From an optimization exercise on the open Yosys and OpenROAD flow, aimed at small area and few clock cycles; shortcuts taken in it are not production practice. At most, simulation tests tie the RTL to the original design; equivalence was not proved. The series may have gaps, and a smaller design here may also do less where the tests do not look. No functional check of the RTL was part of run 2.

`flow/config.mk`:
```
export PLATFORM = sky130hd
export DESIGN_NAME = ao68000
export DESIGN_NICKNAME = ao68000
export VERILOG_FILES = /design/flow/design.v
export SDC_FILE = /design/flow/constraint.sdc
export NUM_CORES = 4
export LEC_CHECK = 0
export CAP_MARGIN = 20
export CORE_MARGIN = 2
export CORE_UTILIZATION = 40
export SLEW_MARGIN = 20
export SYNTH_MEMORY_MAX_BITS = 65536
```
`flow/constraint.sdc`:
```
create_clock -name core_clock -period 12.0 [get_ports {CLK_I}]
set_input_delay 2.4000 -clock core_clock [delete_from_list [all_inputs] [get_ports {CLK_I}]]
set_output_delay 2.4000 -clock core_clock [all_outputs]
set_load 0.01 [all_outputs]
```
`flow/design.v`:
```
module ao68000 (
    input           CLK_I,               
    input           reset_n,             
    output          CYC_O,               
    output  [31:2]  ADR_O,               
    output  [31:0]  DAT_O,               
    input   [31:0]  DAT_I,               
    output  [3:0]   SEL_O,               
    output          STB_O,               
    output          WE_O,                
    input           ACK_I,               
    input           ERR_I,               
    input           RTY_I,               
    output          SGL_O,               
    output          BLK_O,               
    output          RMW_O,               
    output [2:0]    CTI_O,               
    output [1:0]    BTE_O,               
    output [2:0]    fc_o,                
    input [2:0]     ipl_i,               
    output          reset_o,             
    output          blocked_o            
);
wire [15:0] sr;
wire [2:0]  size;
wire [31:0] address;
wire        address_type;
wire        read_modify_write_flag;
wire [31:0] data_read;
wire [31:0] data_write;
wire [31:0] pc;
wire        prefetch_ir_valid;
wire [79:0] prefetch_ir;
wire        do_reset;
wire        do_read;
wire        do_write;
wire        do_interrupt;
wire        do_blocked;
wire        jmp_address_trap;
wire        jmp_bus_trap;
wire        finished;
wire [7:0]  interrupt_trap;
wire [2:0]  interrupt_mask;
wire        rw_state;
wire [2:0]  fc_state;
wire [7:0]  decoder_trap;
wire [31:0] usp;
wire [31:0] Dn_output;
wire [31:0] An_output;
wire [31:0] result;
wire [3:0]  An_address;
wire [31:0] An_input;
wire [2:0]  Dn_address;
wire [15:0] ir;
wire [8:0]  decoder_micropc;
wire        alu_signal;
wire        alu_mult_div_ready;
wire [8:0]  load_ea;
wire [8:0]  perform_ea_read;
wire [8:0]  perform_ea_write;
wire [8:0]  save_ea;
wire        trace_flag;
wire        group_0_flag;
wire        stop_flag;
wire [8:0]  micro_pc;
wire [31:0] operand1;
wire [31:0] operand2;
wire [4:0]  movem_loop;
wire [15:0] movem_reg;
wire        condition;
wire [91:0] micro_data;
wire        movem_skip_hold = micro_data[90] & movem_reg[0];
wire        fin_now;
wire [31:0] data_read_next;
wire        skip56;
wire [1:0]  rd_ctl = micro_data[61:60];
wire [1:0]  wr_ctl = micro_data[63:62];
wire        bus_done = finished | fin_now;
wire        fast_rd = micro_data[88] & bus_done & (rd_ctl == 2'd1);
wire        fast_wr = micro_data[88] & bus_done & (wr_ctl == 2'd1);
wire        req_read  = ((rd_ctl == 2'd1)  | (do_read  & (rd_ctl != 2'd2)))  & ~fast_rd;
wire        req_write = ((wr_ctl == 2'd1) | (do_write & (wr_ctl != 2'd2))) & ~fast_wr;
wire [31:0] data_write_next = (micro_data[67:66] == 2'd1) ? result : data_write;
wire [31:0] fault_address_state;
wire [1:0]  pc_change;
wire        prefetch_ir_valid_32;
wire [3:0]  ea_type;
wire [2:0]  ea_mod;
wire [2:0]  ea_reg;
wire [17:0] decoder_alu;
wire [17:0] decoder_alu_reg;
bus_control bus_control_m(
    .CLK_I                  (CLK_I),
    .reset_n                (reset_n),
    .CYC_O                  (CYC_O),
    .ADR_O                  (ADR_O),
    .DAT_O                  (DAT_O),
    .DAT_I                  (DAT_I),
    .SEL_O                  (SEL_O),
    .STB_O                  (STB_O),
    .WE_O                   (WE_O),
    .ACK_I                  (ACK_I),
    .ERR_I                  (ERR_I),
    .RTY_I                  (RTY_I),
    .SGL_O                  (SGL_O),
    .BLK_O                  (BLK_O),
    .RMW_O                  (RMW_O),
    .CTI_O                  (CTI_O),
    .BTE_O                  (BTE_O),
    .fc_o                   (fc_o),
    .ipl_i                  (ipl_i),
    .reset_o                (reset_o),
    .blocked_o              (blocked_o),
    .supervisor_i           (sr[13]),
    .ipm_i                  (sr[10:8]),
    .size_i                 (size),
    .address_i              (address),
    .address_type_i         (address_type),
    .read_modify_write_i    (read_modify_write_flag),
    .data_write_i           (data_write_next),
    .data_read_o            (data_read),
    .pc_i                   (pc),
    .pc_change_i            (pc_change),
    .prefetch_ir_o          (prefetch_ir),
    .prefetch_ir_valid_32_o (prefetch_ir_valid_32),
    .prefetch_ir_valid_o    (prefetch_ir_valid),
    .prefetch_ir_valid_80_o (),
    .do_reset_i             (do_reset),
    .do_blocked_i           (do_blocked),
    .do_read_i              (req_read),
    .do_write_i             (req_write),
    .do_interrupt_i         (do_interrupt),
    .jmp_address_trap_o     (jmp_address_trap),
    .jmp_bus_trap_o         (jmp_bus_trap),
    .finished_o             (finished),
    .fin_now_o              (fin_now),
    .data_read_next_o       (data_read_next),
    .interrupt_trap_o       (interrupt_trap),
    .interrupt_mask_o       (interrupt_mask),
    .rw_state_o             (rw_state),
    .fc_state_o             (fc_state),
    .fault_address_state_o  (fault_address_state)
);
registers registers_m(
    .clock                          (CLK_I),
    .reset_n                        (reset_n),
    .data_read                      (data_read),
    .prefetch_ir                    (prefetch_ir),
    .prefetch_ir_valid              (prefetch_ir_valid),
    .result                         (result),
    .sr                             (sr),
    .rw_state                       (rw_state),
    .fc_state                       (fc_state),
    .fault_address_state            (fault_address_state),
    .interrupt_trap                 (interrupt_trap),
    .interrupt_mask                 (interrupt_mask),
    .decoder_trap                   (decoder_trap),
    .usp                            (usp),
    .Dn_output                      (Dn_output),
    .An_output                      (An_output),
    .pc_change                      (pc_change),
    .ea_reg                         (ea_reg),
    .ea_reg_control                 (micro_data[2:0]),
    .ea_mod                         (ea_mod),
    .ea_mod_control                 (micro_data[6:3]),
    .ea_type                        (ea_type),
    .ea_type_control                (micro_data[10:7]),
    .operand1                       (operand1),
    .operand1_control               (micro_data[14:11]),
    .operand2                       (operand2),
    .operand2_control               (micro_data[17:15]),
    .address                        (address),
    .address_type                   (address_type),
    .address_control                (micro_data[21:18]),
    .size                           (size),
    .size_control                   (micro_data[25:22]),
    .movem_modreg                   (),
    .movem_modreg_control           (movem_skip_hold ? 3'd0 : micro_data[28:26]),
    .movem_loop                     (movem_loop),
    .movem_loop_control             (movem_skip_hold ? 2'd0 : micro_data[30:29]),
    .movem_reg                      (movem_reg),
    .movem_reg_control              (movem_skip_hold ? 2'd0 : micro_data[32:31]),
    .ir                             (ir),
    .ir_control                     (micro_data[34:33]),
    .pc                             (pc),
    .pc_control                     (micro_data[37:35]),
    .trap                           (),
    .trap_control                   (micro_data[41:38]),
    .offset                         (),
    .offset_control                 (micro_data[43:42]),
    .index                          (),
    .index_control                  (micro_data[45:44]),
    .stop_flag                      (stop_flag),
    .stop_flag_control              (micro_data[47:46]),
    .trace_flag                     (trace_flag),
    .trace_flag_control             (micro_data[49:48]),
    .group_0_flag                   (group_0_flag),
    .group_0_flag_control           (micro_data[51:50]),
    .instruction_flag               (),
    .instruction_flag_control       (micro_data[53:52]),
    .read_modify_write_flag         (read_modify_write_flag),
    .read_modify_write_flag_control (micro_data[55:54]),
    .do_reset_flag                  (do_reset),
    .do_reset_flag_control          (micro_data[57:56]),
    .do_interrupt_flag              (do_interrupt),
    .do_interrupt_flag_control      (micro_data[59:58]),
    .do_read_flag                   (do_read),
    .do_read_flag_control           (micro_data[61:60]),
    .do_write_flag                  (do_write),
    .do_write_flag_control          (micro_data[63:62]),
    .do_blocked_flag                (do_blocked),
    .do_blocked_flag_control        (micro_data[65:64]),
    .data_write                     (data_write),
    .data_write_control             (micro_data[67:66]),
    .An_address                     (An_address),
    .An_address_control             (micro_data[69:68]),
    .An_input                       (An_input),
    .An_input_control               (micro_data[72:71]),
    .Dn_address                     (Dn_address),
    .Dn_address_control             (micro_data[73:73]),
    .decoder_alu                    (decoder_alu),
    .fast_rd                        (fast_rd),
    .fast_wr                        (fast_wr),
    .data_read_now                  (fin_now ? data_read_next : data_read),
    .skip56                         (skip56),
    .decoder_alu_reg                (decoder_alu_reg)
);
memory_registers memory_registers_m(
    .clock              (CLK_I),
    .reset_n            (reset_n),
    .An_address         (An_address),
    .An_input           (An_input),
    .An_write_enable    (micro_data[70:70]),
    .An_output          (An_output),
    .usp                (usp),
    .Dn_address         (Dn_address),
    .Dn_input           (result),
    .Dn_write_enable    (micro_data[74:74]),
    .Dn_size            (size),
    .Dn_output          (Dn_output),
    .micro_pc           (micro_pc),
    .micro_data         (micro_data)
);
decoder decoder_m(
    .clock              (CLK_I),
    .reset_n            (reset_n),
    .supervisor         (sr[13]),
    .ir                 (prefetch_ir[79:64]),
    .decoder_trap       (decoder_trap),
    .decoder_micropc    (decoder_micropc),
    .decoder_alu        (decoder_alu),
    .load_ea            (load_ea),
    .perform_ea_read    (perform_ea_read),
    .perform_ea_write   (perform_ea_write),
    .save_ea            (save_ea),
    .ea_type            (ea_type),
    .ea_mod             (ea_mod),
    .ea_reg             (ea_reg)
);
condition condition_m(
    .cond               (ir[11:8]),
    .ccr                (sr[7:0]),
    .condition          (condition)
);
alu alu_m(
    .clock              (CLK_I),
    .reset_n            (reset_n),
    .address            (address),
    .ir                 (ir),
    .size               (size),
    .operand1           (operand1),
    .operand2           (operand2),
    .interrupt_mask     (interrupt_mask),
    .alu_control        (micro_data[79:75]),
    .sr                 (sr),
    .result             (result),
    .alu_signal         (alu_signal),
    .alu_mult_div_ready (alu_mult_div_ready),
    .decoder_alu_reg    (decoder_alu_reg)
);
microcode_branch microcode_branch_m(
    .clock                  (CLK_I),
    .reset_n                (reset_n),
    .movem_loop             (movem_loop),
    .movem_reg              (movem_reg),
    .operand2               (operand2),
    .alu_signal             (alu_signal),
    .alu_mult_div_ready     (alu_mult_div_ready),
    .condition              (condition),
    .result                 (result),
    .overflow               (sr[1]),
    .stop_flag              (stop_flag),
    .ir                     (ir),
    .decoder_trap           (decoder_trap),
    .trace_flag             (trace_flag),
    .group_0_flag           (group_0_flag),
    .interrupt_mask         (interrupt_mask),
    .load_ea                (load_ea),
    .perform_ea_read        (perform_ea_read),
    .perform_ea_write       (perform_ea_write),
    .save_ea                (save_ea),
    .decoder_micropc        (decoder_micropc),
    .prefetch_ir_valid_32   (prefetch_ir_valid_32),
    .prefetch_ir_valid      (prefetch_ir_valid),
    .jmp_address_trap       (jmp_address_trap),
    .jmp_bus_trap           (jmp_bus_trap),
    .finished               (bus_done),
    .fast_ret               (micro_data[88] & bus_done),
    .loop_stay              (micro_data[89]),
    .skip_zero              (micro_data[90]),
    .loop_back              (micro_data[91]),
    .skip56                 (skip56),
    .bus_wait               (finished),
    .branch_control         (micro_data[83:80]),
    .branch_offset          (micro_data[87:84]),
    .micro_pc               (micro_pc)
);
endmodule
module bus_control(
    input CLK_I,
    input reset_n,
    output CYC_O,
    output [31:2] ADR_O,
    output [31:0] DAT_O,
    input [31:0] DAT_I,
    output [3:0] SEL_O,
    output STB_O,
    output WE_O,
    input ACK_I,
    input ERR_I,
    input RTY_I,
    output SGL_O,
    output BLK_O,
    output RMW_O,
    output [2:0] CTI_O,
    output [1:0] BTE_O,
    output [2:0] fc_o,
    input [2:0] ipl_i,
    output reg reset_o,
    output reg blocked_o,
    input supervisor_i,
    input [2:0] ipm_i,
    input [2:0] size_i,
    input [31:0] address_i,
    input address_type_i,
    input read_modify_write_i,
    input [31:0] data_write_i,
    output reg [31:0] data_read_o,
    input [31:0] pc_i,
    input [1:0] pc_change_i,
    output reg [79:0] prefetch_ir_o,
    output reg prefetch_ir_valid_32_o,
    output reg prefetch_ir_valid_o,
    output reg prefetch_ir_valid_80_o,
    input do_reset_i,
    input do_blocked_i,
    input do_read_i,
    input do_write_i,
    input do_interrupt_i,
    output reg jmp_address_trap_o,
    output reg jmp_bus_trap_o,
    output reg finished_o,
    output fin_now_o,
    output [31:0] data_read_next_o,
    output reg [7:0] interrupt_trap_o,
    output reg [2:0] interrupt_mask_o,
    output reg rw_state_o,
    output reg [2:0] fc_state_o,
    output reg [31:0] fault_address_state_o
);
assign BTE_O = 2'b00;
wire [31:0] pc_i_plus_6;
assign pc_i_plus_6 = pc_i + 32'd6;
wire [31:0] pc_i_plus_4;
assign pc_i_plus_4 = pc_i + 32'd4;
wire [31:0] address_i_plus_4;
assign address_i_plus_4 = address_i + 32'd4;
reg [1:0] saved_pc_change;
parameter [4:0]
    S_INIT      = 5'd0,
    S_RESET     = 5'd1,
    S_BLOCKED   = 5'd2,
    S_INT_1     = 5'd3,
    S_READ_1    = 5'd4,
    S_READ_2    = 5'd5,
    S_READ_3    = 5'd6,
    S_WAIT      = 5'd7,
    S_WRITE_1   = 5'd8,
    S_WRITE_2   = 5'd9,
    S_WRITE_3   = 5'd10,
    S_PC_0      = 5'd11,
    S_PC_1      = 5'd12,
    S_PC_2      = 5'd13,
    S_PC_3      = 5'd14,
    S_PC_4      = 5'd15,
    S_PC_5      = 5'd16,
    S_PC_6      = 5'd17;
parameter [2:0]
    FC_USER_DATA            = 3'd1,
    FC_USER_PROGRAM         = 3'd2,
    FC_SUPERVISOR_DATA      = 3'd5,         
    FC_SUPERVISOR_PROGRAM   = 3'd6,         
    FC_CPU_SPACE            = 3'd7;         
parameter [2:0]
    CTI_CLASSIC_CYCLE       = 3'd0,
    CTI_CONST_CYCLE         = 3'd1,
    CTI_INCR_CYCLE          = 3'd2,
    CTI_END_OF_BURST        = 3'd7;
parameter [7:0]
    VECTOR_BUS_TRAP         = 8'd2,
    VECTOR_ADDRESS_TRAP     = 8'd3;
reg CYC_q, STB_q, WE_q, SGL_q, BLK_q, RMW_q;
reg [31:2] ADR_q;
reg [31:0] DAT_q;
reg [3:0] SEL_q;
reg [2:0] CTI_q, fc_q;
reg [4:0] current_state;
reg [7:0] reset_counter;
wire bus_split = (address_i[1:0] == 2'b10 && size_i[2] == 1'b1);
wire [31:0] rd_extract =
    (address_i[1:0] == 2'b00 && size_i[2] == 1'b1) ? DAT_I[31:0] :
    (address_i[1:0] == 2'b10 && size_i[1] == 1'b1) ? { {16{DAT_I[15]}}, DAT_I[15:0] } :
    (address_i[1:0] == 2'b00 && size_i[1] == 1'b1) ? { {16{DAT_I[31]}}, DAT_I[31:16] } :
    (address_i[1:0] == 2'b11 && size_i[0] == 1'b1) ? { {24{DAT_I[7]}}, DAT_I[7:0] } :
    (address_i[1:0] == 2'b10 && size_i[0] == 1'b1) ? { {24{DAT_I[15]}}, DAT_I[15:8] } :
    (address_i[1:0] == 2'b01 && size_i[0] == 1'b1) ? { {24{DAT_I[23]}}, DAT_I[23:16] } :
    (address_i[1:0] == 2'b00 && size_i[0] == 1'b1) ? { {24{DAT_I[31]}}, DAT_I[31:24] } :
    data_read_o;
assign data_read_next_o = (current_state == S_READ_2) ? { data_read_o[31:16], DAT_I[31:16] } : rd_extract;
assign fin_now_o = ACK_I && (
    ((current_state == S_READ_1 || current_state == S_WRITE_1) && !bus_split) ||
    current_state == S_READ_2 || current_state == S_WRITE_2 );
wire addr_odd = (address_i[0] == 1'b1 && size_i[0] == 1'b0);
wire start_rd = (current_state == S_INIT) && !do_blocked_i && !do_reset_i && do_read_i && !addr_odd;
wire start_wr = (current_state == S_INIT) && !do_blocked_i && !do_reset_i && !do_read_i && do_write_i && !addr_odd;
wire start_pc = (current_state == S_PC_0) && (pc_i[0] == 1'b0);
wire start_any = reset_n & (start_rd | start_wr | start_pc);
reg [31:2] c_ADR;
reg [31:0] c_DAT;
reg [3:0]  c_SEL;
reg        c_WE, c_SGL, c_BLK, c_RMW;
reg [2:0]  c_CTI, c_fc;
always @(*) begin
    c_ADR = ADR_q; c_DAT = DAT_q; c_SEL = SEL_q; c_WE = WE_q;
    c_SGL = SGL_q; c_BLK = BLK_q; c_RMW = RMW_q; c_CTI = CTI_q; c_fc = fc_q;
    if(reset_n && (start_rd || start_wr)) begin
        c_ADR = address_i[31:2];
        if(read_modify_write_i == 1'b1) begin
            c_SGL = 1'b0; c_BLK = 1'b0; c_RMW = 1'b1; c_CTI = CTI_END_OF_BURST;
        end
        else if(address_i[1:0] == 2'b10 && size_i[2] == 1'b1) begin
            c_SGL = 1'b0; c_BLK = 1'b1; c_RMW = 1'b0; c_CTI = CTI_INCR_CYCLE;
        end
        else begin
            c_SGL = 1'b1; c_BLK = 1'b0; c_RMW = 1'b0; c_CTI = CTI_END_OF_BURST;
        end
    end
    if(reset_n && start_rd) begin
        c_WE = 1'b0;
        if(supervisor_i == 1'b1)    c_fc = (address_type_i == 1'b0) ? FC_SUPERVISOR_DATA : FC_SUPERVISOR_PROGRAM;
        else                        c_fc = (address_type_i == 1'b0) ? FC_USER_DATA : FC_USER_PROGRAM;
        c_SEL =     (size_i[0] == 1'b1 && address_i[1:0] == 2'b00)? 4'b1000 :
                    (size_i[0] == 1'b1 && address_i[1:0] == 2'b01)? 4'b0100 :
                    (size_i[0] == 1'b1 && address_i[1:0] == 2'b10)? 4'b0010 :
                    (size_i[0] == 1'b1 && address_i[1:0] == 2'b11)? 4'b0001 :
                    (size_i[1] == 1'b1 && address_i[1] == 2'b0)?    4'b1100 :
                    (size_i[0] == 1'b0 && address_i[1] == 2'b1)?    4'b0011 :
                                                                    4'b1111;
    end
    if(reset_n && start_wr) begin
        c_WE = 1'b1;
        c_fc = (supervisor_i == 1'b1) ? FC_SUPERVISOR_DATA : FC_USER_DATA;
        if(address_i[1:0] == 2'b10 && size_i[2] == 1'b1) begin
            c_DAT = { 16'b0, data_write_i[31:16] }; c_SEL = 4'b0011;
        end
        else if(address_i[1:0] == 2'b00 && size_i[2] == 1'b1) begin
            c_DAT = data_write_i[31:0]; c_SEL = 4'b1111;
        end
        else if(address_i[1:0] == 2'b10 && size_i[1] == 1'b1) begin
            c_DAT = { 16'b0, data_write_i[15:0] }; c_SEL = 4'b0011;
        end
        else if(address_i[1:0] == 2'b00 && size_i[1] == 1'b1) begin
            c_DAT = { data_write_i[15:0], 16'b0 }; c_SEL = 4'b1100;
        end
        else if(address_i[1:0] == 2'b11 && size_i[0] == 1'b1) begin
            c_DAT = { 24'b0, data_write_i[7:0] }; c_SEL = 4'b0001;
        end
        else if(address_i[1:0] == 2'b10 && size_i[0] == 1'b1) begin
            c_DAT = { 16'b0, data_write_i[7:0], 8'b0 }; c_SEL = 4'b0010;
        end
        else if(address_i[1:0] == 2'b01 && size_i[0] == 1'b1) begin
            c_DAT = { 8'b0, data_write_i[7:0], 16'b0 }; c_SEL = 4'b0100;
        end
        else if(address_i[1:0] == 2'b00 && size_i[0] == 1'b1) begin
            c_DAT = { data_write_i[7:0], 24'b0 }; c_SEL = 4'b1000;
        end
    end
    if(reset_n && start_pc) begin
        c_WE = 1'b0;
        c_fc = (supervisor_i == 1'b1) ? FC_SUPERVISOR_PROGRAM : FC_USER_PROGRAM;
        c_ADR = (prefetch_ir_valid_32_o == 1'b0) ? pc_i[31:2] : pc_i_plus_6[31:2];
        c_SEL = (prefetch_ir_valid_32_o == 1'b0 && pc_i[1:0] == 2'b10) ? 4'b0011 : 4'b1111;
        if(prefetch_ir_valid_32_o == 1'b0) begin
            c_SGL = 1'b0; c_BLK = 1'b1; c_RMW = 1'b0; c_CTI = CTI_INCR_CYCLE;
        end
        else begin
            c_SGL = 1'b1; c_BLK = 1'b0; c_RMW = 1'b0; c_CTI = CTI_END_OF_BURST;
        end
    end
end
assign CYC_O = start_any ? 1'b1 : CYC_q;
assign STB_O = start_any ? 1'b1 : STB_q;
assign ADR_O = c_ADR;
assign DAT_O = c_DAT;
assign SEL_O = c_SEL;
assign WE_O  = c_WE;
assign SGL_O = c_SGL;
assign BLK_O = c_BLK;
assign RMW_O = c_RMW;
assign CTI_O = c_CTI;
assign fc_o  = c_fc;
reg [2:0] last_interrupt_mask;
always @(posedge CLK_I or negedge reset_n) begin
    if(reset_n == 1'b0) begin
        interrupt_mask_o <= 3'b000;
        last_interrupt_mask <= 3'b000;
    end
    else if(ipl_i > ipm_i && do_interrupt_i == 1'b0) begin
        interrupt_mask_o <= ipl_i;
        last_interrupt_mask <= interrupt_mask_o;
    end
    else if(do_interrupt_i == 1'b1) begin
        interrupt_mask_o <= last_interrupt_mask;
    end
    else begin
        interrupt_mask_o <= 3'b000;
        last_interrupt_mask <= 3'b000;
    end
end
always @(posedge CLK_I or negedge reset_n) begin
    if(reset_n == 1'b0) begin
        current_state <= S_INIT;
        interrupt_trap_o <= 8'd0;
        prefetch_ir_valid_o <= 1'b0;
        prefetch_ir_valid_32_o <= 1'b0;
        prefetch_ir_valid_80_o <= 1'b0;
        jmp_address_trap_o <= 1'b0;
        jmp_bus_trap_o <= 1'b0;
        CYC_q <= 1'b0;
        ADR_q <= 30'd0;
        DAT_q <= 32'd0;
        SEL_q <= 4'b0;
        STB_q <= 1'b0;
        WE_q <= 1'b0;
        SGL_q <= 1'b0;
        BLK_q <= 1'b0;
        RMW_q <= 1'b0;
        CTI_q <= 3'd0;
        fc_q <= 3'd0;
        reset_o <= 1'b0;
        blocked_o <= 1'b0;
        data_read_o <= 32'd0;
        finished_o <= 1'b0;
        rw_state_o <= 1'b0;
        fc_state_o <= 3'd0;
        fault_address_state_o <= 32'd0;
        saved_pc_change <= 2'b0;
        reset_counter <= 8'd0;
    end
    else begin
        case(current_state)
            S_INIT: begin
                finished_o <= 1'b0;
                jmp_address_trap_o <= 1'b0;
                jmp_bus_trap_o <= 1'b0;
                reset_o <= 1'b0;
                blocked_o <= 1'b0;
                if(do_blocked_i == 1'b1) begin
                    blocked_o <= 1'b1;
                    current_state <= S_BLOCKED;
                end
                else if(do_reset_i == 1'b1) begin
                    reset_o <= 1'b1;
                    reset_counter <= 8'd2;
                    current_state <= S_RESET;
                end
                else if(do_read_i == 1'b1) begin
                    WE_q <= 1'b0;
                    if(supervisor_i == 1'b1)    fc_q <= (address_type_i == 1'b0) ? FC_SUPERVISOR_DATA : FC_SUPERVISOR_PROGRAM;
                    else                        fc_q <= (address_type_i == 1'b0) ? FC_USER_DATA : FC_USER_PROGRAM;
                    if(address_i[0] == 1'b1 && (size_i[0] == 1'b0)) begin  
                        fault_address_state_o <= address_i;
                        rw_state_o <= 1'b1;
                        fc_state_o <= (supervisor_i == 1'b1) ?  ((address_type_i == 1'b0) ? FC_SUPERVISOR_DATA : FC_SUPERVISOR_PROGRAM) :
                                                                ((address_type_i == 1'b0) ? FC_USER_DATA : FC_USER_PROGRAM);
                        interrupt_trap_o <= VECTOR_ADDRESS_TRAP;
                        jmp_address_trap_o <= 1'b1;
                        current_state <= S_WAIT;
                    end
                    else begin
                        CYC_q <= 1'b1;
                        ADR_q <= address_i[31:2];
                        SEL_q <=    (size_i[0] == 1'b1 && address_i[1:0] == 2'b00)? 4'b1000 :
                                    (size_i[0] == 1'b1 && address_i[1:0] == 2'b01)? 4'b0100 :
                                    (size_i[0] == 1'b1 && address_i[1:0] == 2'b10)? 4'b0010 :
                                    (size_i[0] == 1'b1 && address_i[1:0] == 2'b11)? 4'b0001 :
                                    (size_i[1] == 1'b1 && address_i[1] == 2'b0)?    4'b1100 :
                                    (size_i[0] == 1'b0 && address_i[1] == 2'b1)?    4'b0011 :
                                                                                    4'b1111;
                        STB_q <= 1'b1;
                        if(read_modify_write_i == 1'b1) begin
                            SGL_q <= 1'b0;
                            BLK_q <= 1'b0;
                            RMW_q <= 1'b1;
                            CTI_q <= CTI_END_OF_BURST;
                        end
                        else if(address_i[1:0] == 2'b10 && size_i[2] == 1'b1) begin
                            SGL_q <= 1'b0;
                            BLK_q <= 1'b1;
                            RMW_q <= 1'b0;
                            CTI_q <= CTI_INCR_CYCLE;
                        end
                        else begin
                            SGL_q <= 1'b1;
                            BLK_q <= 1'b0;
                            RMW_q <= 1'b0;
                            CTI_q <= CTI_END_OF_BURST;
                        end
                        current_state <= S_READ_1;
                    end
                end
                else if(do_write_i == 1'b1) begin
                    WE_q <= 1'b1;
                    if(supervisor_i == 1'b1)    fc_q <= FC_SUPERVISOR_DATA;
                    else                        fc_q <= FC_USER_DATA;
                    if(address_i[0] == 1'b1 && size_i[0] == 1'b0) begin  
                        fault_address_state_o <= address_i;
                        rw_state_o <= 1'b0;
                        fc_state_o <= (supervisor_i == 1'b1) ? FC_SUPERVISOR_DATA : FC_USER_DATA;
                        interrupt_trap_o <= VECTOR_ADDRESS_TRAP;
                        jmp_address_trap_o <= 1'b1;
                        current_state <= S_WAIT;
                    end
                    else begin
                        CYC_q <= 1'b1;
                        ADR_q <= address_i[31:2];
                        STB_q <= 1'b1;
                        if(address_i[1:0] == 2'b10 && size_i[2] == 1'b1) begin
                            DAT_q <= { 16'b0, data_write_i[31:16] };
                            SEL_q <= 4'b0011;
                        end
                        else if(address_i[1:0] == 2'b00 && size_i[2] == 1'b1) begin
                            DAT_q <= data_write_i[31:0];
                            SEL_q <= 4'b1111;
                        end
                        else if(address_i[1:0] == 2'b10 && size_i[1] == 1'b1) begin
                            DAT_q <= { 16'b0, data_write_i[15:0] };
                            SEL_q <= 4'b0011;
                        end
                        else if(address_i[1:0] == 2'b00 && size_i[1] == 1'b1) begin
                            DAT_q <= { data_write_i[15:0], 16'b0 };
                            SEL_q <= 4'b1100;
                        end
                        else if(address_i[1:0] == 2'b11 && size_i[0] == 1'b1) begin
                            DAT_q <= { 24'b0, data_write_i[7:0] };
                            SEL_q <= 4'b0001;
                        end
                        else if(address_i[1:0] == 2'b10 && size_i[0] == 1'b1) begin
                            DAT_q <= { 16'b0, data_write_i[7:0], 8'b0 };
                            SEL_q <= 4'b0010;
                        end
                        else if(address_i[1:0] == 2'b01 && size_i[0] == 1'b1) begin
                            DAT_q <= { 8'b0, data_write_i[7:0], 16'b0 };
                            SEL_q <= 4'b0100;
                        end
                        else if(address_i[1:0] == 2'b00 && size_i[0] == 1'b1) begin
                            DAT_q <= { data_write_i[7:0], 24'b0 };
                            SEL_q <= 4'b1000;
                        end
                        if(read_modify_write_i == 1'b1) begin
                            SGL_q <= 1'b0;
                            BLK_q <= 1'b0;
                            RMW_q <= 1'b1;
                            CTI_q <= CTI_END_OF_BURST;
                        end
                        else if(address_i[1:0] == 2'b10 && size_i[2] == 1'b1) begin
                            SGL_q <= 1'b0;
                            BLK_q <= 1'b1;
                            RMW_q <= 1'b0;
                            CTI_q <= CTI_INCR_CYCLE;
                        end
                        else begin
                            SGL_q <= 1'b1;
                            BLK_q <= 1'b0;
                            RMW_q <= 1'b0;
                            CTI_q <= CTI_END_OF_BURST;
                        end
                        current_state <= S_WRITE_1;
                    end
                end
                else if(prefetch_ir_valid_o == 1'b0 || pc_change_i != 2'b00) begin
                    if(prefetch_ir_valid_o == 1'b0 || pc_change_i == 2'b10 || pc_change_i == 2'b11) begin
                        prefetch_ir_valid_32_o <= 1'b0;
                        prefetch_ir_valid_o <= 1'b0;
                        prefetch_ir_valid_80_o <= 1'b0;
                        current_state <= S_PC_0;
                    end
                    else if(prefetch_ir_valid_80_o == 1'b0 && pc_change_i == 2'b01) begin
                        prefetch_ir_valid_32_o <= 1'b1;
                        prefetch_ir_valid_o <= 1'b0;
                        prefetch_ir_valid_80_o <= 1'b0;
                        prefetch_ir_o <= { prefetch_ir_o[63:0], 16'b0 };
                        current_state <= S_PC_0;
                    end
                    else begin
                        prefetch_ir_valid_32_o <= 1'b1;
                        prefetch_ir_valid_o <= 1'b1;
                        prefetch_ir_valid_80_o <= 1'b0;
                        prefetch_ir_o <= { prefetch_ir_o[63:0], 16'b0 };
                    end
                end
                else if(do_interrupt_i == 1'b1) begin
                    CYC_q <= 1'b1;
                    ADR_q <= { 27'b111_1111_1111_1111_1111_1111_1111, last_interrupt_mask };
                    SEL_q <= 4'b1111;
                    STB_q <= 1'b1;
                    WE_q <= 1'b0;
                    SGL_q <= 1'b1;
                    BLK_q <= 1'b0;
                    RMW_q <= 1'b0;
                    CTI_q <= CTI_END_OF_BURST;
                    fc_q <= FC_CPU_SPACE;
                    current_state <= S_INT_1;
                end
            end
            S_RESET: begin
                reset_counter <= reset_counter - 8'd1;
                if(reset_counter == 8'd0) begin
                    finished_o <= 1'b1;
                    current_state <= S_WAIT;
                end
            end
            S_BLOCKED: begin
            end
            S_INT_1: begin
                if(ACK_I == 1'b1) begin
                    CYC_q <= 1'b0;
                    STB_q <= 1'b0;
                    interrupt_trap_o <= DAT_I[7:0];
                    finished_o <= 1'b1;
                    current_state <= S_WAIT;
                end
                else if(RTY_I == 1'b1) begin
                    CYC_q <= 1'b0;
                    STB_q <= 1'b0;
                    interrupt_trap_o <= 8'd24 + { 5'b0, interrupt_mask_o };
                    finished_o <= 1'b1;
                    current_state <= S_WAIT;
                end
                else if(ERR_I == 1'b1) begin
                    CYC_q <= 1'b0;
                    STB_q <= 1'b0;
                    interrupt_trap_o <= 8'd24;  
                    finished_o <= 1'b1;
                    current_state <= S_WAIT;
                end
            end
            S_PC_0: begin
                WE_q <= 1'b0;
                if(supervisor_i == 1'b1)    fc_q <= FC_SUPERVISOR_PROGRAM;
                else                        fc_q <= FC_USER_PROGRAM;
                if(pc_i[0] == 1'b1) begin
                    prefetch_ir_valid_32_o <= 1'b1;
                    prefetch_ir_valid_o <= 1'b1;
                    prefetch_ir_valid_80_o <= 1'b1;
                    fault_address_state_o <= pc_i;
                    rw_state_o <= 1'b1;
                    fc_state_o <= (supervisor_i == 1'b1) ? FC_SUPERVISOR_PROGRAM : FC_USER_PROGRAM;
                    interrupt_trap_o <= VECTOR_ADDRESS_TRAP;
                    jmp_address_trap_o <= 1'b1;
                    current_state <= S_WAIT;
                end
                else begin
                    CYC_q <= 1'b1;
                    if(prefetch_ir_valid_32_o == 1'b0)                      ADR_q <= pc_i[31:2];
                    else                                                    ADR_q <= pc_i_plus_6[31:2];
                    SEL_q <= (prefetch_ir_valid_32_o == 1'b0 && pc_i[1:0] == 2'b10)?    4'b0011 :
                                                                                        4'b1111;
                    STB_q <= 1'b1;
                    if(prefetch_ir_valid_32_o == 1'b0) begin
                        SGL_q <= 1'b0;
                        BLK_q <= 1'b1;
                        RMW_q <= 1'b0;
                        CTI_q <= CTI_INCR_CYCLE;
                    end
                    else begin
                        SGL_q <= 1'b1;
                        BLK_q <= 1'b0;
                        RMW_q <= 1'b0;
                        CTI_q <= CTI_END_OF_BURST;
                    end
                    saved_pc_change <= pc_change_i;
                    prefetch_ir_valid_32_o <= 1'b0;
                    current_state <= S_PC_1;
                end
            end
            S_PC_1: begin
                if(pc_change_i != 2'b00) saved_pc_change <= pc_change_i;
                if(ACK_I == 1'b1) begin
                    if(CTI_q == CTI_INCR_CYCLE) begin
                        ADR_q <= pc_i_plus_4[31:2];
                        SEL_q <= 4'b1111;
                        if(pc_i[1:0] == 2'b10) begin
                            SGL_q <= 1'b0;
                            BLK_q <= 1'b1;
                            RMW_q <= 1'b0;
                            CTI_q <= CTI_INCR_CYCLE;
                        end
                        else begin
                            SGL_q <= 1'b0;
                            BLK_q <= 1'b1;
                            RMW_q <= 1'b0;
                            CTI_q <= CTI_END_OF_BURST;
                        end
                        if(pc_i[1:0] == 2'b10)      prefetch_ir_o <= { DAT_I[15:0], 64'b0 };
                        else                        prefetch_ir_o <= { DAT_I[31:0], 48'b0 };
                        current_state <= S_PC_3;
                    end
                    else begin
                        CYC_q <= 1'b0;
                        STB_q <= 1'b0;
                        if(saved_pc_change == 2'b10 || saved_pc_change == 2'b11 || pc_change_i == 2'b10 || pc_change_i == 2'b11) begin
                            prefetch_ir_valid_32_o <= 1'b0;
                            prefetch_ir_valid_o <= 1'b0;
                            prefetch_ir_valid_80_o <= 1'b0;
                            current_state <= S_PC_0;
                        end
                        else if(saved_pc_change == 2'b01 || pc_change_i == 2'b01) begin
                            prefetch_ir_valid_32_o <= 1'b1;
                            prefetch_ir_valid_o <= 1'b1;
                            prefetch_ir_valid_80_o <= 1'b0;
                            prefetch_ir_o <= { prefetch_ir_o[63:32], DAT_I[31:0], 16'b0 };
                            current_state <= S_INIT;
                        end
                        else begin
                            prefetch_ir_valid_32_o <= 1'b1;
                            prefetch_ir_valid_o <= 1'b1;
                            prefetch_ir_valid_80_o <= 1'b1;
                            prefetch_ir_o <= { prefetch_ir_o[79:32], DAT_I[31:0] };
                            current_state <= S_INIT;
                        end
                    end
                end
                else if(RTY_I == 1'b1) begin
                    CYC_q <= 1'b0;
                    STB_q <= 1'b0;
                    current_state <= S_PC_2;
                end
                else if(ERR_I == 1'b1) begin
                    CYC_q <= 1'b0;
                    STB_q <= 1'b0;
                    fault_address_state_o <= { ADR_q, 2'b00 };
                    rw_state_o <= ~WE_q;
                    fc_state_o <= fc_q;
                    interrupt_trap_o <= VECTOR_BUS_TRAP;
                    jmp_bus_trap_o <= 1'b1;
                    current_state <= S_WAIT;
                end
            end
            S_PC_2: begin
                CYC_q <= 1'b1;
                STB_q <= 1'b1;
                current_state <= S_PC_1;
            end
            S_PC_3: begin
                if(ACK_I == 1'b1) begin
                    if(pc_i[1:0] == 2'b10) begin
                        ADR_q <= pc_i_plus_6[31:2];
                        SEL_q <= 4'b1111;
                        SGL_q <= 1'b0;
                        BLK_q <= 1'b1;
                        RMW_q <= 1'b0;
                        CTI_q <= CTI_END_OF_BURST;
                        prefetch_ir_o <= { prefetch_ir_o[79:64], DAT_I[31:0], 32'b0 };
                        current_state <= S_PC_5;
                    end
                    else begin
                        CYC_q <= 1'b0;
                        STB_q <= 1'b0;
                        prefetch_ir_o <= { prefetch_ir_o[79:48], DAT_I[31:0], 16'b0 };
                        prefetch_ir_valid_32_o <= 1'b1;
                        prefetch_ir_valid_o <= 1'b1;
                        prefetch_ir_valid_80_o <= 1'b0;
                        current_state <= S_INIT;
                    end
                end
                else if(RTY_I == 1'b1) begin
                    CYC_q <= 1'b0;
                    STB_q <= 1'b0;
                    current_state <= S_PC_4;
                end
                else if(ERR_I == 1'b1) begin
                    CYC_q <= 1'b0;
                    STB_q <= 1'b0;
                    fault_address_state_o <= { ADR_q, 2'b00 };
                    rw_state_o <= ~WE_q;
                    fc_state_o <= fc_q;
                    interrupt_trap_o <= VECTOR_BUS_TRAP;
                    jmp_bus_trap_o <= 1'b1;
                    current_state <= S_WAIT;
                end
            end
            S_PC_4: begin
                CYC_q <= 1'b1;
                STB_q <= 1'b1;
                current_state <= S_PC_3;
            end
            S_PC_5: begin
                if(ACK_I == 1'b1) begin
                    CYC_q <= 1'b0;
                    STB_q <= 1'b0;
                    prefetch_ir_o <= { prefetch_ir_o[79:32], DAT_I[31:0] };
                    prefetch_ir_valid_32_o <= 1'b1;
                    prefetch_ir_valid_o <= 1'b1;
                    prefetch_ir_valid_80_o <= 1'b1;
                    current_state <= S_INIT;
                end
                else if(RTY_I == 1'b1) begin
                    CYC_q <= 1'b0;
                    STB_q <= 1'b0;
                    current_state <= S_PC_6;
                end
                else if(ERR_I == 1'b1) begin
                    CYC_q <= 1'b0;
                    STB_q <= 1'b0;
                    fault_address_state_o <= { ADR_q, 2'b00 };
                    rw_state_o <= ~WE_q;
                    fc_state_o <= fc_q;
                    interrupt_trap_o <= VECTOR_BUS_TRAP;
                    jmp_bus_trap_o <= 1'b1;
                    current_state <= S_WAIT;
                end
            end
            S_PC_6: begin
                CYC_q <= 1'b1;
                STB_q <= 1'b1;
                current_state <= S_PC_5;
            end
            S_READ_1: begin
                if(ACK_I == 1'b1) begin
                    if(address_i[1:0] == 2'b10 && size_i[2] == 1'b1) begin
                        ADR_q <= address_i_plus_4[31:2];
                        SEL_q <= 4'b1100;
                        CTI_q <= CTI_END_OF_BURST;
                        data_read_o <= { DAT_I[15:0], 16'b0 };
                        current_state <= S_READ_2;
                    end
                    else begin
                        if(read_modify_write_i == 1'b1) begin
                            CYC_q <= 1'b1;
                            STB_q <= 1'b0;
                        end
                        else begin
                            CYC_q <= 1'b0;
                            STB_q <= 1'b0;
                        end
                        if(address_i[1:0] == 2'b00 && size_i[2] == 1'b1)             data_read_o <= DAT_I[31:0];
                        else if(address_i[1:0] == 2'b10 && size_i[1] == 1'b1)        data_read_o <= { {16{DAT_I[15]}}, DAT_I[15:0] };
                        else if(address_i[1:0] == 2'b00 && size_i[1] == 1'b1)        data_read_o <= { {16{DAT_I[31]}}, DAT_I[31:16] };
                        else if(address_i[1:0] == 2'b11 && size_i[0] == 1'b1)        data_read_o <= { {24{DAT_I[7]}}, DAT_I[7:0] };
                        else if(address_i[1:0] == 2'b10 && size_i[0] == 1'b1)        data_read_o <= { {24{DAT_I[15]}}, DAT_I[15:8] };
                        else if(address_i[1:0] == 2'b01 && size_i[0] == 1'b1)        data_read_o <= { {24{DAT_I[23]}}, DAT_I[23:16] };
                        else if(address_i[1:0] == 2'b00 && size_i[0] == 1'b1)        data_read_o <= { {24{DAT_I[31]}}, DAT_I[31:24] };
                        current_state <= S_INIT;
                    end
                end
                else if(RTY_I == 1'b1) begin
                    CYC_q <= 1'b0;
                    STB_q <= 1'b0;
                    current_state <= S_INIT;
                end
                else if(ERR_I == 1'b1) begin
                    CYC_q <= 1'b0;
                    STB_q <= 1'b0;
                    fault_address_state_o <= { ADR_q, 2'b00 };
                    rw_state_o <= ~WE_q;
                    fc_state_o <= fc_q;
                    interrupt_trap_o <= VECTOR_BUS_TRAP;
                    jmp_bus_trap_o <= 1'b1;
                    current_state <= S_WAIT;
                end
            end
            S_READ_2: begin
                if(ACK_I == 1'b1) begin
                    CYC_q <= 1'b0;
                    STB_q <= 1'b0;
                    data_read_o <= { data_read_o[31:16], DAT_I[31:16] };
                    current_state <= S_INIT;
                end
                else if(RTY_I == 1'b1) begin
                    CYC_q <= 1'b0;
                    STB_q <= 1'b0;
                    current_state <= S_READ_3;
                end
                else if(ERR_I == 1'b1) begin
                    CYC_q <= 1'b0;
                    STB_q <= 1'b0;
                    fault_address_state_o <= { ADR_q, 2'b00 };
                    rw_state_o <= ~WE_q;
                    fc_state_o <= fc_q;
                    interrupt_trap_o <= VECTOR_BUS_TRAP;
                    jmp_bus_trap_o <= 1'b1;
                    current_state <= S_WAIT;
                end
            end
            S_READ_3: begin
                CYC_q <= 1'b1;
                STB_q <= 1'b1;
                current_state <= S_READ_2;
            end
            S_WAIT: begin
                jmp_address_trap_o <= 1'b0;
                jmp_bus_trap_o <= 1'b0;
                if(do_read_i == 1'b0 && do_write_i == 1'b0 && do_interrupt_i == 1'b0 && do_reset_i == 1'b0) begin
                    finished_o <= 1'b0;
                    current_state <= S_INIT;
                end
            end
            S_WRITE_1: begin
                if(ACK_I == 1'b1) begin
                    if(address_i[1:0] == 2'b10 && size_i[2] == 1'b1) begin
                        ADR_q <= address_i_plus_4[31:2];
                        DAT_q <= { data_write_i[15:0], 16'b0 };
                        SEL_q <= 4'b1100;
                        CTI_q <= CTI_END_OF_BURST;
                        current_state <= S_WRITE_2;
                    end
                    else begin
                        CYC_q <= 1'b0;
                        STB_q <= 1'b0;
                        current_state <= S_INIT;
                    end
                end
                else if(RTY_I == 1'b1) begin
                    CYC_q <= 1'b0;
                    STB_q <= 1'b0;
                    current_state <= S_INIT;
                end
                else if(ERR_I == 1'b1) begin
                    CYC_q <= 1'b0;
                    STB_q <= 1'b0;
                    fault_address_state_o <= { ADR_q, 2'b00 };
                    rw_state_o <= ~WE_q;
                    fc_state_o <= fc_q;
                    interrupt_trap_o <= VECTOR_BUS_TRAP;
                    jmp_bus_trap_o <= 1'b1;
                    current_state <= S_WAIT;
                end
            end
            S_WRITE_2: begin
                if(ACK_I == 1'b1) begin
                    CYC_q <= 1'b0;
                    STB_q <= 1'b0;
                    current_state <= S_INIT;
                end
                else if(RTY_I == 1'b1) begin
                    CYC_q <= 1'b0;
                    STB_q <= 1'b0;
                    current_state <= S_WRITE_3;
                end
                else if(ERR_I == 1'b1) begin
                    CYC_q <= 1'b0;
                    STB_q <= 1'b0;
                    fault_address_state_o <= { ADR_q, 2'b00 };
                    rw_state_o <= ~WE_q;
                    fc_state_o <= fc_q;
                    interrupt_trap_o <= VECTOR_BUS_TRAP;
                    jmp_bus_trap_o <= 1'b1;
                    current_state <= S_WAIT;
                end
            end
            S_WRITE_3: begin
                CYC_q <= 1'b1;
                STB_q <= 1'b1;
                current_state <= S_WRITE_2;
            end
        endcase
    end
end
endmodule
module registers(
    input clock,
    input reset_n,
    input [31:0] data_read,
    input [79:0] prefetch_ir,
    input prefetch_ir_valid,
    input [31:0] result,
    input [15:0] sr,
    input rw_state,
    input [2:0] fc_state,
    input [31:0] fault_address_state,
    input [7:0] interrupt_trap,
    input [2:0] interrupt_mask,
    input [7:0] decoder_trap,
    input [31:0] usp,
    input [31:0] Dn_output,
    input [31:0] An_output,
    output [1:0] pc_change,
    output reg [2:0] ea_reg,
    input [2:0] ea_reg_control,
    output reg [2:0] ea_mod,
    input [3:0] ea_mod_control,
    output reg [3:0] ea_type,
    input [3:0] ea_type_control,
    output reg [31:0] operand1,
    input [3:0] operand1_control,
    output reg [31:0] operand2,
    input [2:0] operand2_control,
    output reg [31:0] address,
    output reg address_type,
    input [3:0] address_control,
    output reg [2:0] size,
    input [3:0] size_control,
    output reg [5:0] movem_modreg,
    input [2:0] movem_modreg_control,
    output reg [4:0] movem_loop,
    input [1:0] movem_loop_control,
    output reg [15:0] movem_reg,
    input [1:0] movem_reg_control,
    output reg [15:0] ir,
    input [1:0] ir_control,
    output reg [31:0] pc,
    input [2:0] pc_control,
    output reg [7:0] trap,
    input [3:0] trap_control,
    output reg [31:0] offset,
    input [1:0] offset_control,
    output reg [31:0] index,
    input [1:0] index_control,
    output reg stop_flag,
    input [1:0] stop_flag_control,
    output reg trace_flag,
    input [1:0] trace_flag_control,
    output reg group_0_flag,
    input [1:0] group_0_flag_control,
    output reg instruction_flag,
    input [1:0] instruction_flag_control,
    output reg read_modify_write_flag,
    input [1:0] read_modify_write_flag_control,
    output reg do_reset_flag,
    input [1:0] do_reset_flag_control,
    output reg do_interrupt_flag,
    input [1:0] do_interrupt_flag_control,
    output reg do_read_flag,
    input [1:0] do_read_flag_control,
    output reg do_write_flag,
    input [1:0] do_write_flag_control,
    output reg do_blocked_flag,
    input [1:0] do_blocked_flag_control,
    output reg [31:0] data_write,
    input [1:0] data_write_control,
    output [3:0] An_address,
    input [1:0] An_address_control,
    output [31:0] An_input,
    input [1:0] An_input_control,
    output [2:0] Dn_address,
    input Dn_address_control,
    input [17:0] decoder_alu,
    output reg [17:0] decoder_alu_reg,
    input fast_rd,
    input fast_wr,
    input [31:0] data_read_now,
    input skip56
);
reg [31:0] pc_valid;
always @(posedge clock or negedge reset_n) begin
    if(reset_n == 1'b0) begin
        pc <= 32'd0;
        pc_valid <= 32'd0;
    end
    else begin
        if(pc_control == 3'd1)                       pc = result;
        else if(pc_control == 3'd2)                    pc = pc + 32'd2;
        else if(pc_control == 3'd3)                    pc = pc + 32'd4;
        else if(pc_control == 3'd4)                 pc = (size[2] == 1'b0) ? pc + 32'd2 : pc + 32'd4;
        else if(pc_control == 3'd5)             pc = prefetch_ir[47:16];
        else if(pc_control == 3'd6 && prefetch_ir_valid == 1'b1 && decoder_trap == 8'd0 && stop_flag == 1'b0)
                                                                pc = pc + 32'd2;
        if(pc[0] == 1'b0)  pc_valid <= pc;
    end
end
assign pc_change =
    (    pc_control == 3'd1 || pc_control == 3'd5
    ) ? 2'b11 :
    (    pc_control == 3'd3 || (pc_control == 3'd4 && size[2] == 1'b1)
    ) ? 2'b10 :
    (    pc_control == 3'd2 || (pc_control == 3'd4 && size[2] == 1'b0) ||
        (pc_control == 3'd6 && prefetch_ir_valid == 1'b1 && decoder_trap == 8'd0 && stop_flag == 1'b0)
    ) ? 2'b01 :
    2'b00;
always @(posedge clock or negedge reset_n) begin
    if(reset_n == 1'b0) begin
        size <= 2'b00;
    end
    else if(size_control != 4'd0) begin
        size[0] <= (size_control == 4'd1)
                | ((size_control == 4'd7) && (ir[7:6] == 2'b00))
                | ((size_control == 4'd8) && (ir[13:12] == 2'b01))
                | ((size_control == 4'd10) && (ir[5:3] != 3'b000));
        size[1] <= (size_control == 4'd2)
                | ((size_control == 4'd4) && (ir[7:6] == 2'b00))
                | ((size_control == 4'd5) && (ir[7:6] == 2'b10))
                | ((size_control == 4'd6) && (ir[6] == 1'b0))
                | ((size_control == 4'd7) && (ir[7:6] == 2'b01))
                | ((size_control == 4'd8) && (ir[13:12] == 2'b11))
                | ((size_control == 4'd9) && (ir[8] == 1'b0));
        size[2] <= (size_control == 4'd3)
                | ((size_control == 4'd4) && (ir[7:6] != 2'b00))
                | ((size_control == 4'd5) && (ir[7:6] != 2'b10))
                | ((size_control == 4'd6) && (ir[6] == 1'b1))
                | ((size_control == 4'd7) && (ir[7] == 1'b1))
                | ((size_control == 4'd8) && (ir[12] == 1'b0))
                | ((size_control == 4'd9) && (ir[8] == 1'b1))
                | ((size_control == 4'd10) && (ir[5:3] == 3'b000));
    end
end
always @(posedge clock or negedge reset_n) begin
    if(reset_n == 1'b0)                                         ea_reg <= 3'b000;
    else if(ea_reg_control == 3'd1)                   ea_reg <= ir[2:0];
    else if(ea_reg_control == 3'd2)                  ea_reg <= ir[11:9];
    else if(ea_reg_control == 3'd3)            ea_reg <= movem_modreg[2:0];
    else if(ea_reg_control == 3'd4)                    ea_reg <= 3'b111;
    else if(ea_reg_control == 3'd5)                    ea_reg <= 3'b100;
end
always @(posedge clock or negedge reset_n) begin
    if(reset_n == 1'b0)                                         ea_mod <= 3'b000;
    else if(ea_mod_control == 4'd1)                   ea_mod <= ir[5:3];
    else if(ea_mod_control == 4'd2)            ea_mod <= movem_modreg[5:3];
    else if(ea_mod_control == 4'd3)                   ea_mod <= ir[8:6];
    else if(ea_mod_control == 4'd4)                   ea_mod <= 3'b100;
    else if(ea_mod_control == 4'd5)                    ea_mod <= 3'b111;
    else if(ea_mod_control == 4'd6)                ea_mod <= (ir[3] == 1'b0) ?   3'b000 :   3'b100;
    else if(ea_mod_control == 4'd7)                ea_mod <= (ir[7:3] == 5'b01000 || ir[7:3] == 5'b10001) ?   3'b000 :   3'b001;
    else if(ea_mod_control == 4'd8)                  ea_mod <= 3'b011;
    else if(ea_mod_control == 4'd9)                       ea_mod <= 3'b001;
    else if(ea_mod_control == 4'd10)                       ea_mod <= 3'b000;
    else if(ea_mod_control == 4'd11)           ea_mod <= 3'b101;
end
always @(posedge clock or negedge reset_n) begin
    if(reset_n == 1'b0)                                         ea_type <= 4'd0;
    else if(ea_type_control == 4'd1)                    ea_type <= 4'd1;
    else if(ea_type_control == 4'd2)        ea_type <= 4'd2;
    else if(ea_type_control == 4'd3)    ea_type <= 4'd3;
    else if(ea_type_control == 4'd4)                ea_type <= 4'd4;
    else if(ea_type_control == 4'd5)              ea_type <= 4'd5;
    else if(ea_type_control == 4'd6)                  ea_type <= 4'd6;
    else if(ea_type_control == 4'd7)            ea_type <= 4'd7;
    else if(ea_type_control == 4'd8)                   ea_type <= 4'd8;
end
always @(posedge clock or negedge reset_n) begin
    if(reset_n == 1'b0)                                         operand1 <= 32'hFFFFFFFF;
    else if(fast_rd)                                            operand1 <=
                                                                    (size[0] == 1'b1) ? { {24{data_read_now[7]}}, data_read_now[7:0] } :
                                                                    (size[1] == 1'b1) ? { {16{data_read_now[15]}}, data_read_now[15:0] } :
                                                                    data_read_now[31:0];
    else if(operand1_control == 4'd1)                  operand1 <= operand2;
    else if(operand1_control == 4'd2)              operand1 <= address;
    else if(operand1_control == 4'd3)                 operand1 <=
                                                                    (size[0] == 1'b1) ? { {24{data_read[7]}}, data_read[7:0] } :
                                                                    (size[1] == 1'b1) ? { {16{data_read[15]}}, data_read[15:0] } :
                                                                    data_read[31:0];
    else if(operand1_control == 4'd4)            operand1 <=
                                                                    (size[0] == 1'b1) ? { {24{prefetch_ir[71]}}, prefetch_ir[71:64] } :
                                                                    (size[1] == 1'b1) ? { {16{prefetch_ir[79]}}, prefetch_ir[79:64] } :
                                                                    prefetch_ir[79:48];
    else if(operand1_control == 4'd5)               operand1 <= result;
    else if(operand1_control == 4'd6)                     operand1 <= { {24{ir[7]}}, ir[7:0] };
    else if(operand1_control == 4'd7)                   operand1 <= pc_valid;
    else if(operand1_control == 4'd8)                operand1 <= 32'b0;
    else if(operand1_control == 4'd9)                 operand1 <= 32'hFFFFFFFF;
    else if(operand1_control == 4'd10)                   operand1 <= { 16'b0, sr[15], 1'b0, sr[13], 2'b0, sr[10:8], 3'b0, sr[4:0] };
    else if(operand1_control == 4'd11)                  operand1 <= usp;
    else if(operand1_control == 4'd12)                   operand1 <= 
                                                                    (size[1] == 1'b1) ? { {16{An_output[15]}}, An_output[15:0] } :
                                                                    An_output[31:0];
    else if(operand1_control == 4'd13)                   operand1 <=
                                                                    (size[0] == 1'b1) ? { {24{Dn_output[7]}}, Dn_output[7:0] } :
                                                                    (size[1] == 1'b1) ? { {16{Dn_output[15]}}, Dn_output[15:0] } :
                                                                    Dn_output[31:0];
    else if(operand1_control == 4'd14)                   operand1 <= { 16'b0, ir[15:0] };
    else if(operand1_control == 4'd15)        operand1 <= fault_address_state;
end
always @(posedge clock or negedge reset_n) begin
    if(reset_n == 1'b0)                                         operand2 <= 32'hFFFFFFFF;
    else if(operand2_control == 3'd1)                  operand2 <= operand1;
    else if(operand2_control == 3'd2)                    operand2 <= 32'd1;
    else if(operand2_control == 3'd3)                operand2 <=
                                                                    (ir[5] == 1'b0) ? ( (ir[11:9] == 3'b000) ? 32'b1000 : { 29'b0, ir[11:9] } ) :
                                                                    { 26'b0, operand2[5:0] };
    else if(operand2_control == 3'd4)                 operand2 <= (ir[11:9] == 3'b000) ? 32'b1000 : { 29'b0, ir[11:9] };
    else if(operand2_control == 3'd5)               operand2 <= (ir[7:0] == 8'b0) ? operand2[31:0] : { {24{ir[7]}}, ir[7:0] };
    else if(operand2_control == 3'd6)     operand2 <= { 16'b0, 11'b0, rw_state, instruction_flag, fc_state};
    else if(operand2_control == 3'd7)                 operand2 <= operand2 - 32'b1;
end
always @(posedge clock or negedge reset_n) begin
    if(reset_n == 1'b0)                                         address <= 32'b0;
    else if(address_control == 4'd1)           address <= ((size[0]) && ea_reg == 3'b111) ? address + 32'd2 : address + {29'd0,size};
    else if(address_control == 4'd2)           address <= ((size[0]) && ea_reg == 3'b111) ? address - 32'd2 : address - {29'd0,size};
    else if(address_control == 4'd3)              address <= address + 32'd2;
    else if(address_control == 4'd4)         address <= An_output;
    else if(address_control == 4'd5) address <= address + index + offset;
    else if(address_control == 4'd6)            address <= { {16{prefetch_ir[79]}}, prefetch_ir[79:64] };
    else if(address_control == 4'd7)            address <= prefetch_ir[79:48];
    else if(address_control == 4'd8)   address <= pc_valid + index + offset;
    else if(address_control == 4'd9)              address <= {22'b0, trap[7:0], 2'b0};
end
always @(posedge clock or negedge reset_n) begin
    if(reset_n == 1'b0)                                         address_type <= 1'b0;
    else if(address_control == 4'd8)   address_type <= 1'b1;
    else if(address_control != 4'd0)                   address_type <= 1'b0;
end
always @(posedge clock or negedge reset_n) begin
    if(reset_n == 1'b0)                                         movem_modreg <= 6'b0;
    else if(movem_modreg_control == 3'd1)       movem_modreg <= 6'b0;
    else if(movem_modreg_control == 3'd2)movem_modreg <= 6'b001111;
    else if(movem_modreg_control == 3'd3)    movem_modreg <= movem_modreg + 6'd1;
    else if(movem_modreg_control == 3'd4)    movem_modreg <= movem_modreg - 6'd1;
end
always @(posedge clock or negedge reset_n) begin
    if(reset_n == 1'b0)                                         movem_loop <= 5'b0;
    else if(movem_loop_control == 2'd1)           movem_loop <= 5'b0;
    else if(movem_loop_control == 2'd2)        movem_loop <= movem_loop + 5'd1;
end
always @(posedge clock or negedge reset_n) begin
    if(reset_n == 1'b0)                                         movem_reg <= 16'b0;
    else if(movem_reg_control == 2'd1)           movem_reg <= operand1[15:0];
    else if(movem_reg_control == 2'd2)        movem_reg <= { 1'b0, movem_reg[15:1] };
end
always @(posedge clock or negedge reset_n) begin
    if(reset_n == 1'b0)                                         ir <= 16'b0;
    else if(ir_control == 2'd1 && prefetch_ir_valid == 1'b1 && stop_flag == 1'b0)
                                                                ir <= prefetch_ir[79:64];
end
always @(posedge clock or negedge reset_n) begin
    if(reset_n == 1'b0)                                         decoder_alu_reg <= 18'b0;
    else if(ir_control == 2'd1 && prefetch_ir_valid == 1'b1 && stop_flag == 1'b0)
                                                                decoder_alu_reg <= decoder_alu;
end
always @(posedge clock or negedge reset_n) begin
    if(reset_n == 1'b0)                                         trap <= 8'd0;
    else if(trap_control == 4'd1)                trap <= 8'd4;
    else if(trap_control == 4'd2)                  trap <= 8'd5;
    else if(trap_control == 4'd3)                          trap <= 8'd6;
    else if(trap_control == 4'd4)                        trap <= 8'd7;
    else if(trap_control == 4'd5)                trap <= 8'd8;
    else if(trap_control == 4'd6)                        trap <= 8'd9;
    else if(trap_control == 4'd7)                         trap <= { 4'b0010, ir[3:0] };
    else if(trap_control == 4'd8)                 trap <= decoder_trap;
    else if(trap_control == 4'd9)               trap <= interrupt_trap;
end
always @(posedge clock or negedge reset_n) begin
    if(reset_n == 1'b0)                                         offset <= 32'd0;
    else if(offset_control == 2'd1)                    offset <= { {24{prefetch_ir[71]}}, prefetch_ir[71:64] };
    else if(offset_control == 2'd2)                   offset <= { {16{prefetch_ir[79]}}, prefetch_ir[79:64] };
end
always @(posedge clock or negedge reset_n) begin
    if(reset_n == 1'b0)                                         index <= 32'd0;
    else if(index_control == 2'd1)                          index <= 32'd0;
    else if(index_control == 2'd2)              index <=
                                                                    (prefetch_ir[79] == 1'b0) ?
                                                                    (     (prefetch_ir[75] == 1'b0)  ?
                                                                            { {16{Dn_output[15]}}, Dn_output[15:0] } : Dn_output[31:0]
                                                                    ) :
                                                                    (     (prefetch_ir[75] == 1'b0) ?
                                                                            { {16{An_output[15]}}, An_output[15:0] } : An_output[31:0]
                                                                    );
end
always @(posedge clock or negedge reset_n) begin
    if(reset_n == 1'b0)                                         stop_flag <= 1'b0;
    else if(stop_flag_control == 2'd1)                stop_flag <= 1'b1;
    else if(stop_flag_control == 2'd2)              stop_flag <= 1'b0;
end
always @(posedge clock or negedge reset_n) begin
    if(reset_n == 1'b0)                                         trace_flag <= 1'b0;
    else if(trace_flag_control == 2'd1 && prefetch_ir_valid == 1'b1 && decoder_trap == 8'd0 && stop_flag == 1'b0)
                                                                trace_flag <= sr[15];
end
always @(posedge clock or negedge reset_n) begin
    if(reset_n == 1'b0)                                         group_0_flag <= 1'b0;
    else if(group_0_flag_control == 2'd1)          group_0_flag <= 1'b1;
    else if(group_0_flag_control == 2'd2 && prefetch_ir_valid == 1'b1 && stop_flag == 1'b0)
                                                                group_0_flag <= 1'b0;
end
always @(posedge clock or negedge reset_n) begin
    if(reset_n == 1'b0)                                         instruction_flag <= 1'b0;
    else if(skip56)                                             instruction_flag <= 1'b1;
    else if(instruction_flag_control == 2'd1)  instruction_flag <= 1'b1;
    else if(instruction_flag_control == 2'd2 && prefetch_ir_valid == 1'b1 && decoder_trap == 8'd0 && stop_flag == 1'b0)
                                                                instruction_flag <= 1'b0;
end
always @(posedge clock or negedge reset_n) begin
    if(reset_n == 1'b0)                                                         read_modify_write_flag <= 1'b0;
    else if(read_modify_write_flag_control == 2'd1)      read_modify_write_flag <= 1'b1;
    else if(read_modify_write_flag_control == 2'd2)    read_modify_write_flag <= 1'b0;
end
always @(posedge clock or negedge reset_n) begin
    if(reset_n == 1'b0)                                         do_reset_flag <= 1'b0;
    else if(do_reset_flag_control == 2'd1)        do_reset_flag <= 1'b1;
    else if(do_reset_flag_control == 2'd2)      do_reset_flag <= 1'b0;
end
always @(posedge clock or negedge reset_n) begin
    if(reset_n == 1'b0)                                                         do_interrupt_flag <= 1'b0;
    else if(do_interrupt_flag_control == 2'd1)      do_interrupt_flag <= (interrupt_mask != 3'b000) ? 1'b1 : 1'b0;
    else if(do_interrupt_flag_control == 2'd2)              do_interrupt_flag <= 1'b0;
end
always @(posedge clock or negedge reset_n) begin
    if(reset_n == 1'b0)                                         do_read_flag <= 1'b0;
    else if(fast_rd)                                            do_read_flag <= 1'b0;
    else if(do_read_flag_control == 2'd1)          do_read_flag <= 1'b1;
    else if(do_read_flag_control == 2'd2)        do_read_flag <= 1'b0;
end
always @(posedge clock or negedge reset_n) begin
    if(reset_n == 1'b0)                                         do_write_flag <= 1'b0;
    else if(fast_wr)                                            do_write_flag <= 1'b0;
    else if(do_write_flag_control == 2'd1)        do_write_flag <= 1'b1;
    else if(do_write_flag_control == 2'd2)      do_write_flag <= 1'b0;
end
always @(posedge clock or negedge reset_n) begin
    if(reset_n == 1'b0)                                         do_blocked_flag <= 1'b0;
    else if(do_blocked_flag_control == 2'd1)    do_blocked_flag <= 1'b1;
end
always @(posedge clock or negedge reset_n) begin
    if(reset_n == 1'b0)                                         data_write <= 32'd0;
    else if(data_write_control == 2'd1)      data_write <= result;
end
assign An_address =
    (An_address_control == 2'd1) ? { sr[13], prefetch_ir[78:76] } :
    (An_address_control == 2'd2) ?           4'b0111 :
    (An_address_control == 2'd3) ?           4'b1111 :
    { sr[13], ea_reg };
assign An_input =
    (An_input_control == 2'd1) ?      address :
    (An_input_control == 2'd2) ?  prefetch_ir[79:48] :
    result;
assign Dn_address = (Dn_address_control == 1'd1) ? prefetch_ir[78:76] : ea_reg;
endmodule
module memory_registers(
    input clock,
    input reset_n,
    input [3:0] An_address,
    input [31:0] An_input,
    input An_write_enable,
    output [31:0] An_output,
    output reg [31:0] usp,
    input [2:0] Dn_address,
    input [31:0] Dn_input,
    input Dn_write_enable,
    input [2:0] Dn_size,
    output [31:0] Dn_output,
    input [8:0] micro_pc,
    output [91:0] micro_data
);
wire An_ram_write_enable    = (An_address == 4'b0111) ? 1'b0 : An_write_enable;
wire [31:0] An_ram_output;
assign An_output            = (An_address == 4'b0111) ? usp : An_ram_output;
wire [3:0] dn_byteena       = (Dn_size[0] == 1'b1) ? 4'b0001 :
                              (Dn_size[1] == 1'b1) ? 4'b0011 :
                              (Dn_size[2] == 1'b1) ? 4'b1111 :
                              4'b0000;
always @(posedge clock or negedge reset_n) begin
    if(reset_n == 1'b0)                                 usp <= 32'd0;
    else if(An_address == 4'b0111 && An_write_enable)   usp <= An_input;
end
reg [31:0] an_mem [0:7];
reg [2:0]  an_addr_q;
always @(posedge clock) begin
    if(An_ram_write_enable) an_mem[An_address[2:0]] <= An_input;
    an_addr_q <= An_address[2:0];
end
assign An_ram_output = an_mem[an_addr_q];
reg [31:0] dn_mem [0:7];
reg [2:0]  dn_addr_q;
always @(posedge clock) begin
    if(Dn_write_enable && dn_byteena[0]) dn_mem[Dn_address][7:0]   <= Dn_input[7:0];
    if(Dn_write_enable && dn_byteena[1]) dn_mem[Dn_address][15:8]  <= Dn_input[15:8];
    if(Dn_write_enable && dn_byteena[2]) dn_mem[Dn_address][23:16] <= Dn_input[23:16];
    if(Dn_write_enable && dn_byteena[3]) dn_mem[Dn_address][31:24] <= Dn_input[31:24];
    dn_addr_q <= Dn_address;
end
assign Dn_output = dn_mem[dn_addr_q];
reg [91:0] micro_rom_q;
always @(posedge clock) begin
    case(micro_pc)
        9'd0: micro_rom_q <= 92'h00000000004000000000000;
        9'd1: micro_rom_q <= 92'h07f00000000000000000000;
        9'd2: micro_rom_q <= 92'h09f01700000002800000000;
        9'd3: micro_rom_q <= 92'h02e0000a890024000030000;
        9'd4: micro_rom_q <= 92'h06f00010000000000000000;
        9'd5: micro_rom_q <= 92'h00000000004000000000000;
        9'd6: micro_rom_q <= 92'h00000000000000000003800;
        9'd7: micro_rom_q <= 92'h000d8000000000000005000;
        9'd8: micro_rom_q <= 92'h00010000000000000000000;
        9'd9: micro_rom_q <= 92'h00000000000000000c000a4;
        9'd10: micro_rom_q <= 92'h01f00000000000000000000;
        9'd11: micro_rom_q <= 92'h03f00000000000000000000;
        9'd12: micro_rom_q <= 92'h04fd8000000000000007000;
        9'd13: micro_rom_q <= 92'h000000000000000008000a4;
        9'd14: micro_rom_q <= 92'h01f00000000000000000000;
        9'd15: micro_rom_q <= 92'h03f00000000000000000000;
        9'd16: micro_rom_q <= 92'h04fd8000000000000007800;
        9'd17: micro_rom_q <= 92'h01f00000000000000000000;
        9'd18: micro_rom_q <= 92'h03f00000000000000000000;
        9'd19: micro_rom_q <= 92'h04fd8000000000000000800;
        9'd20: micro_rom_q <= 92'h00000000000000000c000a4;
        9'd21: micro_rom_q <= 92'h01f00000000000000000000;
        9'd22: micro_rom_q <= 92'h03f00000000000000000000;
        9'd23: micro_rom_q <= 92'h04fd8000000000000000000;
        9'd24: micro_rom_q <= 92'h000000000000000008000a4;
        9'd25: micro_rom_q <= 92'h01f00000000000000000000;
        9'd26: micro_rom_q <= 92'h03f00000000000000000000;
        9'd27: micro_rom_q <= 92'h04f00000000000000000000;
        9'd28: micro_rom_q <= 92'h00000000000000000e400a4;
        9'd29: micro_rom_q <= 92'h02f00000000000000000000;
        9'd30: micro_rom_q <= 92'h000d8000000000000000000;
        9'd31: micro_rom_q <= 92'h07f00000000000000000000;
        9'd32: micro_rom_q <= 92'h00000000000000800000000;
        9'd33: micro_rom_q <= 92'h00000000000000000000800;
        9'd34: micro_rom_q <= 92'h09f00000000000000000000;
        9'd35: micro_rom_q <= 92'h00000000000000000003800;
        9'd36: micro_rom_q <= 92'h000d8000000000000005000;
        9'd37: micro_rom_q <= 92'h00010000000000000000000;
        9'd38: micro_rom_q <= 92'h00000000000000000c000a4;
        9'd39: micro_rom_q <= 92'h01f00000000000000000000;
        9'd40: micro_rom_q <= 92'h03f00000000000000000000;
        9'd41: micro_rom_q <= 92'h04fd8000000000000000000;
        9'd42: micro_rom_q <= 92'h000000000000000008000a4;
        9'd43: micro_rom_q <= 92'h01f00000000000000000000;
        9'd44: micro_rom_q <= 92'h03f00000000000000000000;
        9'd45: micro_rom_q <= 92'h04f00000000000000000000;
        9'd46: micro_rom_q <= 92'h00000000000000000e400a4;
        9'd47: micro_rom_q <= 92'h02f00000000000000000000;
        9'd48: micro_rom_q <= 92'h000d8000000000000000000;
        9'd49: micro_rom_q <= 92'h07f00000000000000000000;
        9'd50: micro_rom_q <= 92'h00000000000000800000000;
        9'd51: micro_rom_q <= 92'h00000000000000000000800;
        9'd52: micro_rom_q <= 92'h05f00000000000000000000;
        9'd53: micro_rom_q <= 92'h03b000000a9003200000000;
        9'd54: micro_rom_q <= 92'h0bf00000010020000000000;
        9'd55: micro_rom_q <= 92'h09f00000000000000000000;
        9'd56: micro_rom_q <= 92'h02d00000010000000000000;
        9'd57: micro_rom_q <= 92'h0bf00000000818000000000;
        9'd58: micro_rom_q <= 92'h0df00000400000000000000;
        9'd59: micro_rom_q <= 92'h06f08000000000000000000;
        9'd60: micro_rom_q <= 92'h0bf00000800824000000000;
        9'd61: micro_rom_q <= 92'h09f00000000000000000000;
        9'd62: micro_rom_q <= 92'h05f00000000000000100000;
        9'd63: micro_rom_q <= 92'h00000000000000000100000;
        9'd64: micro_rom_q <= 92'h05f00000000000000080000;
        9'd65: micro_rom_q <= 92'h07f00000000000000000000;
        9'd66: micro_rom_q <= 92'h00000000000181000100000;
        9'd67: micro_rom_q <= 92'h05f00000000000000140000;
        9'd68: micro_rom_q <= 92'h07f00000000000000100000;
        9'd69: micro_rom_q <= 92'h00002100000040000000000;
        9'd70: micro_rom_q <= 92'h00000100000201000000000;
        9'd71: micro_rom_q <= 92'h05f00000000000000140000;
        9'd72: micro_rom_q <= 92'h07f00000000000000000000;
        9'd73: micro_rom_q <= 92'h05f00000000001000180000;
        9'd74: micro_rom_q <= 92'h07f00000000000000000000;
        9'd75: micro_rom_q <= 92'h05f000000000018001c0000;
        9'd76: micro_rom_q <= 92'h07f00000000000000000000;
        9'd77: micro_rom_q <= 92'h00000000000180000000000;
        9'd78: micro_rom_q <= 92'h05f00000000001000200000;
        9'd79: micro_rom_q <= 92'h07f00000000000000000000;
        9'd80: micro_rom_q <= 92'h00002100000040000000000;
        9'd81: micro_rom_q <= 92'h00000100000200000000000;
        9'd82: micro_rom_q <= 92'h05f00000000001000200000;
        9'd83: micro_rom_q <= 92'h0bf00000000004000000000;
        9'd84: micro_rom_q <= 92'h09f00000000000000000000;
        9'd85: micro_rom_q <= 92'h05f00000000000000006800;
        9'd86: micro_rom_q <= 92'h05f00000000000000006000;
        9'd87: micro_rom_q <= 92'h07f00000000000000000000;
        9'd88: micro_rom_q <= 92'h05f00000000002000002000;
        9'd89: micro_rom_q <= 92'h16f00001000000000000000;
        9'd90: micro_rom_q <= 92'h05f00002000000000001800;
        9'd91: micro_rom_q <= 92'h05f04000000000000000000;
        9'd92: micro_rom_q <= 92'h05f00400000000000000000;
        9'd93: micro_rom_q <= 92'h16f00044000000000000000;
        9'd94: micro_rom_q <= 92'h05f00008000000000000000;
        9'd95: micro_rom_q <= 92'h00000000000000000040000;
        9'd96: micro_rom_q <= 92'h05f00c00000000000000000;
        9'd97: micro_rom_q <= 92'h05f00c00000000000000000;
        9'd98: micro_rom_q <= 92'h000000000000000004000d9;
        9'd99: micro_rom_q <= 92'h0ef00000000000000000000;
        9'd100: micro_rom_q <= 92'h02f180000000000000c0000;
        9'd101: micro_rom_q <= 92'h02f200000000000000c0000;
        9'd102: micro_rom_q <= 92'h02f280000000000000c0000;
        9'd103: micro_rom_q <= 92'h000300000000000010000d2;
        9'd104: micro_rom_q <= 92'h03f00000000000000000000;
        9'd105: micro_rom_q <= 92'h05f00000000000000000000;
        9'd106: micro_rom_q <= 92'h000000000000000014000d2;
        9'd107: micro_rom_q <= 92'h02f00000000000000000000;
        9'd108: micro_rom_q <= 92'h000000000000000004000d9;
        9'd109: micro_rom_q <= 92'h01f00000000000000000000;
        9'd110: micro_rom_q <= 92'h03f38000000000000000000;
        9'd111: micro_rom_q <= 92'h03f400000000000000c0000;
        9'd112: micro_rom_q <= 92'h03a00000000000000000000;
        9'd113: micro_rom_q <= 92'h03f480000000000000c0000;
        9'd114: micro_rom_q <= 92'h03f500000000000000c0000;
        9'd115: micro_rom_q <= 92'h05f00000000000000000000;
        9'd116: micro_rom_q <= 92'h08f000000000000008000ad;
        9'd117: micro_rom_q <= 92'h00000000000002000002000;
        9'd118: micro_rom_q <= 92'h000000000000000a5800109;
        9'd119: micro_rom_q <= 92'h01f00000000000000000000;
        9'd120: micro_rom_q <= 92'h0af00000000000000000000;
        9'd121: micro_rom_q <= 92'h07100000000000000000000;
        9'd122: micro_rom_q <= 92'h4520000000000014c000000;
        9'd123: micro_rom_q <= 92'h00000000000000001800109;
        9'd124: micro_rom_q <= 92'h02f00000000000000000000;
        9'd125: micro_rom_q <= 92'h00058000000000000c40313;
        9'd126: micro_rom_q <= 92'h03f00000000000000000000;
        9'd127: micro_rom_q <= 92'h8000000000000014c000000;
        9'd128: micro_rom_q <= 92'h0cf00000000000001800109;
        9'd129: micro_rom_q <= 92'h04f00000000000000080000;
        9'd130: micro_rom_q <= 92'h05f00000000000000000000;
        9'd131: micro_rom_q <= 92'h08f000000000000008000ad;
        9'd132: micro_rom_q <= 92'h00000000000002000002000;
        9'd133: micro_rom_q <= 92'h000000000000000a9800189;
        9'd134: micro_rom_q <= 92'h01f00000000000000000000;
        9'd135: micro_rom_q <= 92'h0af00000000000000000000;
        9'd136: micro_rom_q <= 92'h08100000000000000000000;
        9'd137: micro_rom_q <= 92'h46200000000000150000000;
        9'd138: micro_rom_q <= 92'h00000000000000001800313;
        9'd139: micro_rom_q <= 92'h02f00000000000000000000;
        9'd140: micro_rom_q <= 92'h00058000000000001800189;
        9'd141: micro_rom_q <= 92'h03f00000000000000000000;
        9'd142: micro_rom_q <= 92'h00000000000000000080000;
        9'd143: micro_rom_q <= 92'h80000000000000150000000;
        9'd144: micro_rom_q <= 92'h0cf00000000000000040000;
        9'd145: micro_rom_q <= 92'h04f00000000000000000000;
        9'd146: micro_rom_q <= 92'h05f00000000000000000000;
        9'd147: micro_rom_q <= 92'h08f000000000000008000ad;
        9'd148: micro_rom_q <= 92'h00000000000002000002000;
        9'd149: micro_rom_q <= 92'h000000000000000a5800189;
        9'd150: micro_rom_q <= 92'h01f00000000000000000000;
        9'd151: micro_rom_q <= 92'h0af00000000000000000000;
        9'd152: micro_rom_q <= 92'h08100000000000000000000;
        9'd153: micro_rom_q <= 92'h4620000000000014c000000;
        9'd154: micro_rom_q <= 92'h00000000000000001800313;
        9'd155: micro_rom_q <= 92'h02f00000000000000000000;
        9'd156: micro_rom_q <= 92'h00058000000000001800189;
        9'd157: micro_rom_q <= 92'h03f00000000000000000000;
        9'd158: micro_rom_q <= 92'h00000000000000000040000;
        9'd159: micro_rom_q <= 92'h8000000000000014c000000;
        9'd160: micro_rom_q <= 92'h0cf00000000000000000000;
        9'd161: micro_rom_q <= 92'h05f00000000000000000000;
        9'd162: micro_rom_q <= 92'h00000000000000000c00209;
        9'd163: micro_rom_q <= 92'h01f00000000000000000000;
        9'd164: micro_rom_q <= 92'h00000000000000000001000;
        9'd165: micro_rom_q <= 92'h000d8000000000000c000ca;
        9'd166: micro_rom_q <= 92'h03f00000000000000000000;
        9'd167: micro_rom_q <= 92'h05f00000000000000000000;
        9'd168: micro_rom_q <= 92'h00000000000000000c00209;
        9'd169: micro_rom_q <= 92'h01f00000000000000000000;
        9'd170: micro_rom_q <= 92'h00000000000000000001000;
        9'd171: micro_rom_q <= 92'h000d8000000000000c000a4;
        9'd172: micro_rom_q <= 92'h01f00000000000000000000;
        9'd173: micro_rom_q <= 92'h0ff00000000000000000000;
        9'd174: micro_rom_q <= 92'h08f00000000000001c000ad;
        9'd175: micro_rom_q <= 92'h00000000000002001c02289;
        9'd176: micro_rom_q <= 92'h0ef00000000000000008000;
        9'd177: micro_rom_q <= 92'h0ff60000000000000000000;
        9'd178: micro_rom_q <= 92'h08f00000000000001c000ad;
        9'd179: micro_rom_q <= 92'h00000000000002000002000;
        9'd180: micro_rom_q <= 92'h0000000000000000000d000;
        9'd181: micro_rom_q <= 92'h00060000000000000000000;
        9'd182: micro_rom_q <= 92'h00000000000000000002800;
        9'd183: micro_rom_q <= 92'h05fd0000000000000000000;
        9'd184: micro_rom_q <= 92'h08f00000000000001c000ad;
        9'd185: micro_rom_q <= 92'h00000000000002001c02289;
        9'd186: micro_rom_q <= 92'h0ef00000000000000008000;
        9'd187: micro_rom_q <= 92'h04f60000000000000000000;
        9'd188: micro_rom_q <= 92'h05f00000000000000000000;
        9'd189: micro_rom_q <= 92'h00000000000000001c000b1;
        9'd190: micro_rom_q <= 92'h01f00000000000000000000;
        9'd191: micro_rom_q <= 92'h02f00000000000000000000;
        9'd192: micro_rom_q <= 92'h04f00000000000000000000;
        9'd193: micro_rom_q <= 92'h00000000000000001c080b2;
        9'd194: micro_rom_q <= 92'h01f00000000000000000000;
        9'd195: micro_rom_q <= 92'h02f00000000000000000000;
        9'd196: micro_rom_q <= 92'h00068000000000000000000;
        9'd197: micro_rom_q <= 92'h0ff70000000000000000000;
        9'd198: micro_rom_q <= 92'h00000000000000000c00309;
        9'd199: micro_rom_q <= 92'h02f00000000000000000000;
        9'd200: micro_rom_q <= 92'h000d8000000000000c000ba;
        9'd201: micro_rom_q <= 92'h02f00000000000000000000;
        9'd202: micro_rom_q <= 92'h03f00000000000000000000;
        9'd203: micro_rom_q <= 92'h000d8000000000000c00309;
        9'd204: micro_rom_q <= 92'h03f00000000000000000000;
        9'd205: micro_rom_q <= 92'h05f00000000000000000000;
        9'd206: micro_rom_q <= 92'h00000000000000001c000c1;
        9'd207: micro_rom_q <= 92'h0ef00000000000000000000;
        9'd208: micro_rom_q <= 92'h04f00000000000000000000;
        9'd209: micro_rom_q <= 92'h00000000000000001c080c2;
        9'd210: micro_rom_q <= 92'h0ef00000000000000000000;
        9'd211: micro_rom_q <= 92'h04f60000000000000000000;
        9'd212: micro_rom_q <= 92'h05f00000000000000000000;
        9'd213: micro_rom_q <= 92'h00000000000000001c000d2;
        9'd214: micro_rom_q <= 92'h02f00000000000000000000;
        9'd215: micro_rom_q <= 92'h00000000000000001c080d1;
        9'd216: micro_rom_q <= 92'h02f00000000000000000000;
        9'd217: micro_rom_q <= 92'h00000000000000000018000;
        9'd218: micro_rom_q <= 92'h00078000000000000000000;
        9'd219: micro_rom_q <= 92'h02300000000000000000000;
        9'd220: micro_rom_q <= 92'h20080000000000000038000;
        9'd221: micro_rom_q <= 92'h03f00000000000000002800;
        9'd222: micro_rom_q <= 92'h05f00000000000000000000;
        9'd226: micro_rom_q <= 92'h00000000000000000800389;
        9'd227: micro_rom_q <= 92'h0ef00000000000000000000;
        9'd228: micro_rom_q <= 92'h00000000000000000010000;
        9'd229: micro_rom_q <= 92'h00078000000000000000000;
        9'd230: micro_rom_q <= 92'h00080000000000000000000;
        9'd231: micro_rom_q <= 92'h0ff00000000000000000000;
        9'd232: micro_rom_q <= 92'h00000000000000002000089;
        9'd233: micro_rom_q <= 92'h0ef00000000000000000000;
        9'd234: micro_rom_q <= 92'h04f00000000000000000000;
        9'd235: micro_rom_q <= 92'h000d800000000000200029a;
        9'd236: micro_rom_q <= 92'h01f00000000000000000000;
        9'd237: micro_rom_q <= 92'h03f00000000000000000000;
        9'd238: micro_rom_q <= 92'h04f00000000000000000000;
        9'd239: micro_rom_q <= 92'h05f88000000000000000000;
        9'd240: micro_rom_q <= 92'h00000000000000002000089;
        9'd241: micro_rom_q <= 92'h0ef00000000000000000000;
        9'd242: micro_rom_q <= 92'h04f00000000000000000000;
        9'd243: micro_rom_q <= 92'h000580000000000020000ca;
        9'd244: micro_rom_q <= 92'h03f00000000000000000000;
        9'd245: micro_rom_q <= 92'h05f00000000000000000000;
        9'd246: micro_rom_q <= 92'h00000000000000001c000d2;
        9'd247: micro_rom_q <= 92'h02f00000000000000000000;
        9'd248: micro_rom_q <= 92'h00000000000000001c08289;
        9'd249: micro_rom_q <= 92'h0ef00000000000000000000;
        9'd250: micro_rom_q <= 92'h0ff60000000000000000000;
        9'd251: micro_rom_q <= 92'h00000000000000001c000d2;
        9'd252: micro_rom_q <= 92'h02f00000000000000000000;
        9'd253: micro_rom_q <= 92'h00000000000000001c08389;
        9'd254: micro_rom_q <= 92'h0ef00000000000000000000;
        9'd255: micro_rom_q <= 92'h0ff60000000000000000000;
        9'd256: micro_rom_q <= 92'h00000000000000001c00089;
        9'd257: micro_rom_q <= 92'h0ef00000000000000000000;
        9'd258: micro_rom_q <= 92'h04f00000000000000000000;
        9'd259: micro_rom_q <= 92'h00000000000000001c080d2;
        9'd260: micro_rom_q <= 92'h02f00000000000000000000;
        9'd261: micro_rom_q <= 92'h03f60000000000000000000;
        9'd262: micro_rom_q <= 92'h05f00000000000000000000;
        9'd263: micro_rom_q <= 92'h00000000000000001c00089;
        9'd264: micro_rom_q <= 92'h0ef00000000000000000000;
        9'd265: micro_rom_q <= 92'h04f00000000000000000000;
        9'd266: micro_rom_q <= 92'h00000000000000001c080d2;
        9'd267: micro_rom_q <= 92'h02f00000000000000000000;
        9'd268: micro_rom_q <= 92'h05f60000000000000000000;
        9'd269: micro_rom_q <= 92'h00000000000000002400089;
        9'd270: micro_rom_q <= 92'h0ef00000000000000000000;
        9'd271: micro_rom_q <= 92'h04f00000000000000000000;
        9'd272: micro_rom_q <= 92'h00000000000000000c080ca;
        9'd273: micro_rom_q <= 92'h02f00000000000000000000;
        9'd274: micro_rom_q <= 92'h03f90000000000000000000;
        9'd275: micro_rom_q <= 92'h05f00000000000000000000;
        9'd276: micro_rom_q <= 92'h00000000000000002400089;
        9'd277: micro_rom_q <= 92'h0ef00000000000000000000;
        9'd278: micro_rom_q <= 92'h04f00000000000000000000;
        9'd279: micro_rom_q <= 92'h00000000000000000c080ca;
        9'd280: micro_rom_q <= 92'h02f00000000000000000000;
        9'd281: micro_rom_q <= 92'h05f90000000000000000000;
        9'd282: micro_rom_q <= 92'h00000000000000000800409;
        9'd283: micro_rom_q <= 92'h0ef00000000000000000000;
        9'd284: micro_rom_q <= 92'h04f00000000000000000000;
        9'd285: micro_rom_q <= 92'h000000000000000008080d2;
        9'd286: micro_rom_q <= 92'h02f00000000000000000000;
        9'd287: micro_rom_q <= 92'h00098000000000000000000;
        9'd288: micro_rom_q <= 92'h02400000000000000000000;
        9'd289: micro_rom_q <= 92'h0bf0000000000c000000000;
        9'd290: micro_rom_q <= 92'h05f00000000000000000000;
        9'd291: micro_rom_q <= 92'h00000000000000000800409;
        9'd292: micro_rom_q <= 92'h0ef00000000000000000000;
        9'd293: micro_rom_q <= 92'h04f00000000000000000000;
        9'd294: micro_rom_q <= 92'h00000000000000000c080d2;
        9'd295: micro_rom_q <= 92'h02f00000000000000000000;
        9'd296: micro_rom_q <= 92'h000a0000000000000000000;
        9'd297: micro_rom_q <= 92'h03400000000000000000000;
        9'd298: micro_rom_q <= 92'h0bf00000000008000000000;
        9'd299: micro_rom_q <= 92'h05f00000000000000000000;
        9'd300: micro_rom_q <= 92'h0af00000000000000000000;
        9'd301: micro_rom_q <= 92'h02500000000000000000000;
        9'd302: micro_rom_q <= 92'h05f00000000000000000000;
        9'd303: micro_rom_q <= 92'h0cfa0000000000000000000;
        9'd304: micro_rom_q <= 92'h02400000000000000000000;
        9'd305: micro_rom_q <= 92'h05f00000000000000000000;
        9'd306: micro_rom_q <= 92'h03f00000000000000000000;
        9'd307: micro_rom_q <= 92'h05f00000000000000000000;
        9'd308: micro_rom_q <= 92'h00000000000000000c030d2;
        9'd309: micro_rom_q <= 92'h03f88000000000000000000;
        9'd310: micro_rom_q <= 92'h05f00000000000000000000;
        9'd311: micro_rom_q <= 92'h08f000000000000004000ad;
        9'd312: micro_rom_q <= 92'h00000000000002000002000;
        9'd313: micro_rom_q <= 92'h00000000000000002808289;
        9'd314: micro_rom_q <= 92'h0ef00000000000000000000;
        9'd315: micro_rom_q <= 92'h0ffa8000000000000000000;
        9'd316: micro_rom_q <= 92'h08f000000000000004000ad;
        9'd317: micro_rom_q <= 92'h00000000000002000002000;
        9'd318: micro_rom_q <= 92'h00000000000000002808409;
        9'd319: micro_rom_q <= 92'h0ef00000000000000000000;
        9'd320: micro_rom_q <= 92'h04f00000000000000000000;
        9'd321: micro_rom_q <= 92'h05fa8000000000000000000;
        9'd322: micro_rom_q <= 92'h000000000000000028000d2;
        9'd323: micro_rom_q <= 92'h02f00000000000000000000;
        9'd324: micro_rom_q <= 92'h00000000000000002808289;
        9'd325: micro_rom_q <= 92'h0ef00000000000000000000;
        9'd326: micro_rom_q <= 92'h0ffa8000000000000000000;
        9'd327: micro_rom_q <= 92'h000000000000000028000d2;
        9'd328: micro_rom_q <= 92'h02f00000000000000000000;
        9'd329: micro_rom_q <= 92'h00000000000000002808409;
        9'd330: micro_rom_q <= 92'h0ef00000000000000000000;
        9'd331: micro_rom_q <= 92'h04f00000000000000000000;
        9'd332: micro_rom_q <= 92'h05fa8000000000000000000;
        9'd333: micro_rom_q <= 92'h00000000040000000400289;
        9'd334: micro_rom_q <= 92'h0ef00000000000000000000;
        9'd335: micro_rom_q <= 92'h03fb0000000000000000000;
        9'd336: micro_rom_q <= 92'h04f00000000000000000000;
        9'd337: micro_rom_q <= 92'h05f00000080000000000000;
        9'd338: micro_rom_q <= 92'h00000000000000001c00289;
        9'd339: micro_rom_q <= 92'h0ef00000000000000000000;
        9'd340: micro_rom_q <= 92'h0ffb8000000000000000000;
        9'd341: micro_rom_q <= 92'h000000000000000018000d1;
        9'd342: micro_rom_q <= 92'h02f00000000000000000000;
        9'd343: micro_rom_q <= 92'h03fb8000000000000000000;
        9'd344: micro_rom_q <= 92'h05f00000000000000000000;
        9'd345: micro_rom_q <= 92'h00000000000000001c00289;
        9'd346: micro_rom_q <= 92'h0ef00000000000000000000;
        9'd347: micro_rom_q <= 92'h04f00000000000000000000;
        9'd348: micro_rom_q <= 92'h05f88000000000000000000;
        9'd349: micro_rom_q <= 92'h00000000000000001c20289;
        9'd350: micro_rom_q <= 92'h0ef00000000000000000000;
        9'd351: micro_rom_q <= 92'h0ff60000000000000000000;
        9'd352: micro_rom_q <= 92'h00000000000000000c200c9;
        9'd353: micro_rom_q <= 92'h02f00000000000000000000;
        9'd354: micro_rom_q <= 92'h03f90000000000000000000;
        9'd355: micro_rom_q <= 92'h05f00000000000000000000;
        9'd356: micro_rom_q <= 92'h02600000000000000000000;
        9'd357: micro_rom_q <= 92'h00000000000000000004800;
        9'd358: micro_rom_q <= 92'h02700000000000000000000;
        9'd359: micro_rom_q <= 92'h00000000000000000004000;
        9'd360: micro_rom_q <= 92'h000d8000000000000400289;
        9'd361: micro_rom_q <= 92'h01f00000000000000000000;
        9'd362: micro_rom_q <= 92'h0ff00000000000000000000;
        9'd363: micro_rom_q <= 92'h00000000000000000003800;
        9'd364: micro_rom_q <= 92'h03cd8000000000000000000;
        9'd365: micro_rom_q <= 92'h08f000000000000008000ad;
        9'd366: micro_rom_q <= 92'h00000000000002000002000;
        9'd367: micro_rom_q <= 92'h07600000000000000000000;
        9'd368: micro_rom_q <= 92'h00000000000000000008000;
        9'd369: micro_rom_q <= 92'h0000000000000000002a800;
        9'd370: micro_rom_q <= 92'h000c0000000000000000000;
        9'd371: micro_rom_q <= 92'h07f00000000000000000000;
        9'd372: micro_rom_q <= 92'h00000000000000800000000;
        9'd373: micro_rom_q <= 92'h000d8000000000000000000;
        9'd374: micro_rom_q <= 92'h05f00000000000000000000;
        9'd375: micro_rom_q <= 92'h0d700000000000000000000;
        9'd376: micro_rom_q <= 92'h000000000000000008100d1;
        9'd377: micro_rom_q <= 92'h02f00000000000000000000;
        9'd378: micro_rom_q <= 92'h000c8000000000000000000;
        9'd379: micro_rom_q <= 92'h03f00000000000000000000;
        9'd380: micro_rom_q <= 92'h08f000000000000008038ad;
        9'd381: micro_rom_q <= 92'h07800000000000000000000;
        9'd382: micro_rom_q <= 92'h000d8000000000000002000;
        9'd383: micro_rom_q <= 92'h0000000000000000000a800;
        9'd384: micro_rom_q <= 92'h07fc0000000000000000000;
        9'd385: micro_rom_q <= 92'h00000000000000800000000;
        9'd386: micro_rom_q <= 92'h000d8000000000000000000;
        9'd387: micro_rom_q <= 92'h05f00000000000000000000;
        9'd388: micro_rom_q <= 92'h05f00000000001000000000;
        9'd389: micro_rom_q <= 92'h00000000000000000805289;
        9'd390: micro_rom_q <= 92'h01fd8000000000000000000;
        9'd391: micro_rom_q <= 92'h0ff00000000000000000000;
        9'd392: micro_rom_q <= 92'h00000000000000000800409;
        9'd393: micro_rom_q <= 92'h0ef00000000000000000000;
        9'd394: micro_rom_q <= 92'h04f00000000000000000000;
        9'd395: micro_rom_q <= 92'h05fd0000000000000000000;
        9'd396: micro_rom_q <= 92'h00000000000000000c000c9;
        9'd397: micro_rom_q <= 92'h02f00000000000000000000;
        9'd398: micro_rom_q <= 92'h000d8000000000000000000;
        9'd399: micro_rom_q <= 92'h00000600000000000000000;
        9'd400: micro_rom_q <= 92'h05f00000000000000000000;
        9'd401: micro_rom_q <= 92'h00000000000000000c058c9;
        9'd402: micro_rom_q <= 92'h03fd8000000000000000000;
        9'd403: micro_rom_q <= 92'h05f00000000000000000000;
        9'd404: micro_rom_q <= 92'h00000000000000000c000c9;
        9'd405: micro_rom_q <= 92'h02f00000000000000000000;
        9'd406: micro_rom_q <= 92'h000e0000000000000c000a4;
        9'd407: micro_rom_q <= 92'h01f00000000000000000000;
        9'd408: micro_rom_q <= 92'h03f00000000000000000000;
        9'd409: micro_rom_q <= 92'h04f00000000000000000000;
        9'd410: micro_rom_q <= 92'h00000000000000000c000cc;
        9'd411: micro_rom_q <= 92'h02f00000000000000000000;
        9'd412: micro_rom_q <= 92'h000d8000000000000c000c9;
        9'd413: micro_rom_q <= 92'h03f00000000000000000000;
        9'd414: micro_rom_q <= 92'h08f000000000000008000ad;
        9'd415: micro_rom_q <= 92'h00000000000002000002000;
        9'd416: micro_rom_q <= 92'h00000000000000000c080cc;
        9'd417: micro_rom_q <= 92'h02f00000000000000000000;
        9'd418: micro_rom_q <= 92'h03fc0000000000000000000;
        9'd419: micro_rom_q <= 92'h05f00000000000000000000;
        9'd420: micro_rom_q <= 92'h00000000000000000c000c9;
        9'd421: micro_rom_q <= 92'h02f00000000000000000000;
        9'd422: micro_rom_q <= 92'h000d8000000000000c000cc;
        9'd423: micro_rom_q <= 92'h03f00000000000000000000;
        9'd424: micro_rom_q <= 92'h00000000000000000c000c4;
        9'd425: micro_rom_q <= 92'h01f00000000000000000000;
        9'd426: micro_rom_q <= 92'h02f00000000000000000000;
        9'd427: micro_rom_q <= 92'h04f00000000000000000000;
        9'd428: micro_rom_q <= 92'h000d8000000000000c000c9;
        9'd429: micro_rom_q <= 92'h03f00000000000000000000;
        9'd430: micro_rom_q <= 92'h05f00000000000000000000;
        9'd431: micro_rom_q <= 92'h00000000000000000003800;
        9'd432: micro_rom_q <= 92'h03cd8000000000000000000;
        9'd433: micro_rom_q <= 92'h08f000000000000008000ad;
        9'd434: micro_rom_q <= 92'h00000000000002000002000;
        9'd435: micro_rom_q <= 92'h00000000000000000008000;
        9'd436: micro_rom_q <= 92'h0000000000000000002a800;
        9'd437: micro_rom_q <= 92'h000c0000000000000000000;
        9'd438: micro_rom_q <= 92'h07f00000000000000000000;
        9'd439: micro_rom_q <= 92'h00000000000000800003800;
        9'd440: micro_rom_q <= 92'h00000000000000000c000a4;
        9'd441: micro_rom_q <= 92'h01fd8000000000000000000;
        9'd442: micro_rom_q <= 92'h0ff00000000000000000000;
        9'd443: micro_rom_q <= 92'h00000000000000000c00209;
        9'd444: micro_rom_q <= 92'h01f00000000000000000000;
        9'd445: micro_rom_q <= 92'h00000000000000000001000;
        9'd446: micro_rom_q <= 92'h000d8000000000000000000;
        9'd447: micro_rom_q <= 92'h07f00000000000000000000;
        9'd448: micro_rom_q <= 92'h00000000000000800000000;
        9'd449: micro_rom_q <= 92'h000d8000000000000000000;
        9'd450: micro_rom_q <= 92'h05f00000000000000000000;
        9'd451: micro_rom_q <= 92'h00000000000000000c00209;
        9'd452: micro_rom_q <= 92'h01f00000000000000000000;
        9'd453: micro_rom_q <= 92'h00000000000000000001000;
        9'd454: micro_rom_q <= 92'h000d8000000000000000000;
        9'd455: micro_rom_q <= 92'h07f00000000000000000000;
        9'd456: micro_rom_q <= 92'h00000000000000800003800;
        9'd457: micro_rom_q <= 92'h00000000000000000c000a4;
        9'd458: micro_rom_q <= 92'h01fd8000000000000000000;
        9'd459: micro_rom_q <= 92'h0ff00000000000000000000;
        9'd460: micro_rom_q <= 92'h000000000000000008000c4;
        9'd461: micro_rom_q <= 92'h0ef00000000000000000000;
        9'd462: micro_rom_q <= 92'h04f00000000000000000000;
        9'd463: micro_rom_q <= 92'h000d8000000000000c000c4;
        9'd464: micro_rom_q <= 92'h0ef00000000000000000000;
        9'd465: micro_rom_q <= 92'h04f00000000000000000000;
        9'd466: micro_rom_q <= 92'h000d8000000000000002800;
        9'd467: micro_rom_q <= 92'h000d0000000000000000000;
        9'd468: micro_rom_q <= 92'h07f00000000000000000000;
        9'd469: micro_rom_q <= 92'h00000000000000800000000;
        9'd470: micro_rom_q <= 92'h000d8000000000000000000;
        9'd471: micro_rom_q <= 92'h05f00000000000000000000;
        9'd472: micro_rom_q <= 92'h00000000000000000c000c4;
        9'd473: micro_rom_q <= 92'h0ef00000000000000000000;
        9'd474: micro_rom_q <= 92'h04f00000000000000000000;
        9'd475: micro_rom_q <= 92'h000d8000000000000000000;
        9'd476: micro_rom_q <= 92'h07f00000000000000000000;
        9'd477: micro_rom_q <= 92'h00000000000000800000000;
        9'd478: micro_rom_q <= 92'h000d8000000000000000000;
        9'd479: micro_rom_q <= 92'h05f00000000000000000000;
        9'd480: micro_rom_q <= 92'h05f00000000000000000000;
        9'd481: micro_rom_q <= 92'h0bf0000000001c000000000;
        9'd482: micro_rom_q <= 92'h05f00000000000000000000;
        9'd483: micro_rom_q <= 92'h02900000000000000000000;
        9'd484: micro_rom_q <= 92'h0bf00000000010000000000;
        9'd485: micro_rom_q <= 92'h05f00000000000000000000;
        9'd486: micro_rom_q <= 92'h00000000100000000000000;
        9'd487: micro_rom_q <= 92'h06f00000000000000000000;
        9'd488: micro_rom_q <= 92'h05f00000200000000000000;
        9'd489: micro_rom_q <= 92'h08f000000000000008000ad;
        9'd490: micro_rom_q <= 92'h00000000000002000002000;
        9'd491: micro_rom_q <= 92'h05fd0000000400000000000;
        default: micro_rom_q <= 88'h0;
    endcase
end
assign micro_data = micro_rom_q;
endmodule
module decoder(
    input           clock,
    input           reset_n,
    input           supervisor,
    input [15:0]    ir,
    output [7:0]    decoder_trap,
    output [8:0]    decoder_micropc,
    output [17:0]   decoder_alu,
    output [8:0]    save_ea,
    output [8:0]    perform_ea_write,
    output [8:0]    perform_ea_read,
    output [8:0]    load_ea,
    input [3:0]     ea_type,
    input [2:0]     ea_mod,
    input [2:0]     ea_reg
);
parameter [7:0]
    NO_TRAP                             = 8'd0,
    ILLEGAL_INSTRUCTION_TRAP            = 8'd4,
    PRIVILEGE_VIOLATION_TRAP            = 8'd8,
    ILLEGAL_1010_INSTRUCTION_TRAP       = 8'd10,
    ILLEGAL_1111_INSTRUCTION_TRAP       = 8'd11;
parameter [8:0]
    UNUSED_MICROPC                      = 9'd0;
assign { decoder_trap, decoder_micropc } =
    (reset_n == 1'b0) ? { NO_TRAP, UNUSED_MICROPC } :
    ( ( ir[15:0] == 16'b0000_0010_01_111_100 ||
          ir[15:0] == 16'b0000_1010_01_111_100 ||
          ir[15:0] == 16'b0000_0000_01_111_100 ||
          ir[15:0] == 16'b0100_1110_0111_0000 ||
          ir[15:0] == 16'b0100_1110_0111_0010 ||
          ir[15:0] == 16'b0100_1110_0111_0011 ||
         (ir[15:6] == 10'b0100_0110_11 && ir[5:3] != 3'b001 && ir[5:0] != 6'b111_101 && ir[5:0] != 6'b111_110 && ir[5:0] != 6'b111_111) ||
          ir[15:3] == 13'b0100_1110_0110_0 ||
          ir[15:3] == 13'b0100_1110_0110_1 ) && supervisor == 1'b0 ) ? { PRIVILEGE_VIOLATION_TRAP, UNUSED_MICROPC } :
    ( ir[15:0] == 16'b0100_1010_11_111100 ) ? { ILLEGAL_INSTRUCTION_TRAP, UNUSED_MICROPC } :
    ( ir[15:12] == 4'b1010 ) ? { ILLEGAL_1010_INSTRUCTION_TRAP, UNUSED_MICROPC } :
    ( ir[15:12] == 4'b1111 ) ? { ILLEGAL_1111_INSTRUCTION_TRAP, UNUSED_MICROPC } :
    ( ir[15:12] == 4'b0000 && ir[11:9] != 3'b100 && ir[11:9] != 3'b110 && ir[11:9] != 3'b111 && ir[8] == 1'b0 &&
        (ir[7:6] == 2'b00 || ir[7:6] == 2'b01 || ir[7:6] == 2'b10) && ir[5:3] != 3'b001 &&
        (ir[5:3] != 3'b111 || (ir[5:0] == 6'b111_000 || ir[5:0] == 6'b111_001)) &&
        ir[15:0] != 16'b0000_000_0_00_111100 && ir[15:0] != 16'b0000_000_0_01_111100 &&
        ir[15:0] != 16'b0000_001_0_00_111100 && ir[15:0] != 16'b0000_001_0_01_111100 &&
        ir[15:0] != 16'b0000_101_0_00_111100 && ir[15:0] != 16'b0000_101_0_01_111100 ) ? { NO_TRAP, 9'd174 } :
    ( ir[15:0] == 16'b0000_000_0_00_111100 || ir[15:0] == 16'b0000_000_0_01_111100 ||
        ir[15:0] == 16'b0000_001_0_00_111100 || ir[15:0] == 16'b0000_001_0_01_111100 ||
        ir[15:0] == 16'b0000_101_0_00_111100 || ir[15:0] == 16'b0000_101_0_01_111100 ) ?
        { NO_TRAP, 9'd178 } :
    ( ir[15:12] == 4'b0000 && ir[8:6] == 3'b100 && ir[5:3] != 3'b001 &&
        (ir[5:3] != 3'b111 ||
            (ir[5:0] == 6'b111_000 || ir[5:0] == 6'b111_001 || ir[5:0] == 6'b111_010 || ir[5:0] == 6'b111_011 || ir[5:0] == 6'b111_100))
    ) ? { NO_TRAP, 9'd327 } :
    ( ir[15:12] == 4'b0000 && ir[8] == 1'b1 && ir[5:3] == 3'b001 && ( ir[7:6] == 2'b00 || ir[7:6] == 2'b01 ) ) ?
        { NO_TRAP, 9'd98 } :
    ( ir[15:12] == 4'b0000 && ir[8] == 1'b1 && ir[5:3] == 3'b001 && ( ir[7:6] == 2'b10 || ir[7:6] == 2'b11 ) ) ?
        { NO_TRAP, 9'd106 } :
    ( ir[15:12] == 4'b0000 && ir[8] == 1'b1 && ir[5:3] != 3'b001 && ir[8:6] != 3'b100 &&
        (ir[5:3] != 3'b111 || (ir[5:0] == 6'b111_000 || ir[5:0] == 6'b111_001))
    ) ?  { NO_TRAP, 9'd322 } :
    ( ir[15:12] == 4'b0000 && ir[11:8] == 4'b1000 && ir[7:6] == 2'b00 && ir[5:3] != 3'b001 &&
        (ir[5:3] != 3'b111 ||
            (ir[5:0] == 6'b111_000 || ir[5:0] == 6'b111_001 || ir[5:0] == 6'b111_010 || ir[5:0] == 6'b111_011))
    ) ? { NO_TRAP, 9'd316 } :
    ( ir[15:12] == 4'b0000 && ir[11:8] == 4'b1000 && ir[7:6] != 2'b00 && ir[5:3] != 3'b001 &&
        (ir[5:3] != 3'b111 || (ir[5:0] == 6'b111_000 || ir[5:0] == 6'b111_001))
    ) ? { NO_TRAP, 9'd311 } :
    ( ir[15:12] == 4'b0000 && ir[8] == 1'b0 && ir[11:9] == 3'b110 && ir[7:6] != 2'b11 && ir[5:3] != 3'b001 &&
        (ir[5:3] != 3'b111 || (ir[5:0] == 6'b111_000 || ir[5:0] == 6'b111_001))
    ) ? { NO_TRAP, 9'd184 } :
    ( ir[15:14] == 2'b00 && ir[13:12] != 2'b00 && ir[8:6] != 3'b001 &&
        (ir[8:6] != 3'b111 || (ir[11:6] == 6'b000_111 || ir[11:6] == 6'b001_111)) &&
        (ir[13:12] != 2'b01 || ir[5:3] != 3'b001) &&
        (ir[5:3] != 3'b111 ||
            (ir[5:0] == 6'b111_000 || ir[5:0] == 6'b111_001 || ir[5:0] == 6'b111_010 || ir[5:0] == 6'b111_011 || ir[5:0] == 6'b111_100))
    ) ? { NO_TRAP, 9'd232 } :
    ( ir[15:14] == 2'b00 && (ir[13:12] == 2'b11 || ir[13:12] == 2'b10) && ir[8:6] == 3'b001 &&
        (ir[5:3] != 3'b111 ||
            (ir[5:0] == 6'b111_000 || ir[5:0] == 6'b111_001 || ir[5:0] == 6'b111_010 || ir[5:0] == 6'b111_011 || ir[5:0] == 6'b111_100))
    ) ? { NO_TRAP, 9'd240 } :
    (    ir[15:12] == 4'b0100 && ir[5:3] != 3'b001 && (ir[5:3] != 3'b111 || ir[5:0] == 6'b111_000 || ir[5:0] == 6'b111_001) &&
            (    (ir[11:8] == 4'b0000 && ir[7:6] != 2'b11) || (ir[11:8] == 4'b0010 && ir[7:6] != 2'b11) || 
                (ir[11:8] == 4'b0100 && ir[7:6] != 2'b11) || (ir[11:8] == 4'b0110 && ir[7:6] != 2'b11) ||
                (ir[11:6] == 6'b1000_00)
            )
    ) ? { NO_TRAP, 9'd338 } :
    ( ir[15:6] == 10'b0100_0000_11 && ir[5:3] != 3'b001 && (ir[5:3] != 3'b111 || ir[5:0] == 6'b111_000 || ir[5:0] == 6'b111_001)
    ) ? { NO_TRAP, 9'd389 } :
    ( ir[15:12] == 4'b0100 && ir[8:6] == 3'b110 && ir[5:3] != 3'b001 &&
        (ir[5:3] != 3'b111 ||
            (ir[5:0] == 6'b111_000 || ir[5:0] == 6'b111_001 || ir[5:0] == 6'b111_010 || ir[5:0] == 6'b111_011 || ir[5:0] == 6'b111_100))
    ) ? { NO_TRAP, 9'd282 } :
    ( ir[15:12] == 4'b0100 && ir[8:6] == 3'b111  && (ir[5:3] == 3'b010 || ir[5:3] == 3'b101 || ir[5:3] == 3'b110 || ir[5:3] == 3'b111) &&
        (ir[5:3] != 3'b111 ||
            (ir[5:0] == 6'b111_000 || ir[5:0] == 6'b111_001 || ir[5:0] == 6'b111_010 || ir[5:0] == 6'b111_011))
    ) ? { NO_TRAP, 9'd162 } :
    ( (ir[15:6] == 10'b0100_0100_11 || ir[15:6] == 10'b0100_0110_11) && ir[5:3] != 3'b001 &&
        (ir[5:3] != 3'b111 ||
            (ir[5:0] == 6'b111_000 || ir[5:0] == 6'b111_001 || ir[5:0] == 6'b111_010 || ir[5:0] == 6'b111_011 || ir[5:0] == 6'b111_100))
    ) ? { NO_TRAP, 9'd392 } :
    ( ir[15:12] == 4'b0100 && (ir[11:3] == 9'b1000_01_000 || (ir[11:7] == 5'b1000_1 && ir[5:3] == 3'b000) ) ) ? { NO_TRAP, 9'd341 } :
    ( ir[15:6] == 10'b0100_1000_01 && ir[5:3] != 3'b000 && (ir[5:3] == 3'b010 || ir[5:3] == 3'b101 || ir[5:3] == 3'b110 || ir[5:3] == 3'b111) &&
        (ir[5:3] != 3'b111 ||
            (ir[5:0] == 6'b111_000 || ir[5:0] == 6'b111_001 || ir[5:0] == 6'b111_010 || ir[5:0] == 6'b111_011))
    ) ? { NO_TRAP, 9'd168 } :
    ( ir[15:7] == 9'b0100_1000_1 && ir[5:3] == 3'b100 ) ? { NO_TRAP, 9'd131 } :
    ( ir[15:7] == 9'b0100_1000_1 && (ir[5:3] == 3'b010 || ir[5:3] == 3'b101 || ir[5:3] == 3'b110 || ir[5:3] == 3'b111) &&
        (ir[5:3] != 3'b111 || ir[5:0] == 6'b111_000 || ir[5:0] == 6'b111_001)
    ) ? { NO_TRAP, 9'd147 } :
    ( ir[15:8] == 8'b0100_1010 && ir[7:6] != 2'b11 && ir[5:3] != 3'b001 &&
        (ir[5:3] != 3'b111 || (ir[5:0] == 6'b111_000 || ir[5:0] == 6'b111_001))
    ) ? { NO_TRAP, 9'd345 } :
    ( ir[15:6] == 10'b0100_1010_11 && ir[5:3] != 3'b001 &&
        (ir[5:3] != 3'b111 || (ir[5:0] == 6'b111_000 || ir[5:0] == 6'b111_001))
    ) ? { NO_TRAP, 9'd333 } :
    ( ir[15:7] == 9'b0100_1100_1 && (ir[5:3] == 3'b010 || ir[5:3] == 3'b011 || ir[5:3] == 3'b101 || ir[5:3] == 3'b110 || ir[5:3] == 3'b111) &&
        (ir[5:3] != 3'b111 ||
            (ir[5:0] == 6'b111_000 || ir[5:0] == 6'b111_001 || ir[5:0] == 6'b111_010 || ir[5:0] == 6'b111_011))
    ) ? { NO_TRAP, 9'd116 } :
    ( ir[15:4] == 12'b0100_1110_0100 ) ? { NO_TRAP, 9'd481 } :
    ( ir[15:3] == 13'b0100_1110_0101_0 ) ? { NO_TRAP, 9'd404 } :
    ( ir[15:3] == 13'b0100_1110_0101_1 ) ? { NO_TRAP, 9'd420 } :
    ( ir[15:3] == 13'b0100_1110_0110_0 ) ? { NO_TRAP, 9'd396 } :
    ( ir[15:3] == 13'b0100_1110_0110_1 ) ? { NO_TRAP, 9'd401 } :
    ( ir[15:0] == 16'b0100_1110_0111_0000 ) ? { NO_TRAP, 9'd486 } :
    ( ir[15:0] == 16'b0100_1110_0111_0001 ) ? { NO_TRAP, 9'd480 } :
    ( ir[15:0] == 16'b0100_1110_0111_0010 ) ? { NO_TRAP, 9'd489 } :
    ( ir[15:0] == 16'b0100_1110_0111_0011 || ir[15:0] == 16'b0100_1110_0111_0111 ) ? { NO_TRAP, 9'd460 } :
    ( ir[15:0] == 16'b0100_1110_0111_0101 ) ? { NO_TRAP, 9'd472 } :
    ( ir[15:0] == 16'b0100_1110_0111_0110 ) ? { NO_TRAP, 9'd483 } :
    ( ir[15:6] == 10'b0100_1110_10 && (ir[5:3] == 3'b010 || ir[5:3] == 3'b101 || ir[5:3] == 3'b110 || ir[5:3] == 3'b111) &&
        (ir[5:3] != 3'b111 ||
            (ir[5:0] == 6'b111_000 || ir[5:0] == 6'b111_001 || ir[5:0] == 6'b111_010 || ir[5:0] == 6'b111_011))
    ) ? { NO_TRAP, 9'd451 } :
    ( ir[15:6] == 10'b0100_1110_11 && (ir[5:3] == 3'b010 || ir[5:3] == 3'b101 || ir[5:3] == 3'b110 || ir[5:3] == 3'b111) &&
        (ir[5:3] != 3'b111 ||
            (ir[5:0] == 6'b111_000 || ir[5:0] == 6'b111_001 || ir[5:0] == 6'b111_010 || ir[5:0] == 6'b111_011))
    ) ? { NO_TRAP, 9'd443 } :
    ( ir[15:12] == 4'b0101 && ir[7:6] != 2'b11 && ir[5:3] != 3'b001 &&
        (ir[5:3] != 3'b111 || (ir[5:0] == 6'b111_000 || ir[5:0] == 6'b111_001))
    ) ? { NO_TRAP, 9'd349 } :
    ( ir[15:12] == 4'b0101 && ir[7:6] != 2'b11 && ir[7:6] != 2'b00 && ir[5:3] == 3'b001 ) ? { NO_TRAP, 9'd352 } :
    ( ir[15:12] == 4'b0101 && ir[7:6] == 2'b11 && ir[5:3] != 3'b001 &&
        (ir[5:3] != 3'b111 || (ir[5:0] == 6'b111_000 || ir[5:0] == 6'b111_001))
    ) ? { NO_TRAP, 9'd356 } :
    ( ir[15:12] == 4'b0101 && ir[7:6] == 2'b11 && ir[5:3] == 3'b001 ) ? { NO_TRAP, 9'd375 } :
    ( ir[15:12] == 4'b0110 && ir[11:8] == 4'b0001 ) ? { NO_TRAP, 9'd431 } :
    ( ir[15:12] == 4'b0110 && ir[11:8] != 4'b0001 ) ? { NO_TRAP, 9'd363 } :
    ( ir[15:12] == 4'b0111 && ir[8] == 1'b0 ) ? { NO_TRAP, 9'd308 } :
    ( (ir[15:12] == 4'b1011) && (ir[8:6] == 3'b000 || ir[8:6] == 3'b001 || ir[8:6] == 3'b010) &&
        (ir[8:6] != 3'b000 || ir[5:3] != 3'b001) &&
        (ir[5:3] != 3'b111 ||
            (ir[5:0] == 6'b111_000 || ir[5:0] == 6'b111_001 || ir[5:0] == 6'b111_010 || ir[5:0] == 6'b111_011 || ir[5:0] == 6'b111_100))
    ) ? { NO_TRAP, 9'd263 } :
    ( (ir[15:12] == 4'b1011) && (ir[8:6] == 3'b011 || ir[8:6] == 3'b111) &&
        (ir[5:3] != 3'b111 ||
            (ir[5:0] == 6'b111_000 || ir[5:0] == 6'b111_001 || ir[5:0] == 6'b111_010 || ir[5:0] == 6'b111_011 || ir[5:0] == 6'b111_100))
    ) ? { NO_TRAP, 9'd276 } :
    ( ir[15:12] == 4'b1011 && (ir[8:6] == 3'b100 || ir[8:6] == 3'b101 || ir[8:6] == 3'b110) && ir[5:3] == 3'b001) ? { NO_TRAP, 9'd206 } :
    ( ir[15:12] == 4'b1011 && (ir[8:6] == 3'b100 || ir[8:6] == 3'b101 || ir[8:6] == 3'b110) && ir[5:3] != 3'b001 &&
        (ir[5:3] != 3'b111 || (ir[5:0] == 6'b111_000 || ir[5:0] == 6'b111_001))
    ) ? { NO_TRAP, 9'd246 } :
    (     (ir[15:12] == 4'b1101 || ir[15:12] == 4'b1001 || ir[15:12] == 4'b1100 || ir[15:12] == 4'b1000) &&
        (ir[8:4] == 5'b10001 || ir[8:4] == 5'b10010 || ir[8:4] == 5'b10011 ||
         ir[8:4] == 5'b10101 || ir[8:4] == 5'b10110 || ir[8:4] == 5'b10111 ||
         ir[8:4] == 5'b11001 || ir[8:4] == 5'b11010 || ir[8:4] == 5'b11011) &&
        (ir[5:3] != 3'b111 || (ir[5:0] == 6'b111_000 || ir[5:0] == 6'b111_001))
    ) ? { NO_TRAP, 9'd251 } :
    (     (ir[15:12] == 4'b1101 || ir[15:12] == 4'b1001 || ir[15:12] == 4'b1100 || ir[15:12] == 4'b1000) &&
        (ir[8:6] == 3'b000 || ir[8:6] == 3'b001 || ir[8:6] == 3'b010) &&
        (ir[12] != 1'b1 || ir[8:6] != 3'b000 || ir[5:3] != 3'b001) && (ir[12] == 1'b1 || ir[5:3] != 3'b001) &&
        (ir[5:3] != 3'b111 ||
            (ir[5:0] == 6'b111_000 || ir[5:0] == 6'b111_001 || ir[5:0] == 6'b111_010 || ir[5:0] == 6'b111_011 || ir[5:0] == 6'b111_100))
    ) ? { NO_TRAP, 9'd256 } :
    ( (ir[15:12] == 4'b1101 || ir[15:12] == 4'b1001) && (ir[8:6] == 3'b011 || ir[8:6] == 3'b111) &&
        (ir[5:3] != 3'b111 ||
            (ir[5:0] == 6'b111_000 || ir[5:0] == 6'b111_001 || ir[5:0] == 6'b111_010 || ir[5:0] == 6'b111_011 || ir[5:0] == 6'b111_100))
    ) ? { NO_TRAP, 9'd269 } :
    (     ((ir[15:12] == 4'b1100 || ir[15:12] == 4'b1000) && ir[8:4] == 5'b10000) ||
        ((ir[15:12] == 4'b1101 || ir[15:12] == 4'b1001) && (ir[8:4] == 5'b10000 || ir[8:4] == 5'b10100 || ir[8:4] == 5'b11000) ) ) ?
        { NO_TRAP, 9'd189 } :
    ( ir[15:12] == 4'b1100 && (ir[8:3] == 6'b101000 || ir[8:3] == 6'b101001 || ir[8:3] == 6'b110001) ) ? { NO_TRAP, 9'd198 } :
    ( (ir[15:12] == 4'b1100 || ir[15:12] == 4'b1000) && ir[7:6] == 2'b11 && ir[5:3] != 3'b001 &&
        (ir[5:3] != 3'b111 ||
            (ir[5:0] == 6'b111_000 || ir[5:0] == 6'b111_001 || ir[5:0] == 6'b111_010 || ir[5:0] == 6'b111_011 || ir[5:0] == 6'b111_100))
    ) ? { NO_TRAP, 9'd291 } :
    ( ir[15:12] == 4'b1110 && ir[11] == 1'b0 && ir[7:6] == 2'b11 && ir[5:3] != 3'b000 && ir[5:3] != 3'b001 &&
        (ir[5:3] != 3'b111 || (ir[5:0] == 6'b111_000 || ir[5:0] == 6'b111_001))
    ) ?  { NO_TRAP, 9'd226 } :
    ( ir[15:12] == 4'b1110 && (ir[7:6] == 2'b00 || ir[7:6] == 2'b01 || ir[7:6] == 2'b10) ) ?
        { NO_TRAP, 9'd213 } :
    { ILLEGAL_INSTRUCTION_TRAP, UNUSED_MICROPC }
;
assign load_ea =
    (
        (ea_type == 4'd1 && (ea_mod == 3'b000 || ea_mod == 3'b001 || (ea_mod == 3'b111 && ea_reg == 3'b100))) ||
        (ea_type == 4'd5 && ea_mod == 3'b000) ||
        (ea_type == 4'd6 && (ea_mod == 3'b000 || ea_mod == 3'b001)) ||
        (ea_type == 4'd8 && (ea_mod == 3'b000 || (ea_mod == 3'b111 && ea_reg == 3'b100)))
    ) ? 9'd0  
    :
    (ea_mod == 3'b010 && (
        ea_type == 4'd1 || ea_type == 4'd2 || ea_type == 4'd3 ||
        ea_type == 4'd4 || ea_type == 4'd5 || ea_type == 4'd7 ||
        ea_type == 4'd8
    )) ? 9'd62  
    :
    (ea_mod == 3'b011 && (
        ea_type == 4'd1 || ea_type == 4'd2 || ea_type == 4'd7 ||
        ea_type == 4'd5 || ea_type == 4'd8
    )) ? 9'd62  
    :
    (ea_mod == 3'b100 && (
        ea_type == 4'd1 || ea_type == 4'd3 || ea_type == 4'd5 ||
        ea_type == 4'd7 ||    ea_type == 4'd8
    )) ? 9'd63  
    :
    (ea_mod == 3'b101 && (
        ea_type == 4'd1 || ea_type == 4'd2 || ea_type == 4'd3 ||
        ea_type == 4'd4 ||    ea_type == 4'd5 || ea_type == 4'd7 || ea_type == 4'd8
    )) ? 9'd65  
    :
    (ea_mod == 3'b110 && (
        ea_type == 4'd1 || ea_type == 4'd2 || ea_type == 4'd3 ||
        ea_type == 4'd4 || ea_type == 4'd5 || ea_type == 4'd7 || ea_type == 4'd8
    )) ? 9'd68  
    :
    (ea_mod == 3'b111 && ea_reg == 3'b000 && (
        ea_type == 4'd1 || ea_type == 4'd2 || ea_type == 4'd3 ||
        ea_type == 4'd4 ||    ea_type == 4'd5 || ea_type == 4'd7 || ea_type == 4'd8
    )) ? 9'd72  
    :
    (ea_mod == 3'b111 && ea_reg == 3'b001 && (
        ea_type == 4'd1 || ea_type == 4'd2 || ea_type == 4'd3 ||
        ea_type == 4'd4 || ea_type == 4'd5 || ea_type == 4'd7 || ea_type == 4'd8
    )) ? 9'd74  
    :
    (ea_mod == 3'b111 && ea_reg == 3'b010 && (
        ea_type == 4'd1 || ea_type == 4'd2 || ea_type == 4'd4 || ea_type == 4'd8
    )) ? 9'd76  
    :
    (ea_mod == 3'b111 && ea_reg == 3'b011 && (
        ea_type == 4'd1 || ea_type == 4'd2 || ea_type == 4'd4 || ea_type == 4'd8
    )) ? 9'd79  
    :
    9'd83  
;
assign perform_ea_read =
    ( ea_mod == 3'b000 && (ea_type == 4'd1 || ea_type == 4'd5 || ea_type == 4'd6 ||
      ea_type == 4'd8) ) ?
        9'd85 :
    ( ea_mod == 3'b001 && (ea_type == 4'd1 || ea_type == 4'd6) ) ? 9'd86 :
    ( ea_mod == 3'b111 && ea_reg == 3'b100 && (ea_type == 4'd1 || ea_type == 4'd8) ) ?
        9'd87 :
    9'd89
;
assign perform_ea_write =
    ( ea_mod == 3'b000 && (ea_type == 4'd1 || ea_type == 4'd5 || ea_type == 4'd6 ||
      ea_type == 4'd8) ) ?
        9'd91 :
    ( ea_mod == 3'b001 && (ea_type == 4'd1 || ea_type == 4'd6) ) ? 9'd92 :
    9'd93
;
assign save_ea =
    (ea_mod == 3'b011 && (
        ea_type == 4'd1 || ea_type == 4'd2 || ea_type == 4'd7 ||
        ea_type == 4'd5 || ea_type == 4'd8
    )) ? 9'd95  
    :
    (ea_mod == 3'b100 && (
        ea_type == 4'd1 || ea_type == 4'd3 || ea_type == 4'd5 ||
        ea_type == 4'd7 || ea_type == 4'd8
    )) ? 9'd97  
    :
    9'd0  
;
assign decoder_alu[0]  = ((ir[15:12] == 4'b0000 && ir[11:9] == 3'b000)  
                       || (ir[15:12] == 4'b1000));
assign decoder_alu[1]  = ((ir[15:12] == 4'b0000 && ir[11:9] == 3'b001)  
                       || (ir[15:12] == 4'b1100));
assign decoder_alu[2]  = ((ir[15:12] == 4'b0000 && ir[11:9] == 3'b101)  
                       || (ir[15:12] == 4'b1011 && (ir[8:7] == 2'b10 || ir[8:6] == 3'b110) && ir[5:3] != 3'b001));
assign decoder_alu[3]  = ((ir[15:12] == 4'b0000 && ir[11:9] == 3'b011)  
                       || (ir[15:12] == 4'b1101)
                       || (ir[15:12] == 4'b0101 && ir[8] == 1'b0));
assign decoder_alu[4]  = ((ir[15:12] == 4'b0000 && ir[11:9] == 3'b010)  
                       || (ir[15:12] == 4'b1001)
                       || (ir[15:12] == 4'b0101 && ir[8] == 1'b1));
assign decoder_alu[5]  = ((ir[15:12] == 4'b0000 && ir[11:9] == 3'b110)  
                       || (ir[15:12] == 4'b1011 && (ir[8:7] == 2'b10 || ir[8:6] == 3'b110) && ir[5:3] == 3'b001)
                       || (ir[15:12] == 4'b1011 && (ir[8:7] == 2'b00 || ir[8:6] == 3'b010)));
assign decoder_alu[6]  = ((ir[15:12] == 4'b1101)                        
                       || (ir[15:12] == 4'b0101 && ir[8] == 1'b0));
assign decoder_alu[7]  = ((ir[15:12] == 4'b1001)                        
                       || (ir[15:12] == 4'b1011)
                       || (ir[15:12] == 4'b0101 && ir[8] == 1'b1));
assign decoder_alu[8]  = (((ir[7:6] == 2'b11 && ir[10:9] == 2'b00)      
                       ||  (ir[7:6] != 2'b11 && ir[4:3] == 2'b00)) && ir[8] == 1'b1);
assign decoder_alu[9]  = (((ir[7:6] == 2'b11 && ir[10:9] == 2'b01)      
                       ||  (ir[7:6] != 2'b11 && ir[4:3] == 2'b01)) && ir[8] == 1'b1);
assign decoder_alu[10] = (((ir[7:6] == 2'b11 && ir[10:9] == 2'b11)      
                       ||  (ir[7:6] != 2'b11 && ir[4:3] == 2'b11)) && ir[8] == 1'b1);
assign decoder_alu[11] = (((ir[7:6] == 2'b11 && ir[10:9] == 2'b10)      
                       ||  (ir[7:6] != 2'b11 && ir[4:3] == 2'b10)) && ir[8] == 1'b1);
assign decoder_alu[12] = (((ir[7:6] == 2'b11 && ir[10:9] == 2'b00)      
                       ||  (ir[7:6] != 2'b11 && ir[4:3] == 2'b00)) && ir[8] == 1'b0);
assign decoder_alu[13] = (((ir[7:6] == 2'b11 && ir[10:9] == 2'b01)      
                       ||  (ir[7:6] != 2'b11 && ir[4:3] == 2'b01)) && ir[8] == 1'b0);
assign decoder_alu[14] = (((ir[7:6] == 2'b11 && ir[10:9] == 2'b11)      
                       ||  (ir[7:6] != 2'b11 && ir[4:3] == 2'b11)) && ir[8] == 1'b0);
assign decoder_alu[15] = (((ir[7:6] == 2'b11 && ir[10:9] == 2'b10)      
                       ||  (ir[7:6] != 2'b11 && ir[4:3] == 2'b10)) && ir[8] == 1'b0);
assign decoder_alu[16] = ((ir[15:8] == 8'b0100_0110)                    
                       || (ir[15:0] == 16'b0100_1110_0111_0011)
                       || (ir[15:0] == 16'b0100_1110_0111_0010)
                       || (ir[15:0] == 16'b0000_000_0_01_111100)
                       || (ir[15:0] == 16'b0000_001_0_01_111100)
                       || (ir[15:0] == 16'b0000_101_0_01_111100));
assign decoder_alu[17] = ((ir[15:8] == 8'b0100_0100)                    
                       || (ir[15:0] == 16'b0100_1110_0111_0111)
                       || (ir[15:0] == 16'b0000_000_0_00_111100)
                       || (ir[15:0] == 16'b0000_001_0_00_111100)
                       || (ir[15:0] == 16'b0000_101_0_00_111100));
endmodule
module condition(
    input [3:0] cond,
    input [7:0] ccr,
    output condition
);
wire C,V,Z,N;
assign C = ccr[0];
assign V = ccr[1];
assign Z = ccr[2];
assign N = ccr[3];
assign condition =  (cond == 4'b0000) ? 1'b1 :                               
                    (cond == 4'b0001) ? 1'b0 :                               
                    (cond == 4'b0010) ? ~C & ~Z    :                         
                    (cond == 4'b0011) ? C | Z :                              
                    (cond == 4'b0100) ? ~C :                                 
                    (cond == 4'b0101) ? C :                                  
                    (cond == 4'b0110) ? ~Z :                                 
                    (cond == 4'b0111) ? Z :                                  
                    (cond == 4'b1000) ? ~V :                                 
                    (cond == 4'b1001) ? V :                                  
                    (cond == 4'b1010) ? ~N :                                 
                    (cond == 4'b1011) ? N :                                  
                    (cond == 4'b1100) ? (N & V) | (~N & ~V) :                
                    (cond == 4'b1101) ? (N & ~V) | (~N & V)    :             
                    (cond == 4'b1110) ? (N & V & ~Z) | (~N & ~V & ~Z) :      
                    (cond == 4'b1111) ? (Z) | (N & ~V) | (~N & V) :          
                    1'b0;
endmodule
module alu(
    input clock,
    input reset_n,
    input [31:0] address,
    input [15:0] ir,
    input [2:0] size,
    input [31:0] operand1,
    input [31:0] operand2,
    input [2:0] interrupt_mask,
    input [4:0] alu_control,
    output reg [15:0] sr,
    output reg [31:0] result,
    output reg alu_signal,
    output alu_mult_div_ready,
    input [17:0] decoder_alu_reg
);
wire        mult_div_sign = ir[8];
reg  [4:0]  div_count;
reg [16:0]  quotient;
reg [31:0]  dividend, divider;
wire [32:0] div_diff = (dividend - divider);
wire        div_overflow =
    (quotient[16] == 1'b1 ||
        (mult_div_sign == 1'b1 && (
            ((operand1[31] ^ operand2[15]) == 1'b0 && quotient[15] == 1'b1) ||
            ((operand1[31] ^ operand2[15]) == 1'b1 && quotient[15:0] > 16'd32768) )));
wire [15:0] div_quotient = 
    (((operand1[31] ^ operand2[15]) & mult_div_sign) == 1'b0)? quotient[15:0] :
    -quotient[15:0];
wire [15:0] div_remainder =
    ((operand1[31] & mult_div_sign) == 1'b0)? dividend[15:0] :
    -dividend[15:0];
always @(posedge clock or negedge reset_n) begin
    if(reset_n == 1'b0) begin
        div_count <= 5'd0;
    end
    else if(alu_control == 5'd20 && ir[15:12] == 4'b1000 && div_count == 5'd0 && operand2[15:0] != 16'd0) begin
        div_count   <= 5'd18;
        quotient    <= 17'd0;
        if ((!mult_div_sign) || (!operand1[31]))    dividend <= operand1;
        else                                        dividend <= -operand1;
        if ((!mult_div_sign) || (!operand2[15]))    divider <= {operand2[15:0],16'd0};
        else                                        divider <= {-operand2[15:0],16'd0};
    end
    else if(div_count > 5'd1) begin
        if (!div_diff[32]) begin
          dividend <= div_diff[31:0];
          quotient <= {quotient[15:0], 1'b1};
        end
        else begin
          quotient <= {quotient[15:0], 1'b0};
        end
        divider <= {1'b0, divider[31:1]};
        div_count <= div_count - 5'd1;
    end
    else if(alu_control == 5'd20 && ir[15:12] == 4'b1000 && div_count == 5'd1) begin
        div_count <= div_count - 5'd1;
    end
end
wire [33:0] mult_result;
reg signed [33:0] mult_result_q;
always @(posedge clock)
    mult_result_q <= $signed({operand1[15] & mult_div_sign, operand1[15:0]}) * $signed({operand2[15] & mult_div_sign, operand2[15:0]});
assign mult_result = mult_result_q;
assign alu_mult_div_ready = (div_count == 5'd1 || div_count == 5'd0);
reg [2:0] interrupt_mask_copy;
reg was_interrupt;
reg [31:0] result_sh;
reg Dsh, lbit, rbit;
always @(posedge clock or negedge reset_n) begin
    if(reset_n == 1'b0) begin
        sr                  <= { 1'b0, 1'b0, 1'b1, 2'b0, 3'b111, 8'b0 };
        result              <= 32'd0;
        alu_signal          <= 1'b0;
        interrupt_mask_copy <= 3'b0;
        was_interrupt       <= 1'b0;
    end
    else begin
        case(alu_control)
            5'd1: begin
                interrupt_mask_copy <= interrupt_mask[2:0];
                was_interrupt <= 1'b1;
            end
            5'd2: begin
                if(was_interrupt == 1'b1) begin
                    sr <= { 1'b0, sr[14], 1'b1, sr[12:11], interrupt_mask_copy[2:0], sr[7:0] };
                end
                else begin
                    sr <= { 1'b0, sr[14], 1'b1, sr[12:0] };
                end
                was_interrupt <= 1'b0;
            end
            5'd3: begin
                if(ir[6] == 1'b1)   result[31:24] <= operand1[7:0];
                else                result[15:8] <= operand1[7:0];
            end
            5'd4: begin
                if(ir[6] == 1'b1)   result[23:16] <= operand1[7:0];
                else                result[7:0] <= operand1[7:0];
            end
            5'd5: begin
                if(ir[6] == 1'b1)   result[15:8] <= operand1[7:0];
            end
            5'd6: begin
                if(ir[6] == 1'b1)   result[7:0] <= operand1[7:0];
            end
            5'd7: begin
                if(ir[6] == 1'b1)   result[7:0] <= operand1[31:24];
                else                result[7:0] <= operand1[15:8];
            end
            5'd8: begin
                if(ir[6] == 1'b1)   result[7:0] <= operand1[23:16];
                else                result[7:0] <= operand1[7:0];
            end
            5'd9: begin
                result[7:0] <= operand1[15:8];
            end
            5'd10: begin
                result[7:0] <= operand1[7:0];
            end
            5'd11: begin
                if(size[1] == 1'b1) begin
                    result <= { {16{operand1[15]}}, operand1[15:0] };
                end
                else begin
                    result <= operand1;
                end
            end
            5'd12: begin
                if(decoder_alu_reg[0])                              result[31:0] = operand1[31:0] | operand2[31:0];
                else if(decoder_alu_reg[1])                         result[31:0] = operand1[31:0] & operand2[31:0];
                else if(decoder_alu_reg[2])                         result[31:0] = operand1[31:0] ^ operand2[31:0];
                else if(decoder_alu_reg[3])                         result[31:0] = operand1[31:0] + operand2[31:0];
                else if(decoder_alu_reg[4] | decoder_alu_reg[5])    result[31:0] = operand1[31:0] - operand2[31:0];
                sr[2] <= ((size[0] == 1'b1) ? (result[7:0] == 8'b0) : (size[1] == 1'b1) ? (result[15:0] == 16'b0) : (result[31:0] == 32'b0));
                sr[3] <= ((size[0] == 1'b1) ? result[7] :             (size[1] == 1'b1) ? result[15] :              result[31]);
                if(decoder_alu_reg[5]) begin
                    sr[0] <= (((size[0] == 1'b1) ? operand2[7] :           (size[1] == 1'b1) ? operand2[15] :            operand2[31]) & ~((size[0] == 1'b1) ? operand1[7] :           (size[1] == 1'b1) ? operand1[15] :            operand1[31])) | (((size[0] == 1'b1) ? result[7] :             (size[1] == 1'b1) ? result[15] :              result[31]) & ~((size[0] == 1'b1) ? operand1[7] :           (size[1] == 1'b1) ? operand1[15] :            operand1[31])) | (((size[0] == 1'b1) ? operand2[7] :           (size[1] == 1'b1) ? operand2[15] :            operand2[31]) & ((size[0] == 1'b1) ? result[7] :             (size[1] == 1'b1) ? result[15] :              result[31]));
                    sr[1] <= (~((size[0] == 1'b1) ? operand2[7] :           (size[1] == 1'b1) ? operand2[15] :            operand2[31]) & ((size[0] == 1'b1) ? operand1[7] :           (size[1] == 1'b1) ? operand1[15] :            operand1[31]) & ~((size[0] == 1'b1) ? result[7] :             (size[1] == 1'b1) ? result[15] :              result[31])) | (((size[0] == 1'b1) ? operand2[7] :           (size[1] == 1'b1) ? operand2[15] :            operand2[31]) & ~((size[0] == 1'b1) ? operand1[7] :           (size[1] == 1'b1) ? operand1[15] :            operand1[31]) & ((size[0] == 1'b1) ? result[7] :             (size[1] == 1'b1) ? result[15] :              result[31]));
                end
                else if(decoder_alu_reg[3]) begin
                    sr[0] <= (((size[0] == 1'b1) ? operand2[7] :           (size[1] == 1'b1) ? operand2[15] :            operand2[31]) & ((size[0] == 1'b1) ? operand1[7] :           (size[1] == 1'b1) ? operand1[15] :            operand1[31])) | (~((size[0] == 1'b1) ? result[7] :             (size[1] == 1'b1) ? result[15] :              result[31]) & ((size[0] == 1'b1) ? operand1[7] :           (size[1] == 1'b1) ? operand1[15] :            operand1[31])) | (((size[0] == 1'b1) ? operand2[7] :           (size[1] == 1'b1) ? operand2[15] :            operand2[31]) & ~((size[0] == 1'b1) ? result[7] :             (size[1] == 1'b1) ? result[15] :              result[31]));
                    sr[4] <= (((size[0] == 1'b1) ? operand2[7] :           (size[1] == 1'b1) ? operand2[15] :            operand2[31]) & ((size[0] == 1'b1) ? operand1[7] :           (size[1] == 1'b1) ? operand1[15] :            operand1[31])) | (~((size[0] == 1'b1) ? result[7] :             (size[1] == 1'b1) ? result[15] :              result[31]) & ((size[0] == 1'b1) ? operand1[7] :           (size[1] == 1'b1) ? operand1[15] :            operand1[31])) | (((size[0] == 1'b1) ? operand2[7] :           (size[1] == 1'b1) ? operand2[15] :            operand2[31]) & ~((size[0] == 1'b1) ? result[7] :             (size[1] == 1'b1) ? result[15] :              result[31]));  
                    sr[1] <= (((size[0] == 1'b1) ? operand2[7] :           (size[1] == 1'b1) ? operand2[15] :            operand2[31]) & ((size[0] == 1'b1) ? operand1[7] :           (size[1] == 1'b1) ? operand1[15] :            operand1[31]) & ~((size[0] == 1'b1) ? result[7] :             (size[1] == 1'b1) ? result[15] :              result[31])) | (~((size[0] == 1'b1) ? operand2[7] :           (size[1] == 1'b1) ? operand2[15] :            operand2[31]) & ~((size[0] == 1'b1) ? operand1[7] :           (size[1] == 1'b1) ? operand1[15] :            operand1[31]) & ((size[0] == 1'b1) ? result[7] :             (size[1] == 1'b1) ? result[15] :              result[31]));
                end
                else if(decoder_alu_reg[4]) begin
                    sr[0] <= (((size[0] == 1'b1) ? operand2[7] :           (size[1] == 1'b1) ? operand2[15] :            operand2[31]) & ~((size[0] == 1'b1) ? operand1[7] :           (size[1] == 1'b1) ? operand1[15] :            operand1[31])) | (((size[0] == 1'b1) ? result[7] :             (size[1] == 1'b1) ? result[15] :              result[31]) & ~((size[0] == 1'b1) ? operand1[7] :           (size[1] == 1'b1) ? operand1[15] :            operand1[31])) | (((size[0] == 1'b1) ? operand2[7] :           (size[1] == 1'b1) ? operand2[15] :            operand2[31]) & ((size[0] == 1'b1) ? result[7] :             (size[1] == 1'b1) ? result[15] :              result[31]));
                    sr[4] <= (((size[0] == 1'b1) ? operand2[7] :           (size[1] == 1'b1) ? operand2[15] :            operand2[31]) & ~((size[0] == 1'b1) ? operand1[7] :           (size[1] == 1'b1) ? operand1[15] :            operand1[31])) | (((size[0] == 1'b1) ? result[7] :             (size[1] == 1'b1) ? result[15] :              result[31]) & ~((size[0] == 1'b1) ? operand1[7] :           (size[1] == 1'b1) ? operand1[15] :            operand1[31])) | (((size[0] == 1'b1) ? operand2[7] :           (size[1] == 1'b1) ? operand2[15] :            operand2[31]) & ((size[0] == 1'b1) ? result[7] :             (size[1] == 1'b1) ? result[15] :              result[31]));  
                    sr[1] <= (~((size[0] == 1'b1) ? operand2[7] :           (size[1] == 1'b1) ? operand2[15] :            operand2[31]) & ((size[0] == 1'b1) ? operand1[7] :           (size[1] == 1'b1) ? operand1[15] :            operand1[31]) & ~((size[0] == 1'b1) ? result[7] :             (size[1] == 1'b1) ? result[15] :              result[31])) | (((size[0] == 1'b1) ? operand2[7] :           (size[1] == 1'b1) ? operand2[15] :            operand2[31]) & ~((size[0] == 1'b1) ? operand1[7] :           (size[1] == 1'b1) ? operand1[15] :            operand1[31]) & ((size[0] == 1'b1) ? result[7] :             (size[1] == 1'b1) ? result[15] :              result[31]));
                end
                else begin
                    sr[0] <= 1'b0;
                    sr[1] <= 1'b0;
                end
            end
            5'd13: begin
                if( ir[14:12] == 3'b100) begin
                    result[13:8] = {1'b0, operand1[3:0]} + {1'b0, operand2[3:0]} + {4'b0, sr[4]};
                    result[19:14] = {1'b0, operand1[7:4]} + {1'b0, operand2[7:4]};
                    result[31:23] = operand1[7:0] + operand2[7:0] + {7'b0, sr[4]};
                    result[13:8] = (result[13:8] > 6'd9) ? (result[13:8] + 6'd6) : result[13:8];
                end
                else if( ir[14:12] == 3'b000 ) begin
                    result[13:8] = 6'd32 + {2'b0, operand1[3:0]} - {2'b0, operand2[3:0]} - {5'b0, sr[4]};
                    result[19:14] = 6'd32 + {2'b0, operand1[7:4]} - {2'b0, operand2[7:4]};
                    result[31:23] = operand1[7:0] - operand2[7:0] - {7'b0, sr[4]};
                    result[13:8] = (result[13:8] < 6'd32) ? (result[13:8] - 6'd6) : result[13:8];
                end
            end
            5'd14: begin
                if( ir[14:12] == 3'b100) begin
                    result[19:14] = (result[13:8] > 6'h1F) ? (result[19:14] + 6'd2) :
                                    (result[13:8] > 6'h0F) ? (result[19:14] + 6'd1) :
                                    result[19:14];
                    result[19:14] = (result[19:14] > 6'd9) ? (result[19:14] + 6'd6) : result[19:14];
                    result[7:4] = result[17:14];
                    result[3:0] = result[11:8];
                    sr[0] <= (result[19:14] > 6'd9) ? 1'b1 : 1'b0;
                    sr[4] <= (result[19:14] > 6'd9) ? 1'b1 : 1'b0;
                    sr[1] <= (result[30] == 1'b0 && result[7] == 1'b1) ? 1'b1 : 1'b0;
                end
                else if( ir[14:12] == 3'b000 ) begin
                    result[19:14] = (result[13:8] < 6'd16) ? (result[19:14] - 6'd2) :
                                    (result[13:8] < 6'd32) ? (result[19:14] - 6'd1) :
                                    result[19:14];
                    result[19:14] = (result[19:14] < 6'd32 && result[31] == 1'b1) ? (result[19:14] - 6'd6) : result[19:14];
                    result[7:4] = result[17:14];
                    result[3:0] = result[11:8];
                    sr[0] <= (result[19:14] < 6'd32) ? 1'b1 : 1'b0;
                    sr[4] <= (result[19:14] < 6'd32) ? 1'b1 : 1'b0;
                    sr[1] <= (result[30] == 1'b1 && result[7] == 1'b0) ? 1'b1 : 1'b0;
                end
                else if( ir[14:12] == 3'b101 ) begin
                    result[31:0] = operand1[31:0] + operand2[31:0] + sr[4];
                    sr[0] <= (((size[0] == 1'b1) ? operand2[7] :           (size[1] == 1'b1) ? operand2[15] :            operand2[31]) & ((size[0] == 1'b1) ? operand1[7] :           (size[1] == 1'b1) ? operand1[15] :            operand1[31])) | (~((size[0] == 1'b1) ? result[7] :             (size[1] == 1'b1) ? result[15] :              result[31]) & ((size[0] == 1'b1) ? operand1[7] :           (size[1] == 1'b1) ? operand1[15] :            operand1[31])) | (((size[0] == 1'b1) ? operand2[7] :           (size[1] == 1'b1) ? operand2[15] :            operand2[31]) & ~((size[0] == 1'b1) ? result[7] :             (size[1] == 1'b1) ? result[15] :              result[31]));
                    sr[4] <= (((size[0] == 1'b1) ? operand2[7] :           (size[1] == 1'b1) ? operand2[15] :            operand2[31]) & ((size[0] == 1'b1) ? operand1[7] :           (size[1] == 1'b1) ? operand1[15] :            operand1[31])) | (~((size[0] == 1'b1) ? result[7] :             (size[1] == 1'b1) ? result[15] :              result[31]) & ((size[0] == 1'b1) ? operand1[7] :           (size[1] == 1'b1) ? operand1[15] :            operand1[31])) | (((size[0] == 1'b1) ? operand2[7] :           (size[1] == 1'b1) ? operand2[15] :            operand2[31]) & ~((size[0] == 1'b1) ? result[7] :             (size[1] == 1'b1) ? result[15] :              result[31]));  
                    sr[1] <= (((size[0] == 1'b1) ? operand2[7] :           (size[1] == 1'b1) ? operand2[15] :            operand2[31]) & ((size[0] == 1'b1) ? operand1[7] :           (size[1] == 1'b1) ? operand1[15] :            operand1[31]) & ~((size[0] == 1'b1) ? result[7] :             (size[1] == 1'b1) ? result[15] :              result[31])) | (~((size[0] == 1'b1) ? operand2[7] :           (size[1] == 1'b1) ? operand2[15] :            operand2[31]) & ~((size[0] == 1'b1) ? operand1[7] :           (size[1] == 1'b1) ? operand1[15] :            operand1[31]) & ((size[0] == 1'b1) ? result[7] :             (size[1] == 1'b1) ? result[15] :              result[31]));
                end
                else if( ir[14:12] == 3'b001 ) begin
                    result[31:0] = operand1[31:0] - operand2[31:0] - sr[4];
                    sr[0] <= (((size[0] == 1'b1) ? operand2[7] :           (size[1] == 1'b1) ? operand2[15] :            operand2[31]) & ~((size[0] == 1'b1) ? operand1[7] :           (size[1] == 1'b1) ? operand1[15] :            operand1[31])) | (((size[0] == 1'b1) ? result[7] :             (size[1] == 1'b1) ? result[15] :              result[31]) & ~((size[0] == 1'b1) ? operand1[7] :           (size[1] == 1'b1) ? operand1[15] :            operand1[31])) | (((size[0] == 1'b1) ? operand2[7] :           (size[1] == 1'b1) ? operand2[15] :            operand2[31]) & ((size[0] == 1'b1) ? result[7] :             (size[1] == 1'b1) ? result[15] :              result[31]));
                    sr[4] <= (((size[0] == 1'b1) ? operand2[7] :           (size[1] == 1'b1) ? operand2[15] :            operand2[31]) & ~((size[0] == 1'b1) ? operand1[7] :           (size[1] == 1'b1) ? operand1[15] :            operand1[31])) | (((size[0] == 1'b1) ? result[7] :             (size[1] == 1'b1) ? result[15] :              result[31]) & ~((size[0] == 1'b1) ? operand1[7] :           (size[1] == 1'b1) ? operand1[15] :            operand1[31])) | (((size[0] == 1'b1) ? operand2[7] :           (size[1] == 1'b1) ? operand2[15] :            operand2[31]) & ((size[0] == 1'b1) ? result[7] :             (size[1] == 1'b1) ? result[15] :              result[31]));  
                    sr[1] <= (~((size[0] == 1'b1) ? operand2[7] :           (size[1] == 1'b1) ? operand2[15] :            operand2[31]) & ((size[0] == 1'b1) ? operand1[7] :           (size[1] == 1'b1) ? operand1[15] :            operand1[31]) & ~((size[0] == 1'b1) ? result[7] :             (size[1] == 1'b1) ? result[15] :              result[31])) | (((size[0] == 1'b1) ? operand2[7] :           (size[1] == 1'b1) ? operand2[15] :            operand2[31]) & ~((size[0] == 1'b1) ? operand1[7] :           (size[1] == 1'b1) ? operand1[15] :            operand1[31]) & ((size[0] == 1'b1) ? result[7] :             (size[1] == 1'b1) ? result[15] :              result[31]));
                end
                sr[2] <= sr[2] & ((size[0] == 1'b1) ? (result[7:0] == 8'b0) : (size[1] == 1'b1) ? (result[15:0] == 16'b0) : (result[31:0] == 32'b0));
                sr[3] <= ((size[0] == 1'b1) ? result[7] :             (size[1] == 1'b1) ? result[15] :              result[31]);
            end
            5'd15: begin
                result[31:0] = operand1[31:0];
                sr[1] <= 1'b0;
                if(decoder_alu_reg[11] | decoder_alu_reg[15]) begin
                    sr[0] <= sr[4];
                end
                else begin
                    sr[0] <= 1'b0;
                end
                sr[3] <= ((size[0] == 1'b1) ? result[7] :             (size[1] == 1'b1) ? result[15] :              result[31]);
                sr[2] <= ((size[0] == 1'b1) ? (result[7:0] == 8'b0) : (size[1] == 1'b1) ? (result[15:0] == 16'b0) : (result[31:0] == 32'b0));
            end
            5'd16: begin
                result_sh = result;
                Dsh  = (size[0] == 1'b1) ? result_sh[7] : (size[1] == 1'b1) ? result_sh[15] : result_sh[31];
                lbit = (Dsh & decoder_alu_reg[10]) | (sr[4] & decoder_alu_reg[11]);
                rbit = (Dsh & decoder_alu_reg[12]) | (result_sh[0] & decoder_alu_reg[14]) | (sr[4] & decoder_alu_reg[15]);
                if (decoder_alu_reg[8] | decoder_alu_reg[9] | decoder_alu_reg[10] | decoder_alu_reg[11]) begin
                    result[31:0] = {result_sh[30:0], lbit};
                    sr[0] <= Dsh;  
                    if (decoder_alu_reg[8])
                        sr[1] <= (sr[1] == 1'b0)? (((size[0] == 1'b1) ? result[7] :             (size[1] == 1'b1) ? result[15] :              result[31]) != Dsh) : 1'b1;  
                    else
                        sr[1] <= 1'b0;  
                    if (!decoder_alu_reg[10]) sr[4] <= Dsh;  
                end
                else begin
                    result[6:0]   = result_sh[7:1];
                    result[7]     = (size[0]) ? rbit : result_sh[8];
                    result[14:8]  = result_sh[15:9];
                    result[15]    = (size[1]) ? rbit : result_sh[16];
                    result[30:16] = result_sh[31:17];
                    result[31]    = rbit;
                    sr[0] <= result_sh[0];  
                    sr[1] <= 1'b0;         
                    if (!decoder_alu_reg[14]) sr[4] <= result_sh[0];  
                end
                sr[3] <= ((size[0] == 1'b1) ? result[7] :             (size[1] == 1'b1) ? result[15] :              result[31]);
                sr[2] <= ((size[0] == 1'b1) ? (result[7:0] == 8'b0) : (size[1] == 1'b1) ? (result[15:0] == 16'b0) : (result[31:0] == 32'b0));
            end
            5'd17: begin
                result = operand1;
                sr[0] <= 1'b0;
                sr[1] <= 1'b0;
                sr[3] <= ((size[0] == 1'b1) ? result[7] :             (size[1] == 1'b1) ? result[15] :              result[31]);
                sr[2] <= ((size[0] == 1'b1) ? (result[7:0] == 8'b0) : (size[1] == 1'b1) ? (result[15:0] == 16'b0) : (result[31:0] == 32'b0));
            end
            5'd18: begin
                if(decoder_alu_reg[6])  result[31:0] = operand1[31:0] + operand2[31:0];
                else                    result[31:0] = operand1[31:0] - operand2[31:0];
                if( ir[15:12] == 4'b1011 ) begin
                    sr[2] <= ((size[0] == 1'b1) ? (result[7:0] == 8'b0) : (size[1] == 1'b1) ? (result[15:0] == 16'b0) : (result[31:0] == 32'b0));
                    sr[3] <= ((size[0] == 1'b1) ? result[7] :             (size[1] == 1'b1) ? result[15] :              result[31]);
                    sr[0] <= (((size[0] == 1'b1) ? operand2[7] :           (size[1] == 1'b1) ? operand2[15] :            operand2[31]) & ~((size[0] == 1'b1) ? operand1[7] :           (size[1] == 1'b1) ? operand1[15] :            operand1[31])) | (((size[0] == 1'b1) ? result[7] :             (size[1] == 1'b1) ? result[15] :              result[31]) & ~((size[0] == 1'b1) ? operand1[7] :           (size[1] == 1'b1) ? operand1[15] :            operand1[31])) | (((size[0] == 1'b1) ? operand2[7] :           (size[1] == 1'b1) ? operand2[15] :            operand2[31]) & ((size[0] == 1'b1) ? result[7] :             (size[1] == 1'b1) ? result[15] :              result[31]));
                    sr[1] <= (~((size[0] == 1'b1) ? operand2[7] :           (size[1] == 1'b1) ? operand2[15] :            operand2[31]) & ((size[0] == 1'b1) ? operand1[7] :           (size[1] == 1'b1) ? operand1[15] :            operand1[31]) & ~((size[0] == 1'b1) ? result[7] :             (size[1] == 1'b1) ? result[15] :              result[31])) | (((size[0] == 1'b1) ? operand2[7] :           (size[1] == 1'b1) ? operand2[15] :            operand2[31]) & ~((size[0] == 1'b1) ? operand1[7] :           (size[1] == 1'b1) ? operand1[15] :            operand1[31]) & ((size[0] == 1'b1) ? result[7] :             (size[1] == 1'b1) ? result[15] :              result[31]));
                end
            end
            5'd19: begin
                result[15:0] = operand1[15:0] - operand2[15:0];
                if( operand1[15:0] != operand2[15:0] && ((~((size[0] == 1'b1) ? operand1[7] :           (size[1] == 1'b1) ? operand1[15] :            operand1[31]) & ((size[0] == 1'b1) ? operand2[7] :           (size[1] == 1'b1) ? operand2[15] :            operand2[31])) | (~((size[0] == 1'b1) ? operand1[7] :           (size[1] == 1'b1) ? operand1[15] :            operand1[31]) & ~((size[0] == 1'b1) ? operand2[7] :           (size[1] == 1'b1) ? operand2[15] :            operand2[31]) & ~((size[0] == 1'b1) ? result[7] :             (size[1] == 1'b1) ? result[15] :              result[31])) | (((size[0] == 1'b1) ? operand1[7] :           (size[1] == 1'b1) ? operand1[15] :            operand1[31]) & ((size[0] == 1'b1) ? operand2[7] :           (size[1] == 1'b1) ? operand2[15] :            operand2[31]) & ~((size[0] == 1'b1) ? result[7] :             (size[1] == 1'b1) ? result[15] :              result[31]))) == 1'b1 ) begin
                    sr[3] <= 1'b0;
                    alu_signal <= 1'b1;
                end
                else if( operand1[15] == 1'b1 ) begin
                    sr[3] <= 1'b1;
                    alu_signal <= 1'b1;
                end
                else begin
                    alu_signal <= 1'b0;
                end
            end
            5'd20: begin
                if(ir[15:12] == 4'b1000 && operand2[15:0] == 16'b0) begin
                    sr[0] <= 1'b0;
                    sr[1] <= 1'b0;
                    sr[2] <= 1'b0;
                    sr[3] <= 1'b0;
                    alu_signal <= 1'b1;
                end
                else if(ir[15:12] == 4'b1000 && div_count == 5'd0) begin
                    alu_signal <= 1'b0;
                end
                else if(ir[15:12] == 4'b1000 && div_overflow == 1'b1) begin
                    sr[0] <= 1'b0;
                    sr[1] <= 1'b1;
                    sr[2] <= 1'b0;
                    sr[3] <= 1'b1;
                    alu_signal <= 1'b1;
                end
                else if( ir[15:12] == 4'b1000 ) begin
                    result[31:0] <= {div_remainder, div_quotient};
                    sr[0] <= 1'b0;
                    sr[1] <= 1'b0;
                    sr[2] <= (div_quotient == 16'b0);
                    sr[3] <= (div_quotient[15] == 1'b1);
                    alu_signal <= 1'b0;
                end
                else if( ir[15:12] == 4'b1100 ) begin
                    result[31:0] <= mult_result[31:0];
                    sr[0] <= 1'b0;
                    sr[1] <= 1'b0;
                    sr[2] <= (mult_result[31:0] == 32'b0);
                    sr[3] <= (mult_result[31] == 1'b1);
                    alu_signal <= 1'b0;
                end
            end
            5'd21: begin  
                if( ir[5:3] != 3'b000 ) begin
                    sr[2] <= ~(operand1[ {2'b0, operand2[2:0]} ]);
                    result = operand1;
                    result[ {2'b0, operand2[2:0]} ] = (ir[7:6] == 2'b01) ? ~(operand1[ {2'b0, operand2[2:0]} ]) : (ir[7:6] == 2'b10) ? 1'b0 : 1'b1;
                end
                else if( ir[5:3] == 3'b000 ) begin
                    sr[2] <= ~(operand1[ operand2[4:0] ]);
                    result = operand1;
                    result[ operand2[4:0] ] = (ir[7:6] == 2'b01) ? ~(operand1[ operand2[4:0] ]) : (ir[7:6] == 2'b10) ? 1'b0 : 1'b1;
                end
            end
            5'd22: begin
                result[7:0] <= { 1'b1, operand1[6:0] };
                sr[0] <= 1'b0;
                sr[1] <= 1'b0;
                sr[3] <= (operand1[7] == 1'b1);
                sr[2] <= (operand1[7:0] == 8'b0);
            end
            5'd23: begin
                if ((ir[11:8] == 4'b0000) || (ir[11:8] == 4'b0010) || (ir[11:8] == 4'b0100) || (ir[11:8] == 4'b0110))
                    result = 32'b0 - (operand1[31:0] & {32{ir[10] | ~ir[9]}}) - ((sr[4] & ~ir[10] & ~ir[9]) | (ir[10] & ir[9]));
                else if( ir[11:6] == 6'b1000_00 ) begin
                    result[3:0] = 5'd25 - operand1[3:0];
                    result[7:4] = (operand1[3:0] > 4'd9) ? (5'd24 - operand1[7:4]) : (5'd25 - operand1[7:4]);
                    if(sr[4] == 1'b0 && result[3:0] == 4'd9 && result[7:4] == 4'd9) begin
                        result[3:0] = 4'd0;
                        result[7:4] = 4'd0;
                    end
                    else if(sr[4] == 1'b0 && (result[3:0] == 4'd9 || result[3:0] == 4'd15)) begin
                        result[3:0] = 4'd0;
                        result[7:4] = result[7:4] + 4'd1;
                    end
                    else if(sr[4] == 1'b0) begin
                        result[3:0] = result[3:0] + 4'd1;
                    end
                    sr[2] <= sr[2] & ((size[0] == 1'b1) ? (result[7:0] == 8'b0) : (size[1] == 1'b1) ? (result[15:0] == 16'b0) : (result[31:0] == 32'b0));
                    sr[0] <= (operand1[7:0] == 8'd0 && sr[4] == 1'b0) ? 1'b0 : 1'b1;
                    sr[4] <= (operand1[7:0] == 8'd0 && sr[4] == 1'b0) ? 1'b0 : 1'b1;  
                end
                else if( ir[11:6] == 6'b1000_01 ) result = { operand1[15:0], operand1[31:16] };
                else if( ir[11:6] == 6'b1000_10 ) result = { result[31:16], {8{operand1[7]}}, operand1[7:0] };
                else if( ir[11:6] == 6'b1000_11 ) result = { {16{operand1[15]}}, operand1[15:0] };
                sr[3] <= ((size[0] == 1'b1) ? result[7] :             (size[1] == 1'b1) ? result[15] :              result[31]);
                if( ir[11:8] == 4'b0010 || ir[11:8] == 4'b0110 || ir[11:6] == 6'b1000_01 || ir[11:7] == 5'b1000_1 ) begin
                    sr[0] <= 1'b0;
                    sr[1] <= 1'b0;
                    sr[2] <= ((size[0] == 1'b1) ? (result[7:0] == 8'b0) : (size[1] == 1'b1) ? (result[15:0] == 16'b0) : (result[31:0] == 32'b0));
                end
                else if( ir[11:8] == 4'b0000 ) begin
                    sr[0] <= ((size[0] == 1'b1) ? operand1[7] :           (size[1] == 1'b1) ? operand1[15] :            operand1[31]) | ((size[0] == 1'b1) ? result[7] :             (size[1] == 1'b1) ? result[15] :              result[31]);
                    sr[4] <= ((size[0] == 1'b1) ? operand1[7] :           (size[1] == 1'b1) ? operand1[15] :            operand1[31]) | ((size[0] == 1'b1) ? result[7] :             (size[1] == 1'b1) ? result[15] :              result[31]);
                    sr[1] <= ((size[0] == 1'b1) ? operand1[7] :           (size[1] == 1'b1) ? operand1[15] :            operand1[31]) & ((size[0] == 1'b1) ? result[7] :             (size[1] == 1'b1) ? result[15] :              result[31]);
                    sr[2] <= sr[2] & ((size[0] == 1'b1) ? (result[7:0] == 8'b0) : (size[1] == 1'b1) ? (result[15:0] == 16'b0) : (result[31:0] == 32'b0));
                end
                else if( ir[11:8] == 4'b0100 ) begin
                    sr[0] <= ((size[0] == 1'b1) ? operand1[7] :           (size[1] == 1'b1) ? operand1[15] :            operand1[31]) | ((size[0] == 1'b1) ? result[7] :             (size[1] == 1'b1) ? result[15] :              result[31]);
                    sr[4] <= ((size[0] == 1'b1) ? operand1[7] :           (size[1] == 1'b1) ? operand1[15] :            operand1[31]) | ((size[0] == 1'b1) ? result[7] :             (size[1] == 1'b1) ? result[15] :              result[31]);
                    sr[1] <= ((size[0] == 1'b1) ? operand1[7] :           (size[1] == 1'b1) ? operand1[15] :            operand1[31]) & ((size[0] == 1'b1) ? result[7] :             (size[1] == 1'b1) ? result[15] :              result[31]);
                    sr[2] <= ((size[0] == 1'b1) ? (result[7:0] == 8'b0) : (size[1] == 1'b1) ? (result[15:0] == 16'b0) : (result[31:0] == 32'b0));
                end
            end
            5'd24: begin
                result <= operand1[31:0] + operand2[31:0];
            end
            5'd25: begin
                result <= operand1[31:0] - operand2[31:0];
            end
            5'd26: begin
                if(decoder_alu_reg[16]) sr <= { operand1[15], 1'b0, operand1[13], 2'b0, operand1[10:8], 3'b0, operand1[4:0] };
                else                    sr <= { sr[15:8], 3'b0, operand1[4:0] };
            end
            5'd27: begin
                result <= operand1;
            end
            5'd28: begin
                if(ir[3:0] == 3'b111) begin
                    result <= operand1 - 32'd4;
                end
                else begin
                    result <= operand1;
                end
            end
        endcase
    end
end
endmodule
module microcode_branch(
    input clock,
    input reset_n,
    input [4:0]     movem_loop,
    input [15:0]    movem_reg,
    input [31:0]    operand2,
    input           alu_signal,
    input           alu_mult_div_ready,
    input           condition,
    input [31:0]    result,
    input           overflow,
    input           stop_flag,
    input [15:0]    ir,
    input [7:0]     decoder_trap,
    input           trace_flag,
    input           group_0_flag,
    input [2:0]     interrupt_mask,
    input [8:0]     load_ea,
    input [8:0]     perform_ea_read,
    input [8:0]     perform_ea_write,
    input [8:0]     save_ea,
    input [8:0]     decoder_micropc,
    input           prefetch_ir_valid_32,
    input           prefetch_ir_valid,
    input           jmp_address_trap,
    input           jmp_bus_trap,
    input           finished,
    input [3:0]     branch_control,
    input [3:0]     branch_offset,
    output [8:0]    micro_pc,
    input           fast_ret,
    input           loop_stay,
    input           skip_zero,
    input           loop_back,
    output          skip56,
    input           bus_wait
);
reg [8:0] micro_pc_0;
reg [8:0] micro_pc_1;
reg [8:0] micro_pc_2;
reg [8:0] micro_pc_3;
wire do_return = fast_ret || (branch_control == 4'd15 && branch_offset == 4'd5);
assign skip56 = do_return && micro_pc_1 == 9'd56 && trace_flag == 1'b0 && interrupt_mask == 3'b000 && !bus_wait &&
                !(jmp_address_trap == 1'b1 || jmp_bus_trap == 1'b1);
wire [8:0] return_pc = skip56 ? 9'd53 : micro_pc_1;
assign micro_pc =
    (reset_n == 1'b0) ? 9'd0 :
    (jmp_address_trap == 1'b1 || jmp_bus_trap == 1'b1) ? 9'd3 :
    (fast_ret) ? return_pc :
    (loop_stay && operand2[5:0] != 6'd1) ? micro_pc_0 :
    (skip_zero && movem_reg[0] == 1'b0) ? micro_pc_0 :
    (loop_back) ? micro_pc_1 + 9'd1 :
    (   (branch_control == 4'd1               && movem_reg == 16'd0) ||
        (branch_control == 4'd2                && movem_reg[0] == 0) ||
        (branch_control == 4'd3                 && operand2[5:0] == 6'b0) ||
        (branch_control == 4'd4               && alu_signal == 1'b0) ||
        (branch_control == 4'd5       && alu_mult_div_ready == 1'b1) ||
        (branch_control == 4'd6              && condition == 1'b0) ||
        (branch_control == 4'd7              && condition == 1'b1) ||
        (branch_control == 4'd8                   && result[15:0] == 16'hFFFF) ||
        (branch_control == 4'd9                        && overflow == 1'b0) ||
        (branch_control == 4'd10                 && ir[6] == 1'b0) ||
        (branch_control == 4'd11 && stop_flag == 1'b1) ||
        (branch_control == 4'd12                       && ir[7:0] != 8'b0) ||
        (branch_control == 4'd13 && trace_flag == 1'b0 && interrupt_mask != 3'b000) ||
        (branch_control == 4'd14             && group_0_flag == 1'b0)
    ) ? micro_pc_0 + { 5'd0, branch_offset } :
    (branch_control == 4'd11 && prefetch_ir_valid == 1'b1 && decoder_trap == 8'd0) ?         decoder_micropc :
    (branch_control == 4'd13 && trace_flag == 1'b0 && interrupt_mask == 3'b000) ?            9'd53 :
    (branch_control == 4'd15 && branch_offset == 4'd9) ?                            9'd53 :
    (branch_control == 4'd15 && branch_offset == 4'd1 && load_ea != 9'd0) ?              load_ea :
    (branch_control == 4'd15 && branch_offset == 4'd2) ?                         perform_ea_read :
    (branch_control == 4'd15 && branch_offset == 4'd3) ?                        perform_ea_write :
    (branch_control == 4'd15 && branch_offset == 4'd4 && save_ea != 9'd0) ?              save_ea :
    (branch_control == 4'd15 && branch_offset == 4'd14 && load_ea != 9'd0) ?                 load_ea :
    (branch_control == 4'd15 && branch_offset == 4'd14 && load_ea == 9'd0) ?                 perform_ea_read :
    (branch_control == 4'd15 && branch_offset == 4'd15) ?                                   perform_ea_write :
    (branch_control == 4'd15 && branch_offset == 4'd11) ?                                    9'd35 :
    (branch_control == 4'd15 && branch_offset == 4'd5) ?                                       return_pc :
    (branch_control == 4'd15 && branch_offset == 4'd13 && interrupt_mask == 3'b000) ?   9'd53 :
    (    (branch_control == 4'd15 && branch_offset == 4'd6 && finished == 1'b0) ||
        (branch_control == 4'd15 && branch_offset == 4'd7 && prefetch_ir_valid == 1'b0) ||
        (branch_control == 4'd15 && branch_offset == 4'd8 && prefetch_ir_valid_32 == 1'b0) ||
        (branch_control == 4'd11 && prefetch_ir_valid == 1'b0)
    ) ? micro_pc_0 :
    micro_pc_0 + 9'd1
;
always @(posedge clock or negedge reset_n) begin
    if(reset_n == 1'b0) micro_pc_0 <= 9'd0;
    else                micro_pc_0 <= micro_pc;
end
always @(posedge clock or negedge reset_n) begin
    if(reset_n == 1'b0) begin
        micro_pc_1 <= 9'd0;
        micro_pc_2 <= 9'd0;
        micro_pc_3 <= 9'd0;
    end
    else if(fast_ret) begin
        micro_pc_1 <= micro_pc_2;
        micro_pc_2 <= micro_pc_3;
        micro_pc_3 <= 9'd0;
    end
    else if(branch_control == 4'd11 && prefetch_ir_valid == 1'b1 && decoder_trap == 8'd0)
    begin
        micro_pc_1 <= micro_pc_0 + { 5'd0, branch_offset };
        micro_pc_2 <= micro_pc_1;
        micro_pc_3 <= micro_pc_2;
    end
    else if(branch_control == 4'd15) begin
        if(branch_offset == 4'd14 && load_ea != 9'd0) begin
            micro_pc_1 <= perform_ea_read;
            micro_pc_2 <= micro_pc_0 + 9'd1;
            micro_pc_3 <= micro_pc_1;
        end
        else if(branch_offset == 4'd14 && load_ea == 9'd0) begin
            micro_pc_1 <= micro_pc_0 + 9'd1;
            micro_pc_2 <= micro_pc_1;
            micro_pc_3 <= micro_pc_2;
        end
        else if(branch_offset == 4'd15 && save_ea != 9'd0) begin
            micro_pc_1 <= save_ea;
            micro_pc_2 <= micro_pc_1;
            micro_pc_3 <= micro_pc_2;
        end
        else if((branch_offset == 4'd1 && load_ea != 9'd0) ||
                (branch_offset == 4'd2) ||
                (branch_offset == 4'd3) ||
                (branch_offset == 4'd4 && save_ea != 9'd0) ||
                (branch_offset == 4'd11) )
        begin
            micro_pc_1 <= micro_pc_0 + 9'd1;
            micro_pc_2 <= micro_pc_1;
            micro_pc_3 <= micro_pc_2;
        end
        else if(branch_offset == 4'd5) begin
            micro_pc_1 <= micro_pc_2;
            micro_pc_2 <= micro_pc_3;
            micro_pc_3 <= 9'd0;
        end
        else if(branch_offset == 4'd10) begin
            micro_pc_1 <= micro_pc_0;
            micro_pc_2 <= micro_pc_1;
            micro_pc_3 <= micro_pc_2;
        end
        else if(branch_offset == 4'd12) begin
            micro_pc_1 <= micro_pc_2;
            micro_pc_2 <= micro_pc_3;
            micro_pc_3 <= 9'd0;
        end
    end
end
endmodule
```
`flow/run.sh`:
```
#!/bin/bash
# synth_recipe.tcl (not shown) runs the flow's synth.tcl, then flattens the netlist and writes it again
# the make line also repeats each setting of config.mk as NAME=value (left out here)
make -C /OpenROAD-flow-scripts/flow DESIGN_CONFIG=/design/flow/config.mk WORK_HOME=/design/flow/orfs CLKGATE_MAP_FILE= SYNTH_SCRIPT=/design/flow/synth_recipe.tcl finish
```
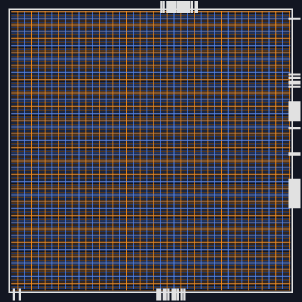
(run_1/pdn.png)
(0.5 px per um) Pins as bars on the die edge.
- blue: VDD
- orange: VSS
- met1 rails: 206
- met4 straps: 41
- met5 straps: 41
- rows: 205

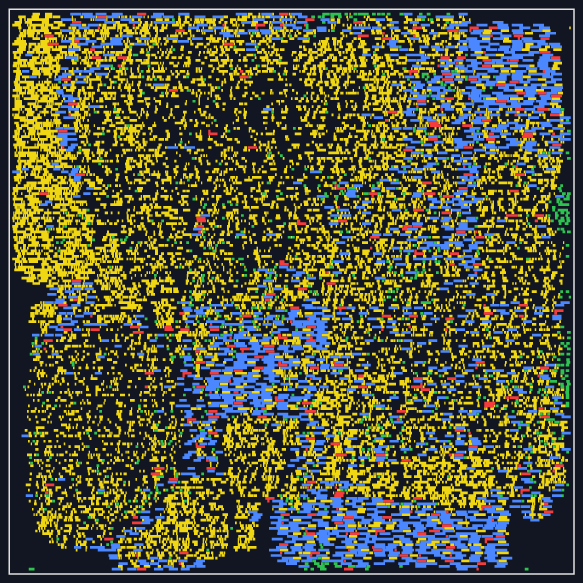
(run_1/cell_classes.png)
(1 px per um)
- yellow: all other logic (cells 12671)
- green: other buffers and delay cells (cells 814)
- blue: flip-flops (cells 1418)
- red: clock drivers and dummy loads (cells 332)
sequential share of cell area: 0.276
core box area: 0.311 sq mm

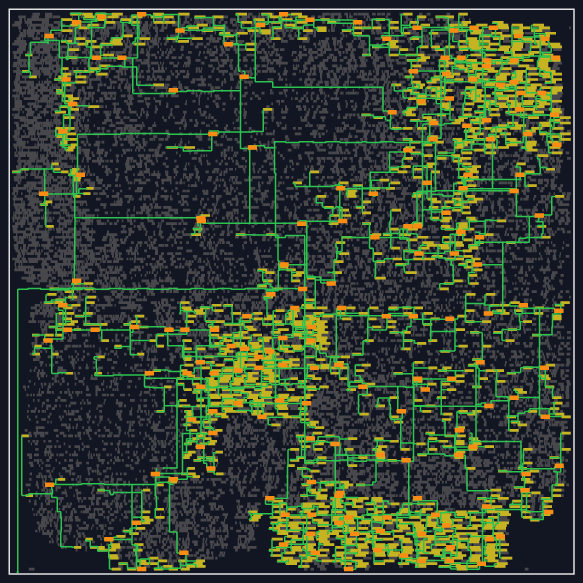
(run_1/clock_map.png)
(1 px per um)
- yellow: flip-flops (count 1418)
- green: clock wires (length 23.7 mm)
- orange: cells driving clock nets (count 179)
- routed clock nets: 180
- flops lie: all over the die
clock latency on the worst-skew pair: 970 ps

==> impl_metrics.yaml, run 1 <==
timing:
  period_share: 0.814
  rsz0062_at_grt: "false"
  fin_setup_tns_ps: 0
  setup_viol: 0
  fin_crit_ps: 9760
  finalMaxSlewViolations: 0
  timing.hold.ws_ps: 459
  max_freq_mhz: 102
  hold_viol: 0
  clock_skew_ps: 96.1
  fin_ws_ps: 2240
placed_design:
  dpl_cell_area_sq_mm: 0.132
  gp_congestion: 1.14
  post-place-ws_ps: 2530
  hpwlAfterDp_um: 603000
  port_buffers: 119
worst_setup_path:
  crit_start: "ACK_I"
  crit_type: "in2out"
  reg2regPathDepth: 22
  crit_slowest_cell: "o21ai_0"
  cp-endpoint: "SEL_O[2]"
  end_kind: "output port"
  worstPathRequired_ps: 9600
  path_buf_inv: 4
  crit_arrival_ps: 7360
  crit_path_frequent_cell: "buf_4"
  path_cells: "buf_2, nor3b_1, and3_1, buf_4, o21ai_2, a22oi_1, nand2_1, nor2_2, buf_4, a221oi_1, o21ai_0, clkdlybuf4s50_1"
  startpoint_type: "primary input"
  r2r_end: "memory_registers_m.micro_rom_q[0]$_DFF_P_"
  cp.depth: 12
yosys:
  ys_ff_latch: 1418
  synth_top_family_by_area: "compound AO/OA/AOI/OAI gates"
  synthMuxAreaShare: 0.0561
  netlist_instances: 15300
  synth_adder_area_share: 0.0996
  yosysSeqAreaShare: 0.307
  yosys.area_share.xor_xnor: 0.0403
  synth.avg_cell_area_sq_um: 8.16
  synthSimpleGateAreaFrac: 0.187
  ys_types: 126
  synth_top_area_frac: 0.162
  synth_warnings: 5
  synth_flop_cell: "edfxtp_1"
  async_flop_share: 0.442
  synth_area_leaders: "edfxtp_1 16%, dfrtp_1 11%, nand2_1 5.8%"
route:
  viasPerCell: 7.16
  drt-pass1-iter-count: 15
  num_vias: 139000
  post_drt_wl_per_cell_um: 41.8
  wl_um: 813000
  drt_iter0_markers: 25500
die:
  row_count: 205
  fp.dieW_um: 563
  initial_core_util: 0.402
  dieArea_sq_mm: 0.317
  die_h_um: 563
  pin_count: 122
clocking:
  post_cts_buffers: 0
  h-tree-depth: 4
  clkTransAtPathRegs_ps: 60
  cts_buffers: 179
  cts.sinks: 1418
  ctsResizeCount: 0
  cts_tree: "yes"
  cts_max_path_buffers: 4
run_status:
  status: "timing/DRC/antenna clean"
finish:
  mostFrequentLayoutCells: "1914 x nand2_1, 1476 x nor2_1, 1286 x o21ai_0"
  area_growth_pct: 11.0
  nNetsFinal: 15900
  layout.cells.non_filler: 19500
  utilization: 0.446
  fin_area_sq_mm: 0.139
global_routing:
  grt_pass1_wl_um: 1090000
  track_usage: 0.497
  grt_pass1_vias: 127000
  met1_usage: 0.596
  busiest_layer: "met2"
  grt_max_degree: 83
  overflow: 0
  grtUsageMet2: 0.676
worst_hold_path:
  min_to: "registers_m.group_0_flag$_DFFE_PN0P_"
  min_path_type: "reg2reg"
  hold_depth: 2
  hp-start: "memory_registers_m.micro_rom_q[50]$_SDFF_PP0_"
run:
  cap_violations: 0
Testbench counts for the RTL of run 1, summed over its fixed seeds: cycles 128,247.
run 1: cell usage after synthesis (145+ instances only):
cell type and number:
a211oi_1 235, a21oi_1 1249, a221oi_1 166, a31oi_1 211
buf_1 145, clkbuf_1 1012, dfrtp_1 559, edfxtp_1 673
fa_1 359, ha_1 418, inv_1 695, mux2i_1 246
nand2_1 1916, nand3_1 376, nor2_1 1523, nor3_1 353
o211ai_1 193, o21ai_0 1295, o22ai_1 214, xnor2_1 382
xor2_1 192
run 1: per-layer routing:
layer	vias up	wire length, um
met5	-	982
met4	68	87400
met3	3813	117000
met2	12200	318000
met1	67700	290000
li1	55600	-
run 1: cell type report:
class,count,area (sq um)
repair buffers,814,6450
clock buffers,226,4840
fillers,31300,173000
diodes,105,263
multi-input cells,11900,79800
flip-flops and latches,1418,38400
inverters,727,2740
clock inverters,106,1190
well taps,4140,5180
run 1: tightest hold or removal path: stages, from the launching register on:
cell     delay, ps
dfxtp_1        300
inv_1           40
o21ai_0         70
--- run 2: outline of the changes from run 1 ---
flow/design.v: 2890 -> 2729 lines; modules unchanged: 2
  ao68000: edited, 318 -> 294 lines
  bus_control: edited, 772 -> 666 lines
  registers: edited, 356 -> 345 lines
  memory_registers: edited, 541 -> 544 lines
  alu: edited, 400 -> 396 lines
  microcode_branch: edited, 152 -> 133 lines
==> module ao68000 as of run 2 <==
module ao68000 (
    input           CLK_I,               
    input           reset_n,             
    output          CYC_O,               
    output  [31:2]  ADR_O,               
    output  [31:0]  DAT_O,               
    input   [31:0]  DAT_I,               
    output  [3:0]   SEL_O,               
    output          STB_O,               
    output          WE_O,                
    input           ACK_I,               
    input           ERR_I,               
    input           RTY_I,               
    output          SGL_O,               
    output          BLK_O,               
    output          RMW_O,               
    output [2:0]    CTI_O,               
    output [1:0]    BTE_O,               
    output [2:0]    fc_o,                
    input [2:0]     ipl_i,               
    output          reset_o,             
    output          blocked_o            
);
wire [15:0] sr;
wire [2:0]  size;
wire [31:0] address;
wire        address_type;
wire        read_modify_write_flag;
wire [31:0] data_read;
wire [31:0] data_write;
wire [31:0] pc;
wire        prefetch_ir_valid;
wire [79:0] prefetch_ir;
wire        do_reset;
wire        do_read;
wire        do_write;
wire        do_interrupt;
wire        do_blocked;
wire        jmp_address_trap;
wire        jmp_bus_trap;
wire        finished;
wire [7:0]  interrupt_trap;
wire [2:0]  interrupt_mask;
wire        rw_state;
wire [2:0]  fc_state;
wire [7:0]  decoder_trap;
wire [31:0] usp;
wire [31:0] Dn_output;
wire [31:0] An_output;
wire [31:0] result;
wire [3:0]  An_address;
wire [31:0] An_input;
wire [2:0]  Dn_address;
wire [15:0] ir;
wire [8:0]  decoder_micropc;
wire        alu_signal;
wire        alu_mult_div_ready;
wire [8:0]  load_ea;
wire [8:0]  perform_ea_read;
wire [8:0]  perform_ea_write;
wire [8:0]  save_ea;
wire        trace_flag;
wire        group_0_flag;
wire        stop_flag;
wire [8:0]  micro_pc;
wire [31:0] operand1;
wire [31:0] operand2;
wire [4:0]  movem_loop;
wire [15:0] movem_reg;
wire        condition;
wire [87:0] micro_data;
wire [31:0] fault_address_state;
wire [1:0]  pc_change;
wire        prefetch_ir_valid_32;
wire [3:0]  ea_type;
wire [2:0]  ea_mod;
wire [2:0]  ea_reg;
wire [17:0] decoder_alu;
wire [17:0] decoder_alu_reg;
bus_control bus_control_m(
    .CLK_I                  (CLK_I),
    .reset_n                (reset_n),
    .CYC_O                  (CYC_O),
    .ADR_O                  (ADR_O),
    .DAT_O                  (DAT_O),
    .DAT_I                  (DAT_I),
    .SEL_O                  (SEL_O),
    .STB_O                  (STB_O),
    .WE_O                   (WE_O),
    .ACK_I                  (ACK_I),
    .ERR_I                  (ERR_I),
    .RTY_I                  (RTY_I),
    .SGL_O                  (SGL_O),
    .BLK_O                  (BLK_O),
    .RMW_O                  (RMW_O),
    .CTI_O                  (CTI_O),
    .BTE_O                  (BTE_O),
    .fc_o                   (fc_o),
    .ipl_i                  (ipl_i),
    .reset_o                (reset_o),
    .blocked_o              (blocked_o),
    .supervisor_i           (sr[13]),
    .ipm_i                  (sr[10:8]),
    .size_i                 (size),
    .address_i              (address),
    .address_type_i         (address_type),
    .read_modify_write_i    (read_modify_write_flag),
    .data_write_i           (data_write),
    .data_read_o            (data_read),
    .pc_i                   (pc),
    .pc_change_i            (pc_change),
    .prefetch_ir_o          (prefetch_ir),
    .prefetch_ir_valid_32_o (prefetch_ir_valid_32),
    .prefetch_ir_valid_o    (prefetch_ir_valid),
    .prefetch_ir_valid_80_o (),
    .do_reset_i             (do_reset),
    .do_blocked_i           (do_blocked),
    .do_read_i              (do_read),
    .do_write_i             (do_write),
    .do_interrupt_i         (do_interrupt),
    .jmp_address_trap_o     (jmp_address_trap),
    .jmp_bus_trap_o         (jmp_bus_trap),
    .finished_o             (finished),
    .interrupt_trap_o       (interrupt_trap),
    .interrupt_mask_o       (interrupt_mask),
    .rw_state_o             (rw_state),
    .fc_state_o             (fc_state),
    .fault_address_state_o  (fault_address_state)
);
registers registers_m(
    .clock                          (CLK_I),
    .reset_n                        (reset_n),
    .data_read                      (data_read),
    .prefetch_ir                    (prefetch_ir),
    .prefetch_ir_valid              (prefetch_ir_valid),
    .result                         (result),
    .sr                             (sr),
    .rw_state                       (rw_state),
    .fc_state                       (fc_state),
    .fault_address_state            (fault_address_state),
    .interrupt_trap                 (interrupt_trap),
    .interrupt_mask                 (interrupt_mask),
    .decoder_trap                   (decoder_trap),
    .usp                            (usp),
    .Dn_output                      (Dn_output),
    .An_output                      (An_output),
    .pc_change                      (pc_change),
    .ea_reg                         (ea_reg),
    .ea_reg_control                 (micro_data[2:0]),
    .ea_mod                         (ea_mod),
    .ea_mod_control                 (micro_data[6:3]),
    .ea_type                        (ea_type),
    .ea_type_control                (micro_data[10:7]),
    .operand1                       (operand1),
    .operand1_control               (micro_data[14:11]),
    .operand2                       (operand2),
    .operand2_control               (micro_data[17:15]),
    .address                        (address),
    .address_type                   (address_type),
    .address_control                (micro_data[21:18]),
    .size                           (size),
    .size_control                   (micro_data[25:22]),
    .movem_modreg                   (),
    .movem_modreg_control           (micro_data[28:26]),
    .movem_loop                     (movem_loop),
    .movem_loop_control             (micro_data[30:29]),
    .movem_reg                      (movem_reg),
    .movem_reg_control              (micro_data[32:31]),
    .ir                             (ir),
    .ir_control                     (micro_data[34:33]),
    .pc                             (pc),
    .pc_control                     (micro_data[37:35]),
    .trap                           (),
    .trap_control                   (micro_data[41:38]),
    .offset                         (),
    .offset_control                 (micro_data[43:42]),
    .index                          (),
    .index_control                  (micro_data[45:44]),
    .stop_flag                      (stop_flag),
    .stop_flag_control              (micro_data[47:46]),
    .trace_flag                     (trace_flag),
    .trace_flag_control             (micro_data[49:48]),
    .group_0_flag                   (group_0_flag),
    .group_0_flag_control           (micro_data[51:50]),
    .instruction_flag               (),
    .instruction_flag_control       (micro_data[53:52]),
    .read_modify_write_flag         (read_modify_write_flag),
    .read_modify_write_flag_control (micro_data[55:54]),
    .do_reset_flag                  (do_reset),
    .do_reset_flag_control          (micro_data[57:56]),
    .do_interrupt_flag              (do_interrupt),
    .do_interrupt_flag_control      (micro_data[59:58]),
    .do_read_flag                   (do_read),
    .do_read_flag_control           (micro_data[61:60]),
    .do_write_flag                  (do_write),
    .do_write_flag_control          (micro_data[63:62]),
    .do_blocked_flag                (do_blocked),
    .do_blocked_flag_control        (micro_data[65:64]),
    .data_write                     (data_write),
    .data_write_control             (micro_data[67:66]),
    .An_address                     (An_address),
    .An_address_control             (micro_data[69:68]),
    .An_input                       (An_input),
    .An_input_control               (micro_data[72:71]),
    .Dn_address                     (Dn_address),
    .Dn_address_control             (micro_data[73:73]),
    .decoder_alu                    (decoder_alu),
    .decoder_alu_reg                (decoder_alu_reg)
);
memory_registers memory_registers_m(
    .clock              (CLK_I),
    .reset_n            (reset_n),
    .An_address         (An_address),
    .An_input           (An_input),
    .An_write_enable    (micro_data[70:70]),
    .An_output          (An_output),
    .usp                (usp),
    .Dn_address         (Dn_address),
    .Dn_input           (result),
    .Dn_write_enable    (micro_data[74:74]),
    .Dn_size            (size),
    .Dn_output          (Dn_output),
    .micro_pc           (micro_pc),
    .micro_data         (micro_data)
);
decoder decoder_m(
    .clock              (CLK_I),
    .reset_n            (reset_n),
    .supervisor         (sr[13]),
    .ir                 (prefetch_ir[79:64]),
    .decoder_trap       (decoder_trap),
    .decoder_micropc    (decoder_micropc),
    .decoder_alu        (decoder_alu),
    .load_ea            (load_ea),
    .perform_ea_read    (perform_ea_read),
    .perform_ea_write   (perform_ea_write),
    .save_ea            (save_ea),
    .ea_type            (ea_type),
    .ea_mod             (ea_mod),
    .ea_reg             (ea_reg)
);
condition condition_m(
    .cond               (ir[11:8]),
    .ccr                (sr[7:0]),
    .condition          (condition)
);
alu alu_m(
    .clock              (CLK_I),
    .reset_n            (reset_n),
    .address            (address),
    .ir                 (ir),
    .size               (size),
    .operand1           (operand1),
    .operand2           (operand2),
    .interrupt_mask     (interrupt_mask),
    .alu_control        (micro_data[79:75]),
    .sr                 (sr),
    .result             (result),
    .alu_signal         (alu_signal),
    .alu_mult_div_ready (alu_mult_div_ready),
    .decoder_alu_reg    (decoder_alu_reg)
);
microcode_branch microcode_branch_m(
    .clock                  (CLK_I),
    .reset_n                (reset_n),
    .movem_loop             (movem_loop),
    .movem_reg              (movem_reg),
    .operand2               (operand2),
    .alu_signal             (alu_signal),
    .alu_mult_div_ready     (alu_mult_div_ready),
    .condition              (condition),
    .result                 (result),
    .overflow               (sr[1]),
    .stop_flag              (stop_flag),
    .ir                     (ir),
    .decoder_trap           (decoder_trap),
    .trace_flag             (trace_flag),
    .group_0_flag           (group_0_flag),
    .interrupt_mask         (interrupt_mask),
    .load_ea                (load_ea),
    .perform_ea_read        (perform_ea_read),
    .perform_ea_write       (perform_ea_write),
    .save_ea                (save_ea),
    .decoder_micropc        (decoder_micropc),
    .prefetch_ir_valid_32   (prefetch_ir_valid_32),
    .prefetch_ir_valid      (prefetch_ir_valid),
    .jmp_address_trap       (jmp_address_trap),
    .jmp_bus_trap           (jmp_bus_trap),
    .finished               (finished),
    .branch_control         (micro_data[83:80]),
    .branch_offset          (micro_data[87:84]),
    .micro_pc               (micro_pc)
);
endmodule
==> module microcode_branch as of run 2 <==
module microcode_branch(
    input clock,
    input reset_n,
    input [4:0]     movem_loop,
    input [15:0]    movem_reg,
    input [31:0]    operand2,
    input           alu_signal,
    input           alu_mult_div_ready,
    input           condition,
    input [31:0]    result,
    input           overflow,
    input           stop_flag,
    input [15:0]    ir,
    input [7:0]     decoder_trap,
    input           trace_flag,
    input           group_0_flag,
    input [2:0]     interrupt_mask,
    input [8:0]     load_ea,
    input [8:0]     perform_ea_read,
    input [8:0]     perform_ea_write,
    input [8:0]     save_ea,
    input [8:0]     decoder_micropc,
    input           prefetch_ir_valid_32,
    input           prefetch_ir_valid,
    input           jmp_address_trap,
    input           jmp_bus_trap,
    input           finished,
    input [3:0]     branch_control,
    input [3:0]     branch_offset,
    output [8:0]    micro_pc
);
reg [8:0] micro_pc_0;
reg [8:0] micro_pc_1;
reg [8:0] micro_pc_2;
reg [8:0] micro_pc_3;
assign micro_pc =
    (reset_n == 1'b0) ? 9'd0 :
    (jmp_address_trap == 1'b1 || jmp_bus_trap == 1'b1) ? 9'd3 :
    (   (branch_control == 4'd1               && movem_loop == 5'b10000) ||
        (branch_control == 4'd2                && movem_reg[0] == 0) ||
        (branch_control == 4'd3                 && operand2[5:0] == 6'b0) ||
        (branch_control == 4'd4               && alu_signal == 1'b0) ||
        (branch_control == 4'd5       && alu_mult_div_ready == 1'b1) ||
        (branch_control == 4'd6              && condition == 1'b0) ||
        (branch_control == 4'd7              && condition == 1'b1) ||
        (branch_control == 4'd8                   && result[15:0] == 16'hFFFF) ||
        (branch_control == 4'd9                        && overflow == 1'b0) ||
        (branch_control == 4'd10                 && ir[6] == 1'b0) ||
        (branch_control == 4'd11 && stop_flag == 1'b1) ||
        (branch_control == 4'd12                       && ir[7:0] != 8'b0) ||
        (branch_control == 4'd13 && trace_flag == 1'b0 && interrupt_mask != 3'b000) ||
        (branch_control == 4'd14             && group_0_flag == 1'b0)
    ) ? micro_pc_0 + { 5'd0, branch_offset } :
    (branch_control == 4'd11 && prefetch_ir_valid == 1'b1 && decoder_trap == 8'd0) ?         decoder_micropc :
    (branch_control == 4'd13 && trace_flag == 1'b0 && interrupt_mask == 3'b000) ?            9'd53 :
    (branch_control == 4'd15 && branch_offset == 4'd9) ?                            9'd53 :
    (branch_control == 4'd15 && branch_offset == 4'd1 && load_ea != 9'd0) ?              load_ea :
    (branch_control == 4'd15 && branch_offset == 4'd2) ?                         perform_ea_read :
    (branch_control == 4'd15 && branch_offset == 4'd3) ?                        perform_ea_write :
    (branch_control == 4'd15 && branch_offset == 4'd4 && save_ea != 9'd0) ?              save_ea :
    (branch_control == 4'd15 && branch_offset == 4'd14 && load_ea != 9'd0) ?                 load_ea :
    (branch_control == 4'd15 && branch_offset == 4'd14 && load_ea == 9'd0) ?                 perform_ea_read :
    (branch_control == 4'd15 && branch_offset == 4'd15) ?                                   perform_ea_write :
    (branch_control == 4'd15 && branch_offset == 4'd11) ?                                    9'd35 :
    (branch_control == 4'd15 && branch_offset == 4'd5) ?                                       micro_pc_1 :
    (branch_control == 4'd15 && branch_offset == 4'd13 && interrupt_mask == 3'b000) ?   9'd53 :
    (    (branch_control == 4'd15 && branch_offset == 4'd6 && finished == 1'b0) ||
        (branch_control == 4'd15 && branch_offset == 4'd7 && prefetch_ir_valid == 1'b0) ||
        (branch_control == 4'd15 && branch_offset == 4'd8 && prefetch_ir_valid_32 == 1'b0) ||
        (branch_control == 4'd11 && prefetch_ir_valid == 1'b0)
    ) ? micro_pc_0 :
    micro_pc_0 + 9'd1
;
always @(posedge clock or negedge reset_n) begin
    if(reset_n == 1'b0) micro_pc_0 <= 9'd0;
    else                micro_pc_0 <= micro_pc;
end
always @(posedge clock or negedge reset_n) begin
    if(reset_n == 1'b0) begin
        micro_pc_1 <= 9'd0;
        micro_pc_2 <= 9'd0;
        micro_pc_3 <= 9'd0;
    end
    else if(branch_control == 4'd11 && prefetch_ir_valid == 1'b1 && decoder_trap == 8'd0)
    begin
        micro_pc_1 <= micro_pc_0 + { 5'd0, branch_offset };
        micro_pc_2 <= micro_pc_1;
        micro_pc_3 <= micro_pc_2;
    end
    else if(branch_control == 4'd15) begin
        if(branch_offset == 4'd14 && load_ea != 9'd0) begin
            micro_pc_1 <= perform_ea_read;
            micro_pc_2 <= micro_pc_0 + 9'd1;
            micro_pc_3 <= micro_pc_1;
        end
        else if(branch_offset == 4'd14 && load_ea == 9'd0) begin
            micro_pc_1 <= micro_pc_0 + 9'd1;
            micro_pc_2 <= micro_pc_1;
            micro_pc_3 <= micro_pc_2;
        end
        else if(branch_offset == 4'd15 && save_ea != 9'd0) begin
            micro_pc_1 <= save_ea;
            micro_pc_2 <= micro_pc_1;
            micro_pc_3 <= micro_pc_2;
        end
        else if((branch_offset == 4'd1 && load_ea != 9'd0) ||
                (branch_offset == 4'd2) ||
                (branch_offset == 4'd3) ||
                (branch_offset == 4'd4 && save_ea != 9'd0) ||
                (branch_offset == 4'd11) )
        begin
            micro_pc_1 <= micro_pc_0 + 9'd1;
            micro_pc_2 <= micro_pc_1;
            micro_pc_3 <= micro_pc_2;
        end
        else if(branch_offset == 4'd5) begin
            micro_pc_1 <= micro_pc_2;
            micro_pc_2 <= micro_pc_3;
            micro_pc_3 <= 9'd0;
        end
        else if(branch_offset == 4'd10) begin
            micro_pc_1 <= micro_pc_0;
            micro_pc_2 <= micro_pc_1;
            micro_pc_3 <= micro_pc_2;
        end
        else if(branch_offset == 4'd12) begin
            micro_pc_1 <= micro_pc_2;
            micro_pc_2 <= micro_pc_3;
            micro_pc_3 <= 9'd0;
        end
    end
end
endmodule
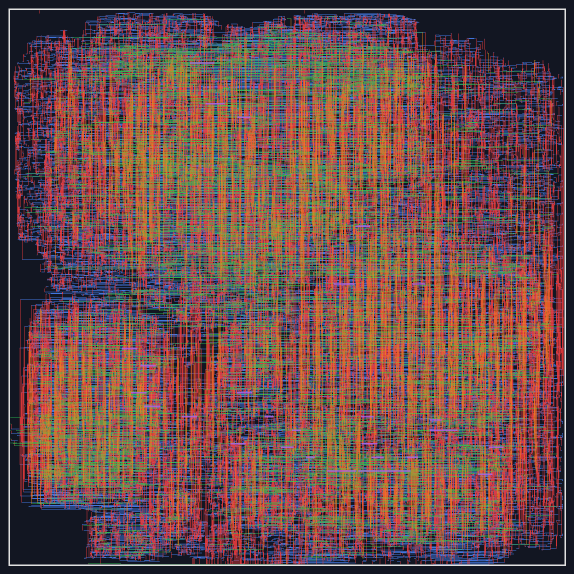
(run_2/metal_stack.png)
(1 px per um)
- orange: met4 (wire length 66.2 mm)
- green: met3 (wire length 92.5 mm)
- purple: met5 (wire length 412 um)
- red: met2 (wire length 294 mm)
- blue: met1 (wire length 270 mm)

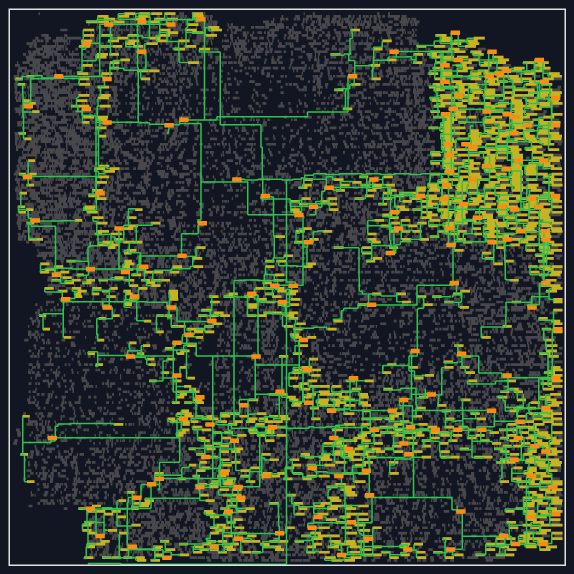
(run_2/clock_map.png)
(1 px per um)
- green: clock wires (length 22.8 mm)
- yellow: flip-flops (count 1419)
- orange: cells driving clock nets (count 173)
- flops lie: all over the die
- routed clock nets: 174
clock skew: 69.6 ps

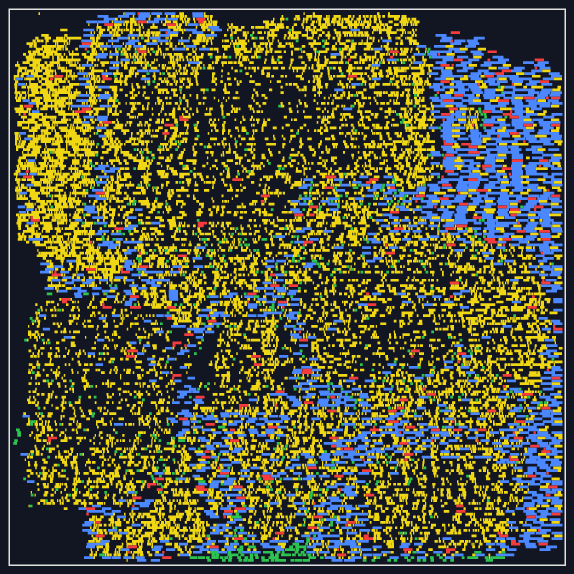
(run_2/cell_classes.png)
(1 px per um)
- blue: flip-flops (cells 1419)
- green: other buffers and delay cells (cells 723)
- red: clock drivers and dummy loads (cells 320)
- yellow: all other logic (cells 11961)
core box area: 0.302 sq mm
core utilization of the finished layout: 0.444

==> impl_metrics.yaml, run 2 <==
clocking:
  clkTransAtPathRegs_ps: 70
  cts_buffers: 173
  clock_latency_ps: 940
  ctsResizeCount: 0
timing:
  hold_viol: 0
  rsz0062_at_grt: "false"
  setup_viol: 0
  fin_setup_tns_ps: 0
  finalMaxSlewViolations: 0
  fin_crit_ps: 8960
  fin_ws_ps: 3040
global_routing:
  grt_pass1_vias: 119000
  grtUsageMet2: 0.645
  grt_pass1_wl_um: 988000
  overflow: 0
  grt_max_degree: 124
  busiest_layer: "met2"
  track_usage: 0.455
yosys:
  ys_top_cells_by_count: "1624 x nand2_1, 1503 x nor2_1, 1176 x a21oi_1, 1150 x o21ai_0, 905 x clkbuf_1"
  synth_warnings: 5
  netlist_instances: 14500
  async_flop_share: 0.445
  synth.avg_cell_area_sq_um: 8.36
  ys_ff_latch: 1419
  synth_flop_cell: "edfxtp_1"
  ys_types: 124
  synth_area_leaders: "edfxtp_1 17%, dfrtp_1 12%, fa_1 5.9%"
die:
  row_count: 202
  initial_core_util: 0.401
  die_h_um: 554
  pin_count: 122
worst_setup_path:
  crit_arrival_ps: 9780
  path_cells: "clkinv_1, ha_1, nor3b_1, and4_1, o22ai_1, o311ai_0, a2111o_1, nor2_1, o21ai_0, a31o_2, inv_1, ha_1, buf_4, clkinv_1, a2111oi_1, nand2_1, nand2_1, nor2_1, a311oi_1, a2111oi_0, a311o_1, nand2_1"
  crit_start: "registers_m.operand2[1]$_DFFE_PN1P_"
  worstPathRequired_ps: 12820
  crit_slowest_cell: "clkinv_1"
  path_buf_inv: 4
  reg2regPathDepth: 22
  r2r_end: "memory_registers_m.micro_rom_q[6]$_DFF_P_"
  startpoint_type: "register"
  end_kind: "register"
  crit_type: "reg2reg"
  crit_path_frequent_cell: "nand2_1"
  cp.depth: 22
  cp-endpoint: "memory_registers_m.micro_rom_q[6]$_DFF_P_"
route:
  routed-wl-met2_um: 294000
  wl_um: 723000
  num_vias: 129000
  highest_layer: "met5"
  drt-pass1-iter-count: 12
worst_hold_path:
  hp-start: "memory_registers_m.micro_rom_q[64]$_SDFF_PP0_"
  min_to: "registers_m.do_blocked_flag$_DFFE_PN0P_"
  hold_depth: 1
  min_path_type: "reg2reg"
placed_design:
  port_buffers: 119
  post-place-ws_ps: 3100
  dpl_cell_area_sq_mm: 0.128
  hpwlAfterDp_um: 535000
  gp_congestion: 1.10
finish:
  mostFrequentLayoutCells: "1615 x nand2_1, 1465 x nor2_1, 1168 x a21oi_1"
  area_growth_pct: 10.7
  fill_cells: 30300
  nNetsFinal: 15100
  layout.cells.non_filler: 18500
  fin_area_sq_mm: 0.134
run_status:
  status: "timing/DRC/antenna clean"
run:
  cap_violations: 0
-- run 2: cell type report --
class | count | area, sq um | area share
Clock buffer | 223 | 4670 | 0.0348
Sequential cell | 1419 | 38400 | 0.286
Tap cell | 3978 | 4980 | 0.0371
Timing Repair Buffer | 723 | 5790 | 0.0432
Antenna cell | 57 | 143 | 0.00106
Multi-Input combinational cell | 11300 | 76400 | 0.570
Inverter | 691 | 2600 | 0.0194
Clock inverter | 97 | 1090 | 0.00815
-- run 2: cell families after synthesis --
group           after synthesis  synth area share
fa+ha+maj                   779             0.103
simple gates               4870             0.183
buf+inv                    1814            0.0572
other cells                   1         0.0000309
mux                         490            0.0563
compound gates             4596             0.245
flops                      1419             0.317
xor+xnor                    533            0.0387
-- run 2: through the flow --
step                      hold WS, ps
after floorplan                   395
after global placement            416
after detailed placement          411
after CTS                         425
after global routing              430
final                             423

-- re-timing with driven ports --
The flow's constraints put no driver on any port. The routed layouts listed below were extracted and timed again, unchanged, in two steps. Step 1, drivers: a clkbuf_16 drives CLK_I and a buf_2 each remaining input, both assumed. Step 2 times the ports against the registers' clock, not the clock port: input delays grow and output delays shrink by t, the midpoint of the rising clock arrivals with the driver on. a / b / c = ideal / step 1 / step 2; a / b = the first two.
run	t, ns	slack for setup (ns)	latest minus earliest clock arrival (ns)	worst slew at a driven data input, ns
run 1	1.030	2.235 / 2.212 / 2.078	0.096 / 0.097	0.15
run 2	0.998	3.039 / 3.039 / 2.787	0.071 / 0.071	0.05
After both steps every run listed still meets setup and hold. For run 2, which loses most, drivers alone change the setup slack by 0.000 ns; drivers and shift together by -0.252 ns.
